This design comes from an exercise in tuning for small area on the open sky130 flow, not from production work. Only simulation tests tie the RTL to the original design; equivalence was not proved. Not every run is shown, and edits may drop behaviour that the tests do not exercise. Power figures rest on the tool's default switching activity, not on a simulated workload.

Run 1, the worst timing path:
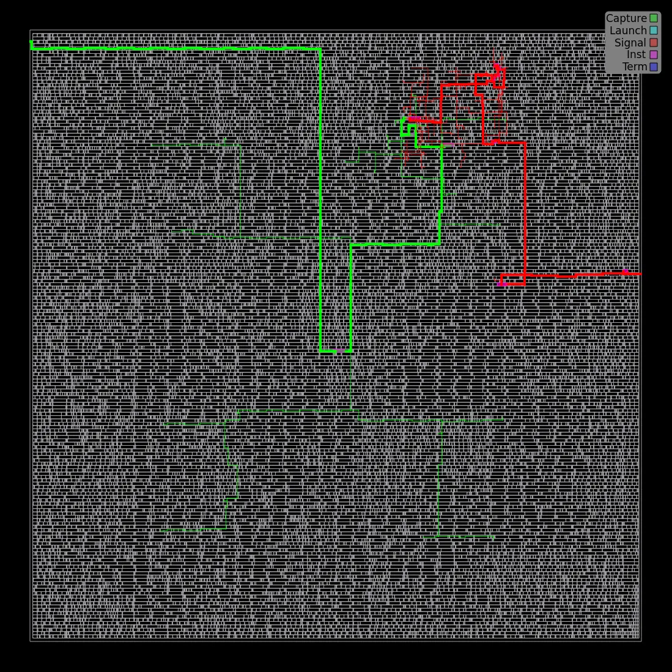
Run 1, metal 3:
Scale: 1 px per um.
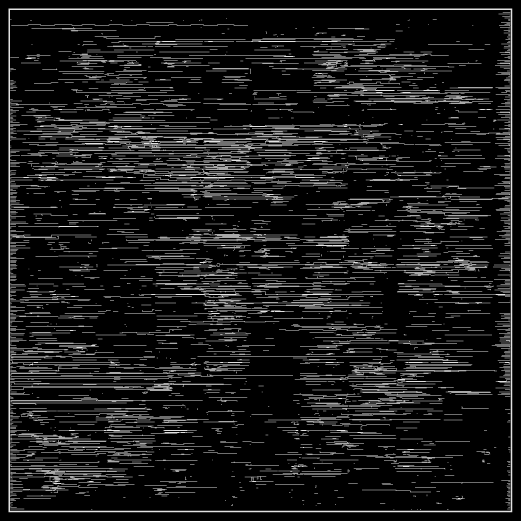
Run 1, close-up of the layout:
Region (366, 366) to (386, 386) um. Cells in grey, sequential cells in the stronger grey; small squares are vias.
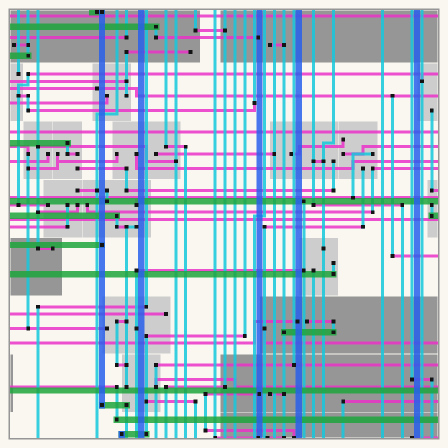
<file path="design/flow/config.mk">
export PLATFORM = sky130hd
export DESIGN_NAME = top
export DESIGN_NICKNAME = top
export VERILOG_FILES = /design/flow/design.v
export SDC_FILE = /design/flow/constraint.sdc
export NUM_CORES = 8
export LEC_CHECK = 0
export CAP_MARGIN = 35
export CELL_PAD_IN_SITES_DETAIL_PLACEMENT = 0
export CELL_PAD_IN_SITES_GLOBAL_PLACEMENT = 1
export CORE_MARGIN = 2
export CORE_UTILIZATION = 50
export PLACE_DENSITY = 0.6
export SLEW_MARGIN = 35
</file>
<file path="design/flow/constraint.sdc">
create_clock -name core_clock -period 8.0 [get_ports {clk}]
set_input_delay 1.6000 -clock core_clock [delete_from_list [all_inputs] [get_ports {clk}]]
set_output_delay 1.6000 -clock core_clock [all_outputs]
set_load 0.01 [all_outputs]
</file>
<file path="design/flow/design.v">
module  top (clk,reset,data1,data2,data3,data4,data5,data6,data7,data8,data9,data10,data11,data12,data13,data14,data15,data16,data17,data18,data19,data20,
	dataen1,dataen2,dataen3,dataen4,dataen5,dataen6,dataen7,dataen8,dataen9,dataen10,dataen11,dataen12,dataen13,dataen14,dataen15,dataen16,dataen17,dataen18,dataen19,dataen20,
	datao1,datao2,datao3,datao4,datao5,datao6,datao7,datao8,datao9,datao10,datao11,datao12,datao13,datao14,datao15,datao16,datao17,datao18,datao19,datao20);
input clk,reset;
input [31:0] data1,data2,data3,data4,data5,data6,data7,data8,data9,data10,
	    data11,data12,data13,data14,data15,data16,data17,data18,data19,data20;
output [31:0] datao1,datao2,datao3,datao4,datao5,datao6,datao7,datao8,datao9,datao10,datao11,datao12,datao13,datao14,datao15,datao16,datao17,datao18,datao19,datao20;
input dataen1,dataen2,dataen3,dataen4,dataen5,dataen6,dataen7,dataen8,dataen9,dataen10,dataen11,dataen12,dataen13,dataen14,dataen15,dataen16,dataen17,dataen18,dataen19,dataen20;
reg [24:0] r_datao1_p;
reg [0:0] r_datao1_a;
reg [24:0] r_data11out2_p;
reg [2:0] r_data11out2_a;
reg [24:0] r_data11out3_p;
reg [4:0] r_data11out3_a;
reg [24:0] r_data11out6_p;
reg [6:0] r_data11out6_a;
reg [24:0] r_datao2_p;
reg [0:0] r_datao2_a;
reg [24:0] r_data12out2_p;
reg [2:0] r_data12out2_a;
reg [24:0] r_data12out3_p;
reg [6:0] r_data12out3_a;
reg [24:0] r_data12out4_p;
reg [0:0] r_data12out4_a;
reg [24:0] r_datao3_p;
reg [0:0] r_datao3_a;
reg [24:0] r_data13out2_p;
reg [2:0] r_data13out2_a;
reg [24:0] r_data13out3_p;
reg [6:0] r_data13out3_a;
reg [24:0] r_data13out4_p;
reg [1:0] r_data13out4_a;
reg [24:0] r_datao4_p;
reg [0:0] r_datao4_a;
reg [24:0] r_data14out2_p;
reg [2:0] r_data14out2_a;
reg [24:0] r_data14out3_p;
reg [6:0] r_data14out3_a;
reg [24:0] r_data14out4_p;
reg [1:0] r_data14out4_a;
reg [24:0] r_datao5_p;
reg [0:0] r_datao5_a;
reg [24:0] r_datao6_p;
reg [1:0] r_datao6_a;
reg [24:0] r_data15out3_p;
reg [4:0] r_data15out3_a;
reg [24:0] r_data15out4_p;
reg [2:0] r_data15out4_a;
reg [24:0] r_data15out7_p;
reg [6:0] r_data15out7_a;
reg [24:0] r_data21out1_p;
reg [2:0] r_data21out1_a;
reg [24:0] r_data21out2_p;
reg [3:0] r_data21out2_a;
reg [24:0] r_data21out3_p;
reg [6:0] r_data21out3_a;
reg [24:0] r_datao19_p;
reg [0:0] r_datao19_a;
reg [24:0] r_data22out1_p;
reg [0:0] r_data22out1_a;
reg [24:0] r_data22out2_p;
reg [3:0] r_data22out2_a;
reg [24:0] r_data22out3_p;
reg [4:0] r_data22out3_a;
reg [24:0] r_data22out4_p;
reg [1:0] r_data22out4_a;
reg [24:0] r_data22out6_p;
reg [6:0] r_data22out6_a;
reg [24:0] r_data22out8_p;
reg [0:0] r_data22out8_a;
reg [24:0] r_data23out1_p;
reg [0:0] r_data23out1_a;
reg [24:0] r_data23out2_p;
reg [3:0] r_data23out2_a;
reg [24:0] r_data23out3_p;
reg [6:0] r_data23out3_a;
reg [24:0] r_data23out4_p;
reg [2:0] r_data23out4_a;
reg [24:0] r_data24out1_p;
reg [0:0] r_data24out1_a;
reg [24:0] r_data24out2_p;
reg [3:0] r_data24out2_a;
reg [24:0] r_data24out3_p;
reg [4:0] r_data24out3_a;
reg [24:0] r_data24out4_p;
reg [2:0] r_data24out4_a;
reg [24:0] r_data24out5_p;
reg [2:0] r_data24out5_a;
reg [24:0] r_data24out7_p;
reg [5:0] r_data24out7_a;
reg [24:0] r_data25out1_p;
reg [2:0] r_data25out1_a;
reg [24:0] r_datao7_p;
reg [3:0] r_datao7_a;
reg [24:0] r_data25out3_p;
reg [6:0] r_data25out3_a;
reg [24:0] r_data31out1_p;
reg [3:0] r_data31out1_a;
reg [24:0] r_data31out3_p;
reg [6:0] r_data31out3_a;
reg [24:0] r_datao18_p;
reg [1:0] r_datao18_a;
reg [24:0] r_data32out1_p;
reg [3:0] r_data32out1_a;
reg [24:0] r_data32out2_p;
reg [2:0] r_data32out2_a;
reg [24:0] r_data32out3_p;
reg [4:0] r_data32out3_a;
reg [24:0] r_data33out1_p;
reg [1:0] r_data33out1_a;
reg [24:0] r_data33out2_p;
reg [3:0] r_data33out2_a;
reg [24:0] r_data33out3_p;
reg [4:0] r_data33out3_a;
reg [24:0] r_data33out4_p;
reg [2:0] r_data33out4_a;
reg [24:0] r_data33out5_p;
reg [3:0] r_data33out5_a;
reg [24:0] r_data33out6_p;
reg [6:0] r_data33out6_a;
reg [24:0] r_data33out7_p;
reg [5:0] r_data33out7_a;
reg [24:0] r_data33out8_p;
reg [2:0] r_data33out8_a;
reg [24:0] r_data34out1_p;
reg [1:0] r_data34out1_a;
reg [24:0] r_data34out2_p;
reg [3:0] r_data34out2_a;
reg [24:0] r_data34out3_p;
reg [4:0] r_data34out3_a;
reg [24:0] r_data35out1_p;
reg [3:0] r_data35out1_a;
reg [24:0] r_datao8_p;
reg [3:0] r_datao8_a;
reg [24:0] r_data35out3_p;
reg [6:0] r_data35out3_a;
reg [24:0] r_data35out4_p;
reg [3:0] r_data35out4_a;
reg [24:0] r_data41out1_p;
reg [4:0] r_data41out1_a;
reg [24:0] r_data41out2_p;
reg [3:0] r_data41out2_a;
reg [24:0] r_data41out3_p;
reg [6:0] r_data41out3_a;
reg [24:0] r_datao17_p;
reg [1:0] r_datao17_a;
reg [24:0] r_data42out1_p;
reg [2:0] r_data42out1_a;
reg [24:0] r_data42out2_p;
reg [3:0] r_data42out2_a;
reg [24:0] r_data42out3_p;
reg [4:0] r_data42out3_a;
reg [24:0] r_data42out5_p;
reg [4:0] r_data42out5_a;
reg [24:0] r_data42out7_p;
reg [4:0] r_data42out7_a;
reg [24:0] r_data43out1_p;
reg [4:0] r_data43out1_a;
reg [24:0] r_data43out2_p;
reg [3:0] r_data43out2_a;
reg [24:0] r_data43out3_p;
reg [4:0] r_data43out3_a;
reg [24:0] r_data44out1_p;
reg [2:0] r_data44out1_a;
reg [24:0] r_data44out2_p;
reg [3:0] r_data44out2_a;
reg [24:0] r_data44out3_p;
reg [4:0] r_data44out3_a;
reg [24:0] r_data44out6_p;
reg [6:0] r_data44out6_a;
reg [24:0] r_data44out8_p;
reg [3:0] r_data44out8_a;
reg [24:0] r_data45out1_p;
reg [4:0] r_data45out1_a;
reg [24:0] r_datao9_p;
reg [3:0] r_datao9_a;
reg [24:0] r_data45out3_p;
reg [6:0] r_data45out3_a;
reg [24:0] r_data45out4_p;
reg [3:0] r_data45out4_a;
reg [24:0] r_data51out1_p;
reg [2:0] r_data51out1_a;
reg [24:0] r_data51out2_p;
reg [3:0] r_data51out2_a;
reg [24:0] r_datao15_p;
reg [4:0] r_datao15_a;
reg [24:0] r_datao16_p;
reg [0:0] r_datao16_a;
reg [24:0] r_data51out5_p;
reg [4:0] r_data51out5_a;
reg [24:0] r_data52out1_p;
reg [4:0] r_data52out1_a;
reg [24:0] r_data52out2_p;
reg [3:0] r_data52out2_a;
reg [24:0] r_datao14_p;
reg [6:0] r_datao14_a;
reg [24:0] r_data53out1_p;
reg [4:0] r_data53out1_a;
reg [24:0] r_data53out2_p;
reg [3:0] r_data53out2_a;
reg [24:0] r_datao13_p;
reg [6:0] r_datao13_a;
reg [24:0] r_data54out1_p;
reg [4:0] r_data54out1_a;
reg [24:0] r_data54out2_p;
reg [3:0] r_data54out2_a;
reg [24:0] r_datao12_p;
reg [6:0] r_datao12_a;
reg [24:0] r_data55out1_p;
reg [2:0] r_data55out1_a;
reg [24:0] r_datao10_p;
reg [3:0] r_datao10_a;
reg [24:0] r_datao11_p;
reg [4:0] r_datao11_a;
reg [24:0] r_data55out8_p;
reg [4:0] r_data55out8_a;
wire [6:0] a11_1 = data1[24:18];
wire [24:0] p11_1 = {data1[31:25],data1[17:0]};
wire v11_1 = |a11_1;
wire l11_1_1 = v11_1 & (((a11_1[6:3] == 4'd0) & ((3'd1 == a11_1[2:0]))) | (~(a11_1[6:3] == 4'd0) & (((3'd1 == a11_1[2:0]) & (4'd0 >= a11_1[6:3])))));
wire l11_1_2 = v11_1 & (((a11_1[6:3] == 4'd0) & ((3'd1 < a11_1[2:0]))));
wire l11_1_3 = v11_1 & ((~(a11_1[6:3] == 4'd0) & (((3'd1 == a11_1[2:0]) & (4'd0 < a11_1[6:3])))));
wire l11_1_6 = v11_1 & ((~(a11_1[6:3] == 4'd0) & (((3'd1 < a11_1[2:0]) & (4'd0 < a11_1[6:3])))));
wire [6:0] a11_2 = {1'b0,1'b0,1'b0,1'b0,1'b0,1'b0,r_data12out4_a[0]};
wire [24:0] p11_2 = r_data12out4_p;
wire v11_2 = |a11_2;
wire l11_2_1 = v11_2 & (((a11_2[6:3] == 4'd0) & ((7'd1 == a11_2))) | (~(a11_2[6:3] == 4'd0) & (((3'd1 == a11_2[2:0]) & (4'd0 >= a11_2[6:3])))));
wire [6:0] a11_3 = {1'b0,1'b0,1'b0,1'b0,r_data21out1_a[2],r_data21out1_a[1],r_data21out1_a[0]};
wire [24:0] p11_3 = r_data21out1_p;
wire v11_3 = |a11_3;
wire l11_3_1 = v11_3 & (((a11_3[6:3] == 4'd0) & ((7'd1 == a11_3))) | (~(a11_3[6:3] == 4'd0) & (((3'd1 == a11_3[2:0]) & (4'd0 >= a11_3[6:3])))));
wire l11_3_2 = v11_3 & (((a11_3[6:3] == 4'd0) & ((7'd1 < a11_3))));
wire [6:0] a11_4 = data20[24:18];
wire [24:0] p11_4 = {data20[31:25],data20[17:0]};
wire v11_4 = |a11_4;
wire l11_4_1 = v11_4 & (((a11_4[6:3] == 4'd0) & ((7'd1 == a11_4))) | (~(a11_4[6:3] == 4'd0) & (((3'd1 == a11_4[2:0]) & (4'd0 >= a11_4[6:3])))));
wire l11_4_2 = v11_4 & (((a11_4[6:3] == 4'd0) & ((7'd1 < a11_4))));
wire l11_4_3 = v11_4 & ((~(a11_4[6:3] == 4'd0) & (((3'd1 == a11_4[2:0]) & (4'd0 < a11_4[6:3])))));
wire l11_4_6 = v11_4 & ((~(a11_4[6:3] == 4'd0) & (((3'd1 < a11_4[2:0]) & (4'd0 < a11_4[6:3])))));
wire [6:0] a11_6 = {1'b0,1'b0,1'b0,1'b0,1'b0,1'b0,r_data22out8_a[0]};
wire [24:0] p11_6 = r_data22out8_p;
wire v11_6 = |a11_6;
wire l11_6_1 = v11_6 & (((a11_6[6:3] == 4'd0) & ((7'd1 == a11_6))) | (~(a11_6[6:3] == 4'd0) & (((3'd1 == a11_6[2:0]) & (4'd0 >= a11_6[6:3])))));
wire f11_1 = v11_1;
wire f11_2 = v11_2 & ~v11_1;
wire f11_3 = v11_3 & ~v11_1 & ~v11_2;
wire f11_4 = v11_4 & ~v11_1 & ~v11_2 & ~v11_3;
wire f11_6 = v11_6 & ~v11_1 & ~v11_2 & ~v11_3 & ~v11_4;
wire any11 = v11_1 | v11_2 | v11_3 | v11_4 | v11_6;
wire [24:0] bus11_p = (v11_1 ? p11_1 : (v11_2 ? p11_2 : (v11_3 ? p11_3 : (v11_4 ? p11_4 : p11_6))));
wire [6:0] bus11_a = (v11_1 ? a11_1 : (v11_2 ? a11_2 : (v11_3 ? a11_3 : (v11_4 ? a11_4 : a11_6))));
wire ld11_1 = (f11_1 & l11_1_1) | (f11_2 & l11_2_1) | (f11_3 & l11_3_1) | (f11_4 & l11_4_1) | (f11_6 & l11_6_1);
wire [24:0] d11_1_p = bus11_p;
wire [6:0] d11_1_a = bus11_a;
always @(posedge clk or negedge reset)
  if (!reset) r_datao1_a <= 1'd0;
  else if (ld11_1) r_datao1_a <= {d11_1_a[0]};
  else if (!any11) r_datao1_a <= 1'd0;
always @(posedge clk or negedge reset)
  if (!reset) r_datao1_p <= 25'd0;
  else if (ld11_1) r_datao1_p <= d11_1_p;
  else if (!any11) r_datao1_p <= 25'd0;
wire ld11_2 = (f11_1 & l11_1_2) | (f11_3 & l11_3_2) | (f11_4 & l11_4_2);
wire [24:0] d11_2_p = bus11_p;
wire [6:0] d11_2_a = bus11_a;
always @(posedge clk or negedge reset)
  if (!reset) r_data11out2_a <= 3'd0;
  else if (ld11_2) r_data11out2_a <= {d11_2_a[2],d11_2_a[1],d11_2_a[0]};
  else if (!any11) r_data11out2_a <= 3'd0;
always @(posedge clk)
  if (ld11_2) r_data11out2_p <= d11_2_p;
wire ld11_3 = (f11_1 & l11_1_3) | (f11_4 & l11_4_3);
wire [24:0] d11_3_p = bus11_p;
wire [6:0] d11_3_a = bus11_a;
always @(posedge clk or negedge reset)
  if (!reset) r_data11out3_a <= 5'd0;
  else if (ld11_3) r_data11out3_a <= {d11_3_a[6],d11_3_a[5],d11_3_a[4],d11_3_a[3],d11_3_a[0]};
  else if (!any11) r_data11out3_a <= 5'd0;
always @(posedge clk)
  if (ld11_3) r_data11out3_p <= d11_3_p;
wire ld11_6 = (f11_1 & l11_1_6) | (f11_4 & l11_4_6);
wire [24:0] d11_6_p = bus11_p;
wire [6:0] d11_6_a = bus11_a;
always @(posedge clk or negedge reset)
  if (!reset) r_data11out6_a <= 7'd0;
  else if (ld11_6) r_data11out6_a <= {d11_6_a[6],d11_6_a[5],d11_6_a[4],d11_6_a[3],d11_6_a[2],d11_6_a[1],d11_6_a[0]};
  else if (!any11) r_data11out6_a <= 7'd0;
always @(posedge clk)
  if (ld11_6) r_data11out6_p <= d11_6_p;
wire [6:0] a12_1 = data2[24:18];
wire [24:0] p12_1 = {data2[31:25],data2[17:0]};
wire v12_1 = |a12_1;
wire l12_1_1 = v12_1 & (((a12_1[6:3] == 4'd0) & ((3'd2 == a12_1[2:0]))) | (~(a12_1[6:3] == 4'd0) & ((4'd0 >= a12_1[6:3]))));
wire l12_1_2 = v12_1 & (((a12_1[6:3] == 4'd0) & ((3'd2 < a12_1[2:0]))));
wire l12_1_3 = v12_1 & ((~(a12_1[6:3] == 4'd0) & ((4'd0 < a12_1[6:3]))));
wire l12_1_4 = v12_1 & (((a12_1[6:3] == 4'd0) & ((3'd2 > a12_1[2:0]))));
wire [6:0] a12_2 = {1'b0,1'b0,1'b0,1'b0,1'b0,r_data13out4_a[1],r_data13out4_a[0]};
wire [24:0] p12_2 = r_data13out4_p;
wire v12_2 = |a12_2;
wire l12_2_1 = v12_2 & (((a12_2[6:3] == 4'd0) & ((7'd2 == a12_2))) | (~(a12_2[6:3] == 4'd0) & ((4'd0 >= a12_2[6:3]))));
wire l12_2_4 = v12_2 & (((a12_2[6:3] == 4'd0) & ((7'd2 > a12_2))));
wire [6:0] a12_3 = {1'b0,1'b0,1'b0,1'b0,1'b0,r_data22out1_a[0],1'b0};
wire [24:0] p12_3 = r_data22out1_p;
wire v12_3 = |a12_3;
wire l12_3_1 = v12_3 & (((a12_3[6:3] == 4'd0) & ((7'd2 == a12_3))) | (~(a12_3[6:3] == 4'd0) & ((4'd0 >= a12_3[6:3]))));
wire [6:0] a12_4 = {1'b0,1'b0,1'b0,1'b0,r_data11out2_a[2],r_data11out2_a[1],r_data11out2_a[0]};
wire [24:0] p12_4 = r_data11out2_p;
wire v12_4 = |a12_4;
wire l12_4_1 = v12_4 & (((a12_4[6:3] == 4'd0) & ((7'd2 == a12_4))) | (~(a12_4[6:3] == 4'd0) & ((4'd0 >= a12_4[6:3]))));
wire l12_4_2 = v12_4 & (((a12_4[6:3] == 4'd0) & ((7'd2 < a12_4))));
wire f12_1 = v12_1;
wire f12_2 = v12_2 & ~v12_1;
wire f12_3 = v12_3 & ~v12_1 & ~v12_2;
wire f12_4 = v12_4 & ~v12_1 & ~v12_2 & ~v12_3;
wire any12 = v12_1 | v12_2 | v12_3 | v12_4;
wire [24:0] bus12_p = (v12_1 ? p12_1 : (v12_2 ? p12_2 : (v12_3 ? p12_3 : p12_4)));
wire [6:0] bus12_a = (v12_1 ? a12_1 : (v12_2 ? a12_2 : (v12_3 ? a12_3 : a12_4)));
wire ld12_1 = (f12_1 & l12_1_1) | (f12_2 & l12_2_1) | (f12_3 & l12_3_1) | (f12_4 & l12_4_1);
wire [24:0] d12_1_p = bus12_p;
wire [6:0] d12_1_a = bus12_a;
always @(posedge clk or negedge reset)
  if (!reset) r_datao2_a <= 1'd0;
  else if (ld12_1) r_datao2_a <= {d12_1_a[1]};
  else if (!any12) r_datao2_a <= 1'd0;
always @(posedge clk or negedge reset)
  if (!reset) r_datao2_p <= 25'd0;
  else if (ld12_1) r_datao2_p <= d12_1_p;
  else if (!any12) r_datao2_p <= 25'd0;
wire ld12_2 = (f12_1 & l12_1_2) | (f12_4 & l12_4_2);
wire [24:0] d12_2_p = bus12_p;
wire [6:0] d12_2_a = bus12_a;
always @(posedge clk or negedge reset)
  if (!reset) r_data12out2_a <= 3'd0;
  else if (ld12_2) r_data12out2_a <= {d12_2_a[2],d12_2_a[1],d12_2_a[0]};
  else if (!any12) r_data12out2_a <= 3'd0;
always @(posedge clk)
  if (ld12_2) r_data12out2_p <= d12_2_p;
wire ld12_3 = (f12_1 & l12_1_3);
wire [24:0] d12_3_p = p12_1;
wire [6:0] d12_3_a = a12_1;
always @(posedge clk or negedge reset)
  if (!reset) r_data12out3_a <= 7'd0;
  else if (ld12_3) r_data12out3_a <= {d12_3_a[6],d12_3_a[5],d12_3_a[4],d12_3_a[3],d12_3_a[2],d12_3_a[1],d12_3_a[0]};
  else if (!any12) r_data12out3_a <= 7'd0;
always @(posedge clk)
  if (ld12_3) r_data12out3_p <= d12_3_p;
wire ld12_4 = (f12_1 & l12_1_4) | (f12_2 & l12_2_4);
wire [24:0] d12_4_p = bus12_p;
wire [6:0] d12_4_a = bus12_a;
always @(posedge clk or negedge reset)
  if (!reset) r_data12out4_a <= 1'd0;
  else if (ld12_4) r_data12out4_a <= {d12_4_a[0]};
  else if (!any12) r_data12out4_a <= 1'd0;
always @(posedge clk)
  if (ld12_4) r_data12out4_p <= d12_4_p;
wire [6:0] a13_1 = data3[24:18];
wire [24:0] p13_1 = {data3[31:25],data3[17:0]};
wire v13_1 = |a13_1;
wire l13_1_1 = v13_1 & (((a13_1[6:3] == 4'd0) & ((3'd3 == a13_1[2:0]))) | (~(a13_1[6:3] == 4'd0) & ((4'd0 >= a13_1[6:3]))));
wire l13_1_2 = v13_1 & (((a13_1[6:3] == 4'd0) & ((3'd3 < a13_1[2:0]))));
wire l13_1_3 = v13_1 & ((~(a13_1[6:3] == 4'd0) & ((4'd0 < a13_1[6:3]))));
wire l13_1_4 = v13_1 & (((a13_1[6:3] == 4'd0) & ((3'd3 > a13_1[2:0]))));
wire [6:0] a13_2 = {1'b0,1'b0,1'b0,1'b0,1'b0,r_data14out4_a[1],r_data14out4_a[0]};
wire [24:0] p13_2 = r_data14out4_p;
wire v13_2 = |a13_2;
wire l13_2_1 = v13_2 & (((a13_2[6:3] == 4'd0) & ((7'd3 == a13_2))) | (~(a13_2[6:3] == 4'd0) & ((4'd0 >= a13_2[6:3]))));
wire l13_2_4 = v13_2 & (((a13_2[6:3] == 4'd0) & ((7'd3 > a13_2))));
wire [6:0] a13_3 = {1'b0,1'b0,1'b0,1'b0,1'b0,r_data23out1_a[0],r_data23out1_a[0]};
wire [24:0] p13_3 = r_data23out1_p;
wire v13_3 = |a13_3;
wire l13_3_1 = v13_3 & (((a13_3[6:3] == 4'd0) & ((7'd3 == a13_3))) | (~(a13_3[6:3] == 4'd0) & ((4'd0 >= a13_3[6:3]))));
wire [6:0] a13_4 = {1'b0,1'b0,1'b0,1'b0,r_data12out2_a[2],r_data12out2_a[1],r_data12out2_a[0]};
wire [24:0] p13_4 = r_data12out2_p;
wire v13_4 = |a13_4;
wire l13_4_1 = v13_4 & (((a13_4[6:3] == 4'd0) & ((7'd3 == a13_4))) | (~(a13_4[6:3] == 4'd0) & ((4'd0 >= a13_4[6:3]))));
wire l13_4_2 = v13_4 & (((a13_4[6:3] == 4'd0) & ((7'd3 < a13_4))));
wire f13_1 = v13_1;
wire f13_2 = v13_2 & ~v13_1;
wire f13_3 = v13_3 & ~v13_1 & ~v13_2;
wire f13_4 = v13_4 & ~v13_1 & ~v13_2 & ~v13_3;
wire any13 = v13_1 | v13_2 | v13_3 | v13_4;
wire [24:0] bus13_p = (v13_1 ? p13_1 : (v13_2 ? p13_2 : (v13_3 ? p13_3 : p13_4)));
wire [6:0] bus13_a = (v13_1 ? a13_1 : (v13_2 ? a13_2 : (v13_3 ? a13_3 : a13_4)));
wire ld13_1 = (f13_1 & l13_1_1) | (f13_2 & l13_2_1) | (f13_3 & l13_3_1) | (f13_4 & l13_4_1);
wire [24:0] d13_1_p = bus13_p;
wire [6:0] d13_1_a = bus13_a;
always @(posedge clk or negedge reset)
  if (!reset) r_datao3_a <= 1'd0;
  else if (ld13_1) r_datao3_a <= {d13_1_a[0]};
  else if (!any13) r_datao3_a <= 1'd0;
always @(posedge clk or negedge reset)
  if (!reset) r_datao3_p <= 25'd0;
  else if (ld13_1) r_datao3_p <= d13_1_p;
  else if (!any13) r_datao3_p <= 25'd0;
wire ld13_2 = (f13_1 & l13_1_2) | (f13_4 & l13_4_2);
wire [24:0] d13_2_p = bus13_p;
wire [6:0] d13_2_a = bus13_a;
always @(posedge clk or negedge reset)
  if (!reset) r_data13out2_a <= 3'd0;
  else if (ld13_2) r_data13out2_a <= {d13_2_a[2],d13_2_a[1],d13_2_a[0]};
  else if (!any13) r_data13out2_a <= 3'd0;
always @(posedge clk)
  if (ld13_2) r_data13out2_p <= d13_2_p;
wire ld13_3 = (f13_1 & l13_1_3);
wire [24:0] d13_3_p = p13_1;
wire [6:0] d13_3_a = a13_1;
always @(posedge clk or negedge reset)
  if (!reset) r_data13out3_a <= 7'd0;
  else if (ld13_3) r_data13out3_a <= {d13_3_a[6],d13_3_a[5],d13_3_a[4],d13_3_a[3],d13_3_a[2],d13_3_a[1],d13_3_a[0]};
  else if (!any13) r_data13out3_a <= 7'd0;
always @(posedge clk)
  if (ld13_3) r_data13out3_p <= d13_3_p;
wire ld13_4 = (f13_1 & l13_1_4) | (f13_2 & l13_2_4);
wire [24:0] d13_4_p = bus13_p;
wire [6:0] d13_4_a = bus13_a;
always @(posedge clk or negedge reset)
  if (!reset) r_data13out4_a <= 2'd0;
  else if (ld13_4) r_data13out4_a <= {d13_4_a[1],d13_4_a[0]};
  else if (!any13) r_data13out4_a <= 2'd0;
always @(posedge clk)
  if (ld13_4) r_data13out4_p <= d13_4_p;
wire [6:0] a14_1 = data4[24:18];
wire [24:0] p14_1 = {data4[31:25],data4[17:0]};
wire v14_1 = |a14_1;
wire l14_1_1 = v14_1 & (((a14_1[6:3] == 4'd0) & ((3'd4 == a14_1[2:0]))) | (~(a14_1[6:3] == 4'd0) & ((4'd0 >= a14_1[6:3]))));
wire l14_1_2 = v14_1 & (((a14_1[6:3] == 4'd0) & ((3'd4 < a14_1[2:0]))));
wire l14_1_3 = v14_1 & ((~(a14_1[6:3] == 4'd0) & ((4'd0 < a14_1[6:3]))));
wire l14_1_4 = v14_1 & (((a14_1[6:3] == 4'd0) & ((3'd4 > a14_1[2:0]))));
wire [6:0] a14_2 = {1'b0,1'b0,1'b0,1'b0,r_data15out4_a[2],r_data15out4_a[1],r_data15out4_a[0]};
wire [24:0] p14_2 = r_data15out4_p;
wire v14_2 = |a14_2;
wire l14_2_1 = v14_2 & (((a14_2[6:3] == 4'd0) & ((7'd4 == a14_2))) | (~(a14_2[6:3] == 4'd0) & ((4'd0 >= a14_2[6:3]))));
wire l14_2_4 = v14_2 & (((a14_2[6:3] == 4'd0) & ((7'd4 > a14_2))));
wire [6:0] a14_3 = {1'b0,1'b0,1'b0,1'b0,r_data24out1_a[0],1'b0,1'b0};
wire [24:0] p14_3 = r_data24out1_p;
wire v14_3 = |a14_3;
wire l14_3_1 = v14_3 & (((a14_3[6:3] == 4'd0) & ((7'd4 == a14_3))) | (~(a14_3[6:3] == 4'd0) & ((4'd0 >= a14_3[6:3]))));
wire [6:0] a14_4 = {1'b0,1'b0,1'b0,1'b0,r_data13out2_a[2],r_data13out2_a[1],r_data13out2_a[0]};
wire [24:0] p14_4 = r_data13out2_p;
wire v14_4 = |a14_4;
wire l14_4_1 = v14_4 & (((a14_4[6:3] == 4'd0) & ((7'd4 == a14_4))) | (~(a14_4[6:3] == 4'd0) & ((4'd0 >= a14_4[6:3]))));
wire l14_4_2 = v14_4 & (((a14_4[6:3] == 4'd0) & ((7'd4 < a14_4))));
wire f14_1 = v14_1;
wire f14_2 = v14_2 & ~v14_1;
wire f14_3 = v14_3 & ~v14_1 & ~v14_2;
wire f14_4 = v14_4 & ~v14_1 & ~v14_2 & ~v14_3;
wire any14 = v14_1 | v14_2 | v14_3 | v14_4;
wire [24:0] bus14_p = (v14_1 ? p14_1 : (v14_2 ? p14_2 : (v14_3 ? p14_3 : p14_4)));
wire [6:0] bus14_a = (v14_1 ? a14_1 : (v14_2 ? a14_2 : (v14_3 ? a14_3 : a14_4)));
wire ld14_1 = (f14_1 & l14_1_1) | (f14_2 & l14_2_1) | (f14_3 & l14_3_1) | (f14_4 & l14_4_1);
wire [24:0] d14_1_p = bus14_p;
wire [6:0] d14_1_a = bus14_a;
always @(posedge clk or negedge reset)
  if (!reset) r_datao4_a <= 1'd0;
  else if (ld14_1) r_datao4_a <= {d14_1_a[2]};
  else if (!any14) r_datao4_a <= 1'd0;
always @(posedge clk or negedge reset)
  if (!reset) r_datao4_p <= 25'd0;
  else if (ld14_1) r_datao4_p <= d14_1_p;
  else if (!any14) r_datao4_p <= 25'd0;
wire ld14_2 = (f14_1 & l14_1_2) | (f14_4 & l14_4_2);
wire [24:0] d14_2_p = bus14_p;
wire [6:0] d14_2_a = bus14_a;
always @(posedge clk or negedge reset)
  if (!reset) r_data14out2_a <= 3'd0;
  else if (ld14_2) r_data14out2_a <= {d14_2_a[2],d14_2_a[1],d14_2_a[0]};
  else if (!any14) r_data14out2_a <= 3'd0;
always @(posedge clk)
  if (ld14_2) r_data14out2_p <= d14_2_p;
wire ld14_3 = (f14_1 & l14_1_3);
wire [24:0] d14_3_p = p14_1;
wire [6:0] d14_3_a = a14_1;
always @(posedge clk or negedge reset)
  if (!reset) r_data14out3_a <= 7'd0;
  else if (ld14_3) r_data14out3_a <= {d14_3_a[6],d14_3_a[5],d14_3_a[4],d14_3_a[3],d14_3_a[2],d14_3_a[1],d14_3_a[0]};
  else if (!any14) r_data14out3_a <= 7'd0;
always @(posedge clk)
  if (ld14_3) r_data14out3_p <= d14_3_p;
wire ld14_4 = (f14_1 & l14_1_4) | (f14_2 & l14_2_4);
wire [24:0] d14_4_p = bus14_p;
wire [6:0] d14_4_a = bus14_a;
always @(posedge clk or negedge reset)
  if (!reset) r_data14out4_a <= 2'd0;
  else if (ld14_4) r_data14out4_a <= {d14_4_a[1],d14_4_a[0]};
  else if (!any14) r_data14out4_a <= 2'd0;
always @(posedge clk)
  if (ld14_4) r_data14out4_p <= d14_4_p;
wire [6:0] a15_1 = data5[24:18];
wire [24:0] p15_1 = {data5[31:25],data5[17:0]};
wire v15_1 = |a15_1;
wire l15_1_1 = v15_1 & (((a15_1[6:3] == 4'd0) & ((3'd5 == a15_1[2:0]))) | (~(a15_1[6:3] == 4'd0) & (((3'd5 == a15_1[2:0]) & (4'd0 >= a15_1[6:3])))));
wire l15_1_2 = v15_1 & (((a15_1[6:3] == 4'd0) & ((3'd5 < a15_1[2:0]))));
wire l15_1_3 = v15_1 & ((~(a15_1[6:3] == 4'd0) & (((3'd5 == a15_1[2:0]) & (4'd0 < a15_1[6:3])))));
wire l15_1_4 = v15_1 & (((a15_1[6:3] == 4'd0) & ((3'd5 > a15_1[2:0]))));
wire l15_1_7 = v15_1 & ((~(a15_1[6:3] == 4'd0) & (((3'd5 > a15_1[2:0]) & (4'd0 <= a15_1[6:3])))));
wire [6:0] a15_2 = data6[24:18];
wire [24:0] p15_2 = {data6[31:25],data6[17:0]};
wire v15_2 = |a15_2;
wire l15_2_1 = v15_2 & (((a15_2[6:3] == 4'd0) & ((7'd5 == a15_2))) | (~(a15_2[6:3] == 4'd0) & (((3'd5 == a15_2[2:0]) & (4'd0 >= a15_2[6:3])))));
wire l15_2_2 = v15_2 & (((a15_2[6:3] == 4'd0) & ((7'd5 < a15_2))));
wire l15_2_3 = v15_2 & ((~(a15_2[6:3] == 4'd0) & (((3'd5 == a15_2[2:0]) & (4'd0 < a15_2[6:3])))));
wire l15_2_4 = v15_2 & (((a15_2[6:3] == 4'd0) & ((7'd5 > a15_2))));
wire l15_2_7 = v15_2 & ((~(a15_2[6:3] == 4'd0) & (((3'd5 > a15_2[2:0]) & (4'd0 <= a15_2[6:3])))));
wire [6:0] a15_3 = {1'b0,1'b0,1'b0,1'b0,r_data25out1_a[2],r_data25out1_a[1],r_data25out1_a[0]};
wire [24:0] p15_3 = r_data25out1_p;
wire v15_3 = |a15_3;
wire l15_3_1 = v15_3 & (((a15_3[6:3] == 4'd0) & ((7'd5 == a15_3))) | (~(a15_3[6:3] == 4'd0) & (((3'd5 == a15_3[2:0]) & (4'd0 >= a15_3[6:3])))));
wire l15_3_2 = v15_3 & (((a15_3[6:3] == 4'd0) & ((7'd5 < a15_3))));
wire l15_3_4 = v15_3 & (((a15_3[6:3] == 4'd0) & ((7'd5 > a15_3))));
wire [6:0] a15_4 = {1'b0,1'b0,1'b0,1'b0,r_data14out2_a[2],r_data14out2_a[1],r_data14out2_a[0]};
wire [24:0] p15_4 = r_data14out2_p;
wire v15_4 = |a15_4;
wire l15_4_1 = v15_4 & (((a15_4[6:3] == 4'd0) & ((7'd5 == a15_4))) | (~(a15_4[6:3] == 4'd0) & (((3'd5 == a15_4[2:0]) & (4'd0 >= a15_4[6:3])))));
wire l15_4_2 = v15_4 & (((a15_4[6:3] == 4'd0) & ((7'd5 < a15_4))));
wire [6:0] a15_7 = {1'b0,1'b0,1'b0,1'b0,r_data24out5_a[2],r_data24out5_a[1],r_data24out5_a[0]};
wire [24:0] p15_7 = r_data24out5_p;
wire v15_7 = |a15_7;
wire l15_7_1 = v15_7 & (((a15_7[6:3] == 4'd0) & ((7'd5 == a15_7))) | (~(a15_7[6:3] == 4'd0) & (((3'd5 == a15_7[2:0]) & (4'd0 >= a15_7[6:3])))));
wire l15_7_2 = v15_7 & (((a15_7[6:3] == 4'd0) & ((7'd5 < a15_7))));
wire f15_1 = v15_1;
wire f15_2 = v15_2 & ~v15_1;
wire f15_3 = v15_3 & ~v15_1 & ~v15_2;
wire f15_4 = v15_4 & ~v15_1 & ~v15_2 & ~v15_3;
wire f15_7 = v15_7 & ~v15_1 & ~v15_2 & ~v15_3 & ~v15_4;
wire any15 = v15_1 | v15_2 | v15_3 | v15_4 | v15_7;
wire [24:0] bus15_p = (v15_1 ? p15_1 : (v15_2 ? p15_2 : (v15_3 ? p15_3 : (v15_4 ? p15_4 : p15_7))));
wire [6:0] bus15_a = (v15_1 ? a15_1 : (v15_2 ? a15_2 : (v15_3 ? a15_3 : (v15_4 ? a15_4 : a15_7))));
wire ld15_1 = (f15_1 & l15_1_1) | (f15_2 & l15_2_1) | (f15_3 & l15_3_1) | (f15_4 & l15_4_1) | (f15_7 & l15_7_1);
wire [24:0] d15_1_p = bus15_p;
wire [6:0] d15_1_a = bus15_a;
always @(posedge clk or negedge reset)
  if (!reset) r_datao5_a <= 1'd0;
  else if (ld15_1) r_datao5_a <= {d15_1_a[0]};
  else if (!any15) r_datao5_a <= 1'd0;
always @(posedge clk or negedge reset)
  if (!reset) r_datao5_p <= 25'd0;
  else if (ld15_1) r_datao5_p <= d15_1_p;
  else if (!any15) r_datao5_p <= 25'd0;
wire ld15_2 = (f15_1 & l15_1_2) | (f15_2 & l15_2_2) | (f15_3 & l15_3_2) | (f15_4 & l15_4_2) | (f15_7 & l15_7_2);
wire [24:0] d15_2_p = bus15_p;
wire [6:0] d15_2_a = bus15_a;
always @(posedge clk or negedge reset)
  if (!reset) r_datao6_a <= 2'd0;
  else if (ld15_2) r_datao6_a <= {d15_2_a[1],d15_2_a[0]};
  else if (!any15) r_datao6_a <= 2'd0;
always @(posedge clk or negedge reset)
  if (!reset) r_datao6_p <= 25'd0;
  else if (ld15_2) r_datao6_p <= d15_2_p;
  else if (!any15) r_datao6_p <= 25'd0;
wire ld15_3 = (f15_1 & l15_1_3) | (f15_2 & l15_2_3);
wire [24:0] d15_3_p = bus15_p;
wire [6:0] d15_3_a = bus15_a;
always @(posedge clk or negedge reset)
  if (!reset) r_data15out3_a <= 5'd0;
  else if (ld15_3) r_data15out3_a <= {d15_3_a[6],d15_3_a[5],d15_3_a[4],d15_3_a[3],d15_3_a[0]};
  else if (!any15) r_data15out3_a <= 5'd0;
always @(posedge clk)
  if (ld15_3) r_data15out3_p <= d15_3_p;
wire ld15_4 = (f15_1 & l15_1_4) | (f15_2 & l15_2_4) | (f15_3 & l15_3_4);
wire [24:0] d15_4_p = bus15_p;
wire [6:0] d15_4_a = bus15_a;
always @(posedge clk or negedge reset)
  if (!reset) r_data15out4_a <= 3'd0;
  else if (ld15_4) r_data15out4_a <= {d15_4_a[2],d15_4_a[1],d15_4_a[0]};
  else if (!any15) r_data15out4_a <= 3'd0;
always @(posedge clk)
  if (ld15_4) r_data15out4_p <= d15_4_p;
wire ld15_7 = (f15_1 & l15_1_7) | (f15_2 & l15_2_7);
wire [24:0] d15_7_p = bus15_p;
wire [6:0] d15_7_a = bus15_a;
always @(posedge clk or negedge reset)
  if (!reset) r_data15out7_a <= 7'd0;
  else if (ld15_7) r_data15out7_a <= {d15_7_a[6],d15_7_a[5],d15_7_a[4],d15_7_a[3],d15_7_a[2],d15_7_a[1],d15_7_a[0]};
  else if (!any15) r_data15out7_a <= 7'd0;
always @(posedge clk)
  if (ld15_7) r_data15out7_p <= d15_7_p;
wire [6:0] a21_1 = {r_data11out3_a[4],r_data11out3_a[3],r_data11out3_a[2],r_data11out3_a[1],1'b0,1'b0,r_data11out3_a[0]};
wire [24:0] p21_1 = r_data11out3_p;
wire v21_1 = |a21_1;
wire l21_1_3 = v21_1 & ((~(a21_1[6:3] == 4'd1) & ((4'd1 < a21_1[6:3]))));
wire l21_1_4 = v21_1 & (((a21_1[6:3] == 4'd1) & ((3'd1 > a21_1[2:0]) | (3'd1 == a21_1[2:0]))));
wire [6:0] a21_2 = {1'b0,1'b0,1'b0,r_data22out4_a[1],1'b0,1'b0,r_data22out4_a[0]};
wire [24:0] p21_2 = r_data22out4_p;
wire v21_2 = |a21_2;
wire l21_2_2 = v21_2 & (((a21_2[6:3] == 4'd1) & ((7'd1 < a21_2))));
wire [6:0] a21_3 = {1'b0,1'b0,1'b0,r_data31out1_a[3],r_data31out1_a[2],r_data31out1_a[1],r_data31out1_a[0]};
wire [24:0] p21_3 = r_data31out1_p;
wire v21_3 = |a21_3;
wire l21_3_1 = v21_3 & ((~(a21_3[6:3] == 4'd1) & ((4'd1 >= a21_3[6:3]))));
wire l21_3_2 = v21_3 & (((a21_3[6:3] == 4'd1) & ((7'd1 < a21_3))));
wire [6:0] a21_4 = data19[24:18];
wire [24:0] p21_4 = {data19[31:25],data19[17:0]};
wire v21_4 = |a21_4;
wire l21_4_1 = v21_4 & ((~(a21_4[6:3] == 4'd1) & ((4'd1 >= a21_4[6:3]))));
wire l21_4_2 = v21_4 & (((a21_4[6:3] == 4'd1) & ((7'd1 < a21_4))));
wire l21_4_3 = v21_4 & ((~(a21_4[6:3] == 4'd1) & ((4'd1 < a21_4[6:3]))));
wire f21_1 = v21_1;
wire f21_2 = v21_2 & ~v21_1;
wire f21_3 = v21_3 & ~v21_1 & ~v21_2;
wire f21_4 = v21_4 & ~v21_1 & ~v21_2 & ~v21_3;
wire any21 = v21_1 | v21_2 | v21_3 | v21_4;
wire [24:0] bus21_p = (v21_1 ? p21_1 : (v21_2 ? p21_2 : (v21_3 ? p21_3 : p21_4)));
wire [6:0] bus21_a = (v21_1 ? a21_1 : (v21_2 ? a21_2 : (v21_3 ? a21_3 : a21_4)));
wire ld21_1 = (f21_3 & l21_3_1) | (f21_4 & l21_4_1);
wire [24:0] d21_1_p = bus21_p;
wire [6:0] d21_1_a = bus21_a;
always @(posedge clk or negedge reset)
  if (!reset) r_data21out1_a <= 3'd0;
  else if (ld21_1) r_data21out1_a <= {d21_1_a[2],d21_1_a[1],d21_1_a[0]};
  else if (!any21) r_data21out1_a <= 3'd0;
always @(posedge clk)
  if (ld21_1) r_data21out1_p <= d21_1_p;
wire ld21_2 = (f21_2 & l21_2_2) | (f21_3 & l21_3_2) | (f21_4 & l21_4_2);
wire [24:0] d21_2_p = bus21_p;
wire [6:0] d21_2_a = bus21_a;
always @(posedge clk or negedge reset)
  if (!reset) r_data21out2_a <= 4'd0;
  else if (ld21_2) r_data21out2_a <= {d21_2_a[3],d21_2_a[2],d21_2_a[1],d21_2_a[0]};
  else if (!any21) r_data21out2_a <= 4'd0;
always @(posedge clk)
  if (ld21_2) r_data21out2_p <= d21_2_p;
wire ld21_3 = (f21_1 & l21_1_3) | (f21_4 & l21_4_3);
wire [24:0] d21_3_p = bus21_p;
wire [6:0] d21_3_a = bus21_a;
always @(posedge clk or negedge reset)
  if (!reset) r_data21out3_a <= 7'd0;
  else if (ld21_3) r_data21out3_a <= {d21_3_a[6],d21_3_a[5],d21_3_a[4],d21_3_a[3],d21_3_a[2],d21_3_a[1],d21_3_a[0]};
  else if (!any21) r_data21out3_a <= 7'd0;
always @(posedge clk)
  if (ld21_3) r_data21out3_p <= d21_3_p;
wire ld21_4 = (f21_1 & l21_1_4);
wire [24:0] d21_4_p = p21_1;
wire [6:0] d21_4_a = a21_1;
always @(posedge clk or negedge reset)
  if (!reset) r_datao19_a <= 1'd0;
  else if (ld21_4) r_datao19_a <= {d21_4_a[0]};
  else if (!any21) r_datao19_a <= 1'd0;
always @(posedge clk or negedge reset)
  if (!reset) r_datao19_p <= 25'd0;
  else if (ld21_4) r_datao19_p <= d21_4_p;
  else if (!any21) r_datao19_p <= 25'd0;
wire [6:0] a22_1 = {r_data12out3_a[6],r_data12out3_a[5],r_data12out3_a[4],r_data12out3_a[3],r_data12out3_a[2],r_data12out3_a[1],r_data12out3_a[0]};
wire [24:0] p22_1 = r_data12out3_p;
wire v22_1 = |a22_1;
wire l22_1_2 = v22_1 & (((a22_1[6:3] == 4'd1) & ((3'd2 < a22_1[2:0]))));
wire l22_1_3 = v22_1 & ((~(a22_1[6:3] == 4'd1) & (((3'd2 == a22_1[2:0]) & (4'd1 < a22_1[6:3])))));
wire l22_1_4 = v22_1 & (((a22_1[6:3] == 4'd1) & ((3'd2 > a22_1[2:0]))));
wire l22_1_6 = v22_1 & ((~(a22_1[6:3] == 4'd1) & (((3'd2 < a22_1[2:0]) & (4'd1 < a22_1[6:3])))));
wire [6:0] a22_2 = {1'b0,1'b0,1'b0,r_data23out4_a[2],1'b0,r_data23out4_a[1],r_data23out4_a[0]};
wire [24:0] p22_2 = r_data23out4_p;
wire v22_2 = |a22_2;
wire l22_2_2 = v22_2 & (((a22_2[6:3] == 4'd1) & ((7'd2 < a22_2))));
wire [6:0] a22_3 = {1'b0,1'b0,1'b0,r_data32out1_a[3],r_data32out1_a[2],r_data32out1_a[1],r_data32out1_a[0]};
wire [24:0] p22_3 = r_data32out1_p;
wire v22_3 = |a22_3;
wire l22_3_1 = v22_3 & ((~(a22_3[6:3] == 4'd1) & (((3'd2 == a22_3[2:0]) & (4'd1 >= a22_3[6:3])))));
wire l22_3_2 = v22_3 & (((a22_3[6:3] == 4'd1) & ((7'd2 < a22_3))));
wire l22_3_8 = v22_3 & ((~(a22_3[6:3] == 4'd1) & (((3'd2 > a22_3[2:0]) & (4'd1 > a22_3[6:3])))));
wire [6:0] a22_4 = {1'b0,1'b0,1'b0,r_data21out2_a[3],r_data21out2_a[2],r_data21out2_a[1],r_data21out2_a[0]};
wire [24:0] p22_4 = r_data21out2_p;
wire v22_4 = |a22_4;
wire l22_4_2 = v22_4 & (((a22_4[6:3] == 4'd1) & ((7'd2 < a22_4))));
wire [6:0] a22_6 = {1'b0,1'b0,1'b0,r_data33out8_a[2],1'b0,r_data33out8_a[1],r_data33out8_a[0]};
wire [24:0] p22_6 = r_data33out8_p;
wire v22_6 = |a22_6;
wire l22_6_1 = v22_6 & ((~(a22_6[6:3] == 4'd1) & (((3'd2 == a22_6[2:0]) & (4'd1 >= a22_6[6:3])))));
wire l22_6_2 = v22_6 & (((a22_6[6:3] == 4'd1) & ((7'd2 < a22_6))));
wire l22_6_8 = v22_6 & ((~(a22_6[6:3] == 4'd1) & (((3'd2 > a22_6[2:0]) & (4'd1 > a22_6[6:3])))));
wire [6:0] a22_8 = {r_data11out6_a[6],r_data11out6_a[5],r_data11out6_a[4],r_data11out6_a[3],r_data11out6_a[2],r_data11out6_a[1],r_data11out6_a[0]};
wire [24:0] p22_8 = r_data11out6_p;
wire v22_8 = |a22_8;
wire l22_8_2 = v22_8 & (((a22_8[6:3] == 4'd1) & ((7'd2 < a22_8))));
wire l22_8_3 = v22_8 & ((~(a22_8[6:3] == 4'd1) & (((3'd2 == a22_8[2:0]) & (4'd1 < a22_8[6:3])))));
wire l22_8_6 = v22_8 & ((~(a22_8[6:3] == 4'd1) & (((3'd2 < a22_8[2:0]) & (4'd1 < a22_8[6:3])))));
wire f22_1 = v22_1;
wire f22_2 = v22_2 & ~v22_1;
wire f22_3 = v22_3 & ~v22_1 & ~v22_2;
wire f22_4 = v22_4 & ~v22_1 & ~v22_2 & ~v22_3;
wire f22_6 = v22_6 & ~v22_1 & ~v22_2 & ~v22_3 & ~v22_4;
wire f22_8 = v22_8 & ~v22_1 & ~v22_2 & ~v22_3 & ~v22_4 & ~v22_6;
wire any22 = v22_1 | v22_2 | v22_3 | v22_4 | v22_6 | v22_8;
wire [24:0] bus22_p = (v22_1 ? p22_1 : (v22_2 ? p22_2 : (v22_3 ? p22_3 : (v22_4 ? p22_4 : (v22_6 ? p22_6 : p22_8)))));
wire [6:0] bus22_a = (v22_1 ? a22_1 : (v22_2 ? a22_2 : (v22_3 ? a22_3 : (v22_4 ? a22_4 : (v22_6 ? a22_6 : a22_8)))));
wire ld22_1 = (f22_3 & l22_3_1) | (f22_6 & l22_6_1);
wire [24:0] d22_1_p = bus22_p;
wire [6:0] d22_1_a = bus22_a;
always @(posedge clk or negedge reset)
  if (!reset) r_data22out1_a <= 1'd0;
  else if (ld22_1) r_data22out1_a <= {d22_1_a[1]};
  else if (!any22) r_data22out1_a <= 1'd0;
always @(posedge clk)
  if (ld22_1) r_data22out1_p <= d22_1_p;
wire ld22_2 = (f22_1 & l22_1_2) | (f22_2 & l22_2_2) | (f22_3 & l22_3_2) | (f22_4 & l22_4_2) | (f22_6 & l22_6_2) | (f22_8 & l22_8_2);
wire [24:0] d22_2_p = bus22_p;
wire [6:0] d22_2_a = bus22_a;
always @(posedge clk or negedge reset)
  if (!reset) r_data22out2_a <= 4'd0;
  else if (ld22_2) r_data22out2_a <= {d22_2_a[3],d22_2_a[2],d22_2_a[1],d22_2_a[0]};
  else if (!any22) r_data22out2_a <= 4'd0;
always @(posedge clk)
  if (ld22_2) r_data22out2_p <= d22_2_p;
wire ld22_3 = (f22_1 & l22_1_3) | (f22_8 & l22_8_3);
wire [24:0] d22_3_p = bus22_p;
wire [6:0] d22_3_a = bus22_a;
always @(posedge clk or negedge reset)
  if (!reset) r_data22out3_a <= 5'd0;
  else if (ld22_3) r_data22out3_a <= {d22_3_a[6],d22_3_a[5],d22_3_a[4],d22_3_a[3],d22_3_a[1]};
  else if (!any22) r_data22out3_a <= 5'd0;
always @(posedge clk)
  if (ld22_3) r_data22out3_p <= d22_3_p;
wire ld22_4 = (f22_1 & l22_1_4);
wire [24:0] d22_4_p = p22_1;
wire [6:0] d22_4_a = a22_1;
always @(posedge clk or negedge reset)
  if (!reset) r_data22out4_a <= 2'd0;
  else if (ld22_4) r_data22out4_a <= {d22_4_a[3],d22_4_a[0]};
  else if (!any22) r_data22out4_a <= 2'd0;
always @(posedge clk)
  if (ld22_4) r_data22out4_p <= d22_4_p;
wire ld22_6 = (f22_1 & l22_1_6) | (f22_8 & l22_8_6);
wire [24:0] d22_6_p = bus22_p;
wire [6:0] d22_6_a = bus22_a;
always @(posedge clk or negedge reset)
  if (!reset) r_data22out6_a <= 7'd0;
  else if (ld22_6) r_data22out6_a <= {d22_6_a[6],d22_6_a[5],d22_6_a[4],d22_6_a[3],d22_6_a[2],d22_6_a[1],d22_6_a[0]};
  else if (!any22) r_data22out6_a <= 7'd0;
always @(posedge clk)
  if (ld22_6) r_data22out6_p <= d22_6_p;
wire ld22_8 = (f22_3 & l22_3_8) | (f22_6 & l22_6_8);
wire [24:0] d22_8_p = bus22_p;
wire [6:0] d22_8_a = bus22_a;
always @(posedge clk or negedge reset)
  if (!reset) r_data22out8_a <= 1'd0;
  else if (ld22_8) r_data22out8_a <= {d22_8_a[0]};
  else if (!any22) r_data22out8_a <= 1'd0;
always @(posedge clk)
  if (ld22_8) r_data22out8_p <= d22_8_p;
wire [6:0] a23_1 = {r_data13out3_a[6],r_data13out3_a[5],r_data13out3_a[4],r_data13out3_a[3],r_data13out3_a[2],r_data13out3_a[1],r_data13out3_a[0]};
wire [24:0] p23_1 = r_data13out3_p;
wire v23_1 = |a23_1;
wire l23_1_2 = v23_1 & (((a23_1[6:3] == 4'd1) & ((3'd3 < a23_1[2:0]))));
wire l23_1_3 = v23_1 & ((~(a23_1[6:3] == 4'd1) & ((4'd1 < a23_1[6:3]))));
wire l23_1_4 = v23_1 & (((a23_1[6:3] == 4'd1) & ((3'd3 > a23_1[2:0]))));
wire [6:0] a23_2 = {1'b0,1'b0,1'b0,r_data24out4_a[2],1'b0,r_data24out4_a[1],r_data24out4_a[0]};
wire [24:0] p23_2 = r_data24out4_p;
wire v23_2 = |a23_2;
wire l23_2_2 = v23_2 & (((a23_2[6:3] == 4'd1) & ((7'd3 < a23_2))));
wire [6:0] a23_3 = {1'b0,1'b0,1'b0,r_data33out1_a[1],1'b0,r_data33out1_a[0],r_data33out1_a[0]};
wire [24:0] p23_3 = r_data33out1_p;
wire v23_3 = |a23_3;
wire l23_3_1 = v23_3 & ((~(a23_3[6:3] == 4'd1) & ((4'd1 >= a23_3[6:3]))));
wire l23_3_2 = v23_3 & (((a23_3[6:3] == 4'd1) & ((7'd3 < a23_3))));
wire [6:0] a23_4 = {1'b0,1'b0,1'b0,r_data22out2_a[3],r_data22out2_a[2],r_data22out2_a[1],r_data22out2_a[0]};
wire [24:0] p23_4 = r_data22out2_p;
wire v23_4 = |a23_4;
wire l23_4_2 = v23_4 & (((a23_4[6:3] == 4'd1) & ((7'd3 < a23_4))));
wire f23_1 = v23_1;
wire f23_2 = v23_2 & ~v23_1;
wire f23_3 = v23_3 & ~v23_1 & ~v23_2;
wire f23_4 = v23_4 & ~v23_1 & ~v23_2 & ~v23_3;
wire any23 = v23_1 | v23_2 | v23_3 | v23_4;
wire [24:0] bus23_p = (v23_1 ? p23_1 : (v23_2 ? p23_2 : (v23_3 ? p23_3 : p23_4)));
wire [6:0] bus23_a = (v23_1 ? a23_1 : (v23_2 ? a23_2 : (v23_3 ? a23_3 : a23_4)));
wire ld23_1 = (f23_3 & l23_3_1);
wire [24:0] d23_1_p = p23_3;
wire [6:0] d23_1_a = a23_3;
always @(posedge clk or negedge reset)
  if (!reset) r_data23out1_a <= 1'd0;
  else if (ld23_1) r_data23out1_a <= {d23_1_a[0]};
  else if (!any23) r_data23out1_a <= 1'd0;
always @(posedge clk)
  if (ld23_1) r_data23out1_p <= d23_1_p;
wire ld23_2 = (f23_1 & l23_1_2) | (f23_2 & l23_2_2) | (f23_3 & l23_3_2) | (f23_4 & l23_4_2);
wire [24:0] d23_2_p = bus23_p;
wire [6:0] d23_2_a = bus23_a;
always @(posedge clk or negedge reset)
  if (!reset) r_data23out2_a <= 4'd0;
  else if (ld23_2) r_data23out2_a <= {d23_2_a[3],d23_2_a[2],d23_2_a[1],d23_2_a[0]};
  else if (!any23) r_data23out2_a <= 4'd0;
always @(posedge clk)
  if (ld23_2) r_data23out2_p <= d23_2_p;
wire ld23_3 = (f23_1 & l23_1_3);
wire [24:0] d23_3_p = p23_1;
wire [6:0] d23_3_a = a23_1;
always @(posedge clk or negedge reset)
  if (!reset) r_data23out3_a <= 7'd0;
  else if (ld23_3) r_data23out3_a <= {d23_3_a[6],d23_3_a[5],d23_3_a[4],d23_3_a[3],d23_3_a[2],d23_3_a[1],d23_3_a[0]};
  else if (!any23) r_data23out3_a <= 7'd0;
always @(posedge clk)
  if (ld23_3) r_data23out3_p <= d23_3_p;
wire ld23_4 = (f23_1 & l23_1_4);
wire [24:0] d23_4_p = p23_1;
wire [6:0] d23_4_a = a23_1;
always @(posedge clk or negedge reset)
  if (!reset) r_data23out4_a <= 3'd0;
  else if (ld23_4) r_data23out4_a <= {d23_4_a[3],d23_4_a[1],d23_4_a[0]};
  else if (!any23) r_data23out4_a <= 3'd0;
always @(posedge clk)
  if (ld23_4) r_data23out4_p <= d23_4_p;
wire [6:0] a24_1 = {r_data14out3_a[6],r_data14out3_a[5],r_data14out3_a[4],r_data14out3_a[3],r_data14out3_a[2],r_data14out3_a[1],r_data14out3_a[0]};
wire [24:0] p24_1 = r_data14out3_p;
wire v24_1 = |a24_1;
wire l24_1_2 = v24_1 & (((a24_1[6:3] == 4'd1) & ((3'd4 < a24_1[2:0]))));
wire l24_1_3 = v24_1 & ((~(a24_1[6:3] == 4'd1) & (((3'd4 == a24_1[2:0]) & (4'd1 < a24_1[6:3])))));
wire l24_1_4 = v24_1 & (((a24_1[6:3] == 4'd1) & ((3'd4 > a24_1[2:0]))));
wire l24_1_7 = v24_1 & ((~(a24_1[6:3] == 4'd1) & (((3'd4 > a24_1[2:0]) & (4'd1 <= a24_1[6:3])))));
wire [6:0] a24_3 = {1'b0,1'b0,1'b0,r_data34out1_a[1],r_data34out1_a[0],1'b0,1'b0};
wire [24:0] p24_3 = r_data34out1_p;
wire v24_3 = |a24_3;
wire l24_3_1 = v24_3 & ((~(a24_3[6:3] == 4'd1) & (((3'd4 == a24_3[2:0]) & (4'd1 >= a24_3[6:3])))));
wire l24_3_2 = v24_3 & (((a24_3[6:3] == 4'd1) & ((7'd4 < a24_3))));
wire [6:0] a24_4 = {1'b0,1'b0,1'b0,r_data23out2_a[3],r_data23out2_a[2],r_data23out2_a[1],r_data23out2_a[0]};
wire [24:0] p24_4 = r_data23out2_p;
wire v24_4 = |a24_4;
wire l24_4_2 = v24_4 & (((a24_4[6:3] == 4'd1) & ((7'd4 < a24_4))));
wire [6:0] a24_5 = {r_data15out7_a[6],r_data15out7_a[5],r_data15out7_a[4],r_data15out7_a[3],r_data15out7_a[2],r_data15out7_a[1],r_data15out7_a[0]};
wire [24:0] p24_5 = r_data15out7_p;
wire v24_5 = |a24_5;
wire l24_5_2 = v24_5 & (((a24_5[6:3] == 4'd1) & ((7'd4 < a24_5))));
wire l24_5_3 = v24_5 & ((~(a24_5[6:3] == 4'd1) & (((3'd4 == a24_5[2:0]) & (4'd1 < a24_5[6:3])))));
wire l24_5_7 = v24_5 & ((~(a24_5[6:3] == 4'd1) & (((3'd4 > a24_5[2:0]) & (4'd1 <= a24_5[6:3])))));
wire [6:0] a24_7 = {1'b0,1'b0,1'b0,r_data33out5_a[3],r_data33out5_a[2],r_data33out5_a[1],r_data33out5_a[0]};
wire [24:0] p24_7 = r_data33out5_p;
wire v24_7 = |a24_7;
wire l24_7_1 = v24_7 & ((~(a24_7[6:3] == 4'd1) & (((3'd4 == a24_7[2:0]) & (4'd1 >= a24_7[6:3])))));
wire l24_7_2 = v24_7 & (((a24_7[6:3] == 4'd1) & ((7'd4 < a24_7))));
wire l24_7_5 = v24_7 & ((~(a24_7[6:3] == 4'd1) & (((3'd4 < a24_7[2:0]) & (4'd1 >= a24_7[6:3])))));
wire f24_1 = v24_1;
wire f24_3 = v24_3 & ~v24_1;
wire f24_4 = v24_4 & ~v24_1 & ~v24_3;
wire f24_5 = v24_5 & ~v24_1 & ~v24_3 & ~v24_4;
wire f24_7 = v24_7 & ~v24_1 & ~v24_3 & ~v24_4 & ~v24_5;
wire any24 = v24_1 | v24_3 | v24_4 | v24_5 | v24_7;
wire [24:0] bus24_p = (v24_1 ? p24_1 : (v24_3 ? p24_3 : (v24_4 ? p24_4 : (v24_5 ? p24_5 : p24_7))));
wire [6:0] bus24_a = (v24_1 ? a24_1 : (v24_3 ? a24_3 : (v24_4 ? a24_4 : (v24_5 ? a24_5 : a24_7))));
wire ld24_1 = (f24_3 & l24_3_1) | (f24_7 & l24_7_1);
wire [24:0] d24_1_p = bus24_p;
wire [6:0] d24_1_a = bus24_a;
always @(posedge clk or negedge reset)
  if (!reset) r_data24out1_a <= 1'd0;
  else if (ld24_1) r_data24out1_a <= {d24_1_a[2]};
  else if (!any24) r_data24out1_a <= 1'd0;
always @(posedge clk)
  if (ld24_1) r_data24out1_p <= d24_1_p;
wire ld24_2 = (f24_1 & l24_1_2) | (f24_3 & l24_3_2) | (f24_4 & l24_4_2) | (f24_5 & l24_5_2) | (f24_7 & l24_7_2);
wire [24:0] d24_2_p = bus24_p;
wire [6:0] d24_2_a = bus24_a;
always @(posedge clk or negedge reset)
  if (!reset) r_data24out2_a <= 4'd0;
  else if (ld24_2) r_data24out2_a <= {d24_2_a[3],d24_2_a[2],d24_2_a[1],d24_2_a[0]};
  else if (!any24) r_data24out2_a <= 4'd0;
always @(posedge clk)
  if (ld24_2) r_data24out2_p <= d24_2_p;
wire ld24_3 = (f24_1 & l24_1_3) | (f24_5 & l24_5_3);
wire [24:0] d24_3_p = bus24_p;
wire [6:0] d24_3_a = bus24_a;
always @(posedge clk or negedge reset)
  if (!reset) r_data24out3_a <= 5'd0;
  else if (ld24_3) r_data24out3_a <= {d24_3_a[6],d24_3_a[5],d24_3_a[4],d24_3_a[3],d24_3_a[2]};
  else if (!any24) r_data24out3_a <= 5'd0;
always @(posedge clk)
  if (ld24_3) r_data24out3_p <= d24_3_p;
wire ld24_4 = (f24_1 & l24_1_4);
wire [24:0] d24_4_p = p24_1;
wire [6:0] d24_4_a = a24_1;
always @(posedge clk or negedge reset)
  if (!reset) r_data24out4_a <= 3'd0;
  else if (ld24_4) r_data24out4_a <= {d24_4_a[3],d24_4_a[1],d24_4_a[0]};
  else if (!any24) r_data24out4_a <= 3'd0;
always @(posedge clk)
  if (ld24_4) r_data24out4_p <= d24_4_p;
wire ld24_5 = (f24_7 & l24_7_5);
wire [24:0] d24_5_p = p24_7;
wire [6:0] d24_5_a = a24_7;
always @(posedge clk or negedge reset)
  if (!reset) r_data24out5_a <= 3'd0;
  else if (ld24_5) r_data24out5_a <= {d24_5_a[2],d24_5_a[1],d24_5_a[0]};
  else if (!any24) r_data24out5_a <= 3'd0;
always @(posedge clk)
  if (ld24_5) r_data24out5_p <= d24_5_p;
wire ld24_7 = (f24_1 & l24_1_7) | (f24_5 & l24_5_7);
wire [24:0] d24_7_p = bus24_p;
wire [6:0] d24_7_a = bus24_a;
always @(posedge clk or negedge reset)
  if (!reset) r_data24out7_a <= 6'd0;
  else if (ld24_7) r_data24out7_a <= {d24_7_a[6],d24_7_a[5],d24_7_a[4],d24_7_a[3],d24_7_a[1],d24_7_a[0]};
  else if (!any24) r_data24out7_a <= 6'd0;
always @(posedge clk)
  if (ld24_7) r_data24out7_p <= d24_7_p;
wire [6:0] a25_1 = {r_data15out3_a[4],r_data15out3_a[3],r_data15out3_a[2],r_data15out3_a[1],r_data15out3_a[0],1'b0,r_data15out3_a[0]};
wire [24:0] p25_1 = r_data15out3_p;
wire v25_1 = |a25_1;
wire l25_1_2 = v25_1 & (((a25_1[6:3] == 4'd1) & ((3'd5 < a25_1[2:0]) | (3'd5 == a25_1[2:0]))));
wire l25_1_3 = v25_1 & ((~(a25_1[6:3] == 4'd1) & ((4'd1 < a25_1[6:3]))));
wire [6:0] a25_2 = data7[24:18];
wire [24:0] p25_2 = {data7[31:25],data7[17:0]};
wire v25_2 = |a25_2;
wire l25_2_1 = v25_2 & ((~(a25_2[6:3] == 4'd1) & ((4'd1 >= a25_2[6:3]))));
wire l25_2_2 = v25_2 & (((a25_2[6:3] == 4'd1) & ((7'd5 < a25_2) | (7'd5 == a25_2))));
wire l25_2_3 = v25_2 & ((~(a25_2[6:3] == 4'd1) & ((4'd1 < a25_2[6:3]))));
wire [6:0] a25_3 = {1'b0,1'b0,1'b0,r_data35out1_a[3],r_data35out1_a[2],r_data35out1_a[1],r_data35out1_a[0]};
wire [24:0] p25_3 = r_data35out1_p;
wire v25_3 = |a25_3;
wire l25_3_1 = v25_3 & ((~(a25_3[6:3] == 4'd1) & ((4'd1 >= a25_3[6:3]))));
wire l25_3_2 = v25_3 & (((a25_3[6:3] == 4'd1) & ((7'd5 < a25_3) | (7'd5 == a25_3))));
wire [6:0] a25_4 = {1'b0,1'b0,1'b0,r_data24out2_a[3],r_data24out2_a[2],r_data24out2_a[1],r_data24out2_a[0]};
wire [24:0] p25_4 = r_data24out2_p;
wire v25_4 = |a25_4;
wire l25_4_2 = v25_4 & (((a25_4[6:3] == 4'd1) & ((7'd5 < a25_4) | (7'd5 == a25_4))));
wire f25_1 = v25_1;
wire f25_2 = v25_2 & ~v25_1;
wire f25_3 = v25_3 & ~v25_1 & ~v25_2;
wire f25_4 = v25_4 & ~v25_1 & ~v25_2 & ~v25_3;
wire any25 = v25_1 | v25_2 | v25_3 | v25_4;
wire [24:0] bus25_p = (v25_1 ? p25_1 : (v25_2 ? p25_2 : (v25_3 ? p25_3 : p25_4)));
wire [6:0] bus25_a = (v25_1 ? a25_1 : (v25_2 ? a25_2 : (v25_3 ? a25_3 : a25_4)));
wire ld25_1 = (f25_2 & l25_2_1) | (f25_3 & l25_3_1);
wire [24:0] d25_1_p = bus25_p;
wire [6:0] d25_1_a = bus25_a;
always @(posedge clk or negedge reset)
  if (!reset) r_data25out1_a <= 3'd0;
  else if (ld25_1) r_data25out1_a <= {d25_1_a[2],d25_1_a[1],d25_1_a[0]};
  else if (!any25) r_data25out1_a <= 3'd0;
always @(posedge clk)
  if (ld25_1) r_data25out1_p <= d25_1_p;
wire ld25_2 = (f25_1 & l25_1_2) | (f25_2 & l25_2_2) | (f25_3 & l25_3_2) | (f25_4 & l25_4_2);
wire [24:0] d25_2_p = bus25_p;
wire [6:0] d25_2_a = bus25_a;
always @(posedge clk or negedge reset)
  if (!reset) r_datao7_a <= 4'd0;
  else if (ld25_2) r_datao7_a <= {d25_2_a[3],d25_2_a[2],d25_2_a[1],d25_2_a[0]};
  else if (!any25) r_datao7_a <= 4'd0;
always @(posedge clk or negedge reset)
  if (!reset) r_datao7_p <= 25'd0;
  else if (ld25_2) r_datao7_p <= d25_2_p;
  else if (!any25) r_datao7_p <= 25'd0;
wire ld25_3 = (f25_1 & l25_1_3) | (f25_2 & l25_2_3);
wire [24:0] d25_3_p = bus25_p;
wire [6:0] d25_3_a = bus25_a;
always @(posedge clk or negedge reset)
  if (!reset) r_data25out3_a <= 7'd0;
  else if (ld25_3) r_data25out3_a <= {d25_3_a[6],d25_3_a[5],d25_3_a[4],d25_3_a[3],d25_3_a[2],d25_3_a[1],d25_3_a[0]};
  else if (!any25) r_data25out3_a <= 7'd0;
always @(posedge clk)
  if (ld25_3) r_data25out3_p <= d25_3_p;
wire [6:0] a31_1 = {r_data21out3_a[6],r_data21out3_a[5],r_data21out3_a[4],r_data21out3_a[3],r_data21out3_a[2],r_data21out3_a[1],r_data21out3_a[0]};
wire [24:0] p31_1 = r_data21out3_p;
wire v31_1 = |a31_1;
wire l31_1_3 = v31_1 & ((~(a31_1[6:3] == 4'd2) & ((4'd2 < a31_1[6:3]))));
wire l31_1_4 = v31_1 & (((a31_1[6:3] == 4'd2) & ((3'd1 > a31_1[2:0]) | (3'd1 == a31_1[2:0]))));
wire [6:0] a31_3 = {1'b0,1'b0,r_data41out1_a[4],r_data41out1_a[3],r_data41out1_a[2],r_data41out1_a[1],r_data41out1_a[0]};
wire [24:0] p31_3 = r_data41out1_p;
wire v31_3 = |a31_3;
wire l31_3_1 = v31_3 & ((~(a31_3[6:3] == 4'd2) & ((4'd2 >= a31_3[6:3]))));
wire [6:0] a31_4 = data18[24:18];
wire [24:0] p31_4 = {data18[31:25],data18[17:0]};
wire v31_4 = |a31_4;
wire l31_4_1 = v31_4 & ((~(a31_4[6:3] == 4'd2) & ((4'd2 >= a31_4[6:3]))));
wire l31_4_3 = v31_4 & ((~(a31_4[6:3] == 4'd2) & ((4'd2 < a31_4[6:3]))));
wire f31_1 = v31_1;
wire f31_3 = v31_3 & ~v31_1;
wire f31_4 = v31_4 & ~v31_1 & ~v31_3;
wire any31 = v31_1 | v31_3 | v31_4;
wire [24:0] bus31_p = (v31_1 ? p31_1 : (v31_3 ? p31_3 : p31_4));
wire [6:0] bus31_a = (v31_1 ? a31_1 : (v31_3 ? a31_3 : a31_4));
wire ld31_1 = (f31_3 & l31_3_1) | (f31_4 & l31_4_1);
wire [24:0] d31_1_p = bus31_p;
wire [6:0] d31_1_a = bus31_a;
always @(posedge clk or negedge reset)
  if (!reset) r_data31out1_a <= 4'd0;
  else if (ld31_1) r_data31out1_a <= {d31_1_a[3],d31_1_a[2],d31_1_a[1],d31_1_a[0]};
  else if (!any31) r_data31out1_a <= 4'd0;
always @(posedge clk)
  if (ld31_1) r_data31out1_p <= d31_1_p;
wire ld31_3 = (f31_1 & l31_1_3) | (f31_4 & l31_4_3);
wire [24:0] d31_3_p = bus31_p;
wire [6:0] d31_3_a = bus31_a;
always @(posedge clk or negedge reset)
  if (!reset) r_data31out3_a <= 7'd0;
  else if (ld31_3) r_data31out3_a <= {d31_3_a[6],d31_3_a[5],d31_3_a[4],d31_3_a[3],d31_3_a[2],d31_3_a[1],d31_3_a[0]};
  else if (!any31) r_data31out3_a <= 7'd0;
always @(posedge clk)
  if (ld31_3) r_data31out3_p <= d31_3_p;
wire ld31_4 = (f31_1 & l31_1_4);
wire [24:0] d31_4_p = p31_1;
wire [6:0] d31_4_a = a31_1;
always @(posedge clk or negedge reset)
  if (!reset) r_datao18_a <= 2'd0;
  else if (ld31_4) r_datao18_a <= {d31_4_a[4],d31_4_a[0]};
  else if (!any31) r_datao18_a <= 2'd0;
always @(posedge clk or negedge reset)
  if (!reset) r_datao18_p <= 25'd0;
  else if (ld31_4) r_datao18_p <= d31_4_p;
  else if (!any31) r_datao18_p <= 25'd0;
wire [6:0] a32_1 = {r_data22out3_a[4],r_data22out3_a[3],r_data22out3_a[2],r_data22out3_a[1],1'b0,r_data22out3_a[0],1'b0};
wire [24:0] p32_1 = r_data22out3_p;
wire v32_1 = |a32_1;
wire l32_1_3 = v32_1 & ((~(a32_1[6:3] == 4'd2) & ((4'd2 < a32_1[6:3]))));
wire [6:0] a32_2 = {1'b0,1'b0,r_data33out4_a[2],1'b0,1'b0,r_data33out4_a[1],r_data33out4_a[0]};
wire [24:0] p32_2 = r_data33out4_p;
wire v32_2 = |a32_2;
wire l32_2_2 = v32_2 & (((a32_2[6:3] == 4'd2) & ((7'd2 < a32_2))));
wire [6:0] a32_3 = {1'b0,1'b0,r_data42out1_a[2],r_data42out1_a[1],1'b0,r_data42out1_a[0],1'b0};
wire [24:0] p32_3 = r_data42out1_p;
wire v32_3 = |a32_3;
wire l32_3_1 = v32_3 & ((~(a32_3[6:3] == 4'd2) & ((4'd2 >= a32_3[6:3]))));
wire l32_3_2 = v32_3 & (((a32_3[6:3] == 4'd2) & ((7'd2 < a32_3))));
wire [6:0] a32_4 = {1'b0,1'b0,1'b0,r_data31out1_a[3],r_data31out1_a[2],r_data31out1_a[1],r_data31out1_a[0]};
wire [24:0] p32_4 = r_data31out1_p;
wire v32_4 = |a32_4;
wire l32_4_1 = v32_4 & ((~(a32_4[6:3] == 4'd2) & ((4'd2 >= a32_4[6:3]))));
wire f32_1 = v32_1;
wire f32_2 = v32_2 & ~v32_1;
wire f32_3 = v32_3 & ~v32_1 & ~v32_2;
wire f32_4 = v32_4 & ~v32_1 & ~v32_2 & ~v32_3;
wire any32 = v32_1 | v32_2 | v32_3 | v32_4;
wire [24:0] bus32_p = (v32_2 ? p32_2 : (v32_3 ? p32_3 : p32_4));
wire [6:0] bus32_a = (v32_2 ? a32_2 : (v32_3 ? a32_3 : a32_4));
wire ld32_1 = (f32_3 & l32_3_1) | (f32_4 & l32_4_1);
wire [24:0] d32_1_p = bus32_p;
wire [6:0] d32_1_a = bus32_a;
always @(posedge clk or negedge reset)
  if (!reset) r_data32out1_a <= 4'd0;
  else if (ld32_1) r_data32out1_a <= {d32_1_a[3],d32_1_a[2],d32_1_a[1],d32_1_a[0]};
  else if (!any32) r_data32out1_a <= 4'd0;
always @(posedge clk)
  if (ld32_1) r_data32out1_p <= d32_1_p;
wire ld32_2 = (f32_2 & l32_2_2) | (f32_3 & l32_3_2);
wire [24:0] d32_2_p = bus32_p;
wire [6:0] d32_2_a = bus32_a;
always @(posedge clk or negedge reset)
  if (!reset) r_data32out2_a <= 3'd0;
  else if (ld32_2) r_data32out2_a <= {d32_2_a[4],d32_2_a[1],d32_2_a[0]};
  else if (!any32) r_data32out2_a <= 3'd0;
always @(posedge clk)
  if (ld32_2) r_data32out2_p <= d32_2_p;
wire ld32_3 = (f32_1 & l32_1_3);
wire [24:0] d32_3_p = p32_1;
wire [6:0] d32_3_a = a32_1;
always @(posedge clk or negedge reset)
  if (!reset) r_data32out3_a <= 5'd0;
  else if (ld32_3) r_data32out3_a <= {d32_3_a[6],d32_3_a[5],d32_3_a[4],d32_3_a[3],d32_3_a[1]};
  else if (!any32) r_data32out3_a <= 5'd0;
always @(posedge clk)
  if (ld32_3) r_data32out3_p <= d32_3_p;
wire [6:0] a33_1 = {r_data23out3_a[6],r_data23out3_a[5],r_data23out3_a[4],r_data23out3_a[3],r_data23out3_a[2],r_data23out3_a[1],r_data23out3_a[0]};
wire [24:0] p33_1 = r_data23out3_p;
wire v33_1 = |a33_1;
wire l33_1_2 = v33_1 & (((a33_1[6:3] == 4'd2) & ((3'd3 < a33_1[2:0]))));
wire l33_1_3 = v33_1 & ((~(a33_1[6:3] == 4'd2) & (((3'd3 == a33_1[2:0]) & (4'd2 < a33_1[6:3])))));
wire l33_1_4 = v33_1 & (((a33_1[6:3] == 4'd2) & ((3'd3 > a33_1[2:0]))));
wire l33_1_6 = v33_1 & ((~(a33_1[6:3] == 4'd2) & (((3'd3 < a33_1[2:0]) & (4'd2 < a33_1[6:3])))));
wire l33_1_7 = v33_1 & ((~(a33_1[6:3] == 4'd2) & (((3'd3 > a33_1[2:0]) & (4'd2 <= a33_1[6:3])))));
wire [6:0] a33_3 = {1'b0,1'b0,r_data43out1_a[4],r_data43out1_a[3],r_data43out1_a[2],r_data43out1_a[1],r_data43out1_a[0]};
wire [24:0] p33_3 = r_data43out1_p;
wire v33_3 = |a33_3;
wire l33_3_1 = v33_3 & ((~(a33_3[6:3] == 4'd2) & (((3'd3 == a33_3[2:0]) & (4'd2 >= a33_3[6:3])))));
wire l33_3_2 = v33_3 & (((a33_3[6:3] == 4'd2) & ((7'd3 < a33_3))));
wire l33_3_5 = v33_3 & ((~(a33_3[6:3] == 4'd2) & (((3'd3 < a33_3[2:0]) & (4'd2 >= a33_3[6:3])))));
wire l33_3_8 = v33_3 & ((~(a33_3[6:3] == 4'd2) & (((3'd3 > a33_3[2:0]) & (4'd2 > a33_3[6:3])))));
wire [6:0] a33_4 = {1'b0,1'b0,r_data32out2_a[2],1'b0,1'b0,r_data32out2_a[1],r_data32out2_a[0]};
wire [24:0] p33_4 = r_data32out2_p;
wire v33_4 = |a33_4;
wire l33_4_2 = v33_4 & (((a33_4[6:3] == 4'd2) & ((7'd3 < a33_4))));
wire [6:0] a33_5 = {r_data24out7_a[5],r_data24out7_a[4],r_data24out7_a[3],r_data24out7_a[2],1'b0,r_data24out7_a[1],r_data24out7_a[0]};
wire [24:0] p33_5 = r_data24out7_p;
wire v33_5 = |a33_5;
wire l33_5_2 = v33_5 & (((a33_5[6:3] == 4'd2) & ((7'd3 < a33_5))));
wire l33_5_3 = v33_5 & ((~(a33_5[6:3] == 4'd2) & (((3'd3 == a33_5[2:0]) & (4'd2 < a33_5[6:3])))));
wire l33_5_7 = v33_5 & ((~(a33_5[6:3] == 4'd2) & (((3'd3 > a33_5[2:0]) & (4'd2 <= a33_5[6:3])))));
wire [6:0] a33_6 = {1'b0,1'b0,r_data44out8_a[3],r_data44out8_a[2],1'b0,r_data44out8_a[1],r_data44out8_a[0]};
wire [24:0] p33_6 = r_data44out8_p;
wire v33_6 = |a33_6;
wire l33_6_1 = v33_6 & ((~(a33_6[6:3] == 4'd2) & (((3'd3 == a33_6[2:0]) & (4'd2 >= a33_6[6:3])))));
wire l33_6_2 = v33_6 & (((a33_6[6:3] == 4'd2) & ((7'd3 < a33_6))));
wire l33_6_8 = v33_6 & ((~(a33_6[6:3] == 4'd2) & (((3'd3 > a33_6[2:0]) & (4'd2 > a33_6[6:3])))));
wire [6:0] a33_7 = {1'b0,1'b0,r_data42out5_a[4],r_data42out5_a[3],r_data42out5_a[2],r_data42out5_a[1],r_data42out5_a[0]};
wire [24:0] p33_7 = r_data42out5_p;
wire v33_7 = |a33_7;
wire l33_7_1 = v33_7 & ((~(a33_7[6:3] == 4'd2) & (((3'd3 == a33_7[2:0]) & (4'd2 >= a33_7[6:3])))));
wire l33_7_2 = v33_7 & (((a33_7[6:3] == 4'd2) & ((7'd3 < a33_7))));
wire l33_7_5 = v33_7 & ((~(a33_7[6:3] == 4'd2) & (((3'd3 < a33_7[2:0]) & (4'd2 >= a33_7[6:3])))));
wire [6:0] a33_8 = {r_data22out6_a[6],r_data22out6_a[5],r_data22out6_a[4],r_data22out6_a[3],r_data22out6_a[2],r_data22out6_a[1],r_data22out6_a[0]};
wire [24:0] p33_8 = r_data22out6_p;
wire v33_8 = |a33_8;
wire l33_8_2 = v33_8 & (((a33_8[6:3] == 4'd2) & ((7'd3 < a33_8))));
wire l33_8_3 = v33_8 & ((~(a33_8[6:3] == 4'd2) & (((3'd3 == a33_8[2:0]) & (4'd2 < a33_8[6:3])))));
wire l33_8_6 = v33_8 & ((~(a33_8[6:3] == 4'd2) & (((3'd3 < a33_8[2:0]) & (4'd2 < a33_8[6:3])))));
wire f33_1 = v33_1;
wire f33_3 = v33_3 & ~v33_1;
wire f33_4 = v33_4 & ~v33_1 & ~v33_3;
wire f33_5 = v33_5 & ~v33_1 & ~v33_3 & ~v33_4;
wire f33_6 = v33_6 & ~v33_1 & ~v33_3 & ~v33_4 & ~v33_5;
wire f33_7 = v33_7 & ~v33_1 & ~v33_3 & ~v33_4 & ~v33_5 & ~v33_6;
wire f33_8 = v33_8 & ~v33_1 & ~v33_3 & ~v33_4 & ~v33_5 & ~v33_6 & ~v33_7;
wire any33 = v33_1 | v33_3 | v33_4 | v33_5 | v33_6 | v33_7 | v33_8;
wire [24:0] bus33_p = (v33_1 ? p33_1 : (v33_3 ? p33_3 : (v33_4 ? p33_4 : (v33_5 ? p33_5 : (v33_6 ? p33_6 : (v33_7 ? p33_7 : p33_8))))));
wire [6:0] bus33_a = (v33_1 ? a33_1 : (v33_3 ? a33_3 : (v33_4 ? a33_4 : (v33_5 ? a33_5 : (v33_6 ? a33_6 : (v33_7 ? a33_7 : a33_8))))));
wire ld33_1 = (f33_3 & l33_3_1) | (f33_6 & l33_6_1) | (f33_7 & l33_7_1);
wire [24:0] d33_1_p = bus33_p;
wire [6:0] d33_1_a = bus33_a;
always @(posedge clk or negedge reset)
  if (!reset) r_data33out1_a <= 2'd0;
  else if (ld33_1) r_data33out1_a <= {d33_1_a[3],d33_1_a[0]};
  else if (!any33) r_data33out1_a <= 2'd0;
always @(posedge clk)
  if (ld33_1) r_data33out1_p <= d33_1_p;
wire ld33_2 = (f33_1 & l33_1_2) | (f33_3 & l33_3_2) | (f33_4 & l33_4_2) | (f33_5 & l33_5_2) | (f33_6 & l33_6_2) | (f33_7 & l33_7_2) | (f33_8 & l33_8_2);
wire [24:0] d33_2_p = bus33_p;
wire [6:0] d33_2_a = bus33_a;
always @(posedge clk or negedge reset)
  if (!reset) r_data33out2_a <= 4'd0;
  else if (ld33_2) r_data33out2_a <= {d33_2_a[4],d33_2_a[2],d33_2_a[1],d33_2_a[0]};
  else if (!any33) r_data33out2_a <= 4'd0;
always @(posedge clk)
  if (ld33_2) r_data33out2_p <= d33_2_p;
wire ld33_3 = (f33_1 & l33_1_3) | (f33_5 & l33_5_3) | (f33_8 & l33_8_3);
wire [24:0] d33_3_p = bus33_p;
wire [6:0] d33_3_a = bus33_a;
always @(posedge clk or negedge reset)
  if (!reset) r_data33out3_a <= 5'd0;
  else if (ld33_3) r_data33out3_a <= {d33_3_a[6],d33_3_a[5],d33_3_a[4],d33_3_a[3],d33_3_a[0]};
  else if (!any33) r_data33out3_a <= 5'd0;
always @(posedge clk)
  if (ld33_3) r_data33out3_p <= d33_3_p;
wire ld33_4 = (f33_1 & l33_1_4);
wire [24:0] d33_4_p = p33_1;
wire [6:0] d33_4_a = a33_1;
always @(posedge clk or negedge reset)
  if (!reset) r_data33out4_a <= 3'd0;
  else if (ld33_4) r_data33out4_a <= {d33_4_a[4],d33_4_a[1],d33_4_a[0]};
  else if (!any33) r_data33out4_a <= 3'd0;
always @(posedge clk)
  if (ld33_4) r_data33out4_p <= d33_4_p;
wire ld33_5 = (f33_3 & l33_3_5) | (f33_7 & l33_7_5);
wire [24:0] d33_5_p = bus33_p;
wire [6:0] d33_5_a = bus33_a;
always @(posedge clk or negedge reset)
  if (!reset) r_data33out5_a <= 4'd0;
  else if (ld33_5) r_data33out5_a <= {d33_5_a[3],d33_5_a[2],d33_5_a[1],d33_5_a[0]};
  else if (!any33) r_data33out5_a <= 4'd0;
always @(posedge clk)
  if (ld33_5) r_data33out5_p <= d33_5_p;
wire ld33_6 = (f33_1 & l33_1_6) | (f33_8 & l33_8_6);
wire [24:0] d33_6_p = bus33_p;
wire [6:0] d33_6_a = bus33_a;
always @(posedge clk or negedge reset)
  if (!reset) r_data33out6_a <= 7'd0;
  else if (ld33_6) r_data33out6_a <= {d33_6_a[6],d33_6_a[5],d33_6_a[4],d33_6_a[3],d33_6_a[2],d33_6_a[1],d33_6_a[0]};
  else if (!any33) r_data33out6_a <= 7'd0;
always @(posedge clk)
  if (ld33_6) r_data33out6_p <= d33_6_p;
wire ld33_7 = (f33_1 & l33_1_7) | (f33_5 & l33_5_7);
wire [24:0] d33_7_p = bus33_p;
wire [6:0] d33_7_a = bus33_a;
always @(posedge clk or negedge reset)
  if (!reset) r_data33out7_a <= 6'd0;
  else if (ld33_7) r_data33out7_a <= {d33_7_a[6],d33_7_a[5],d33_7_a[4],d33_7_a[3],d33_7_a[1],d33_7_a[0]};
  else if (!any33) r_data33out7_a <= 6'd0;
always @(posedge clk)
  if (ld33_7) r_data33out7_p <= d33_7_p;
wire ld33_8 = (f33_3 & l33_3_8) | (f33_6 & l33_6_8);
wire [24:0] d33_8_p = bus33_p;
wire [6:0] d33_8_a = bus33_a;
always @(posedge clk or negedge reset)
  if (!reset) r_data33out8_a <= 3'd0;
  else if (ld33_8) r_data33out8_a <= {d33_8_a[3],d33_8_a[1],d33_8_a[0]};
  else if (!any33) r_data33out8_a <= 3'd0;
always @(posedge clk)
  if (ld33_8) r_data33out8_p <= d33_8_p;
wire [6:0] a34_1 = {r_data24out3_a[4],r_data24out3_a[3],r_data24out3_a[2],r_data24out3_a[1],r_data24out3_a[0],1'b0,1'b0};
wire [24:0] p34_1 = r_data24out3_p;
wire v34_1 = |a34_1;
wire l34_1_3 = v34_1 & ((~(a34_1[6:3] == 4'd2) & ((4'd2 < a34_1[6:3]))));
wire [6:0] a34_2 = {1'b0,1'b0,r_data35out4_a[3],1'b0,r_data35out4_a[2],r_data35out4_a[1],r_data35out4_a[0]};
wire [24:0] p34_2 = r_data35out4_p;
wire v34_2 = |a34_2;
wire l34_2_2 = v34_2 & (((a34_2[6:3] == 4'd2) & ((7'd4 < a34_2))));
wire [6:0] a34_3 = {1'b0,1'b0,r_data44out1_a[2],r_data44out1_a[1],r_data44out1_a[0],1'b0,1'b0};
wire [24:0] p34_3 = r_data44out1_p;
wire v34_3 = |a34_3;
wire l34_3_1 = v34_3 & ((~(a34_3[6:3] == 4'd2) & ((4'd2 >= a34_3[6:3]))));
wire l34_3_2 = v34_3 & (((a34_3[6:3] == 4'd2) & ((7'd4 < a34_3))));
wire [6:0] a34_4 = {1'b0,1'b0,r_data33out2_a[3],1'b0,r_data33out2_a[2],r_data33out2_a[1],r_data33out2_a[0]};
wire [24:0] p34_4 = r_data33out2_p;
wire v34_4 = |a34_4;
wire l34_4_2 = v34_4 & (((a34_4[6:3] == 4'd2) & ((7'd4 < a34_4))));
wire f34_1 = v34_1;
wire f34_2 = v34_2 & ~v34_1;
wire f34_3 = v34_3 & ~v34_1 & ~v34_2;
wire f34_4 = v34_4 & ~v34_1 & ~v34_2 & ~v34_3;
wire any34 = v34_1 | v34_2 | v34_3 | v34_4;
wire [24:0] bus34_p = (v34_2 ? p34_2 : (v34_3 ? p34_3 : p34_4));
wire [6:0] bus34_a = (v34_2 ? a34_2 : (v34_3 ? a34_3 : a34_4));
wire ld34_1 = (f34_3 & l34_3_1);
wire [24:0] d34_1_p = p34_3;
wire [6:0] d34_1_a = a34_3;
always @(posedge clk or negedge reset)
  if (!reset) r_data34out1_a <= 2'd0;
  else if (ld34_1) r_data34out1_a <= {d34_1_a[3],d34_1_a[2]};
  else if (!any34) r_data34out1_a <= 2'd0;
always @(posedge clk)
  if (ld34_1) r_data34out1_p <= d34_1_p;
wire ld34_2 = (f34_2 & l34_2_2) | (f34_3 & l34_3_2) | (f34_4 & l34_4_2);
wire [24:0] d34_2_p = bus34_p;
wire [6:0] d34_2_a = bus34_a;
always @(posedge clk or negedge reset)
  if (!reset) r_data34out2_a <= 4'd0;
  else if (ld34_2) r_data34out2_a <= {d34_2_a[4],d34_2_a[2],d34_2_a[1],d34_2_a[0]};
  else if (!any34) r_data34out2_a <= 4'd0;
always @(posedge clk)
  if (ld34_2) r_data34out2_p <= d34_2_p;
wire ld34_3 = (f34_1 & l34_1_3);
wire [24:0] d34_3_p = p34_1;
wire [6:0] d34_3_a = a34_1;
always @(posedge clk or negedge reset)
  if (!reset) r_data34out3_a <= 5'd0;
  else if (ld34_3) r_data34out3_a <= {d34_3_a[6],d34_3_a[5],d34_3_a[4],d34_3_a[3],d34_3_a[2]};
  else if (!any34) r_data34out3_a <= 5'd0;
always @(posedge clk)
  if (ld34_3) r_data34out3_p <= d34_3_p;
wire [6:0] a35_1 = {r_data25out3_a[6],r_data25out3_a[5],r_data25out3_a[4],r_data25out3_a[3],r_data25out3_a[2],r_data25out3_a[1],r_data25out3_a[0]};
wire [24:0] p35_1 = r_data25out3_p;
wire v35_1 = |a35_1;
wire l35_1_2 = v35_1 & (((a35_1[6:3] == 4'd2) & ((3'd5 < a35_1[2:0]) | (3'd5 == a35_1[2:0]))));
wire l35_1_3 = v35_1 & ((~(a35_1[6:3] == 4'd2) & ((4'd2 < a35_1[6:3]))));
wire l35_1_4 = v35_1 & (((a35_1[6:3] == 4'd2) & ((3'd5 > a35_1[2:0]))));
wire [6:0] a35_2 = data8[24:18];
wire [24:0] p35_2 = {data8[31:25],data8[17:0]};
wire v35_2 = |a35_2;
wire l35_2_1 = v35_2 & ((~(a35_2[6:3] == 4'd2) & ((4'd2 >= a35_2[6:3]))));
wire l35_2_2 = v35_2 & (((a35_2[6:3] == 4'd2) & ((7'd5 < a35_2) | (7'd5 == a35_2))));
wire l35_2_3 = v35_2 & ((~(a35_2[6:3] == 4'd2) & ((4'd2 < a35_2[6:3]))));
wire [6:0] a35_3 = {1'b0,1'b0,r_data45out1_a[4],r_data45out1_a[3],r_data45out1_a[2],r_data45out1_a[1],r_data45out1_a[0]};
wire [24:0] p35_3 = r_data45out1_p;
wire v35_3 = |a35_3;
wire l35_3_1 = v35_3 & ((~(a35_3[6:3] == 4'd2) & ((4'd2 >= a35_3[6:3]))));
wire l35_3_2 = v35_3 & (((a35_3[6:3] == 4'd2) & ((7'd5 < a35_3) | (7'd5 == a35_3))));
wire [6:0] a35_4 = {1'b0,1'b0,r_data34out2_a[3],1'b0,r_data34out2_a[2],r_data34out2_a[1],r_data34out2_a[0]};
wire [24:0] p35_4 = r_data34out2_p;
wire v35_4 = |a35_4;
wire l35_4_2 = v35_4 & (((a35_4[6:3] == 4'd2) & ((7'd5 < a35_4) | (7'd5 == a35_4))));
wire f35_1 = v35_1;
wire f35_2 = v35_2 & ~v35_1;
wire f35_3 = v35_3 & ~v35_1 & ~v35_2;
wire f35_4 = v35_4 & ~v35_1 & ~v35_2 & ~v35_3;
wire any35 = v35_1 | v35_2 | v35_3 | v35_4;
wire [24:0] bus35_p = (v35_1 ? p35_1 : (v35_2 ? p35_2 : (v35_3 ? p35_3 : p35_4)));
wire [6:0] bus35_a = (v35_1 ? a35_1 : (v35_2 ? a35_2 : (v35_3 ? a35_3 : a35_4)));
wire ld35_1 = (f35_2 & l35_2_1) | (f35_3 & l35_3_1);
wire [24:0] d35_1_p = bus35_p;
wire [6:0] d35_1_a = bus35_a;
always @(posedge clk or negedge reset)
  if (!reset) r_data35out1_a <= 4'd0;
  else if (ld35_1) r_data35out1_a <= {d35_1_a[3],d35_1_a[2],d35_1_a[1],d35_1_a[0]};
  else if (!any35) r_data35out1_a <= 4'd0;
always @(posedge clk)
  if (ld35_1) r_data35out1_p <= d35_1_p;
wire ld35_2 = (f35_1 & l35_1_2) | (f35_2 & l35_2_2) | (f35_3 & l35_3_2) | (f35_4 & l35_4_2);
wire [24:0] d35_2_p = bus35_p;
wire [6:0] d35_2_a = bus35_a;
always @(posedge clk or negedge reset)
  if (!reset) r_datao8_a <= 4'd0;
  else if (ld35_2) r_datao8_a <= {d35_2_a[4],d35_2_a[2],d35_2_a[1],d35_2_a[0]};
  else if (!any35) r_datao8_a <= 4'd0;
always @(posedge clk or negedge reset)
  if (!reset) r_datao8_p <= 25'd0;
  else if (ld35_2) r_datao8_p <= d35_2_p;
  else if (!any35) r_datao8_p <= 25'd0;
wire ld35_3 = (f35_1 & l35_1_3) | (f35_2 & l35_2_3);
wire [24:0] d35_3_p = bus35_p;
wire [6:0] d35_3_a = bus35_a;
always @(posedge clk or negedge reset)
  if (!reset) r_data35out3_a <= 7'd0;
  else if (ld35_3) r_data35out3_a <= {d35_3_a[6],d35_3_a[5],d35_3_a[4],d35_3_a[3],d35_3_a[2],d35_3_a[1],d35_3_a[0]};
  else if (!any35) r_data35out3_a <= 7'd0;
always @(posedge clk)
  if (ld35_3) r_data35out3_p <= d35_3_p;
wire ld35_4 = (f35_1 & l35_1_4);
wire [24:0] d35_4_p = p35_1;
wire [6:0] d35_4_a = a35_1;
always @(posedge clk or negedge reset)
  if (!reset) r_data35out4_a <= 4'd0;
  else if (ld35_4) r_data35out4_a <= {d35_4_a[4],d35_4_a[2],d35_4_a[1],d35_4_a[0]};
  else if (!any35) r_data35out4_a <= 4'd0;
always @(posedge clk)
  if (ld35_4) r_data35out4_p <= d35_4_p;
wire [6:0] a41_1 = {r_data31out3_a[6],r_data31out3_a[5],r_data31out3_a[4],r_data31out3_a[3],r_data31out3_a[2],r_data31out3_a[1],r_data31out3_a[0]};
wire [24:0] p41_1 = r_data31out3_p;
wire v41_1 = |a41_1;
wire l41_1_2 = v41_1 & (((a41_1[6:3] == 4'd3) & ((3'd1 < a41_1[2:0]))));
wire l41_1_3 = v41_1 & ((~(a41_1[6:3] == 4'd3) & ((4'd3 < a41_1[6:3]))));
wire l41_1_4 = v41_1 & (((a41_1[6:3] == 4'd3) & ((3'd1 > a41_1[2:0]) | (3'd1 == a41_1[2:0]))));
wire [6:0] a41_3 = {1'b0,1'b0,r_data51out1_a[2],r_data51out1_a[1],1'b0,1'b0,r_data51out1_a[0]};
wire [24:0] p41_3 = r_data51out1_p;
wire v41_3 = |a41_3;
wire l41_3_1 = v41_3 & ((~(a41_3[6:3] == 4'd3) & ((4'd3 >= a41_3[6:3]))));
wire l41_3_2 = v41_3 & (((a41_3[6:3] == 4'd3) & ((7'd1 < a41_3))));
wire [6:0] a41_4 = data17[24:18];
wire [24:0] p41_4 = {data17[31:25],data17[17:0]};
wire v41_4 = |a41_4;
wire l41_4_1 = v41_4 & ((~(a41_4[6:3] == 4'd3) & ((4'd3 >= a41_4[6:3]))));
wire l41_4_2 = v41_4 & (((a41_4[6:3] == 4'd3) & ((7'd1 < a41_4))));
wire l41_4_3 = v41_4 & ((~(a41_4[6:3] == 4'd3) & ((4'd3 < a41_4[6:3]))));
wire f41_1 = v41_1;
wire f41_3 = v41_3 & ~v41_1;
wire f41_4 = v41_4 & ~v41_1 & ~v41_3;
wire any41 = v41_1 | v41_3 | v41_4;
wire [24:0] bus41_p = (v41_1 ? p41_1 : (v41_3 ? p41_3 : p41_4));
wire [6:0] bus41_a = (v41_1 ? a41_1 : (v41_3 ? a41_3 : a41_4));
wire ld41_1 = (f41_3 & l41_3_1) | (f41_4 & l41_4_1);
wire [24:0] d41_1_p = bus41_p;
wire [6:0] d41_1_a = bus41_a;
always @(posedge clk or negedge reset)
  if (!reset) r_data41out1_a <= 5'd0;
  else if (ld41_1) r_data41out1_a <= {d41_1_a[4],d41_1_a[3],d41_1_a[2],d41_1_a[1],d41_1_a[0]};
  else if (!any41) r_data41out1_a <= 5'd0;
always @(posedge clk)
  if (ld41_1) r_data41out1_p <= d41_1_p;
wire ld41_2 = (f41_1 & l41_1_2) | (f41_3 & l41_3_2) | (f41_4 & l41_4_2);
wire [24:0] d41_2_p = bus41_p;
wire [6:0] d41_2_a = bus41_a;
always @(posedge clk or negedge reset)
  if (!reset) r_data41out2_a <= 4'd0;
  else if (ld41_2) r_data41out2_a <= {d41_2_a[3],d41_2_a[2],d41_2_a[1],d41_2_a[0]};
  else if (!any41) r_data41out2_a <= 4'd0;
always @(posedge clk)
  if (ld41_2) r_data41out2_p <= d41_2_p;
wire ld41_3 = (f41_1 & l41_1_3) | (f41_4 & l41_4_3);
wire [24:0] d41_3_p = bus41_p;
wire [6:0] d41_3_a = bus41_a;
always @(posedge clk or negedge reset)
  if (!reset) r_data41out3_a <= 7'd0;
  else if (ld41_3) r_data41out3_a <= {d41_3_a[6],d41_3_a[5],d41_3_a[4],d41_3_a[3],d41_3_a[2],d41_3_a[1],d41_3_a[0]};
  else if (!any41) r_data41out3_a <= 7'd0;
always @(posedge clk)
  if (ld41_3) r_data41out3_p <= d41_3_p;
wire ld41_4 = (f41_1 & l41_1_4);
wire [24:0] d41_4_p = p41_1;
wire [6:0] d41_4_a = a41_1;
always @(posedge clk or negedge reset)
  if (!reset) r_datao17_a <= 2'd0;
  else if (ld41_4) r_datao17_a <= {d41_4_a[3],d41_4_a[0]};
  else if (!any41) r_datao17_a <= 2'd0;
always @(posedge clk or negedge reset)
  if (!reset) r_datao17_p <= 25'd0;
  else if (ld41_4) r_datao17_p <= d41_4_p;
  else if (!any41) r_datao17_p <= 25'd0;
wire [6:0] a42_1 = {r_data32out3_a[4],r_data32out3_a[3],r_data32out3_a[2],r_data32out3_a[1],1'b0,r_data32out3_a[0],1'b0};
wire [24:0] p42_1 = r_data32out3_p;
wire v42_1 = |a42_1;
wire l42_1_3 = v42_1 & ((~(a42_1[6:3] == 4'd3) & (((3'd2 == a42_1[2:0]) & (4'd3 < a42_1[6:3])))));
wire [6:0] a42_3 = {1'b0,1'b0,r_data52out1_a[4],r_data52out1_a[3],r_data52out1_a[2],r_data52out1_a[1],r_data52out1_a[0]};
wire [24:0] p42_3 = r_data52out1_p;
wire v42_3 = |a42_3;
wire l42_3_1 = v42_3 & ((~(a42_3[6:3] == 4'd3) & (((3'd2 == a42_3[2:0]) & (4'd3 >= a42_3[6:3])))));
wire l42_3_2 = v42_3 & (((a42_3[6:3] == 4'd3) & ((7'd2 < a42_3))));
wire l42_3_5 = v42_3 & ((~(a42_3[6:3] == 4'd3) & (((3'd2 < a42_3[2:0]) & (4'd3 >= a42_3[6:3])))));
wire [6:0] a42_4 = {1'b0,1'b0,r_data41out2_a[3],r_data41out2_a[3],r_data41out2_a[2],r_data41out2_a[1],r_data41out2_a[0]};
wire [24:0] p42_4 = r_data41out2_p;
wire v42_4 = |a42_4;
wire l42_4_2 = v42_4 & (((a42_4[6:3] == 4'd3) & ((7'd2 < a42_4))));
wire [6:0] a42_5 = {r_data33out7_a[5],r_data33out7_a[4],r_data33out7_a[3],r_data33out7_a[2],1'b0,r_data33out7_a[1],r_data33out7_a[0]};
wire [24:0] p42_5 = r_data33out7_p;
wire v42_5 = |a42_5;
wire l42_5_2 = v42_5 & (((a42_5[6:3] == 4'd3) & ((7'd2 < a42_5))));
wire l42_5_3 = v42_5 & ((~(a42_5[6:3] == 4'd3) & (((3'd2 == a42_5[2:0]) & (4'd3 < a42_5[6:3])))));
wire l42_5_7 = v42_5 & ((~(a42_5[6:3] == 4'd3) & (((3'd2 > a42_5[2:0]) & (4'd3 <= a42_5[6:3])))));
wire [6:0] a42_7 = {1'b0,1'b0,r_data51out5_a[4],r_data51out5_a[3],r_data51out5_a[2],r_data51out5_a[1],r_data51out5_a[0]};
wire [24:0] p42_7 = r_data51out5_p;
wire v42_7 = |a42_7;
wire l42_7_1 = v42_7 & ((~(a42_7[6:3] == 4'd3) & (((3'd2 == a42_7[2:0]) & (4'd3 >= a42_7[6:3])))));
wire l42_7_2 = v42_7 & (((a42_7[6:3] == 4'd3) & ((7'd2 < a42_7))));
wire l42_7_5 = v42_7 & ((~(a42_7[6:3] == 4'd3) & (((3'd2 < a42_7[2:0]) & (4'd3 >= a42_7[6:3])))));
wire f42_1 = v42_1;
wire f42_3 = v42_3 & ~v42_1;
wire f42_4 = v42_4 & ~v42_1 & ~v42_3;
wire f42_5 = v42_5 & ~v42_1 & ~v42_3 & ~v42_4;
wire f42_7 = v42_7 & ~v42_1 & ~v42_3 & ~v42_4 & ~v42_5;
wire any42 = v42_1 | v42_3 | v42_4 | v42_5 | v42_7;
wire [24:0] bus42_p = (v42_1 ? p42_1 : (v42_3 ? p42_3 : (v42_4 ? p42_4 : (v42_5 ? p42_5 : p42_7))));
wire [6:0] bus42_a = (v42_1 ? a42_1 : (v42_3 ? a42_3 : (v42_4 ? a42_4 : (v42_5 ? a42_5 : a42_7))));
wire ld42_1 = (f42_3 & l42_3_1) | (f42_7 & l42_7_1);
wire [24:0] d42_1_p = bus42_p;
wire [6:0] d42_1_a = bus42_a;
always @(posedge clk or negedge reset)
  if (!reset) r_data42out1_a <= 3'd0;
  else if (ld42_1) r_data42out1_a <= {d42_1_a[4],d42_1_a[3],d42_1_a[1]};
  else if (!any42) r_data42out1_a <= 3'd0;
always @(posedge clk)
  if (ld42_1) r_data42out1_p <= d42_1_p;
wire ld42_2 = (f42_3 & l42_3_2) | (f42_4 & l42_4_2) | (f42_5 & l42_5_2) | (f42_7 & l42_7_2);
wire [24:0] d42_2_p = bus42_p;
wire [6:0] d42_2_a = bus42_a;
always @(posedge clk or negedge reset)
  if (!reset) r_data42out2_a <= 4'd0;
  else if (ld42_2) r_data42out2_a <= {d42_2_a[3],d42_2_a[2],d42_2_a[1],d42_2_a[0]};
  else if (!any42) r_data42out2_a <= 4'd0;
always @(posedge clk)
  if (ld42_2) r_data42out2_p <= d42_2_p;
wire ld42_3 = (f42_1 & l42_1_3) | (f42_5 & l42_5_3);
wire [24:0] d42_3_p = bus42_p;
wire [6:0] d42_3_a = bus42_a;
always @(posedge clk or negedge reset)
  if (!reset) r_data42out3_a <= 5'd0;
  else if (ld42_3) r_data42out3_a <= {d42_3_a[6],d42_3_a[5],d42_3_a[4],d42_3_a[3],d42_3_a[1]};
  else if (!any42) r_data42out3_a <= 5'd0;
always @(posedge clk)
  if (ld42_3) r_data42out3_p <= d42_3_p;
wire ld42_5 = (f42_3 & l42_3_5) | (f42_7 & l42_7_5);
wire [24:0] d42_5_p = bus42_p;
wire [6:0] d42_5_a = bus42_a;
always @(posedge clk or negedge reset)
  if (!reset) r_data42out5_a <= 5'd0;
  else if (ld42_5) r_data42out5_a <= {d42_5_a[4],d42_5_a[3],d42_5_a[2],d42_5_a[1],d42_5_a[0]};
  else if (!any42) r_data42out5_a <= 5'd0;
always @(posedge clk)
  if (ld42_5) r_data42out5_p <= d42_5_p;
wire ld42_7 = (f42_5 & l42_5_7);
wire [24:0] d42_7_p = p42_5;
wire [6:0] d42_7_a = a42_5;
always @(posedge clk or negedge reset)
  if (!reset) r_data42out7_a <= 5'd0;
  else if (ld42_7) r_data42out7_a <= {d42_7_a[6],d42_7_a[5],d42_7_a[4],d42_7_a[3],d42_7_a[0]};
  else if (!any42) r_data42out7_a <= 5'd0;
always @(posedge clk)
  if (ld42_7) r_data42out7_p <= d42_7_p;
wire [6:0] a43_1 = {r_data33out3_a[4],r_data33out3_a[3],r_data33out3_a[2],r_data33out3_a[1],1'b0,r_data33out3_a[0],r_data33out3_a[0]};
wire [24:0] p43_1 = r_data33out3_p;
wire v43_1 = |a43_1;
wire l43_1_3 = v43_1 & ((~(a43_1[6:3] == 4'd3) & ((4'd3 < a43_1[6:3]))));
wire [6:0] a43_3 = {1'b0,1'b0,r_data53out1_a[4],r_data53out1_a[3],r_data53out1_a[2],r_data53out1_a[1],r_data53out1_a[0]};
wire [24:0] p43_3 = r_data53out1_p;
wire v43_3 = |a43_3;
wire l43_3_1 = v43_3 & ((~(a43_3[6:3] == 4'd3) & ((4'd3 >= a43_3[6:3]))));
wire l43_3_2 = v43_3 & (((a43_3[6:3] == 4'd3) & ((7'd3 < a43_3))));
wire [6:0] a43_4 = {1'b0,1'b0,r_data42out2_a[3],r_data42out2_a[3],r_data42out2_a[2],r_data42out2_a[1],r_data42out2_a[0]};
wire [24:0] p43_4 = r_data42out2_p;
wire v43_4 = |a43_4;
wire l43_4_2 = v43_4 & (((a43_4[6:3] == 4'd3) & ((7'd3 < a43_4))));
wire f43_1 = v43_1;
wire f43_3 = v43_3 & ~v43_1;
wire f43_4 = v43_4 & ~v43_1 & ~v43_3;
wire any43 = v43_1 | v43_3 | v43_4;
wire [24:0] bus43_p = (v43_3 ? p43_3 : p43_4);
wire [6:0] bus43_a = (v43_3 ? a43_3 : a43_4);
wire ld43_1 = (f43_3 & l43_3_1);
wire [24:0] d43_1_p = p43_3;
wire [6:0] d43_1_a = a43_3;
always @(posedge clk or negedge reset)
  if (!reset) r_data43out1_a <= 5'd0;
  else if (ld43_1) r_data43out1_a <= {d43_1_a[4],d43_1_a[3],d43_1_a[2],d43_1_a[1],d43_1_a[0]};
  else if (!any43) r_data43out1_a <= 5'd0;
always @(posedge clk)
  if (ld43_1) r_data43out1_p <= d43_1_p;
wire ld43_2 = (f43_3 & l43_3_2) | (f43_4 & l43_4_2);
wire [24:0] d43_2_p = bus43_p;
wire [6:0] d43_2_a = bus43_a;
always @(posedge clk or negedge reset)
  if (!reset) r_data43out2_a <= 4'd0;
  else if (ld43_2) r_data43out2_a <= {d43_2_a[3],d43_2_a[2],d43_2_a[1],d43_2_a[0]};
  else if (!any43) r_data43out2_a <= 4'd0;
always @(posedge clk)
  if (ld43_2) r_data43out2_p <= d43_2_p;
wire ld43_3 = (f43_1 & l43_1_3);
wire [24:0] d43_3_p = p43_1;
wire [6:0] d43_3_a = a43_1;
always @(posedge clk or negedge reset)
  if (!reset) r_data43out3_a <= 5'd0;
  else if (ld43_3) r_data43out3_a <= {d43_3_a[6],d43_3_a[5],d43_3_a[4],d43_3_a[3],d43_3_a[0]};
  else if (!any43) r_data43out3_a <= 5'd0;
always @(posedge clk)
  if (ld43_3) r_data43out3_p <= d43_3_p;
wire [6:0] a44_1 = {r_data34out3_a[4],r_data34out3_a[3],r_data34out3_a[2],r_data34out3_a[1],r_data34out3_a[0],1'b0,1'b0};
wire [24:0] p44_1 = r_data34out3_p;
wire v44_1 = |a44_1;
wire l44_1_3 = v44_1 & ((~(a44_1[6:3] == 4'd3) & (((3'd4 == a44_1[2:0]) & (4'd3 < a44_1[6:3])))));
wire [6:0] a44_2 = {1'b0,1'b0,r_data45out4_a[3],r_data45out4_a[3],r_data45out4_a[2],r_data45out4_a[1],r_data45out4_a[0]};
wire [24:0] p44_2 = r_data45out4_p;
wire v44_2 = |a44_2;
wire l44_2_2 = v44_2 & (((a44_2[6:3] == 4'd3) & ((7'd4 < a44_2))));
wire [6:0] a44_3 = {1'b0,1'b0,r_data54out1_a[4],r_data54out1_a[3],r_data54out1_a[2],r_data54out1_a[1],r_data54out1_a[0]};
wire [24:0] p44_3 = r_data54out1_p;
wire v44_3 = |a44_3;
wire l44_3_1 = v44_3 & ((~(a44_3[6:3] == 4'd3) & (((3'd4 == a44_3[2:0]) & (4'd3 >= a44_3[6:3])))));
wire l44_3_2 = v44_3 & (((a44_3[6:3] == 4'd3) & ((7'd4 < a44_3))));
wire l44_3_8 = v44_3 & ((~(a44_3[6:3] == 4'd3) & (((3'd4 > a44_3[2:0]) & (4'd3 > a44_3[6:3])))));
wire [6:0] a44_4 = {1'b0,1'b0,r_data43out2_a[3],r_data43out2_a[3],r_data43out2_a[2],r_data43out2_a[1],r_data43out2_a[0]};
wire [24:0] p44_4 = r_data43out2_p;
wire v44_4 = |a44_4;
wire l44_4_2 = v44_4 & (((a44_4[6:3] == 4'd3) & ((7'd4 < a44_4))));
wire [6:0] a44_6 = {1'b0,1'b0,r_data55out8_a[4],r_data55out8_a[3],r_data55out8_a[2],r_data55out8_a[1],r_data55out8_a[0]};
wire [24:0] p44_6 = r_data55out8_p;
wire v44_6 = |a44_6;
wire l44_6_1 = v44_6 & ((~(a44_6[6:3] == 4'd3) & (((3'd4 == a44_6[2:0]) & (4'd3 >= a44_6[6:3])))));
wire l44_6_2 = v44_6 & (((a44_6[6:3] == 4'd3) & ((7'd4 < a44_6))));
wire l44_6_8 = v44_6 & ((~(a44_6[6:3] == 4'd3) & (((3'd4 > a44_6[2:0]) & (4'd3 > a44_6[6:3])))));
wire [6:0] a44_8 = {r_data33out6_a[6],r_data33out6_a[5],r_data33out6_a[4],r_data33out6_a[3],r_data33out6_a[2],r_data33out6_a[1],r_data33out6_a[0]};
wire [24:0] p44_8 = r_data33out6_p;
wire v44_8 = |a44_8;
wire l44_8_2 = v44_8 & (((a44_8[6:3] == 4'd3) & ((7'd4 < a44_8))));
wire l44_8_3 = v44_8 & ((~(a44_8[6:3] == 4'd3) & (((3'd4 == a44_8[2:0]) & (4'd3 < a44_8[6:3])))));
wire l44_8_6 = v44_8 & ((~(a44_8[6:3] == 4'd3) & (((3'd4 < a44_8[2:0]) & (4'd3 < a44_8[6:3])))));
wire f44_1 = v44_1;
wire f44_2 = v44_2 & ~v44_1;
wire f44_3 = v44_3 & ~v44_1 & ~v44_2;
wire f44_4 = v44_4 & ~v44_1 & ~v44_2 & ~v44_3;
wire f44_6 = v44_6 & ~v44_1 & ~v44_2 & ~v44_3 & ~v44_4;
wire f44_8 = v44_8 & ~v44_1 & ~v44_2 & ~v44_3 & ~v44_4 & ~v44_6;
wire any44 = v44_1 | v44_2 | v44_3 | v44_4 | v44_6 | v44_8;
wire [24:0] bus44_p = (v44_1 ? p44_1 : (v44_2 ? p44_2 : (v44_3 ? p44_3 : (v44_4 ? p44_4 : (v44_6 ? p44_6 : p44_8)))));
wire [6:0] bus44_a = (v44_1 ? a44_1 : (v44_2 ? a44_2 : (v44_3 ? a44_3 : (v44_4 ? a44_4 : (v44_6 ? a44_6 : a44_8)))));
wire ld44_1 = (f44_3 & l44_3_1) | (f44_6 & l44_6_1);
wire [24:0] d44_1_p = bus44_p;
wire [6:0] d44_1_a = bus44_a;
always @(posedge clk or negedge reset)
  if (!reset) r_data44out1_a <= 3'd0;
  else if (ld44_1) r_data44out1_a <= {d44_1_a[4],d44_1_a[3],d44_1_a[2]};
  else if (!any44) r_data44out1_a <= 3'd0;
always @(posedge clk)
  if (ld44_1) r_data44out1_p <= d44_1_p;
wire ld44_2 = (f44_2 & l44_2_2) | (f44_3 & l44_3_2) | (f44_4 & l44_4_2) | (f44_6 & l44_6_2) | (f44_8 & l44_8_2);
wire [24:0] d44_2_p = bus44_p;
wire [6:0] d44_2_a = bus44_a;
always @(posedge clk or negedge reset)
  if (!reset) r_data44out2_a <= 4'd0;
  else if (ld44_2) r_data44out2_a <= {d44_2_a[3],d44_2_a[2],d44_2_a[1],d44_2_a[0]};
  else if (!any44) r_data44out2_a <= 4'd0;
always @(posedge clk)
  if (ld44_2) r_data44out2_p <= d44_2_p;
wire ld44_3 = (f44_1 & l44_1_3) | (f44_8 & l44_8_3);
wire [24:0] d44_3_p = bus44_p;
wire [6:0] d44_3_a = bus44_a;
always @(posedge clk or negedge reset)
  if (!reset) r_data44out3_a <= 5'd0;
  else if (ld44_3) r_data44out3_a <= {d44_3_a[6],d44_3_a[5],d44_3_a[4],d44_3_a[3],d44_3_a[2]};
  else if (!any44) r_data44out3_a <= 5'd0;
always @(posedge clk)
  if (ld44_3) r_data44out3_p <= d44_3_p;
wire ld44_6 = (f44_8 & l44_8_6);
wire [24:0] d44_6_p = p44_8;
wire [6:0] d44_6_a = a44_8;
always @(posedge clk or negedge reset)
  if (!reset) r_data44out6_a <= 7'd0;
  else if (ld44_6) r_data44out6_a <= {d44_6_a[6],d44_6_a[5],d44_6_a[4],d44_6_a[3],d44_6_a[2],d44_6_a[1],d44_6_a[0]};
  else if (!any44) r_data44out6_a <= 7'd0;
always @(posedge clk)
  if (ld44_6) r_data44out6_p <= d44_6_p;
wire ld44_8 = (f44_3 & l44_3_8) | (f44_6 & l44_6_8);
wire [24:0] d44_8_p = bus44_p;
wire [6:0] d44_8_a = bus44_a;
always @(posedge clk or negedge reset)
  if (!reset) r_data44out8_a <= 4'd0;
  else if (ld44_8) r_data44out8_a <= {d44_8_a[4],d44_8_a[3],d44_8_a[1],d44_8_a[0]};
  else if (!any44) r_data44out8_a <= 4'd0;
always @(posedge clk)
  if (ld44_8) r_data44out8_p <= d44_8_p;
wire [6:0] a45_1 = {r_data35out3_a[6],r_data35out3_a[5],r_data35out3_a[4],r_data35out3_a[3],r_data35out3_a[2],r_data35out3_a[1],r_data35out3_a[0]};
wire [24:0] p45_1 = r_data35out3_p;
wire v45_1 = |a45_1;
wire l45_1_2 = v45_1 & (((a45_1[6:3] == 4'd3) & ((3'd5 < a45_1[2:0]) | (3'd5 == a45_1[2:0]))));
wire l45_1_3 = v45_1 & ((~(a45_1[6:3] == 4'd3) & ((4'd3 < a45_1[6:3]))));
wire l45_1_4 = v45_1 & (((a45_1[6:3] == 4'd3) & ((3'd5 > a45_1[2:0]))));
wire [6:0] a45_2 = data9[24:18];
wire [24:0] p45_2 = {data9[31:25],data9[17:0]};
wire v45_2 = |a45_2;
wire l45_2_1 = v45_2 & ((~(a45_2[6:3] == 4'd3) & ((4'd3 >= a45_2[6:3]))));
wire l45_2_2 = v45_2 & (((a45_2[6:3] == 4'd3) & ((7'd5 < a45_2) | (7'd5 == a45_2))));
wire l45_2_3 = v45_2 & ((~(a45_2[6:3] == 4'd3) & ((4'd3 < a45_2[6:3]))));
wire [6:0] a45_3 = {1'b0,1'b0,r_data55out1_a[2],r_data55out1_a[1],r_data55out1_a[0],1'b0,r_data55out1_a[0]};
wire [24:0] p45_3 = r_data55out1_p;
wire v45_3 = |a45_3;
wire l45_3_1 = v45_3 & ((~(a45_3[6:3] == 4'd3) & ((4'd3 >= a45_3[6:3]))));
wire l45_3_2 = v45_3 & (((a45_3[6:3] == 4'd3) & ((7'd5 < a45_3) | (7'd5 == a45_3))));
wire [6:0] a45_4 = {1'b0,1'b0,r_data44out2_a[3],r_data44out2_a[3],r_data44out2_a[2],r_data44out2_a[1],r_data44out2_a[0]};
wire [24:0] p45_4 = r_data44out2_p;
wire v45_4 = |a45_4;
wire l45_4_2 = v45_4 & (((a45_4[6:3] == 4'd3) & ((7'd5 < a45_4) | (7'd5 == a45_4))));
wire f45_1 = v45_1;
wire f45_2 = v45_2 & ~v45_1;
wire f45_3 = v45_3 & ~v45_1 & ~v45_2;
wire f45_4 = v45_4 & ~v45_1 & ~v45_2 & ~v45_3;
wire any45 = v45_1 | v45_2 | v45_3 | v45_4;
wire [24:0] bus45_p = (v45_1 ? p45_1 : (v45_2 ? p45_2 : (v45_3 ? p45_3 : p45_4)));
wire [6:0] bus45_a = (v45_1 ? a45_1 : (v45_2 ? a45_2 : (v45_3 ? a45_3 : a45_4)));
wire ld45_1 = (f45_2 & l45_2_1) | (f45_3 & l45_3_1);
wire [24:0] d45_1_p = bus45_p;
wire [6:0] d45_1_a = bus45_a;
always @(posedge clk or negedge reset)
  if (!reset) r_data45out1_a <= 5'd0;
  else if (ld45_1) r_data45out1_a <= {d45_1_a[4],d45_1_a[3],d45_1_a[2],d45_1_a[1],d45_1_a[0]};
  else if (!any45) r_data45out1_a <= 5'd0;
always @(posedge clk)
  if (ld45_1) r_data45out1_p <= d45_1_p;
wire ld45_2 = (f45_1 & l45_1_2) | (f45_2 & l45_2_2) | (f45_3 & l45_3_2) | (f45_4 & l45_4_2);
wire [24:0] d45_2_p = bus45_p;
wire [6:0] d45_2_a = bus45_a;
always @(posedge clk or negedge reset)
  if (!reset) r_datao9_a <= 4'd0;
  else if (ld45_2) r_datao9_a <= {d45_2_a[3],d45_2_a[2],d45_2_a[1],d45_2_a[0]};
  else if (!any45) r_datao9_a <= 4'd0;
always @(posedge clk or negedge reset)
  if (!reset) r_datao9_p <= 25'd0;
  else if (ld45_2) r_datao9_p <= d45_2_p;
  else if (!any45) r_datao9_p <= 25'd0;
wire ld45_3 = (f45_1 & l45_1_3) | (f45_2 & l45_2_3);
wire [24:0] d45_3_p = bus45_p;
wire [6:0] d45_3_a = bus45_a;
always @(posedge clk or negedge reset)
  if (!reset) r_data45out3_a <= 7'd0;
  else if (ld45_3) r_data45out3_a <= {d45_3_a[6],d45_3_a[5],d45_3_a[4],d45_3_a[3],d45_3_a[2],d45_3_a[1],d45_3_a[0]};
  else if (!any45) r_data45out3_a <= 7'd0;
always @(posedge clk)
  if (ld45_3) r_data45out3_p <= d45_3_p;
wire ld45_4 = (f45_1 & l45_1_4);
wire [24:0] d45_4_p = p45_1;
wire [6:0] d45_4_a = a45_1;
always @(posedge clk or negedge reset)
  if (!reset) r_data45out4_a <= 4'd0;
  else if (ld45_4) r_data45out4_a <= {d45_4_a[3],d45_4_a[2],d45_4_a[1],d45_4_a[0]};
  else if (!any45) r_data45out4_a <= 4'd0;
always @(posedge clk)
  if (ld45_4) r_data45out4_p <= d45_4_p;
wire [6:0] a51_1 = {r_data41out3_a[6],r_data41out3_a[5],r_data41out3_a[4],r_data41out3_a[3],r_data41out3_a[2],r_data41out3_a[1],r_data41out3_a[0]};
wire [24:0] p51_1 = r_data41out3_p;
wire v51_1 = |a51_1;
wire l51_1_2 = v51_1 & (((a51_1[6:3] == 4'd4) & ((3'd1 < a51_1[2:0]))));
wire l51_1_3 = v51_1 & (((a51_1[6:3] == 4'd4) & ((3'd1 == a51_1[2:0]))) | (~(a51_1[6:3] == 4'd4) & (((3'd1 == a51_1[2:0]) & (4'd4 < a51_1[6:3])))));
wire l51_1_4 = v51_1 & (((a51_1[6:3] == 4'd4) & ((3'd1 > a51_1[2:0]))));
wire [6:0] a51_3 = data15[24:18];
wire [24:0] p51_3 = {data15[31:25],data15[17:0]};
wire v51_3 = |a51_3;
wire l51_3_1 = v51_3 & ((~(a51_3[6:3] == 4'd4) & (((3'd1 == a51_3[2:0]) & (4'd4 >= a51_3[6:3])))));
wire l51_3_2 = v51_3 & (((a51_3[6:3] == 4'd4) & ((7'd1 < a51_3))));
wire l51_3_3 = v51_3 & (((a51_3[6:3] == 4'd4) & ((7'd1 == a51_3))) | (~(a51_3[6:3] == 4'd4) & (((3'd1 == a51_3[2:0]) & (4'd4 < a51_3[6:3])))));
wire l51_3_5 = v51_3 & ((~(a51_3[6:3] == 4'd4) & (((3'd1 < a51_3[2:0]) & (4'd4 >= a51_3[6:3])))));
wire [6:0] a51_4 = data16[24:18];
wire [24:0] p51_4 = {data16[31:25],data16[17:0]};
wire v51_4 = |a51_4;
wire l51_4_1 = v51_4 & ((~(a51_4[6:3] == 4'd4) & (((3'd1 == a51_4[2:0]) & (4'd4 >= a51_4[6:3])))));
wire l51_4_2 = v51_4 & (((a51_4[6:3] == 4'd4) & ((7'd1 < a51_4))));
wire l51_4_3 = v51_4 & (((a51_4[6:3] == 4'd4) & ((7'd1 == a51_4))) | (~(a51_4[6:3] == 4'd4) & (((3'd1 == a51_4[2:0]) & (4'd4 < a51_4[6:3])))));
wire l51_4_5 = v51_4 & ((~(a51_4[6:3] == 4'd4) & (((3'd1 < a51_4[2:0]) & (4'd4 >= a51_4[6:3])))));
wire [6:0] a51_5 = {r_data42out7_a[4],r_data42out7_a[3],r_data42out7_a[2],r_data42out7_a[1],1'b0,1'b0,r_data42out7_a[0]};
wire [24:0] p51_5 = r_data42out7_p;
wire v51_5 = |a51_5;
wire l51_5_2 = v51_5 & (((a51_5[6:3] == 4'd4) & ((7'd1 < a51_5))));
wire l51_5_3 = v51_5 & (((a51_5[6:3] == 4'd4) & ((7'd1 == a51_5))) | (~(a51_5[6:3] == 4'd4) & (((3'd1 == a51_5[2:0]) & (4'd4 < a51_5[6:3])))));
wire f51_1 = v51_1;
wire f51_3 = v51_3 & ~v51_1;
wire f51_4 = v51_4 & ~v51_1 & ~v51_3;
wire f51_5 = v51_5 & ~v51_1 & ~v51_3 & ~v51_4;
wire any51 = v51_1 | v51_3 | v51_4 | v51_5;
wire [24:0] bus51_p = (v51_1 ? p51_1 : (v51_3 ? p51_3 : (v51_4 ? p51_4 : p51_5)));
wire [6:0] bus51_a = (v51_1 ? a51_1 : (v51_3 ? a51_3 : (v51_4 ? a51_4 : a51_5)));
wire ld51_1 = (f51_3 & l51_3_1) | (f51_4 & l51_4_1);
wire [24:0] d51_1_p = bus51_p;
wire [6:0] d51_1_a = bus51_a;
always @(posedge clk or negedge reset)
  if (!reset) r_data51out1_a <= 3'd0;
  else if (ld51_1) r_data51out1_a <= {d51_1_a[4],d51_1_a[3],d51_1_a[0]};
  else if (!any51) r_data51out1_a <= 3'd0;
always @(posedge clk)
  if (ld51_1) r_data51out1_p <= d51_1_p;
wire ld51_2 = (f51_1 & l51_1_2) | (f51_3 & l51_3_2) | (f51_4 & l51_4_2) | (f51_5 & l51_5_2);
wire [24:0] d51_2_p = bus51_p;
wire [6:0] d51_2_a = bus51_a;
always @(posedge clk or negedge reset)
  if (!reset) r_data51out2_a <= 4'd0;
  else if (ld51_2) r_data51out2_a <= {d51_2_a[5],d51_2_a[2],d51_2_a[1],d51_2_a[0]};
  else if (!any51) r_data51out2_a <= 4'd0;
always @(posedge clk)
  if (ld51_2) r_data51out2_p <= d51_2_p;
wire ld51_3 = (f51_1 & l51_1_3) | (f51_3 & l51_3_3) | (f51_4 & l51_4_3) | (f51_5 & l51_5_3);
wire [24:0] d51_3_p = bus51_p;
wire [6:0] d51_3_a = bus51_a;
always @(posedge clk or negedge reset)
  if (!reset) r_datao15_a <= 5'd0;
  else if (ld51_3) r_datao15_a <= {d51_3_a[6],d51_3_a[5],d51_3_a[4],d51_3_a[3],d51_3_a[0]};
  else if (!any51) r_datao15_a <= 5'd0;
always @(posedge clk or negedge reset)
  if (!reset) r_datao15_p <= 25'd0;
  else if (ld51_3) r_datao15_p <= d51_3_p;
  else if (!any51) r_datao15_p <= 25'd0;
wire ld51_4 = (f51_1 & l51_1_4);
wire [24:0] d51_4_p = p51_1;
wire [6:0] d51_4_a = a51_1;
always @(posedge clk or negedge reset)
  if (!reset) r_datao16_a <= 1'd0;
  else if (ld51_4) r_datao16_a <= {d51_4_a[5]};
  else if (!any51) r_datao16_a <= 1'd0;
always @(posedge clk or negedge reset)
  if (!reset) r_datao16_p <= 25'd0;
  else if (ld51_4) r_datao16_p <= d51_4_p;
  else if (!any51) r_datao16_p <= 25'd0;
wire ld51_5 = (f51_3 & l51_3_5) | (f51_4 & l51_4_5);
wire [24:0] d51_5_p = bus51_p;
wire [6:0] d51_5_a = bus51_a;
always @(posedge clk or negedge reset)
  if (!reset) r_data51out5_a <= 5'd0;
  else if (ld51_5) r_data51out5_a <= {d51_5_a[4],d51_5_a[3],d51_5_a[2],d51_5_a[1],d51_5_a[0]};
  else if (!any51) r_data51out5_a <= 5'd0;
always @(posedge clk)
  if (ld51_5) r_data51out5_p <= d51_5_p;
wire [6:0] a52_1 = {r_data42out3_a[4],r_data42out3_a[3],r_data42out3_a[2],r_data42out3_a[1],1'b0,r_data42out3_a[0],1'b0};
wire [24:0] p52_1 = r_data42out3_p;
wire v52_1 = |a52_1;
wire l52_1_3 = v52_1 & (((a52_1[6:3] == 4'd4) & ((3'd2 == a52_1[2:0]))) | (~(a52_1[6:3] == 4'd4) & ((4'd4 < a52_1[6:3]))));
wire [6:0] a52_3 = data14[24:18];
wire [24:0] p52_3 = {data14[31:25],data14[17:0]};
wire v52_3 = |a52_3;
wire l52_3_1 = v52_3 & ((~(a52_3[6:3] == 4'd4) & ((4'd4 >= a52_3[6:3]))));
wire l52_3_2 = v52_3 & (((a52_3[6:3] == 4'd4) & ((7'd2 < a52_3))));
wire l52_3_3 = v52_3 & (((a52_3[6:3] == 4'd4) & ((7'd2 == a52_3))) | (~(a52_3[6:3] == 4'd4) & ((4'd4 < a52_3[6:3]))));
wire [6:0] a52_4 = {1'b0,r_data51out2_a[3],1'b0,1'b0,r_data51out2_a[2],r_data51out2_a[1],r_data51out2_a[0]};
wire [24:0] p52_4 = r_data51out2_p;
wire v52_4 = |a52_4;
wire l52_4_2 = v52_4 & (((a52_4[6:3] == 4'd4) & ((7'd2 < a52_4))));
wire f52_1 = v52_1;
wire f52_3 = v52_3 & ~v52_1;
wire f52_4 = v52_4 & ~v52_1 & ~v52_3;
wire any52 = v52_1 | v52_3 | v52_4;
wire [24:0] bus52_p = (v52_1 ? p52_1 : (v52_3 ? p52_3 : p52_4));
wire [6:0] bus52_a = (v52_1 ? a52_1 : (v52_3 ? a52_3 : a52_4));
wire ld52_1 = (f52_3 & l52_3_1);
wire [24:0] d52_1_p = p52_3;
wire [6:0] d52_1_a = a52_3;
always @(posedge clk or negedge reset)
  if (!reset) r_data52out1_a <= 5'd0;
  else if (ld52_1) r_data52out1_a <= {d52_1_a[4],d52_1_a[3],d52_1_a[2],d52_1_a[1],d52_1_a[0]};
  else if (!any52) r_data52out1_a <= 5'd0;
always @(posedge clk)
  if (ld52_1) r_data52out1_p <= d52_1_p;
wire ld52_2 = (f52_3 & l52_3_2) | (f52_4 & l52_4_2);
wire [24:0] d52_2_p = bus52_p;
wire [6:0] d52_2_a = bus52_a;
always @(posedge clk or negedge reset)
  if (!reset) r_data52out2_a <= 4'd0;
  else if (ld52_2) r_data52out2_a <= {d52_2_a[5],d52_2_a[2],d52_2_a[1],d52_2_a[0]};
  else if (!any52) r_data52out2_a <= 4'd0;
always @(posedge clk)
  if (ld52_2) r_data52out2_p <= d52_2_p;
wire ld52_3 = (f52_1 & l52_1_3) | (f52_3 & l52_3_3);
wire [24:0] d52_3_p = bus52_p;
wire [6:0] d52_3_a = bus52_a;
always @(posedge clk or negedge reset)
  if (!reset) r_datao14_a <= 7'd0;
  else if (ld52_3) r_datao14_a <= {d52_3_a[6],d52_3_a[5],d52_3_a[4],d52_3_a[3],d52_3_a[2],d52_3_a[1],d52_3_a[0]};
  else if (!any52) r_datao14_a <= 7'd0;
always @(posedge clk or negedge reset)
  if (!reset) r_datao14_p <= 25'd0;
  else if (ld52_3) r_datao14_p <= d52_3_p;
  else if (!any52) r_datao14_p <= 25'd0;
wire [6:0] a53_1 = {r_data43out3_a[4],r_data43out3_a[3],r_data43out3_a[2],r_data43out3_a[1],1'b0,r_data43out3_a[0],r_data43out3_a[0]};
wire [24:0] p53_1 = r_data43out3_p;
wire v53_1 = |a53_1;
wire l53_1_3 = v53_1 & (((a53_1[6:3] == 4'd4) & ((3'd3 == a53_1[2:0]))) | (~(a53_1[6:3] == 4'd4) & ((4'd4 < a53_1[6:3]))));
wire [6:0] a53_3 = data13[24:18];
wire [24:0] p53_3 = {data13[31:25],data13[17:0]};
wire v53_3 = |a53_3;
wire l53_3_1 = v53_3 & ((~(a53_3[6:3] == 4'd4) & ((4'd4 >= a53_3[6:3]))));
wire l53_3_2 = v53_3 & (((a53_3[6:3] == 4'd4) & ((7'd3 < a53_3))));
wire l53_3_3 = v53_3 & (((a53_3[6:3] == 4'd4) & ((7'd3 == a53_3))) | (~(a53_3[6:3] == 4'd4) & ((4'd4 < a53_3[6:3]))));
wire [6:0] a53_4 = {1'b0,r_data52out2_a[3],1'b0,1'b0,r_data52out2_a[2],r_data52out2_a[1],r_data52out2_a[0]};
wire [24:0] p53_4 = r_data52out2_p;
wire v53_4 = |a53_4;
wire l53_4_2 = v53_4 & (((a53_4[6:3] == 4'd4) & ((7'd3 < a53_4))));
wire f53_1 = v53_1;
wire f53_3 = v53_3 & ~v53_1;
wire f53_4 = v53_4 & ~v53_1 & ~v53_3;
wire any53 = v53_1 | v53_3 | v53_4;
wire [24:0] bus53_p = (v53_1 ? p53_1 : (v53_3 ? p53_3 : p53_4));
wire [6:0] bus53_a = (v53_1 ? a53_1 : (v53_3 ? a53_3 : a53_4));
wire ld53_1 = (f53_3 & l53_3_1);
wire [24:0] d53_1_p = p53_3;
wire [6:0] d53_1_a = a53_3;
always @(posedge clk or negedge reset)
  if (!reset) r_data53out1_a <= 5'd0;
  else if (ld53_1) r_data53out1_a <= {d53_1_a[4],d53_1_a[3],d53_1_a[2],d53_1_a[1],d53_1_a[0]};
  else if (!any53) r_data53out1_a <= 5'd0;
always @(posedge clk)
  if (ld53_1) r_data53out1_p <= d53_1_p;
wire ld53_2 = (f53_3 & l53_3_2) | (f53_4 & l53_4_2);
wire [24:0] d53_2_p = bus53_p;
wire [6:0] d53_2_a = bus53_a;
always @(posedge clk or negedge reset)
  if (!reset) r_data53out2_a <= 4'd0;
  else if (ld53_2) r_data53out2_a <= {d53_2_a[5],d53_2_a[2],d53_2_a[1],d53_2_a[0]};
  else if (!any53) r_data53out2_a <= 4'd0;
always @(posedge clk)
  if (ld53_2) r_data53out2_p <= d53_2_p;
wire ld53_3 = (f53_1 & l53_1_3) | (f53_3 & l53_3_3);
wire [24:0] d53_3_p = bus53_p;
wire [6:0] d53_3_a = bus53_a;
always @(posedge clk or negedge reset)
  if (!reset) r_datao13_a <= 7'd0;
  else if (ld53_3) r_datao13_a <= {d53_3_a[6],d53_3_a[5],d53_3_a[4],d53_3_a[3],d53_3_a[2],d53_3_a[1],d53_3_a[0]};
  else if (!any53) r_datao13_a <= 7'd0;
always @(posedge clk or negedge reset)
  if (!reset) r_datao13_p <= 25'd0;
  else if (ld53_3) r_datao13_p <= d53_3_p;
  else if (!any53) r_datao13_p <= 25'd0;
wire [6:0] a54_1 = {r_data44out3_a[4],r_data44out3_a[3],r_data44out3_a[2],r_data44out3_a[1],r_data44out3_a[0],1'b0,1'b0};
wire [24:0] p54_1 = r_data44out3_p;
wire v54_1 = |a54_1;
wire l54_1_3 = v54_1 & (((a54_1[6:3] == 4'd4) & ((3'd4 == a54_1[2:0]))) | (~(a54_1[6:3] == 4'd4) & ((4'd4 < a54_1[6:3]))));
wire [6:0] a54_3 = data12[24:18];
wire [24:0] p54_3 = {data12[31:25],data12[17:0]};
wire v54_3 = |a54_3;
wire l54_3_1 = v54_3 & ((~(a54_3[6:3] == 4'd4) & ((4'd4 >= a54_3[6:3]))));
wire l54_3_2 = v54_3 & (((a54_3[6:3] == 4'd4) & ((7'd4 < a54_3))));
wire l54_3_3 = v54_3 & (((a54_3[6:3] == 4'd4) & ((7'd4 == a54_3))) | (~(a54_3[6:3] == 4'd4) & ((4'd4 < a54_3[6:3]))));
wire [6:0] a54_4 = {1'b0,r_data53out2_a[3],1'b0,1'b0,r_data53out2_a[2],r_data53out2_a[1],r_data53out2_a[0]};
wire [24:0] p54_4 = r_data53out2_p;
wire v54_4 = |a54_4;
wire l54_4_2 = v54_4 & (((a54_4[6:3] == 4'd4) & ((7'd4 < a54_4))));
wire f54_1 = v54_1;
wire f54_3 = v54_3 & ~v54_1;
wire f54_4 = v54_4 & ~v54_1 & ~v54_3;
wire any54 = v54_1 | v54_3 | v54_4;
wire [24:0] bus54_p = (v54_1 ? p54_1 : (v54_3 ? p54_3 : p54_4));
wire [6:0] bus54_a = (v54_1 ? a54_1 : (v54_3 ? a54_3 : a54_4));
wire ld54_1 = (f54_3 & l54_3_1);
wire [24:0] d54_1_p = p54_3;
wire [6:0] d54_1_a = a54_3;
always @(posedge clk or negedge reset)
  if (!reset) r_data54out1_a <= 5'd0;
  else if (ld54_1) r_data54out1_a <= {d54_1_a[4],d54_1_a[3],d54_1_a[2],d54_1_a[1],d54_1_a[0]};
  else if (!any54) r_data54out1_a <= 5'd0;
always @(posedge clk)
  if (ld54_1) r_data54out1_p <= d54_1_p;
wire ld54_2 = (f54_3 & l54_3_2) | (f54_4 & l54_4_2);
wire [24:0] d54_2_p = bus54_p;
wire [6:0] d54_2_a = bus54_a;
always @(posedge clk or negedge reset)
  if (!reset) r_data54out2_a <= 4'd0;
  else if (ld54_2) r_data54out2_a <= {d54_2_a[5],d54_2_a[2],d54_2_a[1],d54_2_a[0]};
  else if (!any54) r_data54out2_a <= 4'd0;
always @(posedge clk)
  if (ld54_2) r_data54out2_p <= d54_2_p;
wire ld54_3 = (f54_1 & l54_1_3) | (f54_3 & l54_3_3);
wire [24:0] d54_3_p = bus54_p;
wire [6:0] d54_3_a = bus54_a;
always @(posedge clk or negedge reset)
  if (!reset) r_datao12_a <= 7'd0;
  else if (ld54_3) r_datao12_a <= {d54_3_a[6],d54_3_a[5],d54_3_a[4],d54_3_a[3],d54_3_a[2],d54_3_a[1],d54_3_a[0]};
  else if (!any54) r_datao12_a <= 7'd0;
always @(posedge clk or negedge reset)
  if (!reset) r_datao12_p <= 25'd0;
  else if (ld54_3) r_datao12_p <= d54_3_p;
  else if (!any54) r_datao12_p <= 25'd0;
wire [6:0] a55_1 = {r_data45out3_a[6],r_data45out3_a[5],r_data45out3_a[4],r_data45out3_a[3],r_data45out3_a[2],r_data45out3_a[1],r_data45out3_a[0]};
wire [24:0] p55_1 = r_data45out3_p;
wire v55_1 = |a55_1;
wire l55_1_2 = v55_1 & (((a55_1[6:3] == 4'd4) & ((3'd5 < a55_1[2:0]))));
wire l55_1_3 = v55_1 & (((a55_1[6:3] == 4'd4) & ((3'd5 == a55_1[2:0]))) | (~(a55_1[6:3] == 4'd4) & (((3'd5 == a55_1[2:0]) & (4'd4 < a55_1[6:3])))));
wire [6:0] a55_2 = data10[24:18];
wire [24:0] p55_2 = {data10[31:25],data10[17:0]};
wire v55_2 = |a55_2;
wire l55_2_1 = v55_2 & ((~(a55_2[6:3] == 4'd4) & (((3'd5 == a55_2[2:0]) & (4'd4 >= a55_2[6:3])))));
wire l55_2_2 = v55_2 & (((a55_2[6:3] == 4'd4) & ((7'd5 < a55_2))));
wire l55_2_3 = v55_2 & (((a55_2[6:3] == 4'd4) & ((7'd5 == a55_2))) | (~(a55_2[6:3] == 4'd4) & (((3'd5 == a55_2[2:0]) & (4'd4 < a55_2[6:3])))));
wire l55_2_8 = v55_2 & ((~(a55_2[6:3] == 4'd4) & (((3'd5 > a55_2[2:0]) & (4'd4 > a55_2[6:3])))));
wire [6:0] a55_3 = data11[24:18];
wire [24:0] p55_3 = {data11[31:25],data11[17:0]};
wire v55_3 = |a55_3;
wire l55_3_1 = v55_3 & ((~(a55_3[6:3] == 4'd4) & (((3'd5 == a55_3[2:0]) & (4'd4 >= a55_3[6:3])))));
wire l55_3_2 = v55_3 & (((a55_3[6:3] == 4'd4) & ((7'd5 < a55_3))));
wire l55_3_3 = v55_3 & (((a55_3[6:3] == 4'd4) & ((7'd5 == a55_3))) | (~(a55_3[6:3] == 4'd4) & (((3'd5 == a55_3[2:0]) & (4'd4 < a55_3[6:3])))));
wire l55_3_8 = v55_3 & ((~(a55_3[6:3] == 4'd4) & (((3'd5 > a55_3[2:0]) & (4'd4 > a55_3[6:3])))));
wire [6:0] a55_4 = {1'b0,r_data54out2_a[3],1'b0,1'b0,r_data54out2_a[2],r_data54out2_a[1],r_data54out2_a[0]};
wire [24:0] p55_4 = r_data54out2_p;
wire v55_4 = |a55_4;
wire l55_4_2 = v55_4 & (((a55_4[6:3] == 4'd4) & ((7'd5 < a55_4))));
wire [6:0] a55_8 = {r_data44out6_a[6],r_data44out6_a[5],r_data44out6_a[4],r_data44out6_a[3],r_data44out6_a[2],r_data44out6_a[1],r_data44out6_a[0]};
wire [24:0] p55_8 = r_data44out6_p;
wire v55_8 = |a55_8;
wire l55_8_2 = v55_8 & (((a55_8[6:3] == 4'd4) & ((7'd5 < a55_8))));
wire l55_8_3 = v55_8 & (((a55_8[6:3] == 4'd4) & ((7'd5 == a55_8))) | (~(a55_8[6:3] == 4'd4) & (((3'd5 == a55_8[2:0]) & (4'd4 < a55_8[6:3])))));
wire f55_1 = v55_1;
wire f55_2 = v55_2 & ~v55_1;
wire f55_3 = v55_3 & ~v55_1 & ~v55_2;
wire f55_4 = v55_4 & ~v55_1 & ~v55_2 & ~v55_3;
wire f55_8 = v55_8 & ~v55_1 & ~v55_2 & ~v55_3 & ~v55_4;
wire any55 = v55_1 | v55_2 | v55_3 | v55_4 | v55_8;
wire [24:0] bus55_p = (v55_1 ? p55_1 : (v55_2 ? p55_2 : (v55_3 ? p55_3 : (v55_4 ? p55_4 : p55_8))));
wire [6:0] bus55_a = (v55_1 ? a55_1 : (v55_2 ? a55_2 : (v55_3 ? a55_3 : (v55_4 ? a55_4 : a55_8))));
wire ld55_1 = (f55_2 & l55_2_1) | (f55_3 & l55_3_1);
wire [24:0] d55_1_p = bus55_p;
wire [6:0] d55_1_a = bus55_a;
always @(posedge clk or negedge reset)
  if (!reset) r_data55out1_a <= 3'd0;
  else if (ld55_1) r_data55out1_a <= {d55_1_a[4],d55_1_a[3],d55_1_a[0]};
  else if (!any55) r_data55out1_a <= 3'd0;
always @(posedge clk)
  if (ld55_1) r_data55out1_p <= d55_1_p;
wire ld55_2 = (f55_1 & l55_1_2) | (f55_2 & l55_2_2) | (f55_3 & l55_3_2) | (f55_4 & l55_4_2) | (f55_8 & l55_8_2);
wire [24:0] d55_2_p = bus55_p;
wire [6:0] d55_2_a = bus55_a;
always @(posedge clk or negedge reset)
  if (!reset) r_datao10_a <= 4'd0;
  else if (ld55_2) r_datao10_a <= {d55_2_a[5],d55_2_a[2],d55_2_a[1],d55_2_a[0]};
  else if (!any55) r_datao10_a <= 4'd0;
always @(posedge clk or negedge reset)
  if (!reset) r_datao10_p <= 25'd0;
  else if (ld55_2) r_datao10_p <= d55_2_p;
  else if (!any55) r_datao10_p <= 25'd0;
wire ld55_3 = (f55_1 & l55_1_3) | (f55_2 & l55_2_3) | (f55_3 & l55_3_3) | (f55_8 & l55_8_3);
wire [24:0] d55_3_p = bus55_p;
wire [6:0] d55_3_a = bus55_a;
always @(posedge clk or negedge reset)
  if (!reset) r_datao11_a <= 5'd0;
  else if (ld55_3) r_datao11_a <= {d55_3_a[6],d55_3_a[5],d55_3_a[4],d55_3_a[3],d55_3_a[0]};
  else if (!any55) r_datao11_a <= 5'd0;
always @(posedge clk or negedge reset)
  if (!reset) r_datao11_p <= 25'd0;
  else if (ld55_3) r_datao11_p <= d55_3_p;
  else if (!any55) r_datao11_p <= 25'd0;
wire ld55_8 = (f55_2 & l55_2_8) | (f55_3 & l55_3_8);
wire [24:0] d55_8_p = bus55_p;
wire [6:0] d55_8_a = bus55_a;
always @(posedge clk or negedge reset)
  if (!reset) r_data55out8_a <= 5'd0;
  else if (ld55_8) r_data55out8_a <= {d55_8_a[4],d55_8_a[3],d55_8_a[2],d55_8_a[1],d55_8_a[0]};
  else if (!any55) r_data55out8_a <= 5'd0;
always @(posedge clk)
  if (ld55_8) r_data55out8_p <= d55_8_p;
assign datao1 = {r_datao1_p[24:18], {1'b0,1'b0,1'b0,1'b0,1'b0,1'b0,r_datao1_a[0]}, r_datao1_p[17:0]};
assign datao2 = {r_datao2_p[24:18], {1'b0,1'b0,1'b0,1'b0,1'b0,r_datao2_a[0],1'b0}, r_datao2_p[17:0]};
assign datao3 = {r_datao3_p[24:18], {1'b0,1'b0,1'b0,1'b0,1'b0,r_datao3_a[0],r_datao3_a[0]}, r_datao3_p[17:0]};
assign datao4 = {r_datao4_p[24:18], {1'b0,1'b0,1'b0,1'b0,r_datao4_a[0],1'b0,1'b0}, r_datao4_p[17:0]};
assign datao5 = {r_datao5_p[24:18], {1'b0,1'b0,1'b0,1'b0,r_datao5_a[0],1'b0,r_datao5_a[0]}, r_datao5_p[17:0]};
assign datao6 = {r_datao6_p[24:18], {1'b0,1'b0,1'b0,1'b0,r_datao6_a[1],r_datao6_a[1],r_datao6_a[0]}, r_datao6_p[17:0]};
assign datao7 = {r_datao7_p[24:18], {1'b0,1'b0,1'b0,r_datao7_a[3],r_datao7_a[2],r_datao7_a[1],r_datao7_a[0]}, r_datao7_p[17:0]};
assign datao8 = {r_datao8_p[24:18], {1'b0,1'b0,r_datao8_a[3],1'b0,r_datao8_a[2],r_datao8_a[1],r_datao8_a[0]}, r_datao8_p[17:0]};
assign datao9 = {r_datao9_p[24:18], {1'b0,1'b0,r_datao9_a[3],r_datao9_a[3],r_datao9_a[2],r_datao9_a[1],r_datao9_a[0]}, r_datao9_p[17:0]};
assign datao10 = {r_datao10_p[24:18], {1'b0,r_datao10_a[3],1'b0,1'b0,r_datao10_a[2],r_datao10_a[1],r_datao10_a[0]}, r_datao10_p[17:0]};
assign datao11 = {r_datao11_p[24:18], {r_datao11_a[4],r_datao11_a[3],r_datao11_a[2],r_datao11_a[1],r_datao11_a[0],1'b0,r_datao11_a[0]}, r_datao11_p[17:0]};
assign datao12 = {r_datao12_p[24:18], {r_datao12_a[6],r_datao12_a[5],r_datao12_a[4],r_datao12_a[3],r_datao12_a[2],r_datao12_a[1],r_datao12_a[0]}, r_datao12_p[17:0]};
assign datao13 = {r_datao13_p[24:18], {r_datao13_a[6],r_datao13_a[5],r_datao13_a[4],r_datao13_a[3],r_datao13_a[2],r_datao13_a[1],r_datao13_a[0]}, r_datao13_p[17:0]};
assign datao14 = {r_datao14_p[24:18], {r_datao14_a[6],r_datao14_a[5],r_datao14_a[4],r_datao14_a[3],r_datao14_a[2],r_datao14_a[1],r_datao14_a[0]}, r_datao14_p[17:0]};
assign datao15 = {r_datao15_p[24:18], {r_datao15_a[4],r_datao15_a[3],r_datao15_a[2],r_datao15_a[1],1'b0,1'b0,r_datao15_a[0]}, r_datao15_p[17:0]};
assign datao16 = {r_datao16_p[24:18], {1'b0,r_datao16_a[0],1'b0,1'b0,1'b0,1'b0,1'b0}, r_datao16_p[17:0]};
assign datao17 = {r_datao17_p[24:18], {1'b0,1'b0,r_datao17_a[1],r_datao17_a[1],1'b0,1'b0,r_datao17_a[0]}, r_datao17_p[17:0]};
assign datao18 = {r_datao18_p[24:18], {1'b0,1'b0,r_datao18_a[1],1'b0,1'b0,1'b0,r_datao18_a[0]}, r_datao18_p[17:0]};
assign datao19 = {r_datao19_p[24:18], {1'b0,1'b0,1'b0,r_datao19_a[0],1'b0,1'b0,r_datao19_a[0]}, r_datao19_p[17:0]};
assign datao20 = 32'd0;
endmodule
</file>
<file path="design/flow/run.sh">
#!/bin/bash
# synth_recipe.tcl (not shown) runs the flow's synth.tcl, then flattens the netlist and writes it again
# the make line also repeats each setting of config.mk as NAME=value (left out here)
make -C /OpenROAD-flow-scripts/flow DESIGN_CONFIG=/design/flow/config.mk WORK_HOME=/design/flow/orfs CLKGATE_MAP_FILE= SYNTH_SCRIPT=/design/flow/synth_recipe.tcl finish
</file>
==> results.json, run 1 <==
{
  "seq_share_pct": 57.1,
  "required_ns": 8.59,
  "setup_viol": 0,
  "rsz0062_at_grt": "no",
  "grt_pass1_vias": 85200,
  "root_buffer": "clkbuf_16",
  "power_density_nw_per_um2": 335,
  "die_height_um": 501,
  "firstDrtPassIters": 10,
  "ys_seq_area_share_pct": 70.0,
  "fin_crit_sh_pct": 57.8,
  "detail-route-antenna-nets": 0,
  "yosysMostFrequentCell": "edfxtp_1",
  "hold_path.startpoint": "r_data44out1_p[14]$_DFFE_PN_",
  "nMultiInputCombCells": 5448,
  "die_x_um": 501,
  "drive_gt1_share_pct": 10.5,
  "place_area_um2": 140000,
  "crit_type": "primary input to flip-flop",
  "vias_per_cell": 6.55,
  "async_flop_share_pct": 29.8,
  "initial_core_util_pct": 50.2,
  "htreeDepth": 5,
  "relSlewSlack_pct": 28.5,
  "postCtsSetupBuffers": 0,
  "syn-cell-area_um2": 123000,
  "nClkBuffers": 429,
  "synth_flop_cell": "edfxtp_1",
  "place_congestion": 1.00,
  "drt_iter0_markers": 14200,
  "num-nonclk-buffers": 1475,
  "clock_cell_area_share_pct": 7.13,
  "r2r_start": "r_data23out3_a[0]$_DFFE_PN0P_",
  "inverters_excl_clock": 196,
  "n_antenna_cell": 68,
  "multi_input_area_um2": 34900,
  "antenna_found_initial": 66,
  "io_pins": 1302,
  "cp_max_fo": 54,
  "fillers": 19000,
  "cp-start-kind": "primary input",
  "status": "finished clean",
  "fin_hold_ws_ns": 0.389,
  "arrival_ns": 5.22,
  "finalMaxSlewViolations": 0,
  "syn_to_final_growth_pct": 22.6,
  "nNetsFinal": 11100,
  "finalClockSkew_ns": 0.0729,
  "rows": 182,
  "grt_pass1_wl_um": 684000,
  "r2r_setup_slack_ns": 3.97,
  "synth-edff-count": 2125,
  "synthTopCellsByArea": "edfxtp_1 52%, dfrtp_1 18%, mux2i_1 4.0%",
  "ctsLongestPathBuffers": 4,
  "port_buffers": 1183,
  "ys_ff_latch": 3027,
  "clk_latency_ns": 1.00,
  "post_cts_resized": 0,
  "drc": 0,
  "drv_cap": 0,
  "yosysTopAreaCell": "edfxtp_1",
  "wire_per_inst_um": 36.4,
  "p_leak_nw": 56.6,
  "cts.reportedPaths.clkPinSlew_ns": 0.07,
  "die_area_um2": 251000,
  "bufAreaShareNonClock_pct": 9.43,
  "track_usage_pct": 39.6,
  "cts_tree": "yes",
  "worst_slew_pin_slew_ns": 1.07,
  "finalInstanceArea_um2": 151000,
  "setup_tns_ns": 0,
  "seq_area_um2": 86400,
  "multi_input_area_share_pct": 23.0,
  "fmax_mhz": 216,
  "synthCells": 9264,
  "yosys.cell_types.count": 90,
  "hpwlAfterDp_um": 381000,
  "endpoint_kind": "flip-flop",
  "ys_warn_count": 1,
  "cts_buffers": 327
}
## Picture notes: 'the worst timing path'
Util after Layout: 61.5%
post-route setup slack: 3.37 ns
Layout Cells excl Fill: 14.0k
Final min period: 4.63 ns

## Picture notes: 'metal 3'
longest straight run: 190 um
main direction: horizontal
wire length on this layer: 57.4 mm
Post-Route WL: 510000 um
met3 GRT Util: 9.55%
total via count in the routed design: 91.8k

## Picture notes: 'close-up of the layout'
legend:
  green:
    layer: metal 3
  blue:
    layer: metal 4
  magenta:
    layer: metal 1
  cyan:
    layer: metal 2
sequential cells in the window: 4
netlist names of flops here include: r_data33out5_p (3), r_data15out7_p (1)
cells with their middle in the window: 16
most frequent: edfxtp_1 (4), o21ai_2 (3)

[run 1: path summary, 6_finish.rpt]
path,cells past startpoint,endpoint
worst max-delay path,9,r_data14out2_p[13]$_DFFE_PP_
max in group asynchronous,3,r_data12out2_a[1]$_DFFE_PN0P_
min in group asynchronous,1,r_datao10_p[23]$_DFFE_PN0P_
worst min-delay path,0,r_data34out1_p[14]$_DFFE_PP_
worst max register to register,6,r_data33out7_a[4]$_DFFE_PN0P_
worst min register to register,0,r_data34out1_p[14]$_DFFE_PP_
[run 1: power breakdown]
| part | internal (W) | switching [W] |
|---|---|---|
| sequential | 0.0198 | 0.00255 |
| combinational | 0.00496 | 0.00791 |
| clock | 0.00907 | 0.00642 |
| total | 0.0338 | 0.0169 |
[run 1: cell usage in the layout, fill, tap and decap left out, types with 98 or more instances in the layout]
master and count:
dfrtp_1 902, clkbuf_16 333, a211oi_1 126, o21ai_0 435
nand2_1 1002, clkdlybuf4s50_1 1182, conb_1 98, inv_1 163
a221o_1 170, nor3_1 103, a31oi_1 126, a22o_1 288
mux2i_1 498, edfxtp_1 2125, buf_4 248, nor2_1 475
nand3_1 450, a21oi_1 421
[run 1: stage by stage]
stage / worst slack (ns) / cells / util (%) / power, W
after floorplan: 1.10 / 9361 / - / 0.0275
after global placement: 1.86 / 13300 / 56.7 / 0.0348
after detailed placement: 2.55 / 13400 / 57.0 / 0.0350
after CTS: 3.54 / 13900 / 61.4 / 0.0504
after global routing: 3.29 / 14000 / 61.5 / 0.0520
final: 3.37 / 14000 / 61.5 / 0.0507
[run 1: critical path, cell delays in order]
cell             delay [ns]
clkdlybuf4s50_1        0.58
nor4_4                 0.75
clkinv_1               0.15
buf_4                  0.30
or3_1                  0.35
buf_4                  0.31
nor3_1                 0.46
nand2_1                0.12
nand2_2                0.55
[run 1: cells by family (layout without fill, tap and decap cells)]
family,after synthesis,after routing,share of synthesized area [%]
DFF,3027,3027,70.0
and+or+nand+nor,2473,2473,9.12
AOI/OAI and AO/OA,2321,2321,13.2
buffers and inverters,886,2254,3.07
muxes,552,552,4.53
adders and majority gates,2,2,0.0203
xor gates and xnor gates,2,2,0.0142
other,1,166,0.00304
[run 1: layer usage]
| layer | part of all wire (%) | track usage, % |
|---|---|---|
| met5 | 0.031 | 0 |
| met4 | 6.0 | 20.8 |
| met3 | 11 | 9.55 |
| met2 | 45 | 60.2 |
| met1 | 37 | 53.1 |
Run 1, placement by cell class:
Scale: 1.5 px per um. Fill, decap, tap and diode cells in grey.
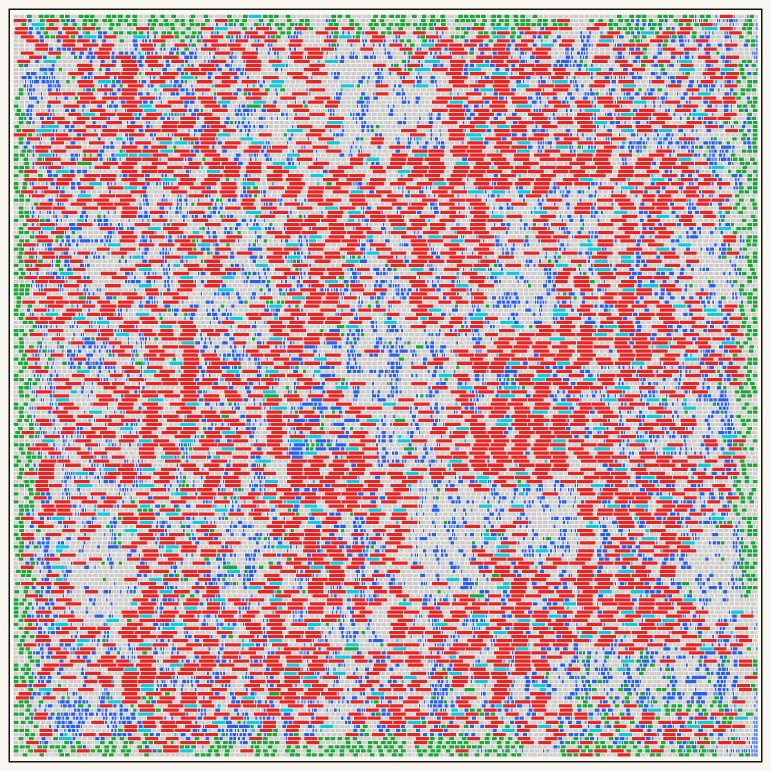

--- run 2 (diff from run 1) ---
--- a/design/flow/design.v
+++ b/design/flow/design.v
@@ -247,8 +247,8 @@
 wire f11_4 = v11_4 & ~v11_1 & ~v11_2 & ~v11_3;
 wire f11_6 = v11_6 & ~v11_1 & ~v11_2 & ~v11_3 & ~v11_4;
 wire any11 = v11_1 | v11_2 | v11_3 | v11_4 | v11_6;
-wire [24:0] bus11_p = (v11_1 ? p11_1 : (v11_2 ? p11_2 : (v11_3 ? p11_3 : (v11_4 ? p11_4 : p11_6))));
-wire [6:0] bus11_a = (v11_1 ? a11_1 : (v11_2 ? a11_2 : (v11_3 ? a11_3 : (v11_4 ? a11_4 : a11_6))));
+wire [24:0] bus11_p = (({25{f11_1}} & p11_1) | ({25{f11_2}} & p11_2) | ({25{f11_3}} & p11_3) | ({25{f11_4}} & p11_4) | ({25{f11_6}} & p11_6));
+wire [6:0] bus11_a = (({7{f11_1}} & a11_1) | ({7{f11_2}} & a11_2) | ({7{f11_3}} & a11_3) | ({7{f11_4}} & a11_4) | ({7{f11_6}} & a11_6));
 wire ld11_1 = (f11_1 & l11_1_1) | (f11_2 & l11_2_1) | (f11_3 & l11_3_1) | (f11_4 & l11_4_1) | (f11_6 & l11_6_1);
 wire [24:0] d11_1_p = bus11_p;
 wire [6:0] d11_1_a = bus11_a;
@@ -313,8 +313,8 @@
 wire f12_3 = v12_3 & ~v12_1 & ~v12_2;
 wire f12_4 = v12_4 & ~v12_1 & ~v12_2 & ~v12_3;
 wire any12 = v12_1 | v12_2 | v12_3 | v12_4;
-wire [24:0] bus12_p = (v12_1 ? p12_1 : (v12_2 ? p12_2 : (v12_3 ? p12_3 : p12_4)));
-wire [6:0] bus12_a = (v12_1 ? a12_1 : (v12_2 ? a12_2 : (v12_3 ? a12_3 : a12_4)));
+wire [24:0] bus12_p = (({25{f12_1}} & p12_1) | ({25{f12_2}} & p12_2) | ({25{f12_3}} & p12_3) | ({25{f12_4}} & p12_4));
+wire [6:0] bus12_a = (({7{f12_1}} & a12_1) | ({7{f12_2}} & a12_2) | ({7{f12_3}} & a12_3) | ({7{f12_4}} & a12_4));
 wire ld12_1 = (f12_1 & l12_1_1) | (f12_2 & l12_2_1) | (f12_3 & l12_3_1) | (f12_4 & l12_4_1);
 wire [24:0] d12_1_p = bus12_p;
 wire [6:0] d12_1_a = bus12_a;
@@ -379,8 +379,8 @@
 wire f13_3 = v13_3 & ~v13_1 & ~v13_2;
 wire f13_4 = v13_4 & ~v13_1 & ~v13_2 & ~v13_3;
 wire any13 = v13_1 | v13_2 | v13_3 | v13_4;
-wire [24:0] bus13_p = (v13_1 ? p13_1 : (v13_2 ? p13_2 : (v13_3 ? p13_3 : p13_4)));
-wire [6:0] bus13_a = (v13_1 ? a13_1 : (v13_2 ? a13_2 : (v13_3 ? a13_3 : a13_4)));
+wire [24:0] bus13_p = (({25{f13_1}} & p13_1) | ({25{f13_2}} & p13_2) | ({25{f13_3}} & p13_3) | ({25{f13_4}} & p13_4));
+wire [6:0] bus13_a = (({7{f13_1}} & a13_1) | ({7{f13_2}} & a13_2) | ({7{f13_3}} & a13_3) | ({7{f13_4}} & a13_4));
 wire ld13_1 = (f13_1 & l13_1_1) | (f13_2 & l13_2_1) | (f13_3 & l13_3_1) | (f13_4 & l13_4_1);
 wire [24:0] d13_1_p = bus13_p;
 wire [6:0] d13_1_a = bus13_a;
@@ -445,8 +445,8 @@
 wire f14_3 = v14_3 & ~v14_1 & ~v14_2;
 wire f14_4 = v14_4 & ~v14_1 & ~v14_2 & ~v14_3;
 wire any14 = v14_1 | v14_2 | v14_3 | v14_4;
-wire [24:0] bus14_p = (v14_1 ? p14_1 : (v14_2 ? p14_2 : (v14_3 ? p14_3 : p14_4)));
-wire [6:0] bus14_a = (v14_1 ? a14_1 : (v14_2 ? a14_2 : (v14_3 ? a14_3 : a14_4)));
+wire [24:0] bus14_p = (({25{f14_1}} & p14_1) | ({25{f14_2}} & p14_2) | ({25{f14_3}} & p14_3) | ({25{f14_4}} & p14_4));
+wire [6:0] bus14_a = (({7{f14_1}} & a14_1) | ({7{f14_2}} & a14_2) | ({7{f14_3}} & a14_3) | ({7{f14_4}} & a14_4));
 wire ld14_1 = (f14_1 & l14_1_1) | (f14_2 & l14_2_1) | (f14_3 & l14_3_1) | (f14_4 & l14_4_1);
 wire [24:0] d14_1_p = bus14_p;
 wire [6:0] d14_1_a = bus14_a;
@@ -523,8 +523,8 @@
 wire f15_4 = v15_4 & ~v15_1 & ~v15_2 & ~v15_3;
 wire f15_7 = v15_7 & ~v15_1 & ~v15_2 & ~v15_3 & ~v15_4;
 wire any15 = v15_1 | v15_2 | v15_3 | v15_4 | v15_7;
-wire [24:0] bus15_p = (v15_1 ? p15_1 : (v15_2 ? p15_2 : (v15_3 ? p15_3 : (v15_4 ? p15_4 : p15_7))));
-wire [6:0] bus15_a = (v15_1 ? a15_1 : (v15_2 ? a15_2 : (v15_3 ? a15_3 : (v15_4 ? a15_4 : a15_7))));
+wire [24:0] bus15_p = (({25{f15_1}} & p15_1) | ({25{f15_2}} & p15_2) | ({25{f15_3}} & p15_3) | ({25{f15_4}} & p15_4) | ({25{f15_7}} & p15_7));
+wire [6:0] bus15_a = (({7{f15_1}} & a15_1) | ({7{f15_2}} & a15_2) | ({7{f15_3}} & a15_3) | ({7{f15_4}} & a15_4) | ({7{f15_7}} & a15_7));
 wire ld15_1 = (f15_1 & l15_1_1) | (f15_2 & l15_2_1) | (f15_3 & l15_3_1) | (f15_4 & l15_4_1) | (f15_7 & l15_7_1);
 wire [24:0] d15_1_p = bus15_p;
 wire [6:0] d15_1_a = bus15_a;
@@ -599,8 +599,8 @@
 wire f21_3 = v21_3 & ~v21_1 & ~v21_2;
 wire f21_4 = v21_4 & ~v21_1 & ~v21_2 & ~v21_3;
 wire any21 = v21_1 | v21_2 | v21_3 | v21_4;
-wire [24:0] bus21_p = (v21_1 ? p21_1 : (v21_2 ? p21_2 : (v21_3 ? p21_3 : p21_4)));
-wire [6:0] bus21_a = (v21_1 ? a21_1 : (v21_2 ? a21_2 : (v21_3 ? a21_3 : a21_4)));
+wire [24:0] bus21_p = (({25{f21_1}} & p21_1) | ({25{f21_2}} & p21_2) | ({25{f21_3}} & p21_3) | ({25{f21_4}} & p21_4));
+wire [6:0] bus21_a = (({7{f21_1}} & a21_1) | ({7{f21_2}} & a21_2) | ({7{f21_3}} & a21_3) | ({7{f21_4}} & a21_4));
 wire ld21_1 = (f21_3 & l21_3_1) | (f21_4 & l21_4_1);
 wire [24:0] d21_1_p = bus21_p;
 wire [6:0] d21_1_a = bus21_a;
@@ -679,8 +679,8 @@
 wire f22_6 = v22_6 & ~v22_1 & ~v22_2 & ~v22_3 & ~v22_4;
 wire f22_8 = v22_8 & ~v22_1 & ~v22_2 & ~v22_3 & ~v22_4 & ~v22_6;
 wire any22 = v22_1 | v22_2 | v22_3 | v22_4 | v22_6 | v22_8;
-wire [24:0] bus22_p = (v22_1 ? p22_1 : (v22_2 ? p22_2 : (v22_3 ? p22_3 : (v22_4 ? p22_4 : (v22_6 ? p22_6 : p22_8)))));
-wire [6:0] bus22_a = (v22_1 ? a22_1 : (v22_2 ? a22_2 : (v22_3 ? a22_3 : (v22_4 ? a22_4 : (v22_6 ? a22_6 : a22_8)))));
+wire [24:0] bus22_p = (({25{f22_1}} & p22_1) | ({25{f22_2}} & p22_2) | ({25{f22_3}} & p22_3) | ({25{f22_4}} & p22_4) | ({25{f22_6}} & p22_6) | ({25{f22_8}} & p22_8));
+wire [6:0] bus22_a = (({7{f22_1}} & a22_1) | ({7{f22_2}} & a22_2) | ({7{f22_3}} & a22_3) | ({7{f22_4}} & a22_4) | ({7{f22_6}} & a22_6) | ({7{f22_8}} & a22_8));
 wire ld22_1 = (f22_3 & l22_3_1) | (f22_6 & l22_6_1);
 wire [24:0] d22_1_p = bus22_p;
 wire [6:0] d22_1_a = bus22_a;
@@ -759,8 +759,8 @@
 wire f23_3 = v23_3 & ~v23_1 & ~v23_2;
 wire f23_4 = v23_4 & ~v23_1 & ~v23_2 & ~v23_3;
 wire any23 = v23_1 | v23_2 | v23_3 | v23_4;
-wire [24:0] bus23_p = (v23_1 ? p23_1 : (v23_2 ? p23_2 : (v23_3 ? p23_3 : p23_4)));
-wire [6:0] bus23_a = (v23_1 ? a23_1 : (v23_2 ? a23_2 : (v23_3 ? a23_3 : a23_4)));
+wire [24:0] bus23_p = (({25{f23_1}} & p23_1) | ({25{f23_2}} & p23_2) | ({25{f23_3}} & p23_3) | ({25{f23_4}} & p23_4));
+wire [6:0] bus23_a = (({7{f23_1}} & a23_1) | ({7{f23_2}} & a23_2) | ({7{f23_3}} & a23_3) | ({7{f23_4}} & a23_4));
 wire ld23_1 = (f23_3 & l23_3_1);
 wire [24:0] d23_1_p = p23_3;
 wire [6:0] d23_1_a = a23_3;
@@ -831,8 +831,8 @@
 wire f24_5 = v24_5 & ~v24_1 & ~v24_3 & ~v24_4;
 wire f24_7 = v24_7 & ~v24_1 & ~v24_3 & ~v24_4 & ~v24_5;
 wire any24 = v24_1 | v24_3 | v24_4 | v24_5 | v24_7;
-wire [24:0] bus24_p = (v24_1 ? p24_1 : (v24_3 ? p24_3 : (v24_4 ? p24_4 : (v24_5 ? p24_5 : p24_7))));
-wire [6:0] bus24_a = (v24_1 ? a24_1 : (v24_3 ? a24_3 : (v24_4 ? a24_4 : (v24_5 ? a24_5 : a24_7))));
+wire [24:0] bus24_p = (({25{f24_1}} & p24_1) | ({25{f24_3}} & p24_3) | ({25{f24_4}} & p24_4) | ({25{f24_5}} & p24_5) | ({25{f24_7}} & p24_7));
+wire [6:0] bus24_a = (({7{f24_1}} & a24_1) | ({7{f24_3}} & a24_3) | ({7{f24_4}} & a24_4) | ({7{f24_5}} & a24_5) | ({7{f24_7}} & a24_7));
 wire ld24_1 = (f24_3 & l24_3_1) | (f24_7 & l24_7_1);
 wire [24:0] d24_1_p = bus24_p;
 wire [6:0] d24_1_a = bus24_a;
@@ -912,8 +912,8 @@
 wire f25_3 = v25_3 & ~v25_1 & ~v25_2;
 wire f25_4 = v25_4 & ~v25_1 & ~v25_2 & ~v25_3;
 wire any25 = v25_1 | v25_2 | v25_3 | v25_4;
-wire [24:0] bus25_p = (v25_1 ? p25_1 : (v25_2 ? p25_2 : (v25_3 ? p25_3 : p25_4)));
-wire [6:0] bus25_a = (v25_1 ? a25_1 : (v25_2 ? a25_2 : (v25_3 ? a25_3 : a25_4)));
+wire [24:0] bus25_p = (({25{f25_1}} & p25_1) | ({25{f25_2}} & p25_2) | ({25{f25_3}} & p25_3) | ({25{f25_4}} & p25_4));
+wire [6:0] bus25_a = (({7{f25_1}} & a25_1) | ({7{f25_2}} & a25_2) | ({7{f25_3}} & a25_3) | ({7{f25_4}} & a25_4));
 wire ld25_1 = (f25_2 & l25_2_1) | (f25_3 & l25_3_1);
 wire [24:0] d25_1_p = bus25_p;
 wire [6:0] d25_1_a = bus25_a;
@@ -961,8 +961,8 @@
 wire f31_3 = v31_3 & ~v31_1;
 wire f31_4 = v31_4 & ~v31_1 & ~v31_3;
 wire any31 = v31_1 | v31_3 | v31_4;
-wire [24:0] bus31_p = (v31_1 ? p31_1 : (v31_3 ? p31_3 : p31_4));
-wire [6:0] bus31_a = (v31_1 ? a31_1 : (v31_3 ? a31_3 : a31_4));
+wire [24:0] bus31_p = (({25{f31_1}} & p31_1) | ({25{f31_3}} & p31_3) | ({25{f31_4}} & p31_4));
+wire [6:0] bus31_a = (({7{f31_1}} & a31_1) | ({7{f31_3}} & a31_3) | ({7{f31_4}} & a31_4));
 wire ld31_1 = (f31_3 & l31_3_1) | (f31_4 & l31_4_1);
 wire [24:0] d31_1_p = bus31_p;
 wire [6:0] d31_1_a = bus31_a;
@@ -1014,8 +1014,8 @@
 wire f32_3 = v32_3 & ~v32_1 & ~v32_2;
 wire f32_4 = v32_4 & ~v32_1 & ~v32_2 & ~v32_3;
 wire any32 = v32_1 | v32_2 | v32_3 | v32_4;
-wire [24:0] bus32_p = (v32_2 ? p32_2 : (v32_3 ? p32_3 : p32_4));
-wire [6:0] bus32_a = (v32_2 ? a32_2 : (v32_3 ? a32_3 : a32_4));
+wire [24:0] bus32_p = (({25{f32_2}} & p32_2) | ({25{f32_3}} & p32_3) | ({25{f32_4}} & p32_4));
+wire [6:0] bus32_a = (({7{f32_2}} & a32_2) | ({7{f32_3}} & a32_3) | ({7{f32_4}} & a32_4));
 wire ld32_1 = (f32_3 & l32_3_1) | (f32_4 & l32_4_1);
 wire [24:0] d32_1_p = bus32_p;
 wire [6:0] d32_1_a = bus32_a;
@@ -1094,8 +1094,8 @@
 wire f33_7 = v33_7 & ~v33_1 & ~v33_3 & ~v33_4 & ~v33_5 & ~v33_6;
 wire f33_8 = v33_8 & ~v33_1 & ~v33_3 & ~v33_4 & ~v33_5 & ~v33_6 & ~v33_7;
 wire any33 = v33_1 | v33_3 | v33_4 | v33_5 | v33_6 | v33_7 | v33_8;
-wire [24:0] bus33_p = (v33_1 ? p33_1 : (v33_3 ? p33_3 : (v33_4 ? p33_4 : (v33_5 ? p33_5 : (v33_6 ? p33_6 : (v33_7 ? p33_7 : p33_8))))));
-wire [6:0] bus33_a = (v33_1 ? a33_1 : (v33_3 ? a33_3 : (v33_4 ? a33_4 : (v33_5 ? a33_5 : (v33_6 ? a33_6 : (v33_7 ? a33_7 : a33_8))))));
+wire [24:0] bus33_p = (({25{f33_1}} & p33_1) | ({25{f33_3}} & p33_3) | ({25{f33_4}} & p33_4) | ({25{f33_5}} & p33_5) | ({25{f33_6}} & p33_6) | ({25{f33_7}} & p33_7) | ({25{f33_8}} & p33_8));
+wire [6:0] bus33_a = (({7{f33_1}} & a33_1) | ({7{f33_3}} & a33_3) | ({7{f33_4}} & a33_4) | ({7{f33_5}} & a33_5) | ({7{f33_6}} & a33_6) | ({7{f33_7}} & a33_7) | ({7{f33_8}} & a33_8));
 wire ld33_1 = (f33_3 & l33_3_1) | (f33_6 & l33_6_1) | (f33_7 & l33_7_1);
 wire [24:0] d33_1_p = bus33_p;
 wire [6:0] d33_1_a = bus33_a;
@@ -1190,8 +1190,8 @@
 wire f34_3 = v34_3 & ~v34_1 & ~v34_2;
 wire f34_4 = v34_4 & ~v34_1 & ~v34_2 & ~v34_3;
 wire any34 = v34_1 | v34_2 | v34_3 | v34_4;
-wire [24:0] bus34_p = (v34_2 ? p34_2 : (v34_3 ? p34_3 : p34_4));
-wire [6:0] bus34_a = (v34_2 ? a34_2 : (v34_3 ? a34_3 : a34_4));
+wire [24:0] bus34_p = (({25{f34_2}} & p34_2) | ({25{f34_3}} & p34_3) | ({25{f34_4}} & p34_4));
+wire [6:0] bus34_a = (({7{f34_2}} & a34_2) | ({7{f34_3}} & a34_3) | ({7{f34_4}} & a34_4));
 wire ld34_1 = (f34_3 & l34_3_1);
 wire [24:0] d34_1_p = p34_3;
 wire [6:0] d34_1_a = a34_3;
@@ -1245,8 +1245,8 @@
 wire f35_3 = v35_3 & ~v35_1 & ~v35_2;
 wire f35_4 = v35_4 & ~v35_1 & ~v35_2 & ~v35_3;
 wire any35 = v35_1 | v35_2 | v35_3 | v35_4;
-wire [24:0] bus35_p = (v35_1 ? p35_1 : (v35_2 ? p35_2 : (v35_3 ? p35_3 : p35_4)));
-wire [6:0] bus35_a = (v35_1 ? a35_1 : (v35_2 ? a35_2 : (v35_3 ? a35_3 : a35_4)));
+wire [24:0] bus35_p = (({25{f35_1}} & p35_1) | ({25{f35_2}} & p35_2) | ({25{f35_3}} & p35_3) | ({25{f35_4}} & p35_4));
+wire [6:0] bus35_a = (({7{f35_1}} & a35_1) | ({7{f35_2}} & a35_2) | ({7{f35_3}} & a35_3) | ({7{f35_4}} & a35_4));
 wire ld35_1 = (f35_2 & l35_2_1) | (f35_3 & l35_3_1);
 wire [24:0] d35_1_p = bus35_p;
 wire [6:0] d35_1_a = bus35_a;
@@ -1306,8 +1306,8 @@
 wire f41_3 = v41_3 & ~v41_1;
 wire f41_4 = v41_4 & ~v41_1 & ~v41_3;
 wire any41 = v41_1 | v41_3 | v41_4;
-wire [24:0] bus41_p = (v41_1 ? p41_1 : (v41_3 ? p41_3 : p41_4));
-wire [6:0] bus41_a = (v41_1 ? a41_1 : (v41_3 ? a41_3 : a41_4));
+wire [24:0] bus41_p = (({25{f41_1}} & p41_1) | ({25{f41_3}} & p41_3) | ({25{f41_4}} & p41_4));
+wire [6:0] bus41_a = (({7{f41_1}} & a41_1) | ({7{f41_3}} & a41_3) | ({7{f41_4}} & a41_4));
 wire ld41_1 = (f41_3 & l41_3_1) | (f41_4 & l41_4_1);
 wire [24:0] d41_1_p = bus41_p;
 wire [6:0] d41_1_a = bus41_a;
@@ -1378,8 +1378,8 @@
 wire f42_5 = v42_5 & ~v42_1 & ~v42_3 & ~v42_4;
 wire f42_7 = v42_7 & ~v42_1 & ~v42_3 & ~v42_4 & ~v42_5;
 wire any42 = v42_1 | v42_3 | v42_4 | v42_5 | v42_7;
-wire [24:0] bus42_p = (v42_1 ? p42_1 : (v42_3 ? p42_3 : (v42_4 ? p42_4 : (v42_5 ? p42_5 : p42_7))));
-wire [6:0] bus42_a = (v42_1 ? a42_1 : (v42_3 ? a42_3 : (v42_4 ? a42_4 : (v42_5 ? a42_5 : a42_7))));
+wire [24:0] bus42_p = (({25{f42_1}} & p42_1) | ({25{f42_3}} & p42_3) | ({25{f42_4}} & p42_4) | ({25{f42_5}} & p42_5) | ({25{f42_7}} & p42_7));
+wire [6:0] bus42_a = (({7{f42_1}} & a42_1) | ({7{f42_3}} & a42_3) | ({7{f42_4}} & a42_4) | ({7{f42_5}} & a42_5) | ({7{f42_7}} & a42_7));
 wire ld42_1 = (f42_3 & l42_3_1) | (f42_7 & l42_7_1);
 wire [24:0] d42_1_p = bus42_p;
 wire [6:0] d42_1_a = bus42_a;
@@ -1442,8 +1442,8 @@
 wire f43_3 = v43_3 & ~v43_1;
 wire f43_4 = v43_4 & ~v43_1 & ~v43_3;
 wire any43 = v43_1 | v43_3 | v43_4;
-wire [24:0] bus43_p = (v43_3 ? p43_3 : p43_4);
-wire [6:0] bus43_a = (v43_3 ? a43_3 : a43_4);
+wire [24:0] bus43_p = (({25{f43_3}} & p43_3) | ({25{f43_4}} & p43_4));
+wire [6:0] bus43_a = (({7{f43_3}} & a43_3) | ({7{f43_4}} & a43_4));
 wire ld43_1 = (f43_3 & l43_3_1);
 wire [24:0] d43_1_p = p43_3;
 wire [6:0] d43_1_a = a43_3;
@@ -1508,8 +1508,8 @@
 wire f44_6 = v44_6 & ~v44_1 & ~v44_2 & ~v44_3 & ~v44_4;
 wire f44_8 = v44_8 & ~v44_1 & ~v44_2 & ~v44_3 & ~v44_4 & ~v44_6;
 wire any44 = v44_1 | v44_2 | v44_3 | v44_4 | v44_6 | v44_8;
-wire [24:0] bus44_p = (v44_1 ? p44_1 : (v44_2 ? p44_2 : (v44_3 ? p44_3 : (v44_4 ? p44_4 : (v44_6 ? p44_6 : p44_8)))));
-wire [6:0] bus44_a = (v44_1 ? a44_1 : (v44_2 ? a44_2 : (v44_3 ? a44_3 : (v44_4 ? a44_4 : (v44_6 ? a44_6 : a44_8)))));
+wire [24:0] bus44_p = (({25{f44_1}} & p44_1) | ({25{f44_2}} & p44_2) | ({25{f44_3}} & p44_3) | ({25{f44_4}} & p44_4) | ({25{f44_6}} & p44_6) | ({25{f44_8}} & p44_8));
+wire [6:0] bus44_a = (({7{f44_1}} & a44_1) | ({7{f44_2}} & a44_2) | ({7{f44_3}} & a44_3) | ({7{f44_4}} & a44_4) | ({7{f44_6}} & a44_6) | ({7{f44_8}} & a44_8));
 wire ld44_1 = (f44_3 & l44_3_1) | (f44_6 & l44_6_1);
 wire [24:0] d44_1_p = bus44_p;
 wire [6:0] d44_1_a = bus44_a;
@@ -1581,8 +1581,8 @@
 wire f45_3 = v45_3 & ~v45_1 & ~v45_2;
 wire f45_4 = v45_4 & ~v45_1 & ~v45_2 & ~v45_3;
 wire any45 = v45_1 | v45_2 | v45_3 | v45_4;
-wire [24:0] bus45_p = (v45_1 ? p45_1 : (v45_2 ? p45_2 : (v45_3 ? p45_3 : p45_4)));
-wire [6:0] bus45_a = (v45_1 ? a45_1 : (v45_2 ? a45_2 : (v45_3 ? a45_3 : a45_4)));
+wire [24:0] bus45_p = (({25{f45_1}} & p45_1) | ({25{f45_2}} & p45_2) | ({25{f45_3}} & p45_3) | ({25{f45_4}} & p45_4));
+wire [6:0] bus45_a = (({7{f45_1}} & a45_1) | ({7{f45_2}} & a45_2) | ({7{f45_3}} & a45_3) | ({7{f45_4}} & a45_4));
 wire ld45_1 = (f45_2 & l45_2_1) | (f45_3 & l45_3_1);
 wire [24:0] d45_1_p = bus45_p;
 wire [6:0] d45_1_a = bus45_a;
@@ -1651,8 +1651,8 @@
 wire f51_4 = v51_4 & ~v51_1 & ~v51_3;
 wire f51_5 = v51_5 & ~v51_1 & ~v51_3 & ~v51_4;
 wire any51 = v51_1 | v51_3 | v51_4 | v51_5;
-wire [24:0] bus51_p = (v51_1 ? p51_1 : (v51_3 ? p51_3 : (v51_4 ? p51_4 : p51_5)));
-wire [6:0] bus51_a = (v51_1 ? a51_1 : (v51_3 ? a51_3 : (v51_4 ? a51_4 : a51_5)));
+wire [24:0] bus51_p = (({25{f51_1}} & p51_1) | ({25{f51_3}} & p51_3) | ({25{f51_4}} & p51_4) | ({25{f51_5}} & p51_5));
+wire [6:0] bus51_a = (({7{f51_1}} & a51_1) | ({7{f51_3}} & a51_3) | ({7{f51_4}} & a51_4) | ({7{f51_5}} & a51_5));
 wire ld51_1 = (f51_3 & l51_3_1) | (f51_4 & l51_4_1);
 wire [24:0] d51_1_p = bus51_p;
 wire [6:0] d51_1_a = bus51_a;
@@ -1720,8 +1720,8 @@
 wire f52_3 = v52_3 & ~v52_1;
 wire f52_4 = v52_4 & ~v52_1 & ~v52_3;
 wire any52 = v52_1 | v52_3 | v52_4;
-wire [24:0] bus52_p = (v52_1 ? p52_1 : (v52_3 ? p52_3 : p52_4));
-wire [6:0] bus52_a = (v52_1 ? a52_1 : (v52_3 ? a52_3 : a52_4));
+wire [24:0] bus52_p = (({25{f52_1}} & p52_1) | ({25{f52_3}} & p52_3) | ({25{f52_4}} & p52_4));
+wire [6:0] bus52_a = (({7{f52_1}} & a52_1) | ({7{f52_3}} & a52_3) | ({7{f52_4}} & a52_4));
 wire ld52_1 = (f52_3 & l52_3_1);
 wire [24:0] d52_1_p = p52_3;
 wire [6:0] d52_1_a = a52_3;
@@ -1769,8 +1769,8 @@
 wire f53_3 = v53_3 & ~v53_1;
 wire f53_4 = v53_4 & ~v53_1 & ~v53_3;
 wire any53 = v53_1 | v53_3 | v53_4;
-wire [24:0] bus53_p = (v53_1 ? p53_1 : (v53_3 ? p53_3 : p53_4));
-wire [6:0] bus53_a = (v53_1 ? a53_1 : (v53_3 ? a53_3 : a53_4));
+wire [24:0] bus53_p = (({25{f53_1}} & p53_1) | ({25{f53_3}} & p53_3) | ({25{f53_4}} & p53_4));
+wire [6:0] bus53_a = (({7{f53_1}} & a53_1) | ({7{f53_3}} & a53_3) | ({7{f53_4}} & a53_4));
 wire ld53_1 = (f53_3 & l53_3_1);
 wire [24:0] d53_1_p = p53_3;
 wire [6:0] d53_1_a = a53_3;
@@ -1818,8 +1818,8 @@
 wire f54_3 = v54_3 & ~v54_1;
 wire f54_4 = v54_4 & ~v54_1 & ~v54_3;
 wire any54 = v54_1 | v54_3 | v54_4;
-wire [24:0] bus54_p = (v54_1 ? p54_1 : (v54_3 ? p54_3 : p54_4));
-wire [6:0] bus54_a = (v54_1 ? a54_1 : (v54_3 ? a54_3 : a54_4));
+wire [24:0] bus54_p = (({25{f54_1}} & p54_1) | ({25{f54_3}} & p54_3) | ({25{f54_4}} & p54_4));
+wire [6:0] bus54_a = (({7{f54_1}} & a54_1) | ({7{f54_3}} & a54_3) | ({7{f54_4}} & a54_4));
 wire ld54_1 = (f54_3 & l54_3_1);
 wire [24:0] d54_1_p = p54_3;
 wire [6:0] d54_1_a = a54_3;
@@ -1883,8 +1883,8 @@
 wire f55_4 = v55_4 & ~v55_1 & ~v55_2 & ~v55_3;
 wire f55_8 = v55_8 & ~v55_1 & ~v55_2 & ~v55_3 & ~v55_4;
 wire any55 = v55_1 | v55_2 | v55_3 | v55_4 | v55_8;
-wire [24:0] bus55_p = (v55_1 ? p55_1 : (v55_2 ? p55_2 : (v55_3 ? p55_3 : (v55_4 ? p55_4 : p55_8))));
-wire [6:0] bus55_a = (v55_1 ? a55_1 : (v55_2 ? a55_2 : (v55_3 ? a55_3 : (v55_4 ? a55_4 : a55_8))));
+wire [24:0] bus55_p = (({25{f55_1}} & p55_1) | ({25{f55_2}} & p55_2) | ({25{f55_3}} & p55_3) | ({25{f55_4}} & p55_4) | ({25{f55_8}} & p55_8));
+wire [6:0] bus55_a = (({7{f55_1}} & a55_1) | ({7{f55_2}} & a55_2) | ({7{f55_3}} & a55_3) | ({7{f55_4}} & a55_4) | ({7{f55_8}} & a55_8));
 wire ld55_1 = (f55_2 & l55_2_1) | (f55_3 & l55_3_1);
 wire [24:0] d55_1_p = bus55_p;
 wire [6:0] d55_1_a = bus55_a;
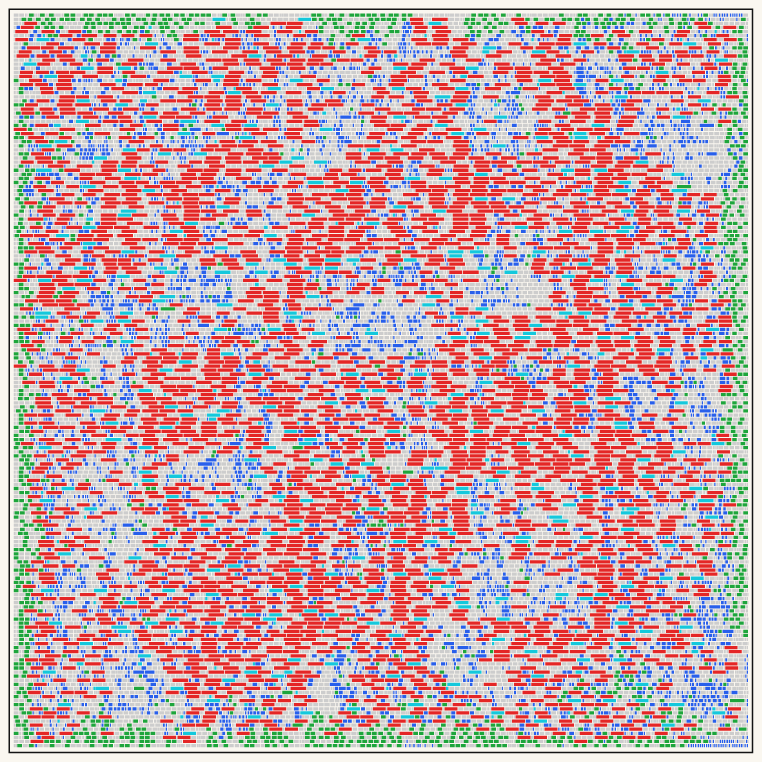
Run 2: placement by cell class
Scale: 1.5 px per um. Fill, decap, tap and diode cells in grey.
legend:
  green:
    class: other buffers and delay cells
    cells: 1401
  cyan:
    class: clock drivers and dummy loads
    cells: 583
  blue:
    class: combinational and other logic
    cells: 5272
  red:
    class: flops
    cells: 3027
design area: 147000 um^2
Site Rows: 180
Seq area share: 58.8%

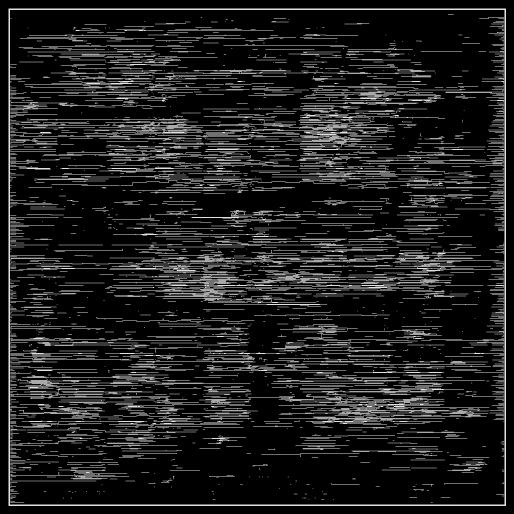
Run 2: metal 3
Scale: 1 px per um.
share of all routed wire: 13%
nets with wire on the layer: 2758
longest straight run: 139 um
wire length on this layer: 64.6 mm
met3 GRT Util: 10.5%
Post-Route WL: 501000 um
total via count in the routed design: 89.6k

==> results.json, run 2 <==
{
  "rsz0062_at_grt": "no",
  "die_area_um2": 244000,
  "finalMaxSlewViolations": 0,
  "syn-cell-area_um2": 120000,
  "grt_pass1_wl_um": 668000,
  "grt_pass1_vias": 82200,
  "hold_path.startpoint": "r_data24out3_p[12]$_DFFE_PP_",
  "htreeDepth": 5,
  "cts_buffers": 327,
  "relSlewSlack_pct": 28.0,
  "p_seq_w": 0.0220,
  "drc": 0,
  "synth-edff-count": 2125,
  "multi_input_area_um2": 31100,
  "top_usage_layer": "met2",
  "numClockSinks": 3027,
  "pg_clk_w": 0.0152,
  "vias_per_cell": 6.60,
  "crit_type": "primary input to flip-flop",
  "worst_slew_pin_slew_ns": 1.08,
  "cts.reportedPaths.clkPinSlew_ns": 0.06,
  "async_flop_share_pct": 29.8,
  "ys_warn_count": 1,
  "intPower_w": 0.0326,
  "track_usage_pct": 39.9,
  "required_ns": 8.59,
  "antenna_found_initial": 72,
  "setup_viol": 0,
  "synthCells": 8836,
  "fin_hold_ws_ns": 0.408,
  "r2r_start": "r_data44out8_a[1]$_DFFE_PN0P_",
  "startpoint": "data15[24]",
  "switchingPower_w": 0.0150,
  "power_top_consumer": "sequential cells",
  "met1_usage_pct": 53.9,
  "yosysTopAreaCell": "edfxtp_1",
  "port_buffers": 1183,
  "place_area_um2": 136000,
  "fmax_mhz": 222,
  "place_congestion": 1.02,
  "die_x_um": 494,
  "p_leak_nw": 54.9,
  "cp_max_fo": 25,
  "cts_tree": "yes",
  "fillers": 18700,
  "dp_cells": 12900,
  "ys_ff_latch": 3027,
  "finalClockSkew_ns": 0.0455,
  "wire_per_inst_um": 36.9,
  "swShare_pct": 31.5,
  "detail-route-antenna-nets": 0,
  "firstDrtPassIters": 14,
  "cp-start-kind": "primary input",
  "post_cts_resized": 0,
  "arrival_ns": 5.10,
  "ys_seq_area_share_pct": 71.8,
  "p_comb_share_pct": 21.9,
  "root_buffer": "clkbuf_16",
  "hpwlAfterDp_um": 368000,
  "endpoint_kind": "flip-flop",
  "pwr-share-clk_pct": 32.0,
  "drive_gt1_share_pct": 9.98,
  "yosysMostFrequentCell": "edfxtp_1",
  "power_density_nw_per_um2": 324,
  "postCtsSetupBuffers": 0,
  "io_pins": 1302,
  "initial_core_util_pct": 50.1,
  "comb_power_w": 0.0104,
  "nNetsFinal": 10700,
  "status": "finished clean",
  "power.sequential.fraction_pct": 46.2,
  "drt_iter0_markers": 15400,
  "final_common_cell": "edfxtp_1",
  "seq_area_um2": 86400,
  "synthTopCellsByArea": "edfxtp_1 53%, dfrtp_1 19%, nand2_1 3.4%",
  "die_height_um": 494,
  "clk_latency_ns": 0.98,
  "power_w": 0.0476,
  "syn_to_final_growth_pct": 22.2,
  "yosys.cell_types.count": 95,
  "synth_flop_cell": "edfxtp_1",
  "ctsLongestPathBuffers": 4,
  "final_cell_mix": "2125 x edfxtp_1, 1182 x clkdlybuf4s50_1, 1073 x nand2_1",
  "drv_cap": 0,
  "grtUsageMet2_pct": 58.5,
  "fin_crit_sh_pct": 56.3
}
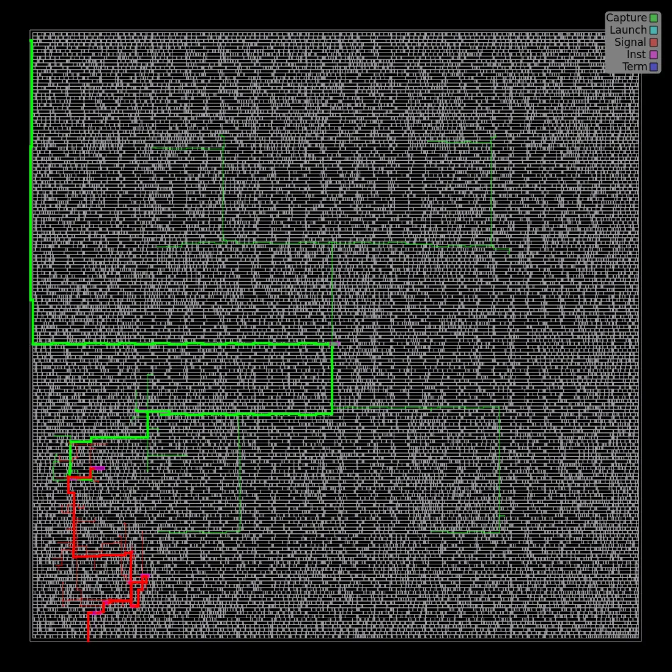
Run 2: the worst timing path
Fin Setup TNS: 0 ns
Final min period: 4.51 ns
Util after Layout: 61.3%
Layout Cells excl Fill: 13.6k
post-route setup slack: 3.49 ns

-- run 2: cell types whose count changed in the layout (fill, tap and decap cells not counted), sizes merged, moves of 111 or more --
| cell | previous run | this run |
|---|---|---|
| mux2i | 498 | 80 |
| nor2 | 488 | 253 |
| a222oi | 25 | 200 |
| a221o | 170 | 339 |
| o21ai | 484 | 615 |
| a22o | 289 | 178 |
-- run 2: logic make-up (layout without fill, tap and decap cells) --
family,Yosys count,in the layout,synth area share [%]
DFF,3027,3027,71.8
AOI/OAI and AO/OA,2439,2439,14.7
and+or+nand+nor,2327,2327,9.14
buffers and inverters,930,2280,3.37
muxes,108,108,0.928
adders and majority gates,2,2,0.0208
xor gates and xnor gates,2,2,0.0146
other,1,197,0.00312
-- run 2: metrics by stage --
step | setup slack, ns | utilization, %
after floorplan | 2.53 | -
after global placement | 2.09 | 56.5
after detailed placement | 2.37 | 56.7
after CTS | 3.39 | 61.1
after global routing | 3.43 | 61.2
final | 3.49 | 61.3
-- run 2: final timing paths --
path,to,slack [ns],depth (start not counted)
max,r_data51out1_p[6]$_DFFE_PP_,3.49,7
min in group asynchronous,r_datao11_a[1]$_DFFE_PN0P_,0.49,1
min reg2reg,r_data34out3_p[12]$_DFFE_PP_,0.41,0
max reg2reg,r_data33out1_p[21]$_DFFE_PP_,3.81,7
min,r_data34out3_p[12]$_DFFE_PP_,0.41,0
max in group asynchronous,r_datao3_p[9]$_DFFE_PN0P_,5.74,4
-- run 2: layout make-up --
class                      instances  area share, %
timing repair buffer            1401           9.27
inverter                         296          0.756
multi-input combinational       4976           21.1
clock inverter                   147           1.03
sequential                      3027           58.8
tap                             3185           2.71
clock buffer                     436           6.16
antenna                           99          0.169
-- run 2: per-layer routing --
| layer | vias to the layer above | routed length [um] |
|---|---|---|
| met2 | 7391 | 220000 |
| met1 | 44500 | 183000 |
| li1 | 36300 | - |
| met3 | 1305 | 64600 |
| met4 | 34 | 33100 |
| met5 | - | 224 |
-- run 2: critical path, stage by stage --
cell and delay [ns]:
clkdlybuf4s50_1 0.51, or4_1 0.67, buf_6 0.24, or2_4 0.31, nor3b_4 0.69, a41oi_1 0.42, inv_2 0.63
Run 2, close-up of the layout:
Region (361, 361) to (381, 381) um. Cells in grey, sequential cells in the stronger grey; small squares are vias.
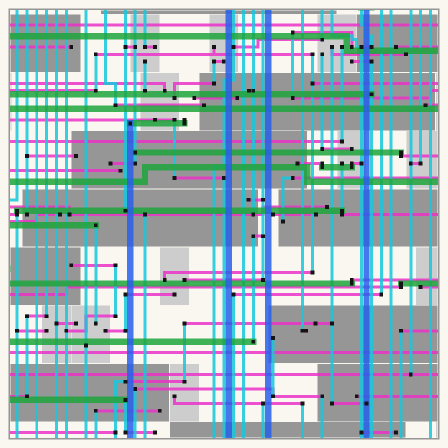

--- run 3 (diff from run 2) ---
==> design/flow/flow/run.sh (new file) <==
#!/bin/bash
export BUFFER_PORTS_ARGS="-buffer_cell sky130_fd_sc_hd__buf_1"
bash standard.sh > standard.log 2>&1
==> design/flow/standard.sh (new file) <==
#!/bin/bash
# synth_recipe.tcl (not shown) runs the flow's synth.tcl, then flattens the netlist and writes it again
# the make line also repeats each setting of config.mk as NAME=value (left out here)
make -C /OpenROAD-flow-scripts/flow DESIGN_CONFIG=/design/flow/config.mk WORK_HOME=/design/flow/orfs CLKGATE_MAP_FILE= SYNTH_SCRIPT=/design/flow/synth_recipe.tcl "${@:-finish}"
--- a/design/flow/config.mk
+++ b/design/flow/config.mk
@@ -7,8 +7,9 @@
 export LEC_CHECK = 0
 export CAP_MARGIN = 35
 export CELL_PAD_IN_SITES_DETAIL_PLACEMENT = 0
-export CELL_PAD_IN_SITES_GLOBAL_PLACEMENT = 1
+export CELL_PAD_IN_SITES_GLOBAL_PLACEMENT = 0
 export CORE_MARGIN = 2
-export CORE_UTILIZATION = 50
-export PLACE_DENSITY = 0.6
+export CORE_UTILIZATION = 65
+export CTS_BUF_LIST = sky130_fd_sc_hd__clkbuf_4
+export PLACE_DENSITY = 0.75
 export SLEW_MARGIN = 35
removed: design/flow/run.sh
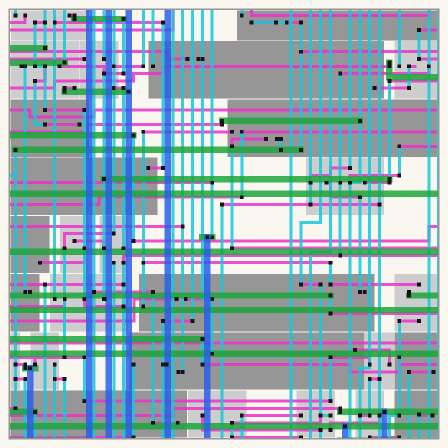
Run 3: close-up of the layout
Region (316, 316) to (336, 336) um. Cells in grey, sequential cells in the stronger grey; small squares are vias.

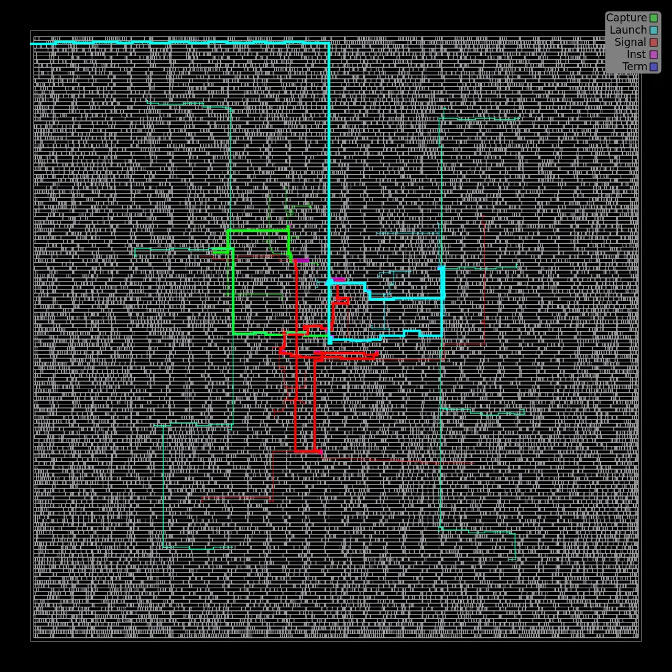
Run 3: the worst timing path
post-route setup slack: 3.82 ns
Layout Cells excl Fill: 13.6k
Util after Layout: 74.9%
Final min period: 4.18 ns

==> results.json, run 3 <==
{
  "status": "finished clean",
  "numClockSinks": 3027,
  "core_area_um2": 183000,
  "vias": 94600,
  "firstDrtPassIters": 14,
  "postCtsSetupBuffers": 0,
  "cts.reportedPaths.clkPinSlew_ns": 0.08,
  "relSlewSlack_pct": 29.8,
  "r2r_setup_slack_ns": 3.82,
  "rows": 157,
  "die_height_um": 434,
  "worst_slew_pin_slew_ns": 1.05,
  "cpMaxStageDelayCell": "a222oi_1",
  "place_congestion": 1.08,
  "finalMaxSlewViolations": 0,
  "synth-edff-count": 2125,
  "rsz0062_at_grt": "no",
  "async_flop_share_pct": 29.8,
  "syn_to_final_growth_pct": 14.3,
  "post_cts_resized": 0,
  "finalClockSkew_ns": 0.129,
  "cts_tree": "yes",
  "setup_tns_ns": 0,
  "setup_viol": 0,
  "postCtsHoldBufs": 0,
  "fillers": 12200,
  "antenna_found_initial": 61,
  "arrival_ns": 5.41,
  "yosysTopAreaCell": "edfxtp_1",
  "initial_core_util_pct": 65.5,
  "ctsLongestPathBuffers": 4,
  "die_area_um2": 188000,
  "cp_max_fo": 29,
  "finalHoldViolCount": 0,
  "fin_crit_sh_pct": 52.3,
  "endpoint_kind": "flip-flop",
  "ir_worst_vdd_v": 0.000232,
  "grt_pass1_wl_um": 629000,
  "grt_max_degree": 154,
  "drc": 0,
  "synthTopCellsByArea": "edfxtp_1 53%, dfrtp_1 19%, nand2_1 3.4%",
  "max_stage_delay_ns": 0.81,
  "track_usage_pct": 48.5,
  "ys_warn_count": 1,
  "fmax_mhz": 239,
  "syn_avg_cell_area_um2": 13.6,
  "yosysMostFrequentCell": "edfxtp_1",
  "synthCells": 8836,
  "die_x_um": 434,
  "final_common_cell": "edfxtp_1",
  "synth_flop_cell": "edfxtp_1",
  "syn-cell-area_um2": 120000,
  "hpwlAfterDp_um": 337000,
  "drv_cap": 0,
  "p_leak_nw": 52.2,
  "crit_type": "flip-flop to flip-flop",
  "detail-route-antenna-nets": 0,
  "min_path_type": "primary input to async pin",
  "yosys.cell_types.count": 95,
  "dp_cells": 12100,
  "critical_path.cell_chain": "nor3_1 > nand2_2 > a222oi_1 > nand3_1 > a221o_1 > buf_4",
  "root_buffer": "clkbuf_4",
  "required_ns": 9.22,
  "critPathTopFamily": "simple AND/OR/NAND/NOR gates",
  "cp-start-kind": "flip-flop",
  "finalWirelength_um": 466000,
  "nNetsFinal": 11100,
  "htreeDepth": 6,
  "power_density_nw_per_um2": 319,
  "vias_per_cell": 6.98,
  "synth_top_area_share_pct": 53.1,
  "gr-total-overflow": 0,
  "clk_latency_ns": 1.57,
  "final_cell_mix": "2125 x edfxtp_1, 1182 x buf_1, 1085 x clkbuf_4",
  "ys_seq_area_share_pct": 71.8,
  "cp_num_buf_inv": 1,
  "cts_buffers": 743,
  "drive_gt1_share_pct": 15.3,
  "ys_ff_latch": 3027,
  "wire_per_inst_um": 34.4,
  "r2r_cells": 6,
  "drt_iter0_markers": 19100,
  "cp.depth": 6,
  "synth_common_cells": "2125 x edfxtp_1, 1084 x nand2_1, 902 x dfrtp_1",
  "grt_pass1_vias": 86000
}
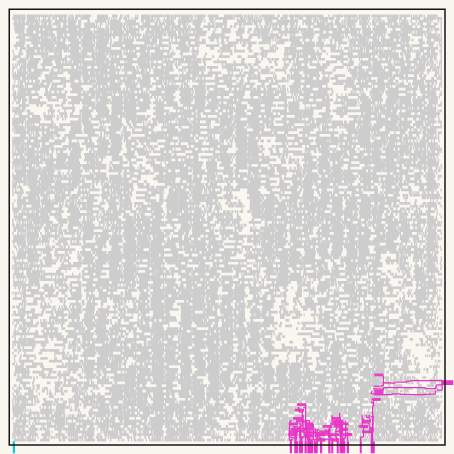
Run 3: wires at chosen ports, followed through buffers
Scale: 1 px per um.
legend:
  cyan:
    port: dataen1
    bits: 1
    direction: input
    edge: south
    end_cells: 0
    buffers: 0
  magenta:
    port: datao12
    bits: 32
    direction: output
    edge: 29 south, 3 east
    end_cells: 32
    buffers: 32
    wire: 1200 um
I/O Buffers: 1183
I/O pins: 1302

-- run 3: cell counts after synthesis --
Identical to the previous run, type by type.
-- run 3: metal layers --
layer	routed length [um]	GRT usage [%]	up-vias
met5	210	0.364	-
met4	37100	32.6	32
met3	75200	16.4	1845
met2	204000	70.1	9852
met1	150000	62.7	45300
li1	-	-	37600
-- run 3: worst paths after layout --
path                                          startpoint                             to
hold reg to reg             r_data22out3_p[23]$_DFFE_PP_   r_data32out3_p[23]$_DFFE_PP_
min in group core_clock                        data14[4]    r_data52out1_p[4]$_DFFE_PP_
setup / recovery           r_data23out3_a[3]$_DFFE_PN0P_    r_data33out1_p[2]$_DFFE_PP_
hold / removal                                     reset  r_data42out3_a[4]$_DFFE_PN0P_
setup reg to reg           r_data23out3_a[3]$_DFFE_PN0P_    r_data33out1_p[2]$_DFFE_PP_
max in group asynchronous                          reset     r_datao13_a[3]$_DFFE_PN0P_
-- run 3: power breakdown --
group	internal, W	leakage [nW]	switching [W]
clock	0.00666	5.67	0.00652
sequential	0.0196	30.9	0.00228
combinational	0.00268	15.7	0.00620
total	0.0289	52.2	0.0150
-- run 3: area by class of cell --
cell class / count / area (um^2) / area share [%]
antenna: 81 / 203 / 0.148
inverter: 296 / 1110 / 0.809
multi-input combinational: 4976 / 31100 / 22.6
clock buffer: 1084 / 8140 / 5.92
sequential: 3027 / 86400 / 62.9
timing repair buffer: 1383 / 6080 / 4.43
clock inverter: 249 / 1350 / 0.983
tap: 2464 / 3080 / 2.24
-- run 3: cells by family after synthesis --
group	share of synthesized area, %
XOR/XNOR	0.0146
AND/OR/NAND/NOR	9.14
buffers and inverters	3.37
multiplexers	0.928
other	0.00312
adder cells (fa/ha/maj)	0.0208
AO/OA/AOI/OAI	14.7
flip-flops	71.8
-- run 3: through the flow --
step / power, W / area, um^2 / setup slack (ns) / hold WS (ns) / utilization, %
3_3_place_gp: 0.0301 / 127000 / 2.88 / 0.402 / 69.3
2_1_floorplan: 0.0257 / 121000 / 2.53 / 0.400 / -
4_1_cts: 0.0433 / 137000 / 3.85 / 0.207 / 74.7
3_5_place_dp: 0.0304 / 128000 / 3.02 / 0.405 / 69.5
5_1_grt: 0.0451 / 137000 / 3.80 / 0.243 / 74.8
6_report: 0.0439 / 137000 / 3.82 / 0.238 / 74.9
Run 3, placement by cell class:
Scale: 1.5 px per um. Fill, decap, tap and diode cells in grey.
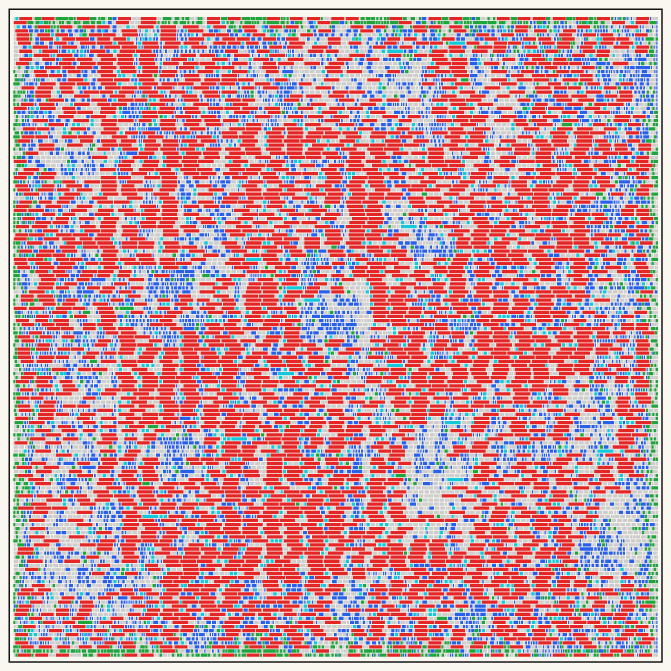

--- run 4 (diff from run 3) ---
==> design/flow/flow/run.sh (replaced) <==
#!/bin/bash
# The standard layout (standard.sh) with two changes:
#  - every input and output port is buffered by a sky130_fd_sc_hd__buf_1
#    (buffer_ports otherwise picks clkdlybuf4s50_1, 2.7x larger);
#  - synthesis maps with an area-oriented ABC script (flow/synth_area.tcl, flow/area.abc).
set -euo pipefail
export BUFFER_PORTS_ARGS="-buffer_cell sky130_fd_sc_hd__buf_1"
work=$(pwd)
sed "s#SYNTH_SCRIPT=[^ ]*#SYNTH_SCRIPT=$work/flow/synth_area.tcl#" standard.sh > flow_standard.sh
bash flow_standard.sh > standard.log 2>&1
==> design/flow/flow/area.abc (new file) <==
&get -n
&st
&dch
&nf -R 1000 -E 10
&put
&get -n
&st
&dch
&nf -R 1000 -E 10
&put
==> design/flow/flow/synth_area.tcl (new file) <==
# The standard flow's synthesis script (synth_recipe.tcl, in the work folder) unchanged, except that
# ABC's technology mapping uses the area-oriented script area.abc beside this file.
set ::area_abc_script [file join [file dirname [file normalize [info script]]] area.abc]
proc abc {args} {
  set i [lsearch -exact $args -script]
  if { $i >= 0 } {
    lset args [expr { $i + 1 }] $::area_abc_script
  }
  yosys abc {*}$args
}
source [file join [file dirname [file dirname [file normalize [info script]]]] synth_recipe.tcl]
--- a/design/flow/config.mk
+++ b/design/flow/config.mk
@@ -10,6 +10,8 @@
 export CELL_PAD_IN_SITES_GLOBAL_PLACEMENT = 0
 export CORE_MARGIN = 2
 export CORE_UTILIZATION = 65
-export CTS_BUF_LIST = sky130_fd_sc_hd__clkbuf_4
+export CTS_BUF_LIST = sky130_fd_sc_hd__clkbuf_16
+export CTS_CLUSTER_DIAMETER = 80
+export CTS_CLUSTER_SIZE = 22
 export PLACE_DENSITY = 0.75
 export SLEW_MARGIN = 35
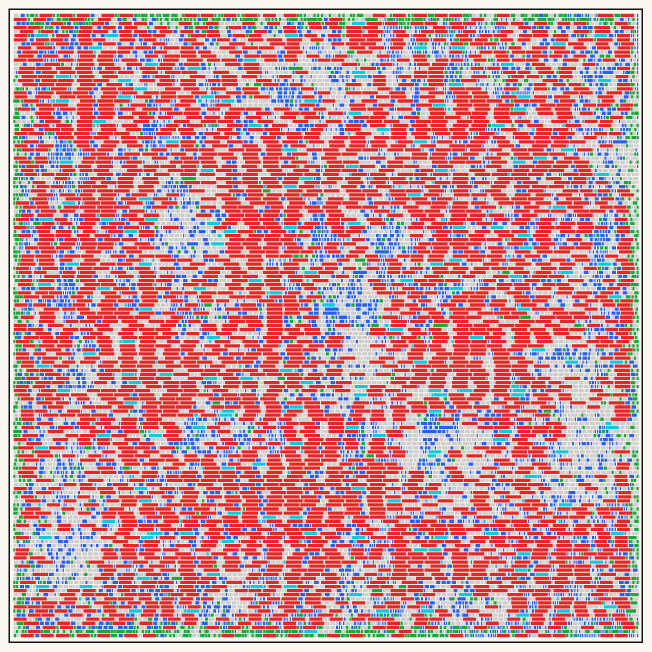
Run 4: placement by cell class
Scale: 1.5 px per um. Fill, decap, tap and diode cells in grey.
legend:
  green:
    class: other buffers and delay cells
    cells: 1403
  cyan:
    class: clock drivers and dummy loads
    cells: 295
  blue:
    class: combinational and other logic
    cells: 4433
  red:
    class: flops
    cells: 3027
Util after Layout: 73.6%
Seq area share: 67.7%
design area: 128000 um^2
Site Rows: 153
core area: 173000 um^2

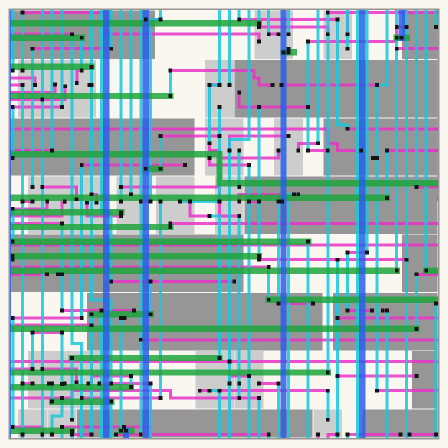
Run 4: close-up of the layout
Region (306, 306) to (326, 326) um. Cells in grey, sequential cells in the stronger grey; small squares are vias.
legend:
  blue:
    layer: metal 4
  cyan:
    layer: metal 2
  magenta:
    layer: metal 1
  green:
    layer: metal 3
most frequent: nand2_1 (9), edfxtp_1 (7), nand3_1 (4)
cells with their middle in the window: 23
sequential cells in the window: 7
netlist names of flops here include: r_data33out5_p (3), r_data15out7_p (2)

==> results.json, run 4 <==
{
  "port_buffers": 1183,
  "synth-edff-count": 2125,
  "drive_gt1_share_pct": 6.08,
  "grt_pass1_wl_um": 607000,
  "setup_viol": 0,
  "met1_usage_pct": 64.3,
  "status": "finished clean",
  "p_seq_w": 0.0225,
  "place_congestion": 1.08,
  "async_flop_share_pct": 29.8,
  "min_to": "r_data32out3_p[2]$_DFFE_PP_",
  "power_top_consumer": "sequential cells",
  "finalHoldViolCount": 0,
  "final_common_cell": "edfxtp_1",
  "htreeDepth": 4,
  "hpwlAfterDp_um": 333000,
  "yosysMostFrequentCell": "edfxtp_1",
  "ys_ff_latch": 3027,
  "min_path_type": "flip-flop to flip-flop",
  "ys_seq_area_share_pct": 76.4,
  "setup_tns_ns": 0,
  "vias_per_cell": 7.41,
  "die_area_um2": 177000,
  "power.sequential.fraction_pct": 55.5,
  "r2r_cells": 11,
  "synth_top_area_share_pct": 56.4,
  "switchingPower_w": 0.0140,
  "fin_crit_sh_pct": 59.3,
  "numClockSinks": 3027,
  "arrival_ns": 5.41,
  "syn-cell-area_um2": 113000,
  "detail-route-antenna-nets": 0,
  "syn_to_final_growth_pct": 12.9,
  "drv_cap": 0,
  "hold_path.startpoint": "r_data22out3_p[2]$_DFFE_PP_",
  "die_x_um": 421,
  "drc": 0,
  "die_height_um": 421,
  "r2r_start": "r_data43out1_a[4]$_DFFE_PN0P_",
  "clk_latency_ns": 0.87,
  "comb_power_w": 0.00915,
  "cts.reportedPaths.clkPinSlew_ns": 0.09,
  "top_usage_layer": "met2",
  "postCtsHoldBufs": 0,
  "intPower_w": 0.0266,
  "p_leak_nw": 46.4,
  "postCtsSetupBuffers": 0,
  "hold_depth": 0,
  "track_usage_pct": 49.7,
  "nNetsFinal": 9687,
  "yosys.cell_types.count": 61,
  "grtUsageMet2_pct": 71.7,
  "worst_slew_pin_slew_ns": 1.08,
  "grt_pass1_vias": 77700,
  "firstDrtPassIters": 17,
  "swShare_pct": 34.5,
  "finalMaxSlewViolations": 0,
  "ir_worst_vdd_v": 0.000244,
  "syn_avg_cell_area_um2": 15.1,
  "io_pins": 1302,
  "final_cell_mix": "2125 x edfxtp_1, 1367 x nand2_1, 1182 x buf_1",
  "grt_max_degree": 169,
  "ctsLongestPathBuffers": 3,
  "synthCells": 7475,
  "pg_clk_w": 0.00891,
  "place_area_um2": 122000,
  "pwr-share-clk_pct": 22.0,
  "cp_max_fo": 27,
  "r2r-end": "r_data33out2_p[15]$_DFFE_PP_",
  "synth_common_cells": "2125 x edfxtp_1, 1372 x nand2_1, 902 x dfrtp_1",
  "initial_core_util_pct": 65.2,
  "rsz0062_at_grt": "no",
  "power_density_nw_per_um2": 318,
  "dp_cells": 11200,
  "cts_buffers": 158,
  "finalClockSkew_ns": 0.0311,
  "wire_per_inst_um": 38.7,
  "antenna_found_initial": 67,
  "synth_flop_cell": "edfxtp_1",
  "cp-start-kind": "flip-flop",
  "vias": 86000,
  "post_cts_resized": 0,
  "root_buffer": "clkbuf_16",
  "synthTopCellsByArea": "edfxtp_1 56%, dfrtp_1 20%, a222oi_1 5.2%",
  "drt_iter0_markers": 21600,
  "cts_tree": "yes",
  "endpoint_kind": "flip-flop",
  "relSlewSlack_pct": 28.1,
  "yosysTopAreaCell": "edfxtp_1",
  "ys_warn_count": 1,
  "crit_type": "flip-flop to flip-flop",
  "r2r_setup_slack_ns": 3.25,
  "required_ns": 8.66,
  "finalWirelength_um": 449000,
  "fmax_mhz": 211,
  "p_comb_share_pct": 22.5,
  "met3_usage_pct": 17.0,
  "gr-total-overflow": 0
}
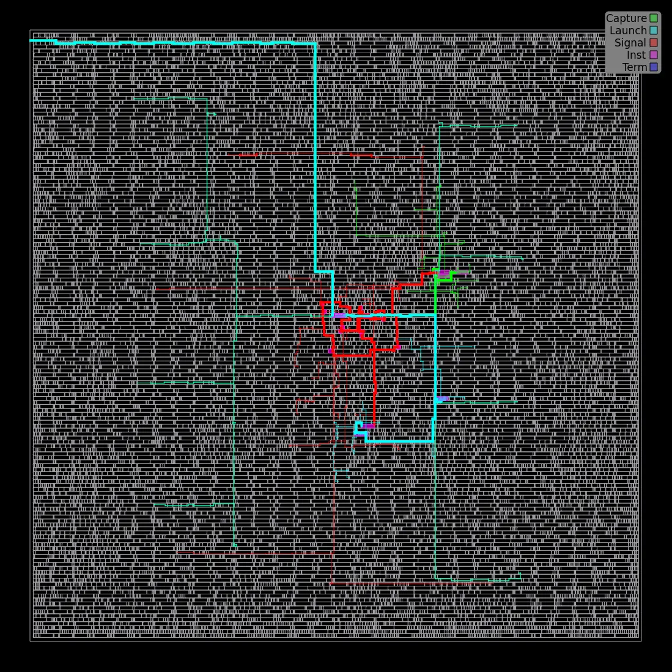
Run 4: the worst timing path
Final min period: 4.75 ns
post-route setup slack: 3.25 ns
Layout Cells excl Fill: 11.6k

## run 4: cell count changes in the layout (fill, tap and decap cells not counted), sizes merged, moves of 206 or more
cell	before	now
clkbuf	1088	174
nand3	444	120
a222oi	200	591
nand2	1101	1372
o21ai	615	409
a22o	178	454
a21oi	469	157
## run 4: through the flow
stage | power, W | hold WS [ns] | worst slack [ns] | util (%)
6_report | 0.0406 | 0.416 | 3.25 | 73.6
5_1_grt | 0.0414 | 0.430 | 3.09 | 73.4
3_5_place_dp | 0.0314 | 0.405 | 2.41 | 70.5
4_1_cts | 0.0400 | 0.423 | 3.24 | 73.3
3_3_place_gp | 0.0311 | 0.402 | 2.36 | 70.2
2_1_floorplan | 0.0260 | 0.400 | 0.660 | -
## run 4: final cells by class
cell class              instances  area (um^2)
flip-flops and latches       3027        86400
clock buffers                 169         4230
clock inverters               126          552
fillers                     11200        45800
repair buffers               1403         6280
diodes                        130          325
inverters                     333         1280
well taps                    2325         2910
multi-input cells            4100        25600
## run 4: worst max-delay path by stage
| stage | start | end |
|---|---|---|
| final | r_data43out1_a[4]$_DFFE_PN0P_ | r_data33out2_p[15]$_DFFE_PP_ |
| after global placement | data5[21] | r_datao6_p[21]$_DFFE_PN0P_ |
| after CTS | r_data43out1_a[4]$_DFFE_PN0P_ | r_data33out8_p[13]$_DFFE_PN_ |
| after detailed placement | data3[21] | r_datao3_p[12]$_DFFE_PN0P_ |
| after global routing | r_data43out1_a[4]$_DFFE_PN0P_ | r_data33out8_p[15]$_DFFE_PN_ |
| after floorplan | data4[21] | r_datao4_p[0]$_DFFE_PN0P_ |
## run 4: cells by family (layout without fill, tap and decap cells)
kind of cell,count (synthesis),count (layout),synth area share [%]
fa+ha+maj,2,2,0.0221
other cells,1,228,0.00332
flops,3027,3027,76.4
compound gates,1973,1973,14.1
simple gates,2027,2027,7.61
buf+inv,445,2031,1.85
## run 4: critical path, stage by stage, from the launching register on
cell	delay, ns
dfrtp_1	0.52
or2_0	0.34
nor4_1	0.34
nand3_1	0.19
nor4_2	0.49
and3_1	0.41
and2_0	0.17
buf_4	0.31
nor2b_1	0.18
buf_4	0.32
a221o_1	0.82
buf_4	0.44
## run 4: routing by layer
layer / wire length (um) / vias to the layer above
li1: - / 33000
met1: 141000 / 41400
met2: 195000 / 9793
met3: 74200 / 1760
met4: 38800 / 18
met5: 126 / -
Run 4, metal 3:
Scale: 1 px per um.
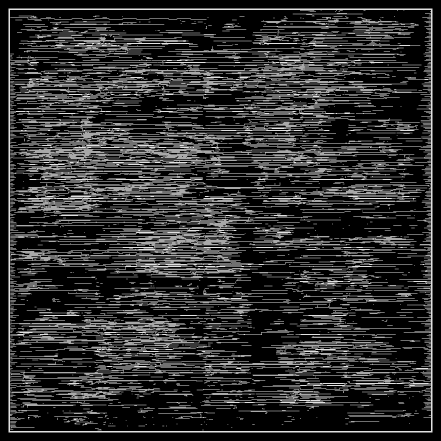

--- run 5 (diff from run 4) ---
--- a/design/flow/config.mk
+++ b/design/flow/config.mk
@@ -9,9 +9,9 @@
 export CELL_PAD_IN_SITES_DETAIL_PLACEMENT = 0
 export CELL_PAD_IN_SITES_GLOBAL_PLACEMENT = 0
 export CORE_MARGIN = 2
-export CORE_UTILIZATION = 65
+export CORE_UTILIZATION = 75
 export CTS_BUF_LIST = sky130_fd_sc_hd__clkbuf_16
 export CTS_CLUSTER_DIAMETER = 80
 export CTS_CLUSTER_SIZE = 22
-export PLACE_DENSITY = 0.75
+export PLACE_DENSITY = 0.85
 export SLEW_MARGIN = 35
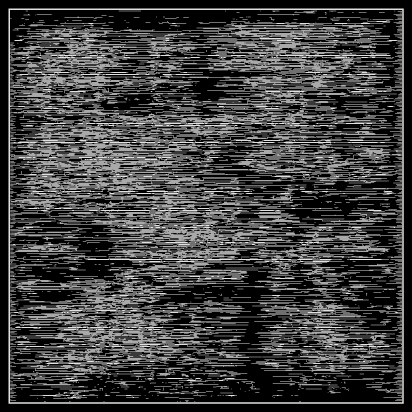
Run 5: metal 3
Scale: 1 px per um.
main direction: horizontal
longest straight run: 141 um
share of all routed wire: 20%
wire length on this layer: 89.7 mm
nets with wire on the layer: 3938
total via count in the routed design: 90.9k
Post-Route WL: 456000 um

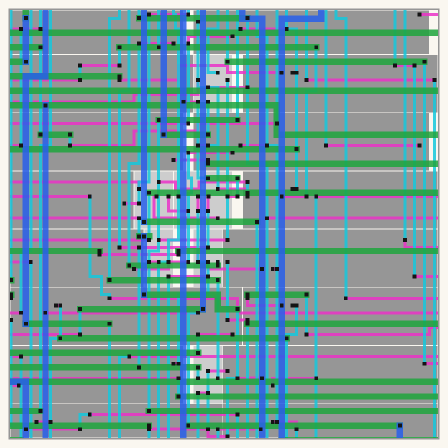
Run 5: close-up of the layout
Region (284, 284) to (304, 304) um. Cells in grey, sequential cells in the stronger grey; small squares are vias.

==> results.json, run 5 <==
{
  "synth_common_cells": "2125 x edfxtp_1, 1372 x nand2_1, 902 x dfrtp_1",
  "yosys.cell_types.count": 61,
  "cts.reportedPaths.clkPinSlew_ns": 0.09,
  "yosysMostFrequentCell": "edfxtp_1",
  "setup_tns_ns": 0,
  "power.sequential.fraction_pct": 55.3,
  "p_seq_w": 0.0226,
  "postCtsSetupBuffers": 0,
  "track_usage_pct": 58.3,
  "r2r_cells": 11,
  "fin_crit_sh_pct": 66.2,
  "power_top_consumer": "sequential cells",
  "startpoint": "r_data43out1_a[4]$_DFFE_PN0P_",
  "final_common_cell": "edfxtp_1",
  "route.met3.wl_um": 89700,
  "drt_iter0_markers": 25100,
  "min_to": "r_data34out3_p[7]$_DFFE_PP_",
  "numClockSinks": 3027,
  "r2r-end": "r_data33out1_p[14]$_DFFE_PP_",
  "ctsLongestPathBuffers": 3,
  "nNetsFinal": 9673,
  "drv_cap": 0,
  "drc": 0,
  "place_congestion": 1.11,
  "post_cts_resized": 0,
  "initial_core_util_pct": 75.5,
  "htreeDepth": 4,
  "gr-total-overflow": 0,
  "comb_power_w": 0.00945,
  "die_height_um": 392,
  "finalMaxSlewViolations": 0,
  "die_x_um": 392,
  "p_leak_nw": 46.3,
  "min_path_type": "flip-flop to flip-flop",
  "io_pins": 1302,
  "intPower_w": 0.0265,
  "p_comb_share_pct": 23.1,
  "syn_to_final_growth_pct": 12.5,
  "r2r_start": "r_data43out1_a[4]$_DFFE_PN0P_",
  "worst_slew_pin_slew_ns": 1.17,
  "synth-edff-count": 2125,
  "firstDrtPassIters": 23,
  "pwr-share-clk_pct": 21.6,
  "cp_max_fo": 27,
  "synth_top_area_share_pct": 56.4,
  "hold_path.startpoint": "r_data24out3_p[7]$_DFFE_PP_",
  "grt_pass1_vias": 81500,
  "synthTopCellsByArea": "edfxtp_1 56%, dfrtp_1 20%, a222oi_1 5.2%",
  "rsz0062_at_grt": "no",
  "wl_met1_um": 124000,
  "endpoint_kind": "flip-flop",
  "wire_per_inst_um": 40.2,
  "fillers": 6972,
  "crit_type": "flip-flop to flip-flop",
  "cts_tree": "yes",
  "clk_latency_ns": 0.89,
  "ir_worst_vdd_v": 0.000261,
  "fmax_mhz": 189,
  "cts_buffers": 157,
  "grt_max_degree": 160,
  "r2r_setup_slack_ns": 2.71,
  "switchingPower_w": 0.0144,
  "syn_avg_cell_area_um2": 15.1,
  "rows": 142,
  "synthCells": 7475,
  "finalClockSkew_ns": 0.0373,
  "ys_warn_count": 1,
  "grt_pass1_wl_um": 612000,
  "swShare_pct": 35.2,
  "core_area_um2": 150000,
  "final_cell_mix": "2125 x edfxtp_1, 1367 x nand2_1, 1182 x buf_1",
  "yosysTopAreaCell": "edfxtp_1",
  "port_buffers": 1183,
  "async_flop_share_pct": 29.8,
  "ys_seq_area_share_pct": 76.4,
  "postCtsHoldBufs": 0,
  "drive_gt1_share_pct": 5.98,
  "root_buffer": "clkbuf_16",
  "relSlewSlack_pct": 21.9,
  "required_ns": 8.68,
  "power_density_nw_per_um2": 321,
  "met2_length_um": 186000,
  "pg_clk_w": 0.00881,
  "vias_per_cell": 8.02,
  "antenna_found_initial": 104,
  "cp-start-kind": "flip-flop",
  "detail-route-antenna-nets": 0,
  "pre_cts_slack_ns": 2.34,
  "status": "finished clean",
  "hpwlAfterDp_um": 325000,
  "setup_viol": 0,
  "finalHoldViolCount": 0,
  "top_layer": "met5",
  "ys_ff_latch": 3027,
  "synth_flop_cell": "edfxtp_1",
  "die_area_um2": 154000,
  "hold_depth": 0,
  "syn-cell-area_um2": 113000,
  "arrival_ns": 5.98
}
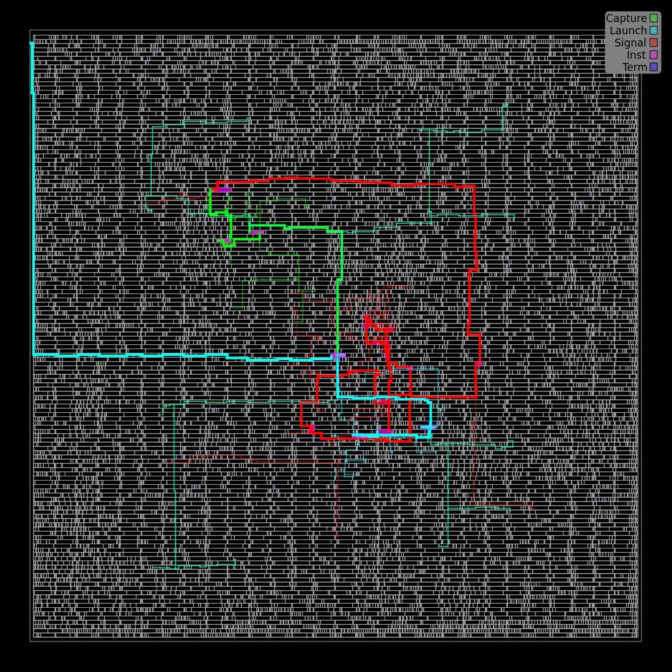
Run 5: the worst timing path
Final min period: 5.29 ns
Util after Layout: 84.9%
post-route setup slack: 2.71 ns
Layout Cells excl Fill: 11.3k

-- run 5: cell counts after synthesis --
No cell type changed its count.
-- run 5: worst max-delay path by stage --
stage / slack [ns] / cells past startpoint / end
finish: 2.71 / 11 / r_data33out1_p[14]$_DFFE_PP_
global placement: 2.32 / 11 / r_datao6_p[17]$_DFFE_PN0P_
global route: 2.68 / 11 / r_data33out1_p[14]$_DFFE_PP_
floorplan: 0.66 / 6 / r_datao4_p[0]$_DFFE_PN0P_
detailed placement: 2.34 / 11 / r_datao3_p[10]$_DFFE_PN0P_
CTS: 3.06 / 10 / r_datao8_p[13]$_DFFE_PN0P_
-- run 5: final cells by class --
class | count | area [um^2] | area share (%)
Multi-Input combinational cell | 4100 | 25700 | 20.2
Tap cell | 2016 | 2520 | 1.98
Clock buffer | 160 | 4000 | 3.15
Clock inverter | 133 | 656 | 0.516
Timing Repair Buffer | 1390 | 6210 | 4.89
Inverter | 333 | 1270 | 1.00
Antenna cell | 176 | 440 | 0.346
Sequential cell | 3027 | 86400 | 67.9
-- run 5: cells by family after synthesis --
| logic type | after synthesis | share of synthesized area, % |
|---|---|---|
| flops | 3027 | 76.4 |
| other cells | 1 | 0.00332 |
| compound gates | 1973 | 14.1 |
| simple gates | 2027 | 7.61 |
| buf+inv | 445 | 1.85 |
| fa+ha+maj | 2 | 0.0221 |
-- run 5: through the flow --
stage | hold slack, ns | cell area, um^2 | power (W) | instances | util (%)
floorplan | 0.400 | 113000 | 0.0260 | 7572 | -
global placement | 0.403 | 121000 | 0.0308 | 10800 | 81.0
detailed placement | 0.405 | 122000 | 0.0313 | 10800 | 81.3
CTS | 0.417 | 126000 | 0.0397 | 11100 | 84.4
global route | 0.429 | 127000 | 0.0413 | 11200 | 84.7
finish | 0.419 | 127000 | 0.0408 | 11300 | 84.9
-- run 5: critical path: stages (launching register included) --
cell     delay (ns)
dfrtp_1        0.53
or2_0          0.34
nor4_1         0.36
nand3_1        0.19
nor4_2         0.51
and3_1         0.39
and2_1         0.67
buf_4          0.30
nor2b_1        0.15
buf_4          0.38
a221o_1        0.86
buf_4          0.40
-- run 5: routing by layer --
metal / vias to the layer above / track usage, %
met4: 46 / 50.5
met2: 12600 / 80.2
met1: 42000 / 69.7
met3: 3232 / 26.8
met5: - / 0.797
li1: 33000 / -
Run 5, wires at chosen ports, followed through buffers:
Scale: 1 px per um.
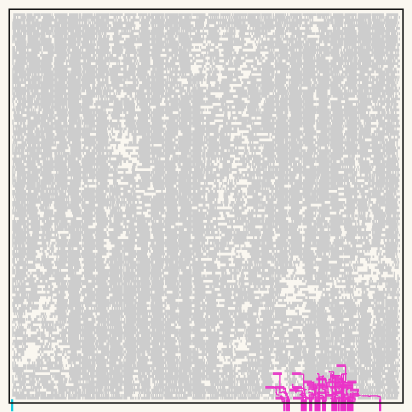

==> run 6: too many edits to list; what changed since run 5 <==
design/flow/design.v: 1948 -> 1936 lines; modules unchanged: 0
  top: edited, 1948 -> 1936 lines
--- a/design/flow/config.mk
+++ b/design/flow/config.mk
@@ -10,8 +10,8 @@
 export CELL_PAD_IN_SITES_GLOBAL_PLACEMENT = 0
 export CORE_MARGIN = 2
-export CORE_UTILIZATION = 75
+export CORE_UTILIZATION = 65
 export CTS_BUF_LIST = sky130_fd_sc_hd__clkbuf_16
 export CTS_CLUSTER_DIAMETER = 80
 export CTS_CLUSTER_SIZE = 22
-export PLACE_DENSITY = 0.85
+export PLACE_DENSITY = 0.75
 export SLEW_MARGIN = 35
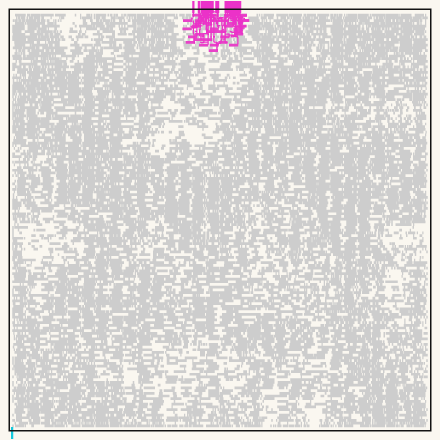
Run 6: wires at chosen ports, followed through buffers
Scale: 1 px per um.

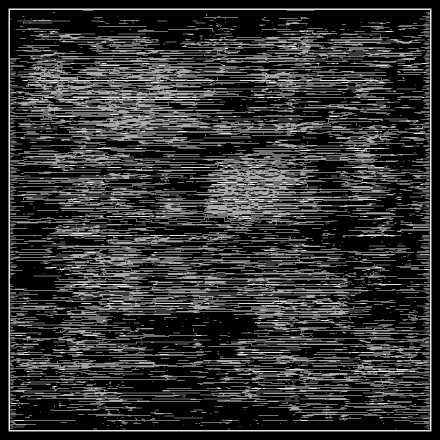
Run 6: metal 3
Scale: 1 px per um.
total via count in the routed design: 90.7k
met3 GRT Util: 19.9%
Post-Route WL: 471000 um

==> results.json, run 6 <==
{
  "status": "finished clean",
  "drv_cap": 0,
  "power_w": 0.0418,
  "postCtsHoldBufs": 0,
  "rsz0062_at_grt": "no",
  "drt_iter0_markers": 22000,
  "ys_warn_count": 1,
  "detail-route-antenna-nets": 0,
  "final_common_cell": "edfxtp_1",
  "finalCriticalPeriod_ns": 5.22,
  "post-route-util_pct": 74.0,
  "grt_pass1_wl_um": 631000,
  "cts_tree": "yes",
  "endpoint_kind": "flip-flop",
  "drive_gt1_share_pct": 5.83,
  "synthTopCellsByArea": "edfxtp_1 48%, dfrtp_1 20%, nand2_1 5.9%",
  "ir_worst_vdd_v": 0.000271,
  "grt_max_degree": 178,
  "hpwlAfterDp_um": 344000,
  "gr-total-overflow": 0,
  "rows": 152,
  "setup_viol": 0,
  "synth_compound_area_share_pct": 15.1,
  "initial_core_util_pct": 65.5,
  "finalMaxSlewViolations": 0,
  "cp_num_buf_inv": 1,
  "critPathTopFamily": "simple AND/OR/NAND/NOR gates",
  "fin_hold_ws_ns": 0.415,
  "syn_avg_cell_area_um2": 14.1,
  "setup_tns_ns": 0,
  "die_x_um": 420,
  "worst_slew_pin_slew_ns": 1.08,
  "synth_common_cells": "1800 x edfxtp_1, 1755 x nand2_1, 902 x dfrtp_1",
  "min_path_type": "flip-flop to flip-flop",
  "synthMuxAreaShare_pct": 0.00890,
  "post_cts_resized": 0,
  "firstDrtPassIters": 22,
  "wire_per_inst_um": 39.0,
  "vias_per_cell": 7.51,
  "fmax_mhz": 192,
  "yosysTopAreaCell": "edfxtp_1",
  "place_congestion": 1.08,
  "yosysMostFrequentCell": "edfxtp_1",
  "cp-start-kind": "flip-flop",
  "final_cell_mix": "1800 x edfxtp_1, 1754 x nand2_1, 1182 x buf_1",
  "synth_fa_ha_area_share_pct": 0.0222,
  "die_area_um2": 176000,
  "postCtsSetupBuffers": 0,
  "drc": 0,
  "yosys.cell_types.count": 65,
  "ys_ff_latch": 3027,
  "cp.depth": 9,
  "ctsLongestPathBuffers": 3,
  "required_ns": 8.67,
  "async_flop_share_pct": 29.8,
  "port_buffers": 1183,
  "clk_latency_ns": 0.88,
  "synth-edff-count": 1800,
  "arrival_ns": 5.89,
  "cts_buffers": 160,
  "cp_max_fo": 25,
  "track_usage_pct": 52.4,
  "synthCells": 7982,
  "synth_xor_area_share_pct": 0,
  "root_buffer": "clkbuf_16",
  "cpMaxStageDelayCell": "a221o_1",
  "syn-cell-area_um2": 112000,
  "p_leak_nw": 48.5,
  "synth_top_area_share_pct": 48.1,
  "relSlewSlack_pct": 28.2,
  "syn_to_final_growth_pct": 12.9,
  "nNetsFinal": 10200,
  "crit_type": "flip-flop to flip-flop",
  "io_pins": 1302,
  "finalHoldViolCount": 0,
  "antenna_found_initial": 76,
  "synth-simple-area-share_pct": 9.62,
  "numClockSinks": 3027,
  "power_density_nw_per_um2": 329,
  "max_stage_delay_ns": 0.96,
  "r2r_cells": 9,
  "synth_flop_cell": "edfxtp_1",
  "grt_pass1_vias": 81800,
  "ys_seq_area_share_pct": 73.9,
  "fin_crit_sh_pct": 65.2,
  "finalClockSkew_ns": 0.0345,
  "hold_depth": 0,
  "cts.reportedPaths.clkPinSlew_ns": 0.09,
  "htreeDepth": 4,
  "die_height_um": 420,
  "synth_top_family_by_area": "compound AO/OA/AOI/OAI gates",
  "place_area_um2": 122000,
  "critical_path.cell_chain": "nor2_1 > nor4b_1 > nand2b_1 > nor4_2 > and3_1 > and2_0 > nor2b_4 > a221o_1 > buf_4"
}
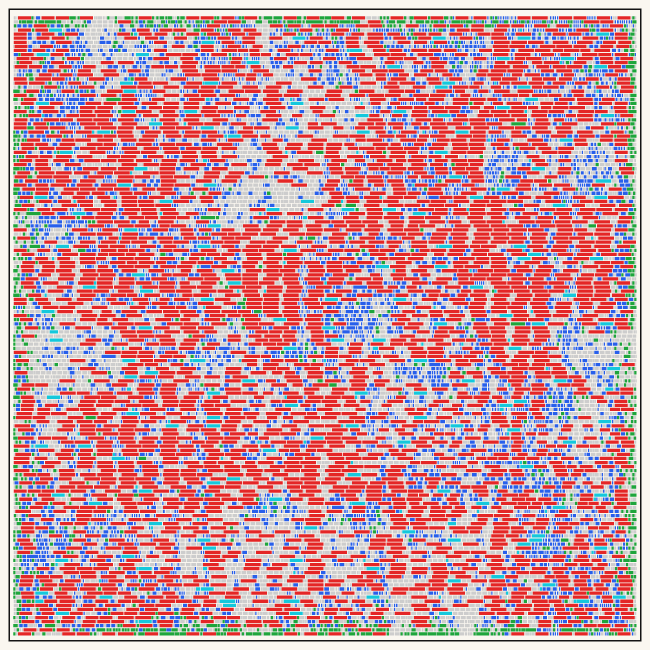
Run 6: placement by cell class
Scale: 1.5 px per um. Fill, decap, tap and diode cells in grey.
legend:
  blue:
    class: combinational and other logic
    cells: 4940
  red:
    class: flops
    cells: 3027
  cyan:
    class: clock drivers and dummy loads
    cells: 297
  green:
    class: other buffers and delay cells
    cells: 1390
design area: 127000 um^2
core area: 172000 um^2

[run 6: metrics by stage]
stage	setup slack, ns	cells
2_1_floorplan	0.219	8079
3_3_place_gp	2.33	11600
5_1_grt	2.62	12000
3_5_place_dp	2.50	11700
6_report	2.78	12100
4_1_cts	2.65	12000
[run 6: power by group]
group          total [W]  switching [W]  internal (W)
combinational    0.00940        0.00642       0.00298
sequential        0.0233        0.00317        0.0201
clock            0.00905        0.00514       0.00391
total             0.0418         0.0147        0.0270
[run 6: layout make-up]
class | count | area [um^2]
multi-input combinational | 4768 | 29000
antenna | 110 | 275
clock buffer | 166 | 4150
tap | 2310 | 2890
clock inverter | 131 | 681
timing repair buffer | 1390 | 6230
inverter | 172 | 673
fill | 11100 | 44700
sequential | 3027 | 83100
[run 6: kinds of logic after synthesis]
logic type	after synthesis
DFF	3027
other	1
buffers and inverters	284
AOI/OAI and AO/OA	2105
and+or+nand+nor	2562
adders and majority gates	2
muxes	1
[run 6: worst paths after layout]
| kind | from | slack (ns) | to |
|---|---|---|---|
| worst min-delay path | r_data33out3_p[5]$_DFFE_PP_ | 0.41 | r_data43out3_p[5]$_DFFE_PP_ |
| worst min register to register | r_data33out3_p[5]$_DFFE_PP_ | 0.41 | r_data43out3_p[5]$_DFFE_PP_ |
| min in group asynchronous | reset | 0.73 | r_data15out7_a[0]$_DFFE_PN0P_ |
| worst max-delay path | r_data43out1_a[4]$_DFFE_PN0P_ | 2.78 | r_data33out5_p[9]$_DFFE_PP_ |
| max in group asynchronous | reset | 5.49 | r_datao12_p[21]$_DFFE_PN0P_ |
| worst max register to register | r_data43out1_a[4]$_DFFE_PN0P_ | 2.78 | r_data33out5_p[9]$_DFFE_PP_ |
[run 6: metal layers]
| metal | vias to the layer above | GRT usage (%) | part of all wire (%) |
|---|---|---|---|
| li1 | 34500 | - | - |
| met1 | 43500 | 65.0 | 30 |
| met2 | 10200 | 73.2 | 42 |
| met3 | 2377 | 19.9 | 17 |
| met4 | 47 | 42.8 | 11 |
| met5 | - | 1.22 | 0.11 |
Run 6, close-up of the layout:
Region (305, 305) to (325, 325) um. Cells in grey, sequential cells in the stronger grey; small squares are vias.
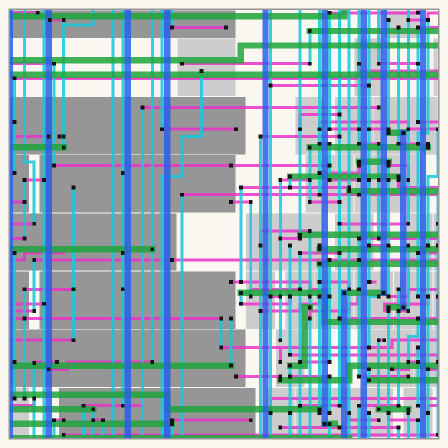

--- run 7: outline of the changes from run 6 ---
design/flow/design.v: 1936 -> 1930 lines; modules unchanged: 0
  top: edited, 1936 -> 1930 lines
==> design/flow/flow/area.abc (replaced) <==
&get -n
&st
&dch -f
&nf -R 1000 -E 10 -p
&put
&get -n
&st
&dch -f
&nf -R 1000 -E 10 -p
&put
&get -n
&st
&dch -f
&nf -R 1000 -E 10 -p
&put
&get -n
&st
&dch -f
&nf -R 1000 -E 10 -p
&put
==> design/flow/config.mk (replaced) <==
export PLATFORM = sky130hd
export DESIGN_NAME = top
export DESIGN_NICKNAME = top
export VERILOG_FILES = /design/flow/design.v
export SDC_FILE = /design/flow/constraint.sdc
export NUM_CORES = 8
export LEC_CHECK = 0
export CAP_MARGIN = 15
export CELL_PAD_IN_SITES_DETAIL_PLACEMENT = 0
export CELL_PAD_IN_SITES_GLOBAL_PLACEMENT = 0
export CORE_MARGIN = 2
export CORE_UTILIZATION = 70
export CTS_BUF_LIST = sky130_fd_sc_hd__clkbuf_16
export CTS_CLUSTER_DIAMETER = 50
export CTS_CLUSTER_SIZE = 30
export PLACE_DENSITY = 0.8
export SLEW_MARGIN = 15
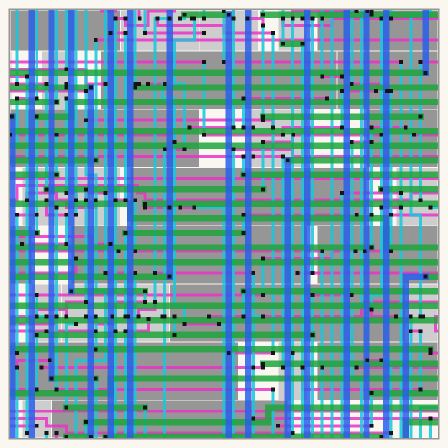
Run 7: close-up of the layout
Region (292, 292) to (312, 312) um. Cells in grey, sequential cells in the stronger grey; small squares are vias.
legend:
  magenta:
    layer: metal 1
  blue:
    layer: metal 4
  cyan:
    layer: metal 2
  green:
    layer: metal 3
sequential cells in the window: 10
cells with their middle in the window: 24
netlist names of flops here include: r_data41out2_p (3), r_data51out5_p (3), r_data42out7_p (2)
most frequent: edfxtp_1 (10), nand2_1 (8), a22oi_1 (3)

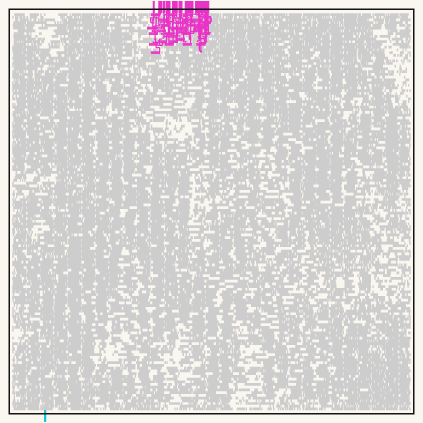
Run 7: wires at chosen ports, followed through buffers
Scale: 1 px per um.
legend:
  magenta:
    port: datao12
    bits: 32
    direction: output
    edge: north
    end_cells: 32
    buffers: 32
    wire: 1280 um
  cyan:
    port: dataen1
    bits: 1
    direction: input
    edge: south
    end_cells: 0
    buffers: 0

==> results.json, run 7 <==
{
  "critPathTopFamily": "simple AND/OR/NAND/NOR gates",
  "fin_crit_sh_pct": 70.7,
  "fin_ws_ns": 2.35,
  "die_x_um": 403,
  "ir_worst_vdd_v": 0.000311,
  "finalWirelength_um": 460000,
  "detail-route-antenna-nets": 0,
  "final_common_cell": "edfxtp_1",
  "post_cts_resized": 0,
  "r2r_setup_slack_ns": 2.85,
  "drt_iter0_markers": 24200,
  "yosysTopAreaCell": "edfxtp_1",
  "startpoint": "data4[21]",
  "syn_avg_cell_area_um2": 14.1,
  "wire_per_inst_um": 39.1,
  "finalClockSkew_ns": 0.0533,
  "setup_viol": 0,
  "critical_path.cell_chain": "buf_1 > nor4_1 > clkinv_1 > buf_4 > nor2_1 > nand2_1 > nor2_1 > nand2_1 > nor2_1 > buf_4 > a211o_1 > nor2_2 > a22o_1",
  "fin_cells": 11800,
  "ys_ff_latch": 3011,
  "synthCells": 7880,
  "status": "complete, but fails checks",
  "r2r-end": "r_data24out3_a[1]$_DFFE_PN0P_",
  "min_path_type": "flip-flop to flip-flop",
  "die_height_um": 403,
  "arrival_ns": 6.44,
  "pre_cts_slack_ns": 1.69,
  "yosysMostFrequentCell": "edfxtp_1",
  "antenna_found_initial": 73,
  "die_area_um2": 162000,
  "r2r_start": "r_data14out3_a[5]$_DFFE_PN0P_",
  "track_usage_pct": 55.8,
  "async_flop_share_pct": 29.4,
  "io_pins": 1302,
  "dp_cells": 11300,
  "postCtsSetupBuffers": 0,
  "nNetsFinal": 10100,
  "ys_warn_count": 1,
  "finalMaxSlewViolations": 2,
  "cpMaxStageDelayCell": "nor4_1",
  "fmax_mhz": 177,
  "finalHoldViolCount": 0,
  "cp.depth": 13,
  "root_buffer": "clkbuf_16",
  "synth_flop_cell": "edfxtp_1",
  "ctsLongestPathBuffers": 3,
  "final_cell_mix": "1800 x edfxtp_1, 1792 x nand2_1, 1182 x buf_1",
  "fin_hold_ws_ns": 0.414,
  "numClockSinks": 3011,
  "power_density_nw_per_um2": 354,
  "htreeDepth": 4,
  "worst_slew_pin_slew_ns": 1.50,
  "failed_checks": "slew limit",
  "required_ns": 8.78,
  "cp_max_fo": 31,
  "grt_max_degree": 166,
  "max_stage_delay_ns": 0.87,
  "core_area_um2": 158000,
  "crit_type": "primary input to flip-flop",
  "place_congestion": 1.07,
  "finalCriticalPeriod_ns": 5.65,
  "drive_gt1_share_pct": 6.73,
  "grt_pass1_vias": 83600,
  "setup_tns_ns": 0,
  "grt_pass1_wl_um": 625000,
  "syn-cell-area_um2": 111000,
  "r2r_cells": 12,
  "p_leak_nw": 48.3,
  "vias_per_cell": 7.72,
  "rsz0062_at_grt": "no"
}
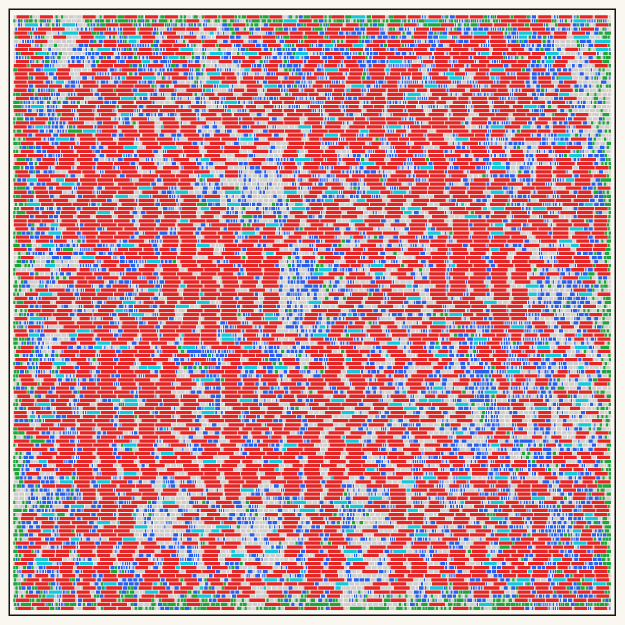
Run 7: placement by cell class
Scale: 1.5 px per um. Fill, decap, tap and diode cells in grey.
Seq area share: 64.9%
Site Rows: 146
design area: 127000 um^2
Util after Layout: 80.5%

-- run 7: changes by cell type after synthesis, sizes merged, moves of 56 or more --
| cell | delta |
|---|---|
| nand3 | +56 |
| a21o | -64 |
| clkinv | +69 |
| o21ai | -68 |
| a222oi | +67 |
| a22oi | -130 |
-- run 7: metrics by stage --
stage | area [um^2] | power, W
after floorplan | 112000 | 0.0273
after global placement | 120000 | 0.0325
after detailed placement | 120000 | 0.0331
after CTS | 127000 | 0.0440
after global routing | 127000 | 0.0457
final | 127000 | 0.0451
-- run 7: worst min path at each step --
stage	startpoint	endpoint	slack (ns)	cells past startpoint
global placement	r_data22out3_p[5]$_DFFE_PP_	r_data32out3_p[5]$_DFFE_PP_	0.40	0
CTS	r_data33out3_p[7]$_DFFE_PP_	r_data43out3_p[7]$_DFFE_PP_	0.40	0
floorplan	r_data22out3_p[0]$_DFFE_PP_	r_data32out3_p[0]$_DFFE_PP_	0.40	0
global route	r_data33out3_p[7]$_DFFE_PP_	r_data43out3_p[7]$_DFFE_PP_	0.42	0
finish	r_data33out3_p[7]$_DFFE_PP_	r_data43out3_p[7]$_DFFE_PP_	0.41	0
detailed placement	r_data24out3_p[3]$_DFFE_PP_	r_data34out3_p[3]$_DFFE_PP_	0.40	0
-- run 7: power breakdown --
part / switching, W / internal (W)
Sequential: 0.00347 / 0.0203
Clock: 0.00624 / 0.00496
Combinational: 0.00692 / 0.00316
Total: 0.0166 / 0.0284
-- run 7: area by class of cell --
class                      count  area (um^2)
antenna                       95          238
clock buffer                 190         4750
clock inverter               162         2170
fill                        8649        30800
inverter                     241          905
multi-input combinational   4613        27900
sequential                  3011        82700
tap                         2072         2590
timing repair buffer        1388         6100
-- run 7: cells by family (layout without fill, tap and decap cells) --
logic type	after synthesis	after routing	share of synthesized area, %
other cells	1	193	0.00336
fa+ha+maj	2	2	0.0224
simple gates	2622	2622	9.92
flops	3011	3011	74.2
buf+inv	353	1981	1.57
compound gates	1890	1890	14.3
mux	1	1	0.00898
-- run 7: metal layers --
metal,vias to the layer above,part of all wire [%],global-route usage (%)
li1,34200,-,-
met1,42700,29,67.3
met2,11100,41,77.8
met3,2788,18,22.8
met4,44,12,48.3
met5,-,0.093,1.61
Run 7, metal 3:
Scale: 1 px per um.
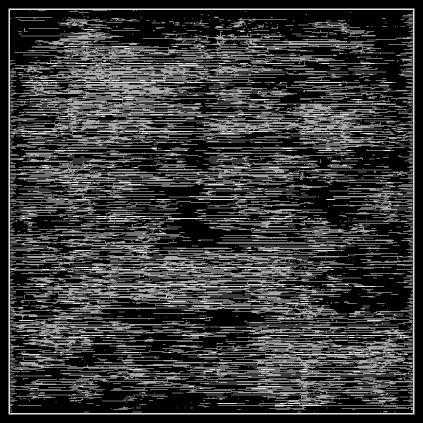

--- run 8 (diff from run 7) ---
==> design/flow/config.mk (replaced) <==
export PLATFORM = sky130hd
export DESIGN_NAME = top
export DESIGN_NICKNAME = top
export VERILOG_FILES = /design/flow/design.v
export SDC_FILE = /design/flow/constraint.sdc
export NUM_CORES = 8
export LEC_CHECK = 0
export CAP_MARGIN = 35
export CELL_PAD_IN_SITES_DETAIL_PLACEMENT = 0
export CELL_PAD_IN_SITES_GLOBAL_PLACEMENT = 0
export CORE_MARGIN = 2
export CORE_UTILIZATION = 65
export CTS_BUF_LIST = sky130_fd_sc_hd__clkbuf_16
export CTS_CLUSTER_DIAMETER = 80
export CTS_CLUSTER_SIZE = 22
export PLACE_DENSITY = 0.75
export SLEW_MARGIN = 35
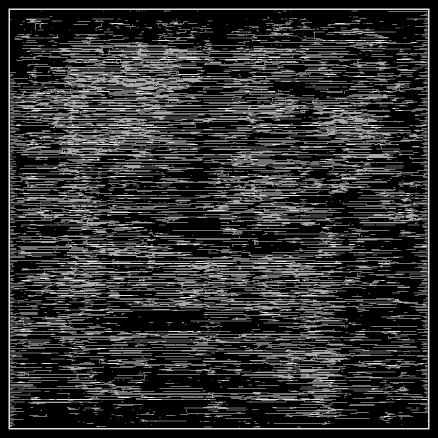
Run 8: metal 3
Scale: 1 px per um.
longest straight run: 198 um
nets with wire on the layer: 3390
share of all routed wire: 16%
main direction: horizontal
met3 GRT Util: 17.4%
total via count in the routed design: 89.3k
Post-Route WL: 462000 um

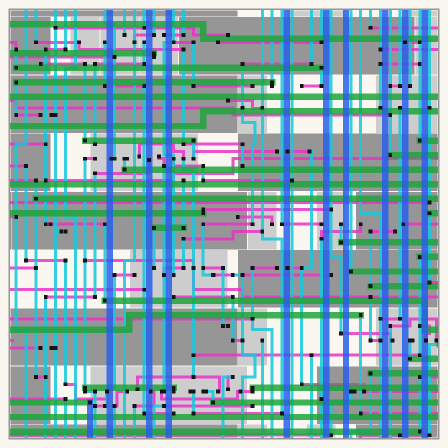
Run 8: close-up of the layout
Region (304, 304) to (324, 324) um. Cells in grey, sequential cells in the stronger grey; small squares are vias.

==> results.json, run 8 <==
{
  "max_stage_delay_ns": 0.73,
  "port_buffers": 1183,
  "p_comb_share_pct": 23.5,
  "setup_tns_ns": 0,
  "postCtsSetupBuffers": 0,
  "ys_warn_count": 1,
  "final_cell_mix": "1800 x edfxtp_1, 1788 x nand2_1, 1182 x buf_1",
  "cp_num_buf_inv": 5,
  "wire_per_inst_um": 38.9,
  "root_buffer": "clkbuf_16",
  "pre_cts_slack_ns": 2.20,
  "detail-route-antenna-nets": 0,
  "r2r_cells": 9,
  "ir_worst_vdd_v": 0.000285,
  "firstDrtPassIters": 17,
  "synth_common_cells": "1800 x edfxtp_1, 1792 x nand2_1, 886 x dfrtp_1",
  "swShare_pct": 36.1,
  "fin_crit_sh_pct": 59.9,
  "fmax_mhz": 209,
  "cp-start-kind": "primary input",
  "ys_seq_area_share_pct": 74.2,
  "relSlewSlack_pct": 25.2,
  "drc": 0,
  "die_area_um2": 175000,
  "post_cts_resized": 0,
  "cpMaxStageDelayCell": "nor4_1",
  "power_density_nw_per_um2": 339,
  "nNetsFinal": 10100,
  "syn_avg_cell_area_um2": 14.1,
  "pwr-share-clk_pct": 20.8,
  "yosys.cell_types.count": 60,
  "vias_per_cell": 7.53,
  "track_usage_pct": 51.9,
  "synth_flop_cell": "edfxtp_1",
  "htreeDepth": 4,
  "final_common_cell": "edfxtp_1",
  "initial_core_util_pct": 65.6,
  "rsz0062_at_grt": "no",
  "hold_path.startpoint": "r_data22out3_p[7]$_DFFE_PP_",
  "postCtsHoldBufs": 0,
  "r2r_start": "r_data43out1_a[4]$_DFFE_PN0P_",
  "power.sequential.fraction_pct": 55.7,
  "grt_pass1_vias": 81000,
  "min_path_type": "flip-flop to flip-flop",
  "status": "finished clean",
  "min_to": "r_data32out3_p[7]$_DFFE_PP_",
  "antenna_found_initial": 64,
  "finalHoldViolCount": 0,
  "ys_ff_latch": 3011,
  "gr-total-overflow": 0,
  "numClockSinks": 3011,
  "worst_slew_pin_slew_ns": 1.12,
  "cts_buffers": 158,
  "finalMaxSlewViolations": 0,
  "intPower_w": 0.0272,
  "crit_type": "primary input to flip-flop",
  "place_congestion": 1.05,
  "synth_top_area_share_pct": 48.5,
  "rows": 151,
  "die_height_um": 418,
  "arrival_ns": 5.59,
  "cts.reportedPaths.clkPinSlew_ns": 0.09,
  "yosysMostFrequentCell": "edfxtp_1",
  "critPathTopFamily": "simple AND/OR/NAND/NOR gates",
  "grt_pass1_wl_um": 623000,
  "cpMostUsedCell": "buf_4",
  "synthCells": 7880,
  "drt_iter0_markers": 21400,
  "endpoint_kind": "flip-flop",
  "cp_max_fo": 28,
  "r2r-end": "r_data33out1_p[3]$_DFFE_PP_",
  "power_w": 0.0427,
  "ctsLongestPathBuffers": 3,
  "r2r_setup_slack_ns": 3.35,
  "required_ns": 8.80,
  "syn-cell-area_um2": 111000,
  "finalClockSkew_ns": 0.0514,
  "drive_gt1_share_pct": 5.86,
  "drv_cap": 0,
  "critical_path.cell_chain": "buf_1 > nor4_1 > nand2_1 > or2_0 > buf_4 > nor3_2 > buf_4 > o21ai_0 > a21o_1 > buf_6 > nor2_1 > buf_4 > a22o_1",
  "cts_tree": "yes",
  "switchingPower_w": 0.0154,
  "grt_max_degree": 171,
  "p_leak_nw": 47.8,
  "hpwlAfterDp_um": 338000,
  "async_flop_share_pct": 29.4,
  "yosysTopAreaCell": "edfxtp_1",
  "setup_viol": 0,
  "syn_to_final_growth_pct": 12.8,
  "clk_latency_ns": 0.89,
  "die_x_um": 418,
  "synth-edff-count": 1800,
  "io_pins": 1302,
  "synthTopCellsByArea": "edfxtp_1 48%, dfrtp_1 20%, nand2_1 6.0%",
  "fillers": 10700,
  "core_area_um2": 170000,
  "hold_depth": 0
}
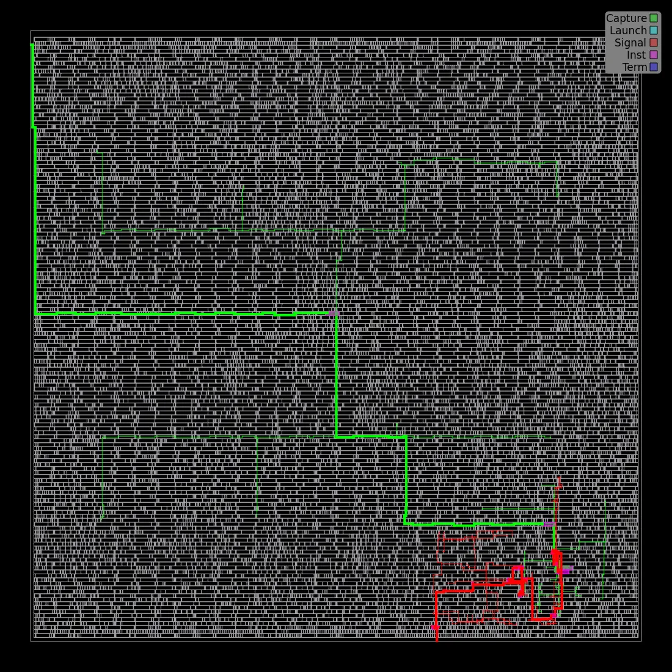
Run 8: the worst timing path
Layout Cells excl Fill: 11.9k
Util after Layout: 74.0%
Final min period: 4.79 ns
post-route setup slack: 3.21 ns

==> run 8: worst max path at each step <==
stage,slack [ns],depth (start not counted),from,endpoint
after floorplan,0.06,8,data3[21],r_datao3_a$_DFFE_PN0P_
after global placement,2.10,9,data4[21],r_datao4_p[2]$_DFFE_PN0P_
after detailed placement,2.20,10,data4[21],r_datao4_p[15]$_DFFE_PN0P_
after CTS,3.06,10,data4[21],r_datao4_p[15]$_DFFE_PN0P_
after global routing,2.94,13,data1[22],r_datao1_p[20]$_DFFE_PN0P_
final,3.21,13,data1[21],r_datao1_p[13]$_DFFE_PN0P_
==> run 8: area by class of cell <==
| type | count | area, um^2 | area share [%] |
|---|---|---|---|
| diodes | 91 | 228 | 0.181 |
| flip-flops and latches | 3011 | 82700 | 65.8 |
| clock buffers | 162 | 4050 | 3.22 |
| clock inverters | 132 | 667 | 0.530 |
| inverters | 241 | 927 | 0.737 |
| well taps | 2218 | 2780 | 2.21 |
| repair buffers | 1402 | 6280 | 5.00 |
| multi-input cells | 4613 | 28100 | 22.3 |
==> run 8: per-layer routing <==
metal / track usage (%) / up-vias / wire [um]
li1: - / 34000 / -
met1: 65.1 / 42800 / 141000
met2: 73.8 / 10200 / 196000
met3: 17.4 / 2259 / 76200
met4: 42.1 / 46 / 48800
met5: 1.00 / - / 549
==> run 8: logic make-up after synthesis <==
group,Yosys count,share of synthesized area [%]
AOI/OAI and AO/OA,1890,14.3
adders and majority gates,2,0.0224
buffers and inverters,353,1.57
DFF,3011,74.2
muxes,1,0.00898
other,1,0.00336
and+or+nand+nor,2622,9.92
==> run 8: power groups by stage <==
stage	Clock, W	Sequential [W]	Combinational (W)
after floorplan	0	0.0225	0.00483
after global placement	0	0.0236	0.00911
after detailed placement	0	0.0237	0.00951
after CTS	0.00873	0.0234	0.00962
after global routing	0.00923	0.0237	0.0104
final	0.00887	0.0237	0.0100
==> run 8: through the flow <==
stage	area, um^2	util, %	hold slack, ns	instances
global placement	120000	70.8	0.404	11500
global route	126000	73.9	0.429	11800
finish	126000	74.0	0.420	11900
detailed placement	121000	71.0	0.405	11500
floorplan	112000	-	0.400	7977
CTS	125000	73.8	0.416	11800
Run 8, wires at chosen ports, followed through buffers:
Scale: 1 px per um.
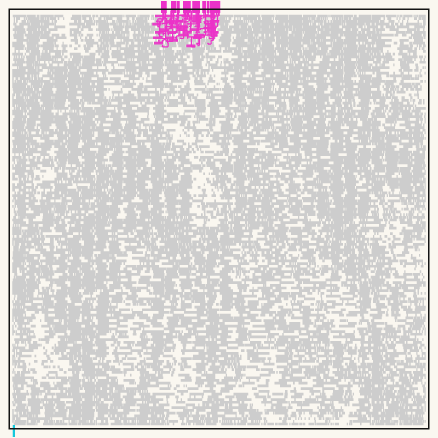

--- run 9 (diff from run 8) ---
--- a/design/flow/config.mk
+++ b/design/flow/config.mk
@@ -11,7 +11,7 @@
 export CORE_MARGIN = 2
 export CORE_UTILIZATION = 65
 export CTS_BUF_LIST = sky130_fd_sc_hd__clkbuf_16
-export CTS_CLUSTER_DIAMETER = 80
-export CTS_CLUSTER_SIZE = 22
+export CTS_CLUSTER_DIAMETER = 90
+export CTS_CLUSTER_SIZE = 25
 export PLACE_DENSITY = 0.75
 export SLEW_MARGIN = 35
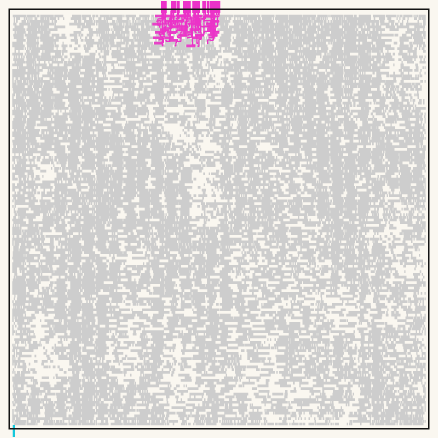
Run 9: wires at chosen ports, followed through buffers
Scale: 1 px per um.
legend:
  magenta:
    port: datao12
    bits: 32
    direction: output
    edge: north
    end_cells: 32
    buffers: 32
    wire: 1180 um
  cyan:
    port: dataen1
    bits: 1
    direction: input
    edge: south
    end_cells: 0
    buffers: 0

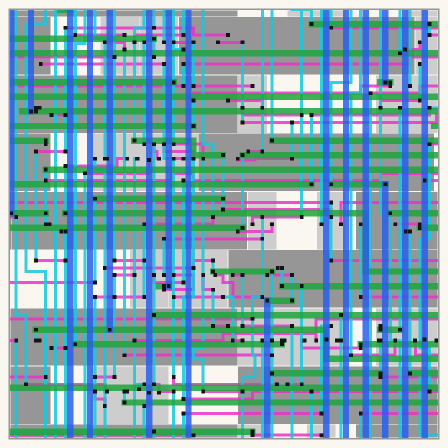
Run 9: close-up of the layout
Region (304, 304) to (324, 324) um. Cells in grey, sequential cells in the stronger grey; small squares are vias.
legend:
  cyan:
    layer: metal 2
  magenta:
    layer: metal 1
  green:
    layer: metal 3
  blue:
    layer: metal 4
cells with their middle in the window: 21
sequential cells in the window: 7
netlist names of flops here include: r_data51out5_p (4), r_data42out7_p (2)
most frequent: edfxtp_1 (7), nand2_1 (6), a222oi_1 (4)

==> results.json, run 9 <==
{
  "power.sequential.fraction_pct": 56.5,
  "cpMostUsedCell": "buf_4",
  "crit_type": "primary input to flip-flop",
  "fmax_mhz": 201,
  "fillers": 10700,
  "fin_crit_sh_pct": 62.2,
  "finalHoldViolCount": 0,
  "drv_cap": 0,
  "root_buffer": "clkbuf_16",
  "async_flop_share_pct": 29.4,
  "syn-cell-area_um2": 111000,
  "synthCells": 7880,
  "port_buffers": 1183,
  "syn_to_final_growth_pct": 12.3,
  "cts_buffers": 139,
  "cp_max_fo": 28,
  "yosysTopAreaCell": "edfxtp_1",
  "yosys.cell_types.count": 60,
  "final_cell_mix": "1800 x edfxtp_1, 1788 x nand2_1, 1182 x buf_1",
  "drt_iter0_markers": 21600,
  "numClockSinks": 3011,
  "multi_input_area_share_pct": 22.4,
  "r2r_cells": 9,
  "vias_per_cell": 7.51,
  "drive_gt1_share_pct": 5.63,
  "finalCriticalPeriod_ns": 4.98,
  "firstDrtPassIters": 22,
  "p_comb_share_pct": 23.9,
  "intPower_w": 0.0268,
  "status": "finished clean",
  "grt_pass1_wl_um": 622000,
  "ctsLongestPathBuffers": 3,
  "nWellTaps": 2218,
  "finalWirelength_um": 462000,
  "arrival_ns": 5.76,
  "vias": 88800,
  "fin_ws_ns": 3.02,
  "postCtsHoldBufs": 0,
  "initial_core_util_pct": 65.6,
  "ys_warn_count": 1,
  "postCtsSetupBuffers": 0,
  "critical_path.cell_chain": "buf_1 > nor4_1 > nand2_1 > or2_0 > buf_4 > nor3_2 > buf_4 > o21ai_0 > a21o_1 > nor2_1 > buf_4 > a22o_1",
  "wire_per_inst_um": 39.1,
  "bufAreaShareNonClock_pct": 5.04,
  "max_stage_delay_ns": 0.73,
  "synth-edff-count": 1800,
  "endpoint_kind": "flip-flop",
  "power_density_nw_per_um2": 336,
  "worst_slew_pin_slew_ns": 1.14,
  "io_pins": 1302,
  "die_area_um2": 175000,
  "relSlewSlack_pct": 23.8,
  "seq_cell_count": 3011,
  "p_leak_nw": 47.5,
  "cp-start-kind": "primary input",
  "swShare_pct": 36.2,
  "grt_pass1_vias": 80900,
  "syn_avg_cell_area_um2": 14.1,
  "track_usage_pct": 51.8,
  "min_path_type": "flip-flop to flip-flop",
  "hold_depth": 0,
  "largestClassByArea": "registers",
  "nMultiInputCombCells": 4613,
  "ys_seq_area_share_pct": 74.2,
  "cts_tree": "yes",
  "nClkBuffers": 145,
  "pwr-share-clk_pct": 19.7,
  "ir_worst_vdd_v": 0.000293,
  "yosysMostFrequentCell": "edfxtp_1",
  "n_antenna_cell": 79,
  "multi_input_area_um2": 28100,
  "required_ns": 8.78,
  "cts.reportedPaths.clkPinSlew_ns": 0.11,
  "gr-total-overflow": 0,
  "synth_common_cells": "1800 x edfxtp_1, 1792 x nand2_1, 886 x dfrtp_1",
  "grt_max_degree": 171,
  "pre_cts_slack_ns": 2.20,
  "cpMaxStageDelayCell": "nor4_1",
  "finalClockSkew_ns": 0.0371,
  "ys_ff_latch": 3011,
  "finalMaxSlewViolations": 0,
  "rsz0062_at_grt": "no",
  "clk_latency_ns": 0.86,
  "num-nonclk-buffers": 1402,
  "die_height_um": 418,
  "synthTopCellsByArea": "edfxtp_1 48%, dfrtp_1 20%, nand2_1 6.0%",
  "clock_cell_area_share_pct": 3.29,
  "switchingPower_w": 0.0152,
  "hpwlAfterDp_um": 338000,
  "die_x_um": 418,
  "htreeDepth": 4,
  "post_cts_resized": 0,
  "seq_area_um2": 82700,
  "setup_viol": 0,
  "drc": 0,
  "synth_top_area_share_pct": 48.5,
  "place_congestion": 1.05,
  "antenna_found_initial": 70,
  "synth_flop_cell": "edfxtp_1"
}
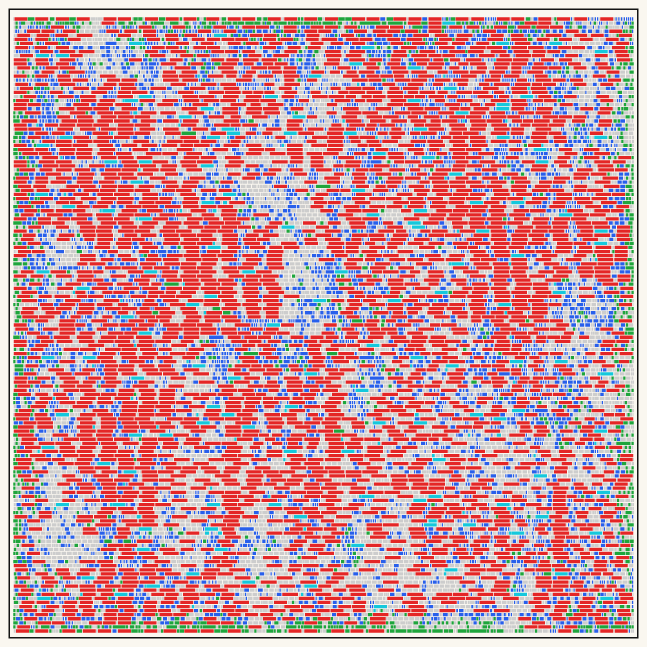
Run 9: placement by cell class
Scale: 1.5 px per um. Fill, decap, tap and diode cells in grey.
Util after Layout: 73.7%
core area: 170000 um^2
Site Rows: 151
Seq area share: 66.1%

==> run 9: logic make-up (layout without fill, tap and decap cells) <==
group / Yosys count / in the layout / synth area share (%)
DFF: 3011 / 3011 / 74.2
other: 1 / 177 / 0.00336
muxes: 1 / 1 / 0.00898
and+or+nand+nor: 2622 / 2622 / 9.92
buffers and inverters: 353 / 1900 / 1.57
adders and majority gates: 2 / 2 / 0.0224
AOI/OAI and AO/OA: 1890 / 1890 / 14.3
==> run 9: power by group through the flow <==
stage	sequential, W	clock, W	combinational (W)
4_1_cts	0.0234	0.00815	0.00962
5_1_grt	0.0237	0.00863	0.0104
3_5_place_dp	0.0237	0	0.00951
6_report	0.0237	0.00827	0.0100
3_3_place_gp	0.0236	0	0.00911
2_1_floorplan	0.0225	0	0.00483
==> run 9: per-layer routing <==
metal | global-route usage, % | vias up | routed length (um)
met3 | 17.2 | 2191 | 75800
met4 | 42.7 | 42 | 49500
li1 | - | 34000 | -
met1 | 65.0 | 42600 | 141000
met5 | 1.17 | - | 524
met2 | 73.5 | 10000 | 195000
==> run 9: through the flow <==
stage | power, W | std cells | utilization, % | hold slack (ns) | area (um^2)
6_report | 0.0421 | 11800 | 73.7 | 0.403 | 125000
5_1_grt | 0.0428 | 11800 | 73.6 | 0.425 | 125000
4_1_cts | 0.0412 | 11700 | 73.4 | 0.415 | 125000
3_5_place_dp | 0.0332 | 11500 | 71.0 | 0.405 | 121000
3_3_place_gp | 0.0327 | 11500 | 70.8 | 0.404 | 120000
2_1_floorplan | 0.0273 | 7977 | - | 0.400 | 112000
==> run 9: worst paths after layout <==
check                                              startpoint                            end  slack (ns)
worst max-delay path                                data1[22]     r_datao1_p[20]$_DFFE_PN0P_        3.02
worst min-delay path              r_data24out3_p[2]$_DFFE_PP_    r_data34out3_p[2]$_DFFE_PP_        0.40
worst max register to register  r_data43out1_a[4]$_DFFE_PN0P_    r_data33out8_p[3]$_DFFE_PN_        3.37
worst min register to register    r_data24out3_p[2]$_DFFE_PP_    r_data34out3_p[2]$_DFFE_PP_        0.40
max in group asynchronous                               reset      r_datao8_p[2]$_DFFE_PN0P_        5.27
min in group asynchronous                               reset  r_data12out3_a[2]$_DFFE_PN0P_        0.81
==> run 9: worst max-delay path, delay by kind of cell <==
kind                   cells  cell delay [ns]
AND/OR/NAND/NOR            5             2.14
AO/OA/AOI/OAI              3             1.00
buffers and inverters      4             1.02

-- afterwards: timing with drivers on the ports --
The flow's constraints put no driver on any port. The routed layouts listed below were extracted and timed again, unchanged, in two steps.
Step 1 sets driving cells, clkbuf_16 on the clock port and buf_2 on the other inputs (assumed; they add their load-dependent delay and slew).
Step 2, shift: input delay + t, output delay - t, t = (earliest + latest rising clock arrival at the registers) / 2. This alone moves slack from input paths to output paths.
a / b / c = no drivers / after step 1 / after step 2; a / b = the first two.
run | shift t [ns] | slack for setup (ns) | worst setup path after step 2 | worst register clock-pin slew, ns | pins driven straight from the clock port
run 1 | 1.087 | 3.374 / 3.460 / 2.372 | input to register | 0.07 / 0.07 | 1
run 2 | 1.056 | 3.494 / 3.560 / 2.504 | input to register | 0.07 / 0.07 | 1
run 3 | 1.603 | 3.815 / 3.815 / 2.986 | input to register | 0.09 / 0.09 | 1
run 4 | 0.956 | 3.253 / 3.253 / 2.486 | input to register | 0.10 / 0.10 | 1
run 5 | 0.965 | 2.708 / 2.708 / 2.351 | input to register | 0.10 / 0.10 | 1
run 6 | 0.959 | 2.780 / 2.780 / 2.228 | input to register | 0.10 / 0.10 | 1
run 7 | 0.990 | 2.346 / 2.413 / 1.424 | input to register | 0.11 / 0.11 | 1
run 8 | 0.959 | 3.209 / 3.283 / 2.324 | input to register | 0.10 / 0.10 | 1
run 9 | 0.940 | 3.023 / 3.095 / 2.155 | input to register | 0.11 / 0.11 | 1
For run 1, which loses most, drivers alone change the setup slack by +0.086 ns; drivers and shift together by -1.002 ns.
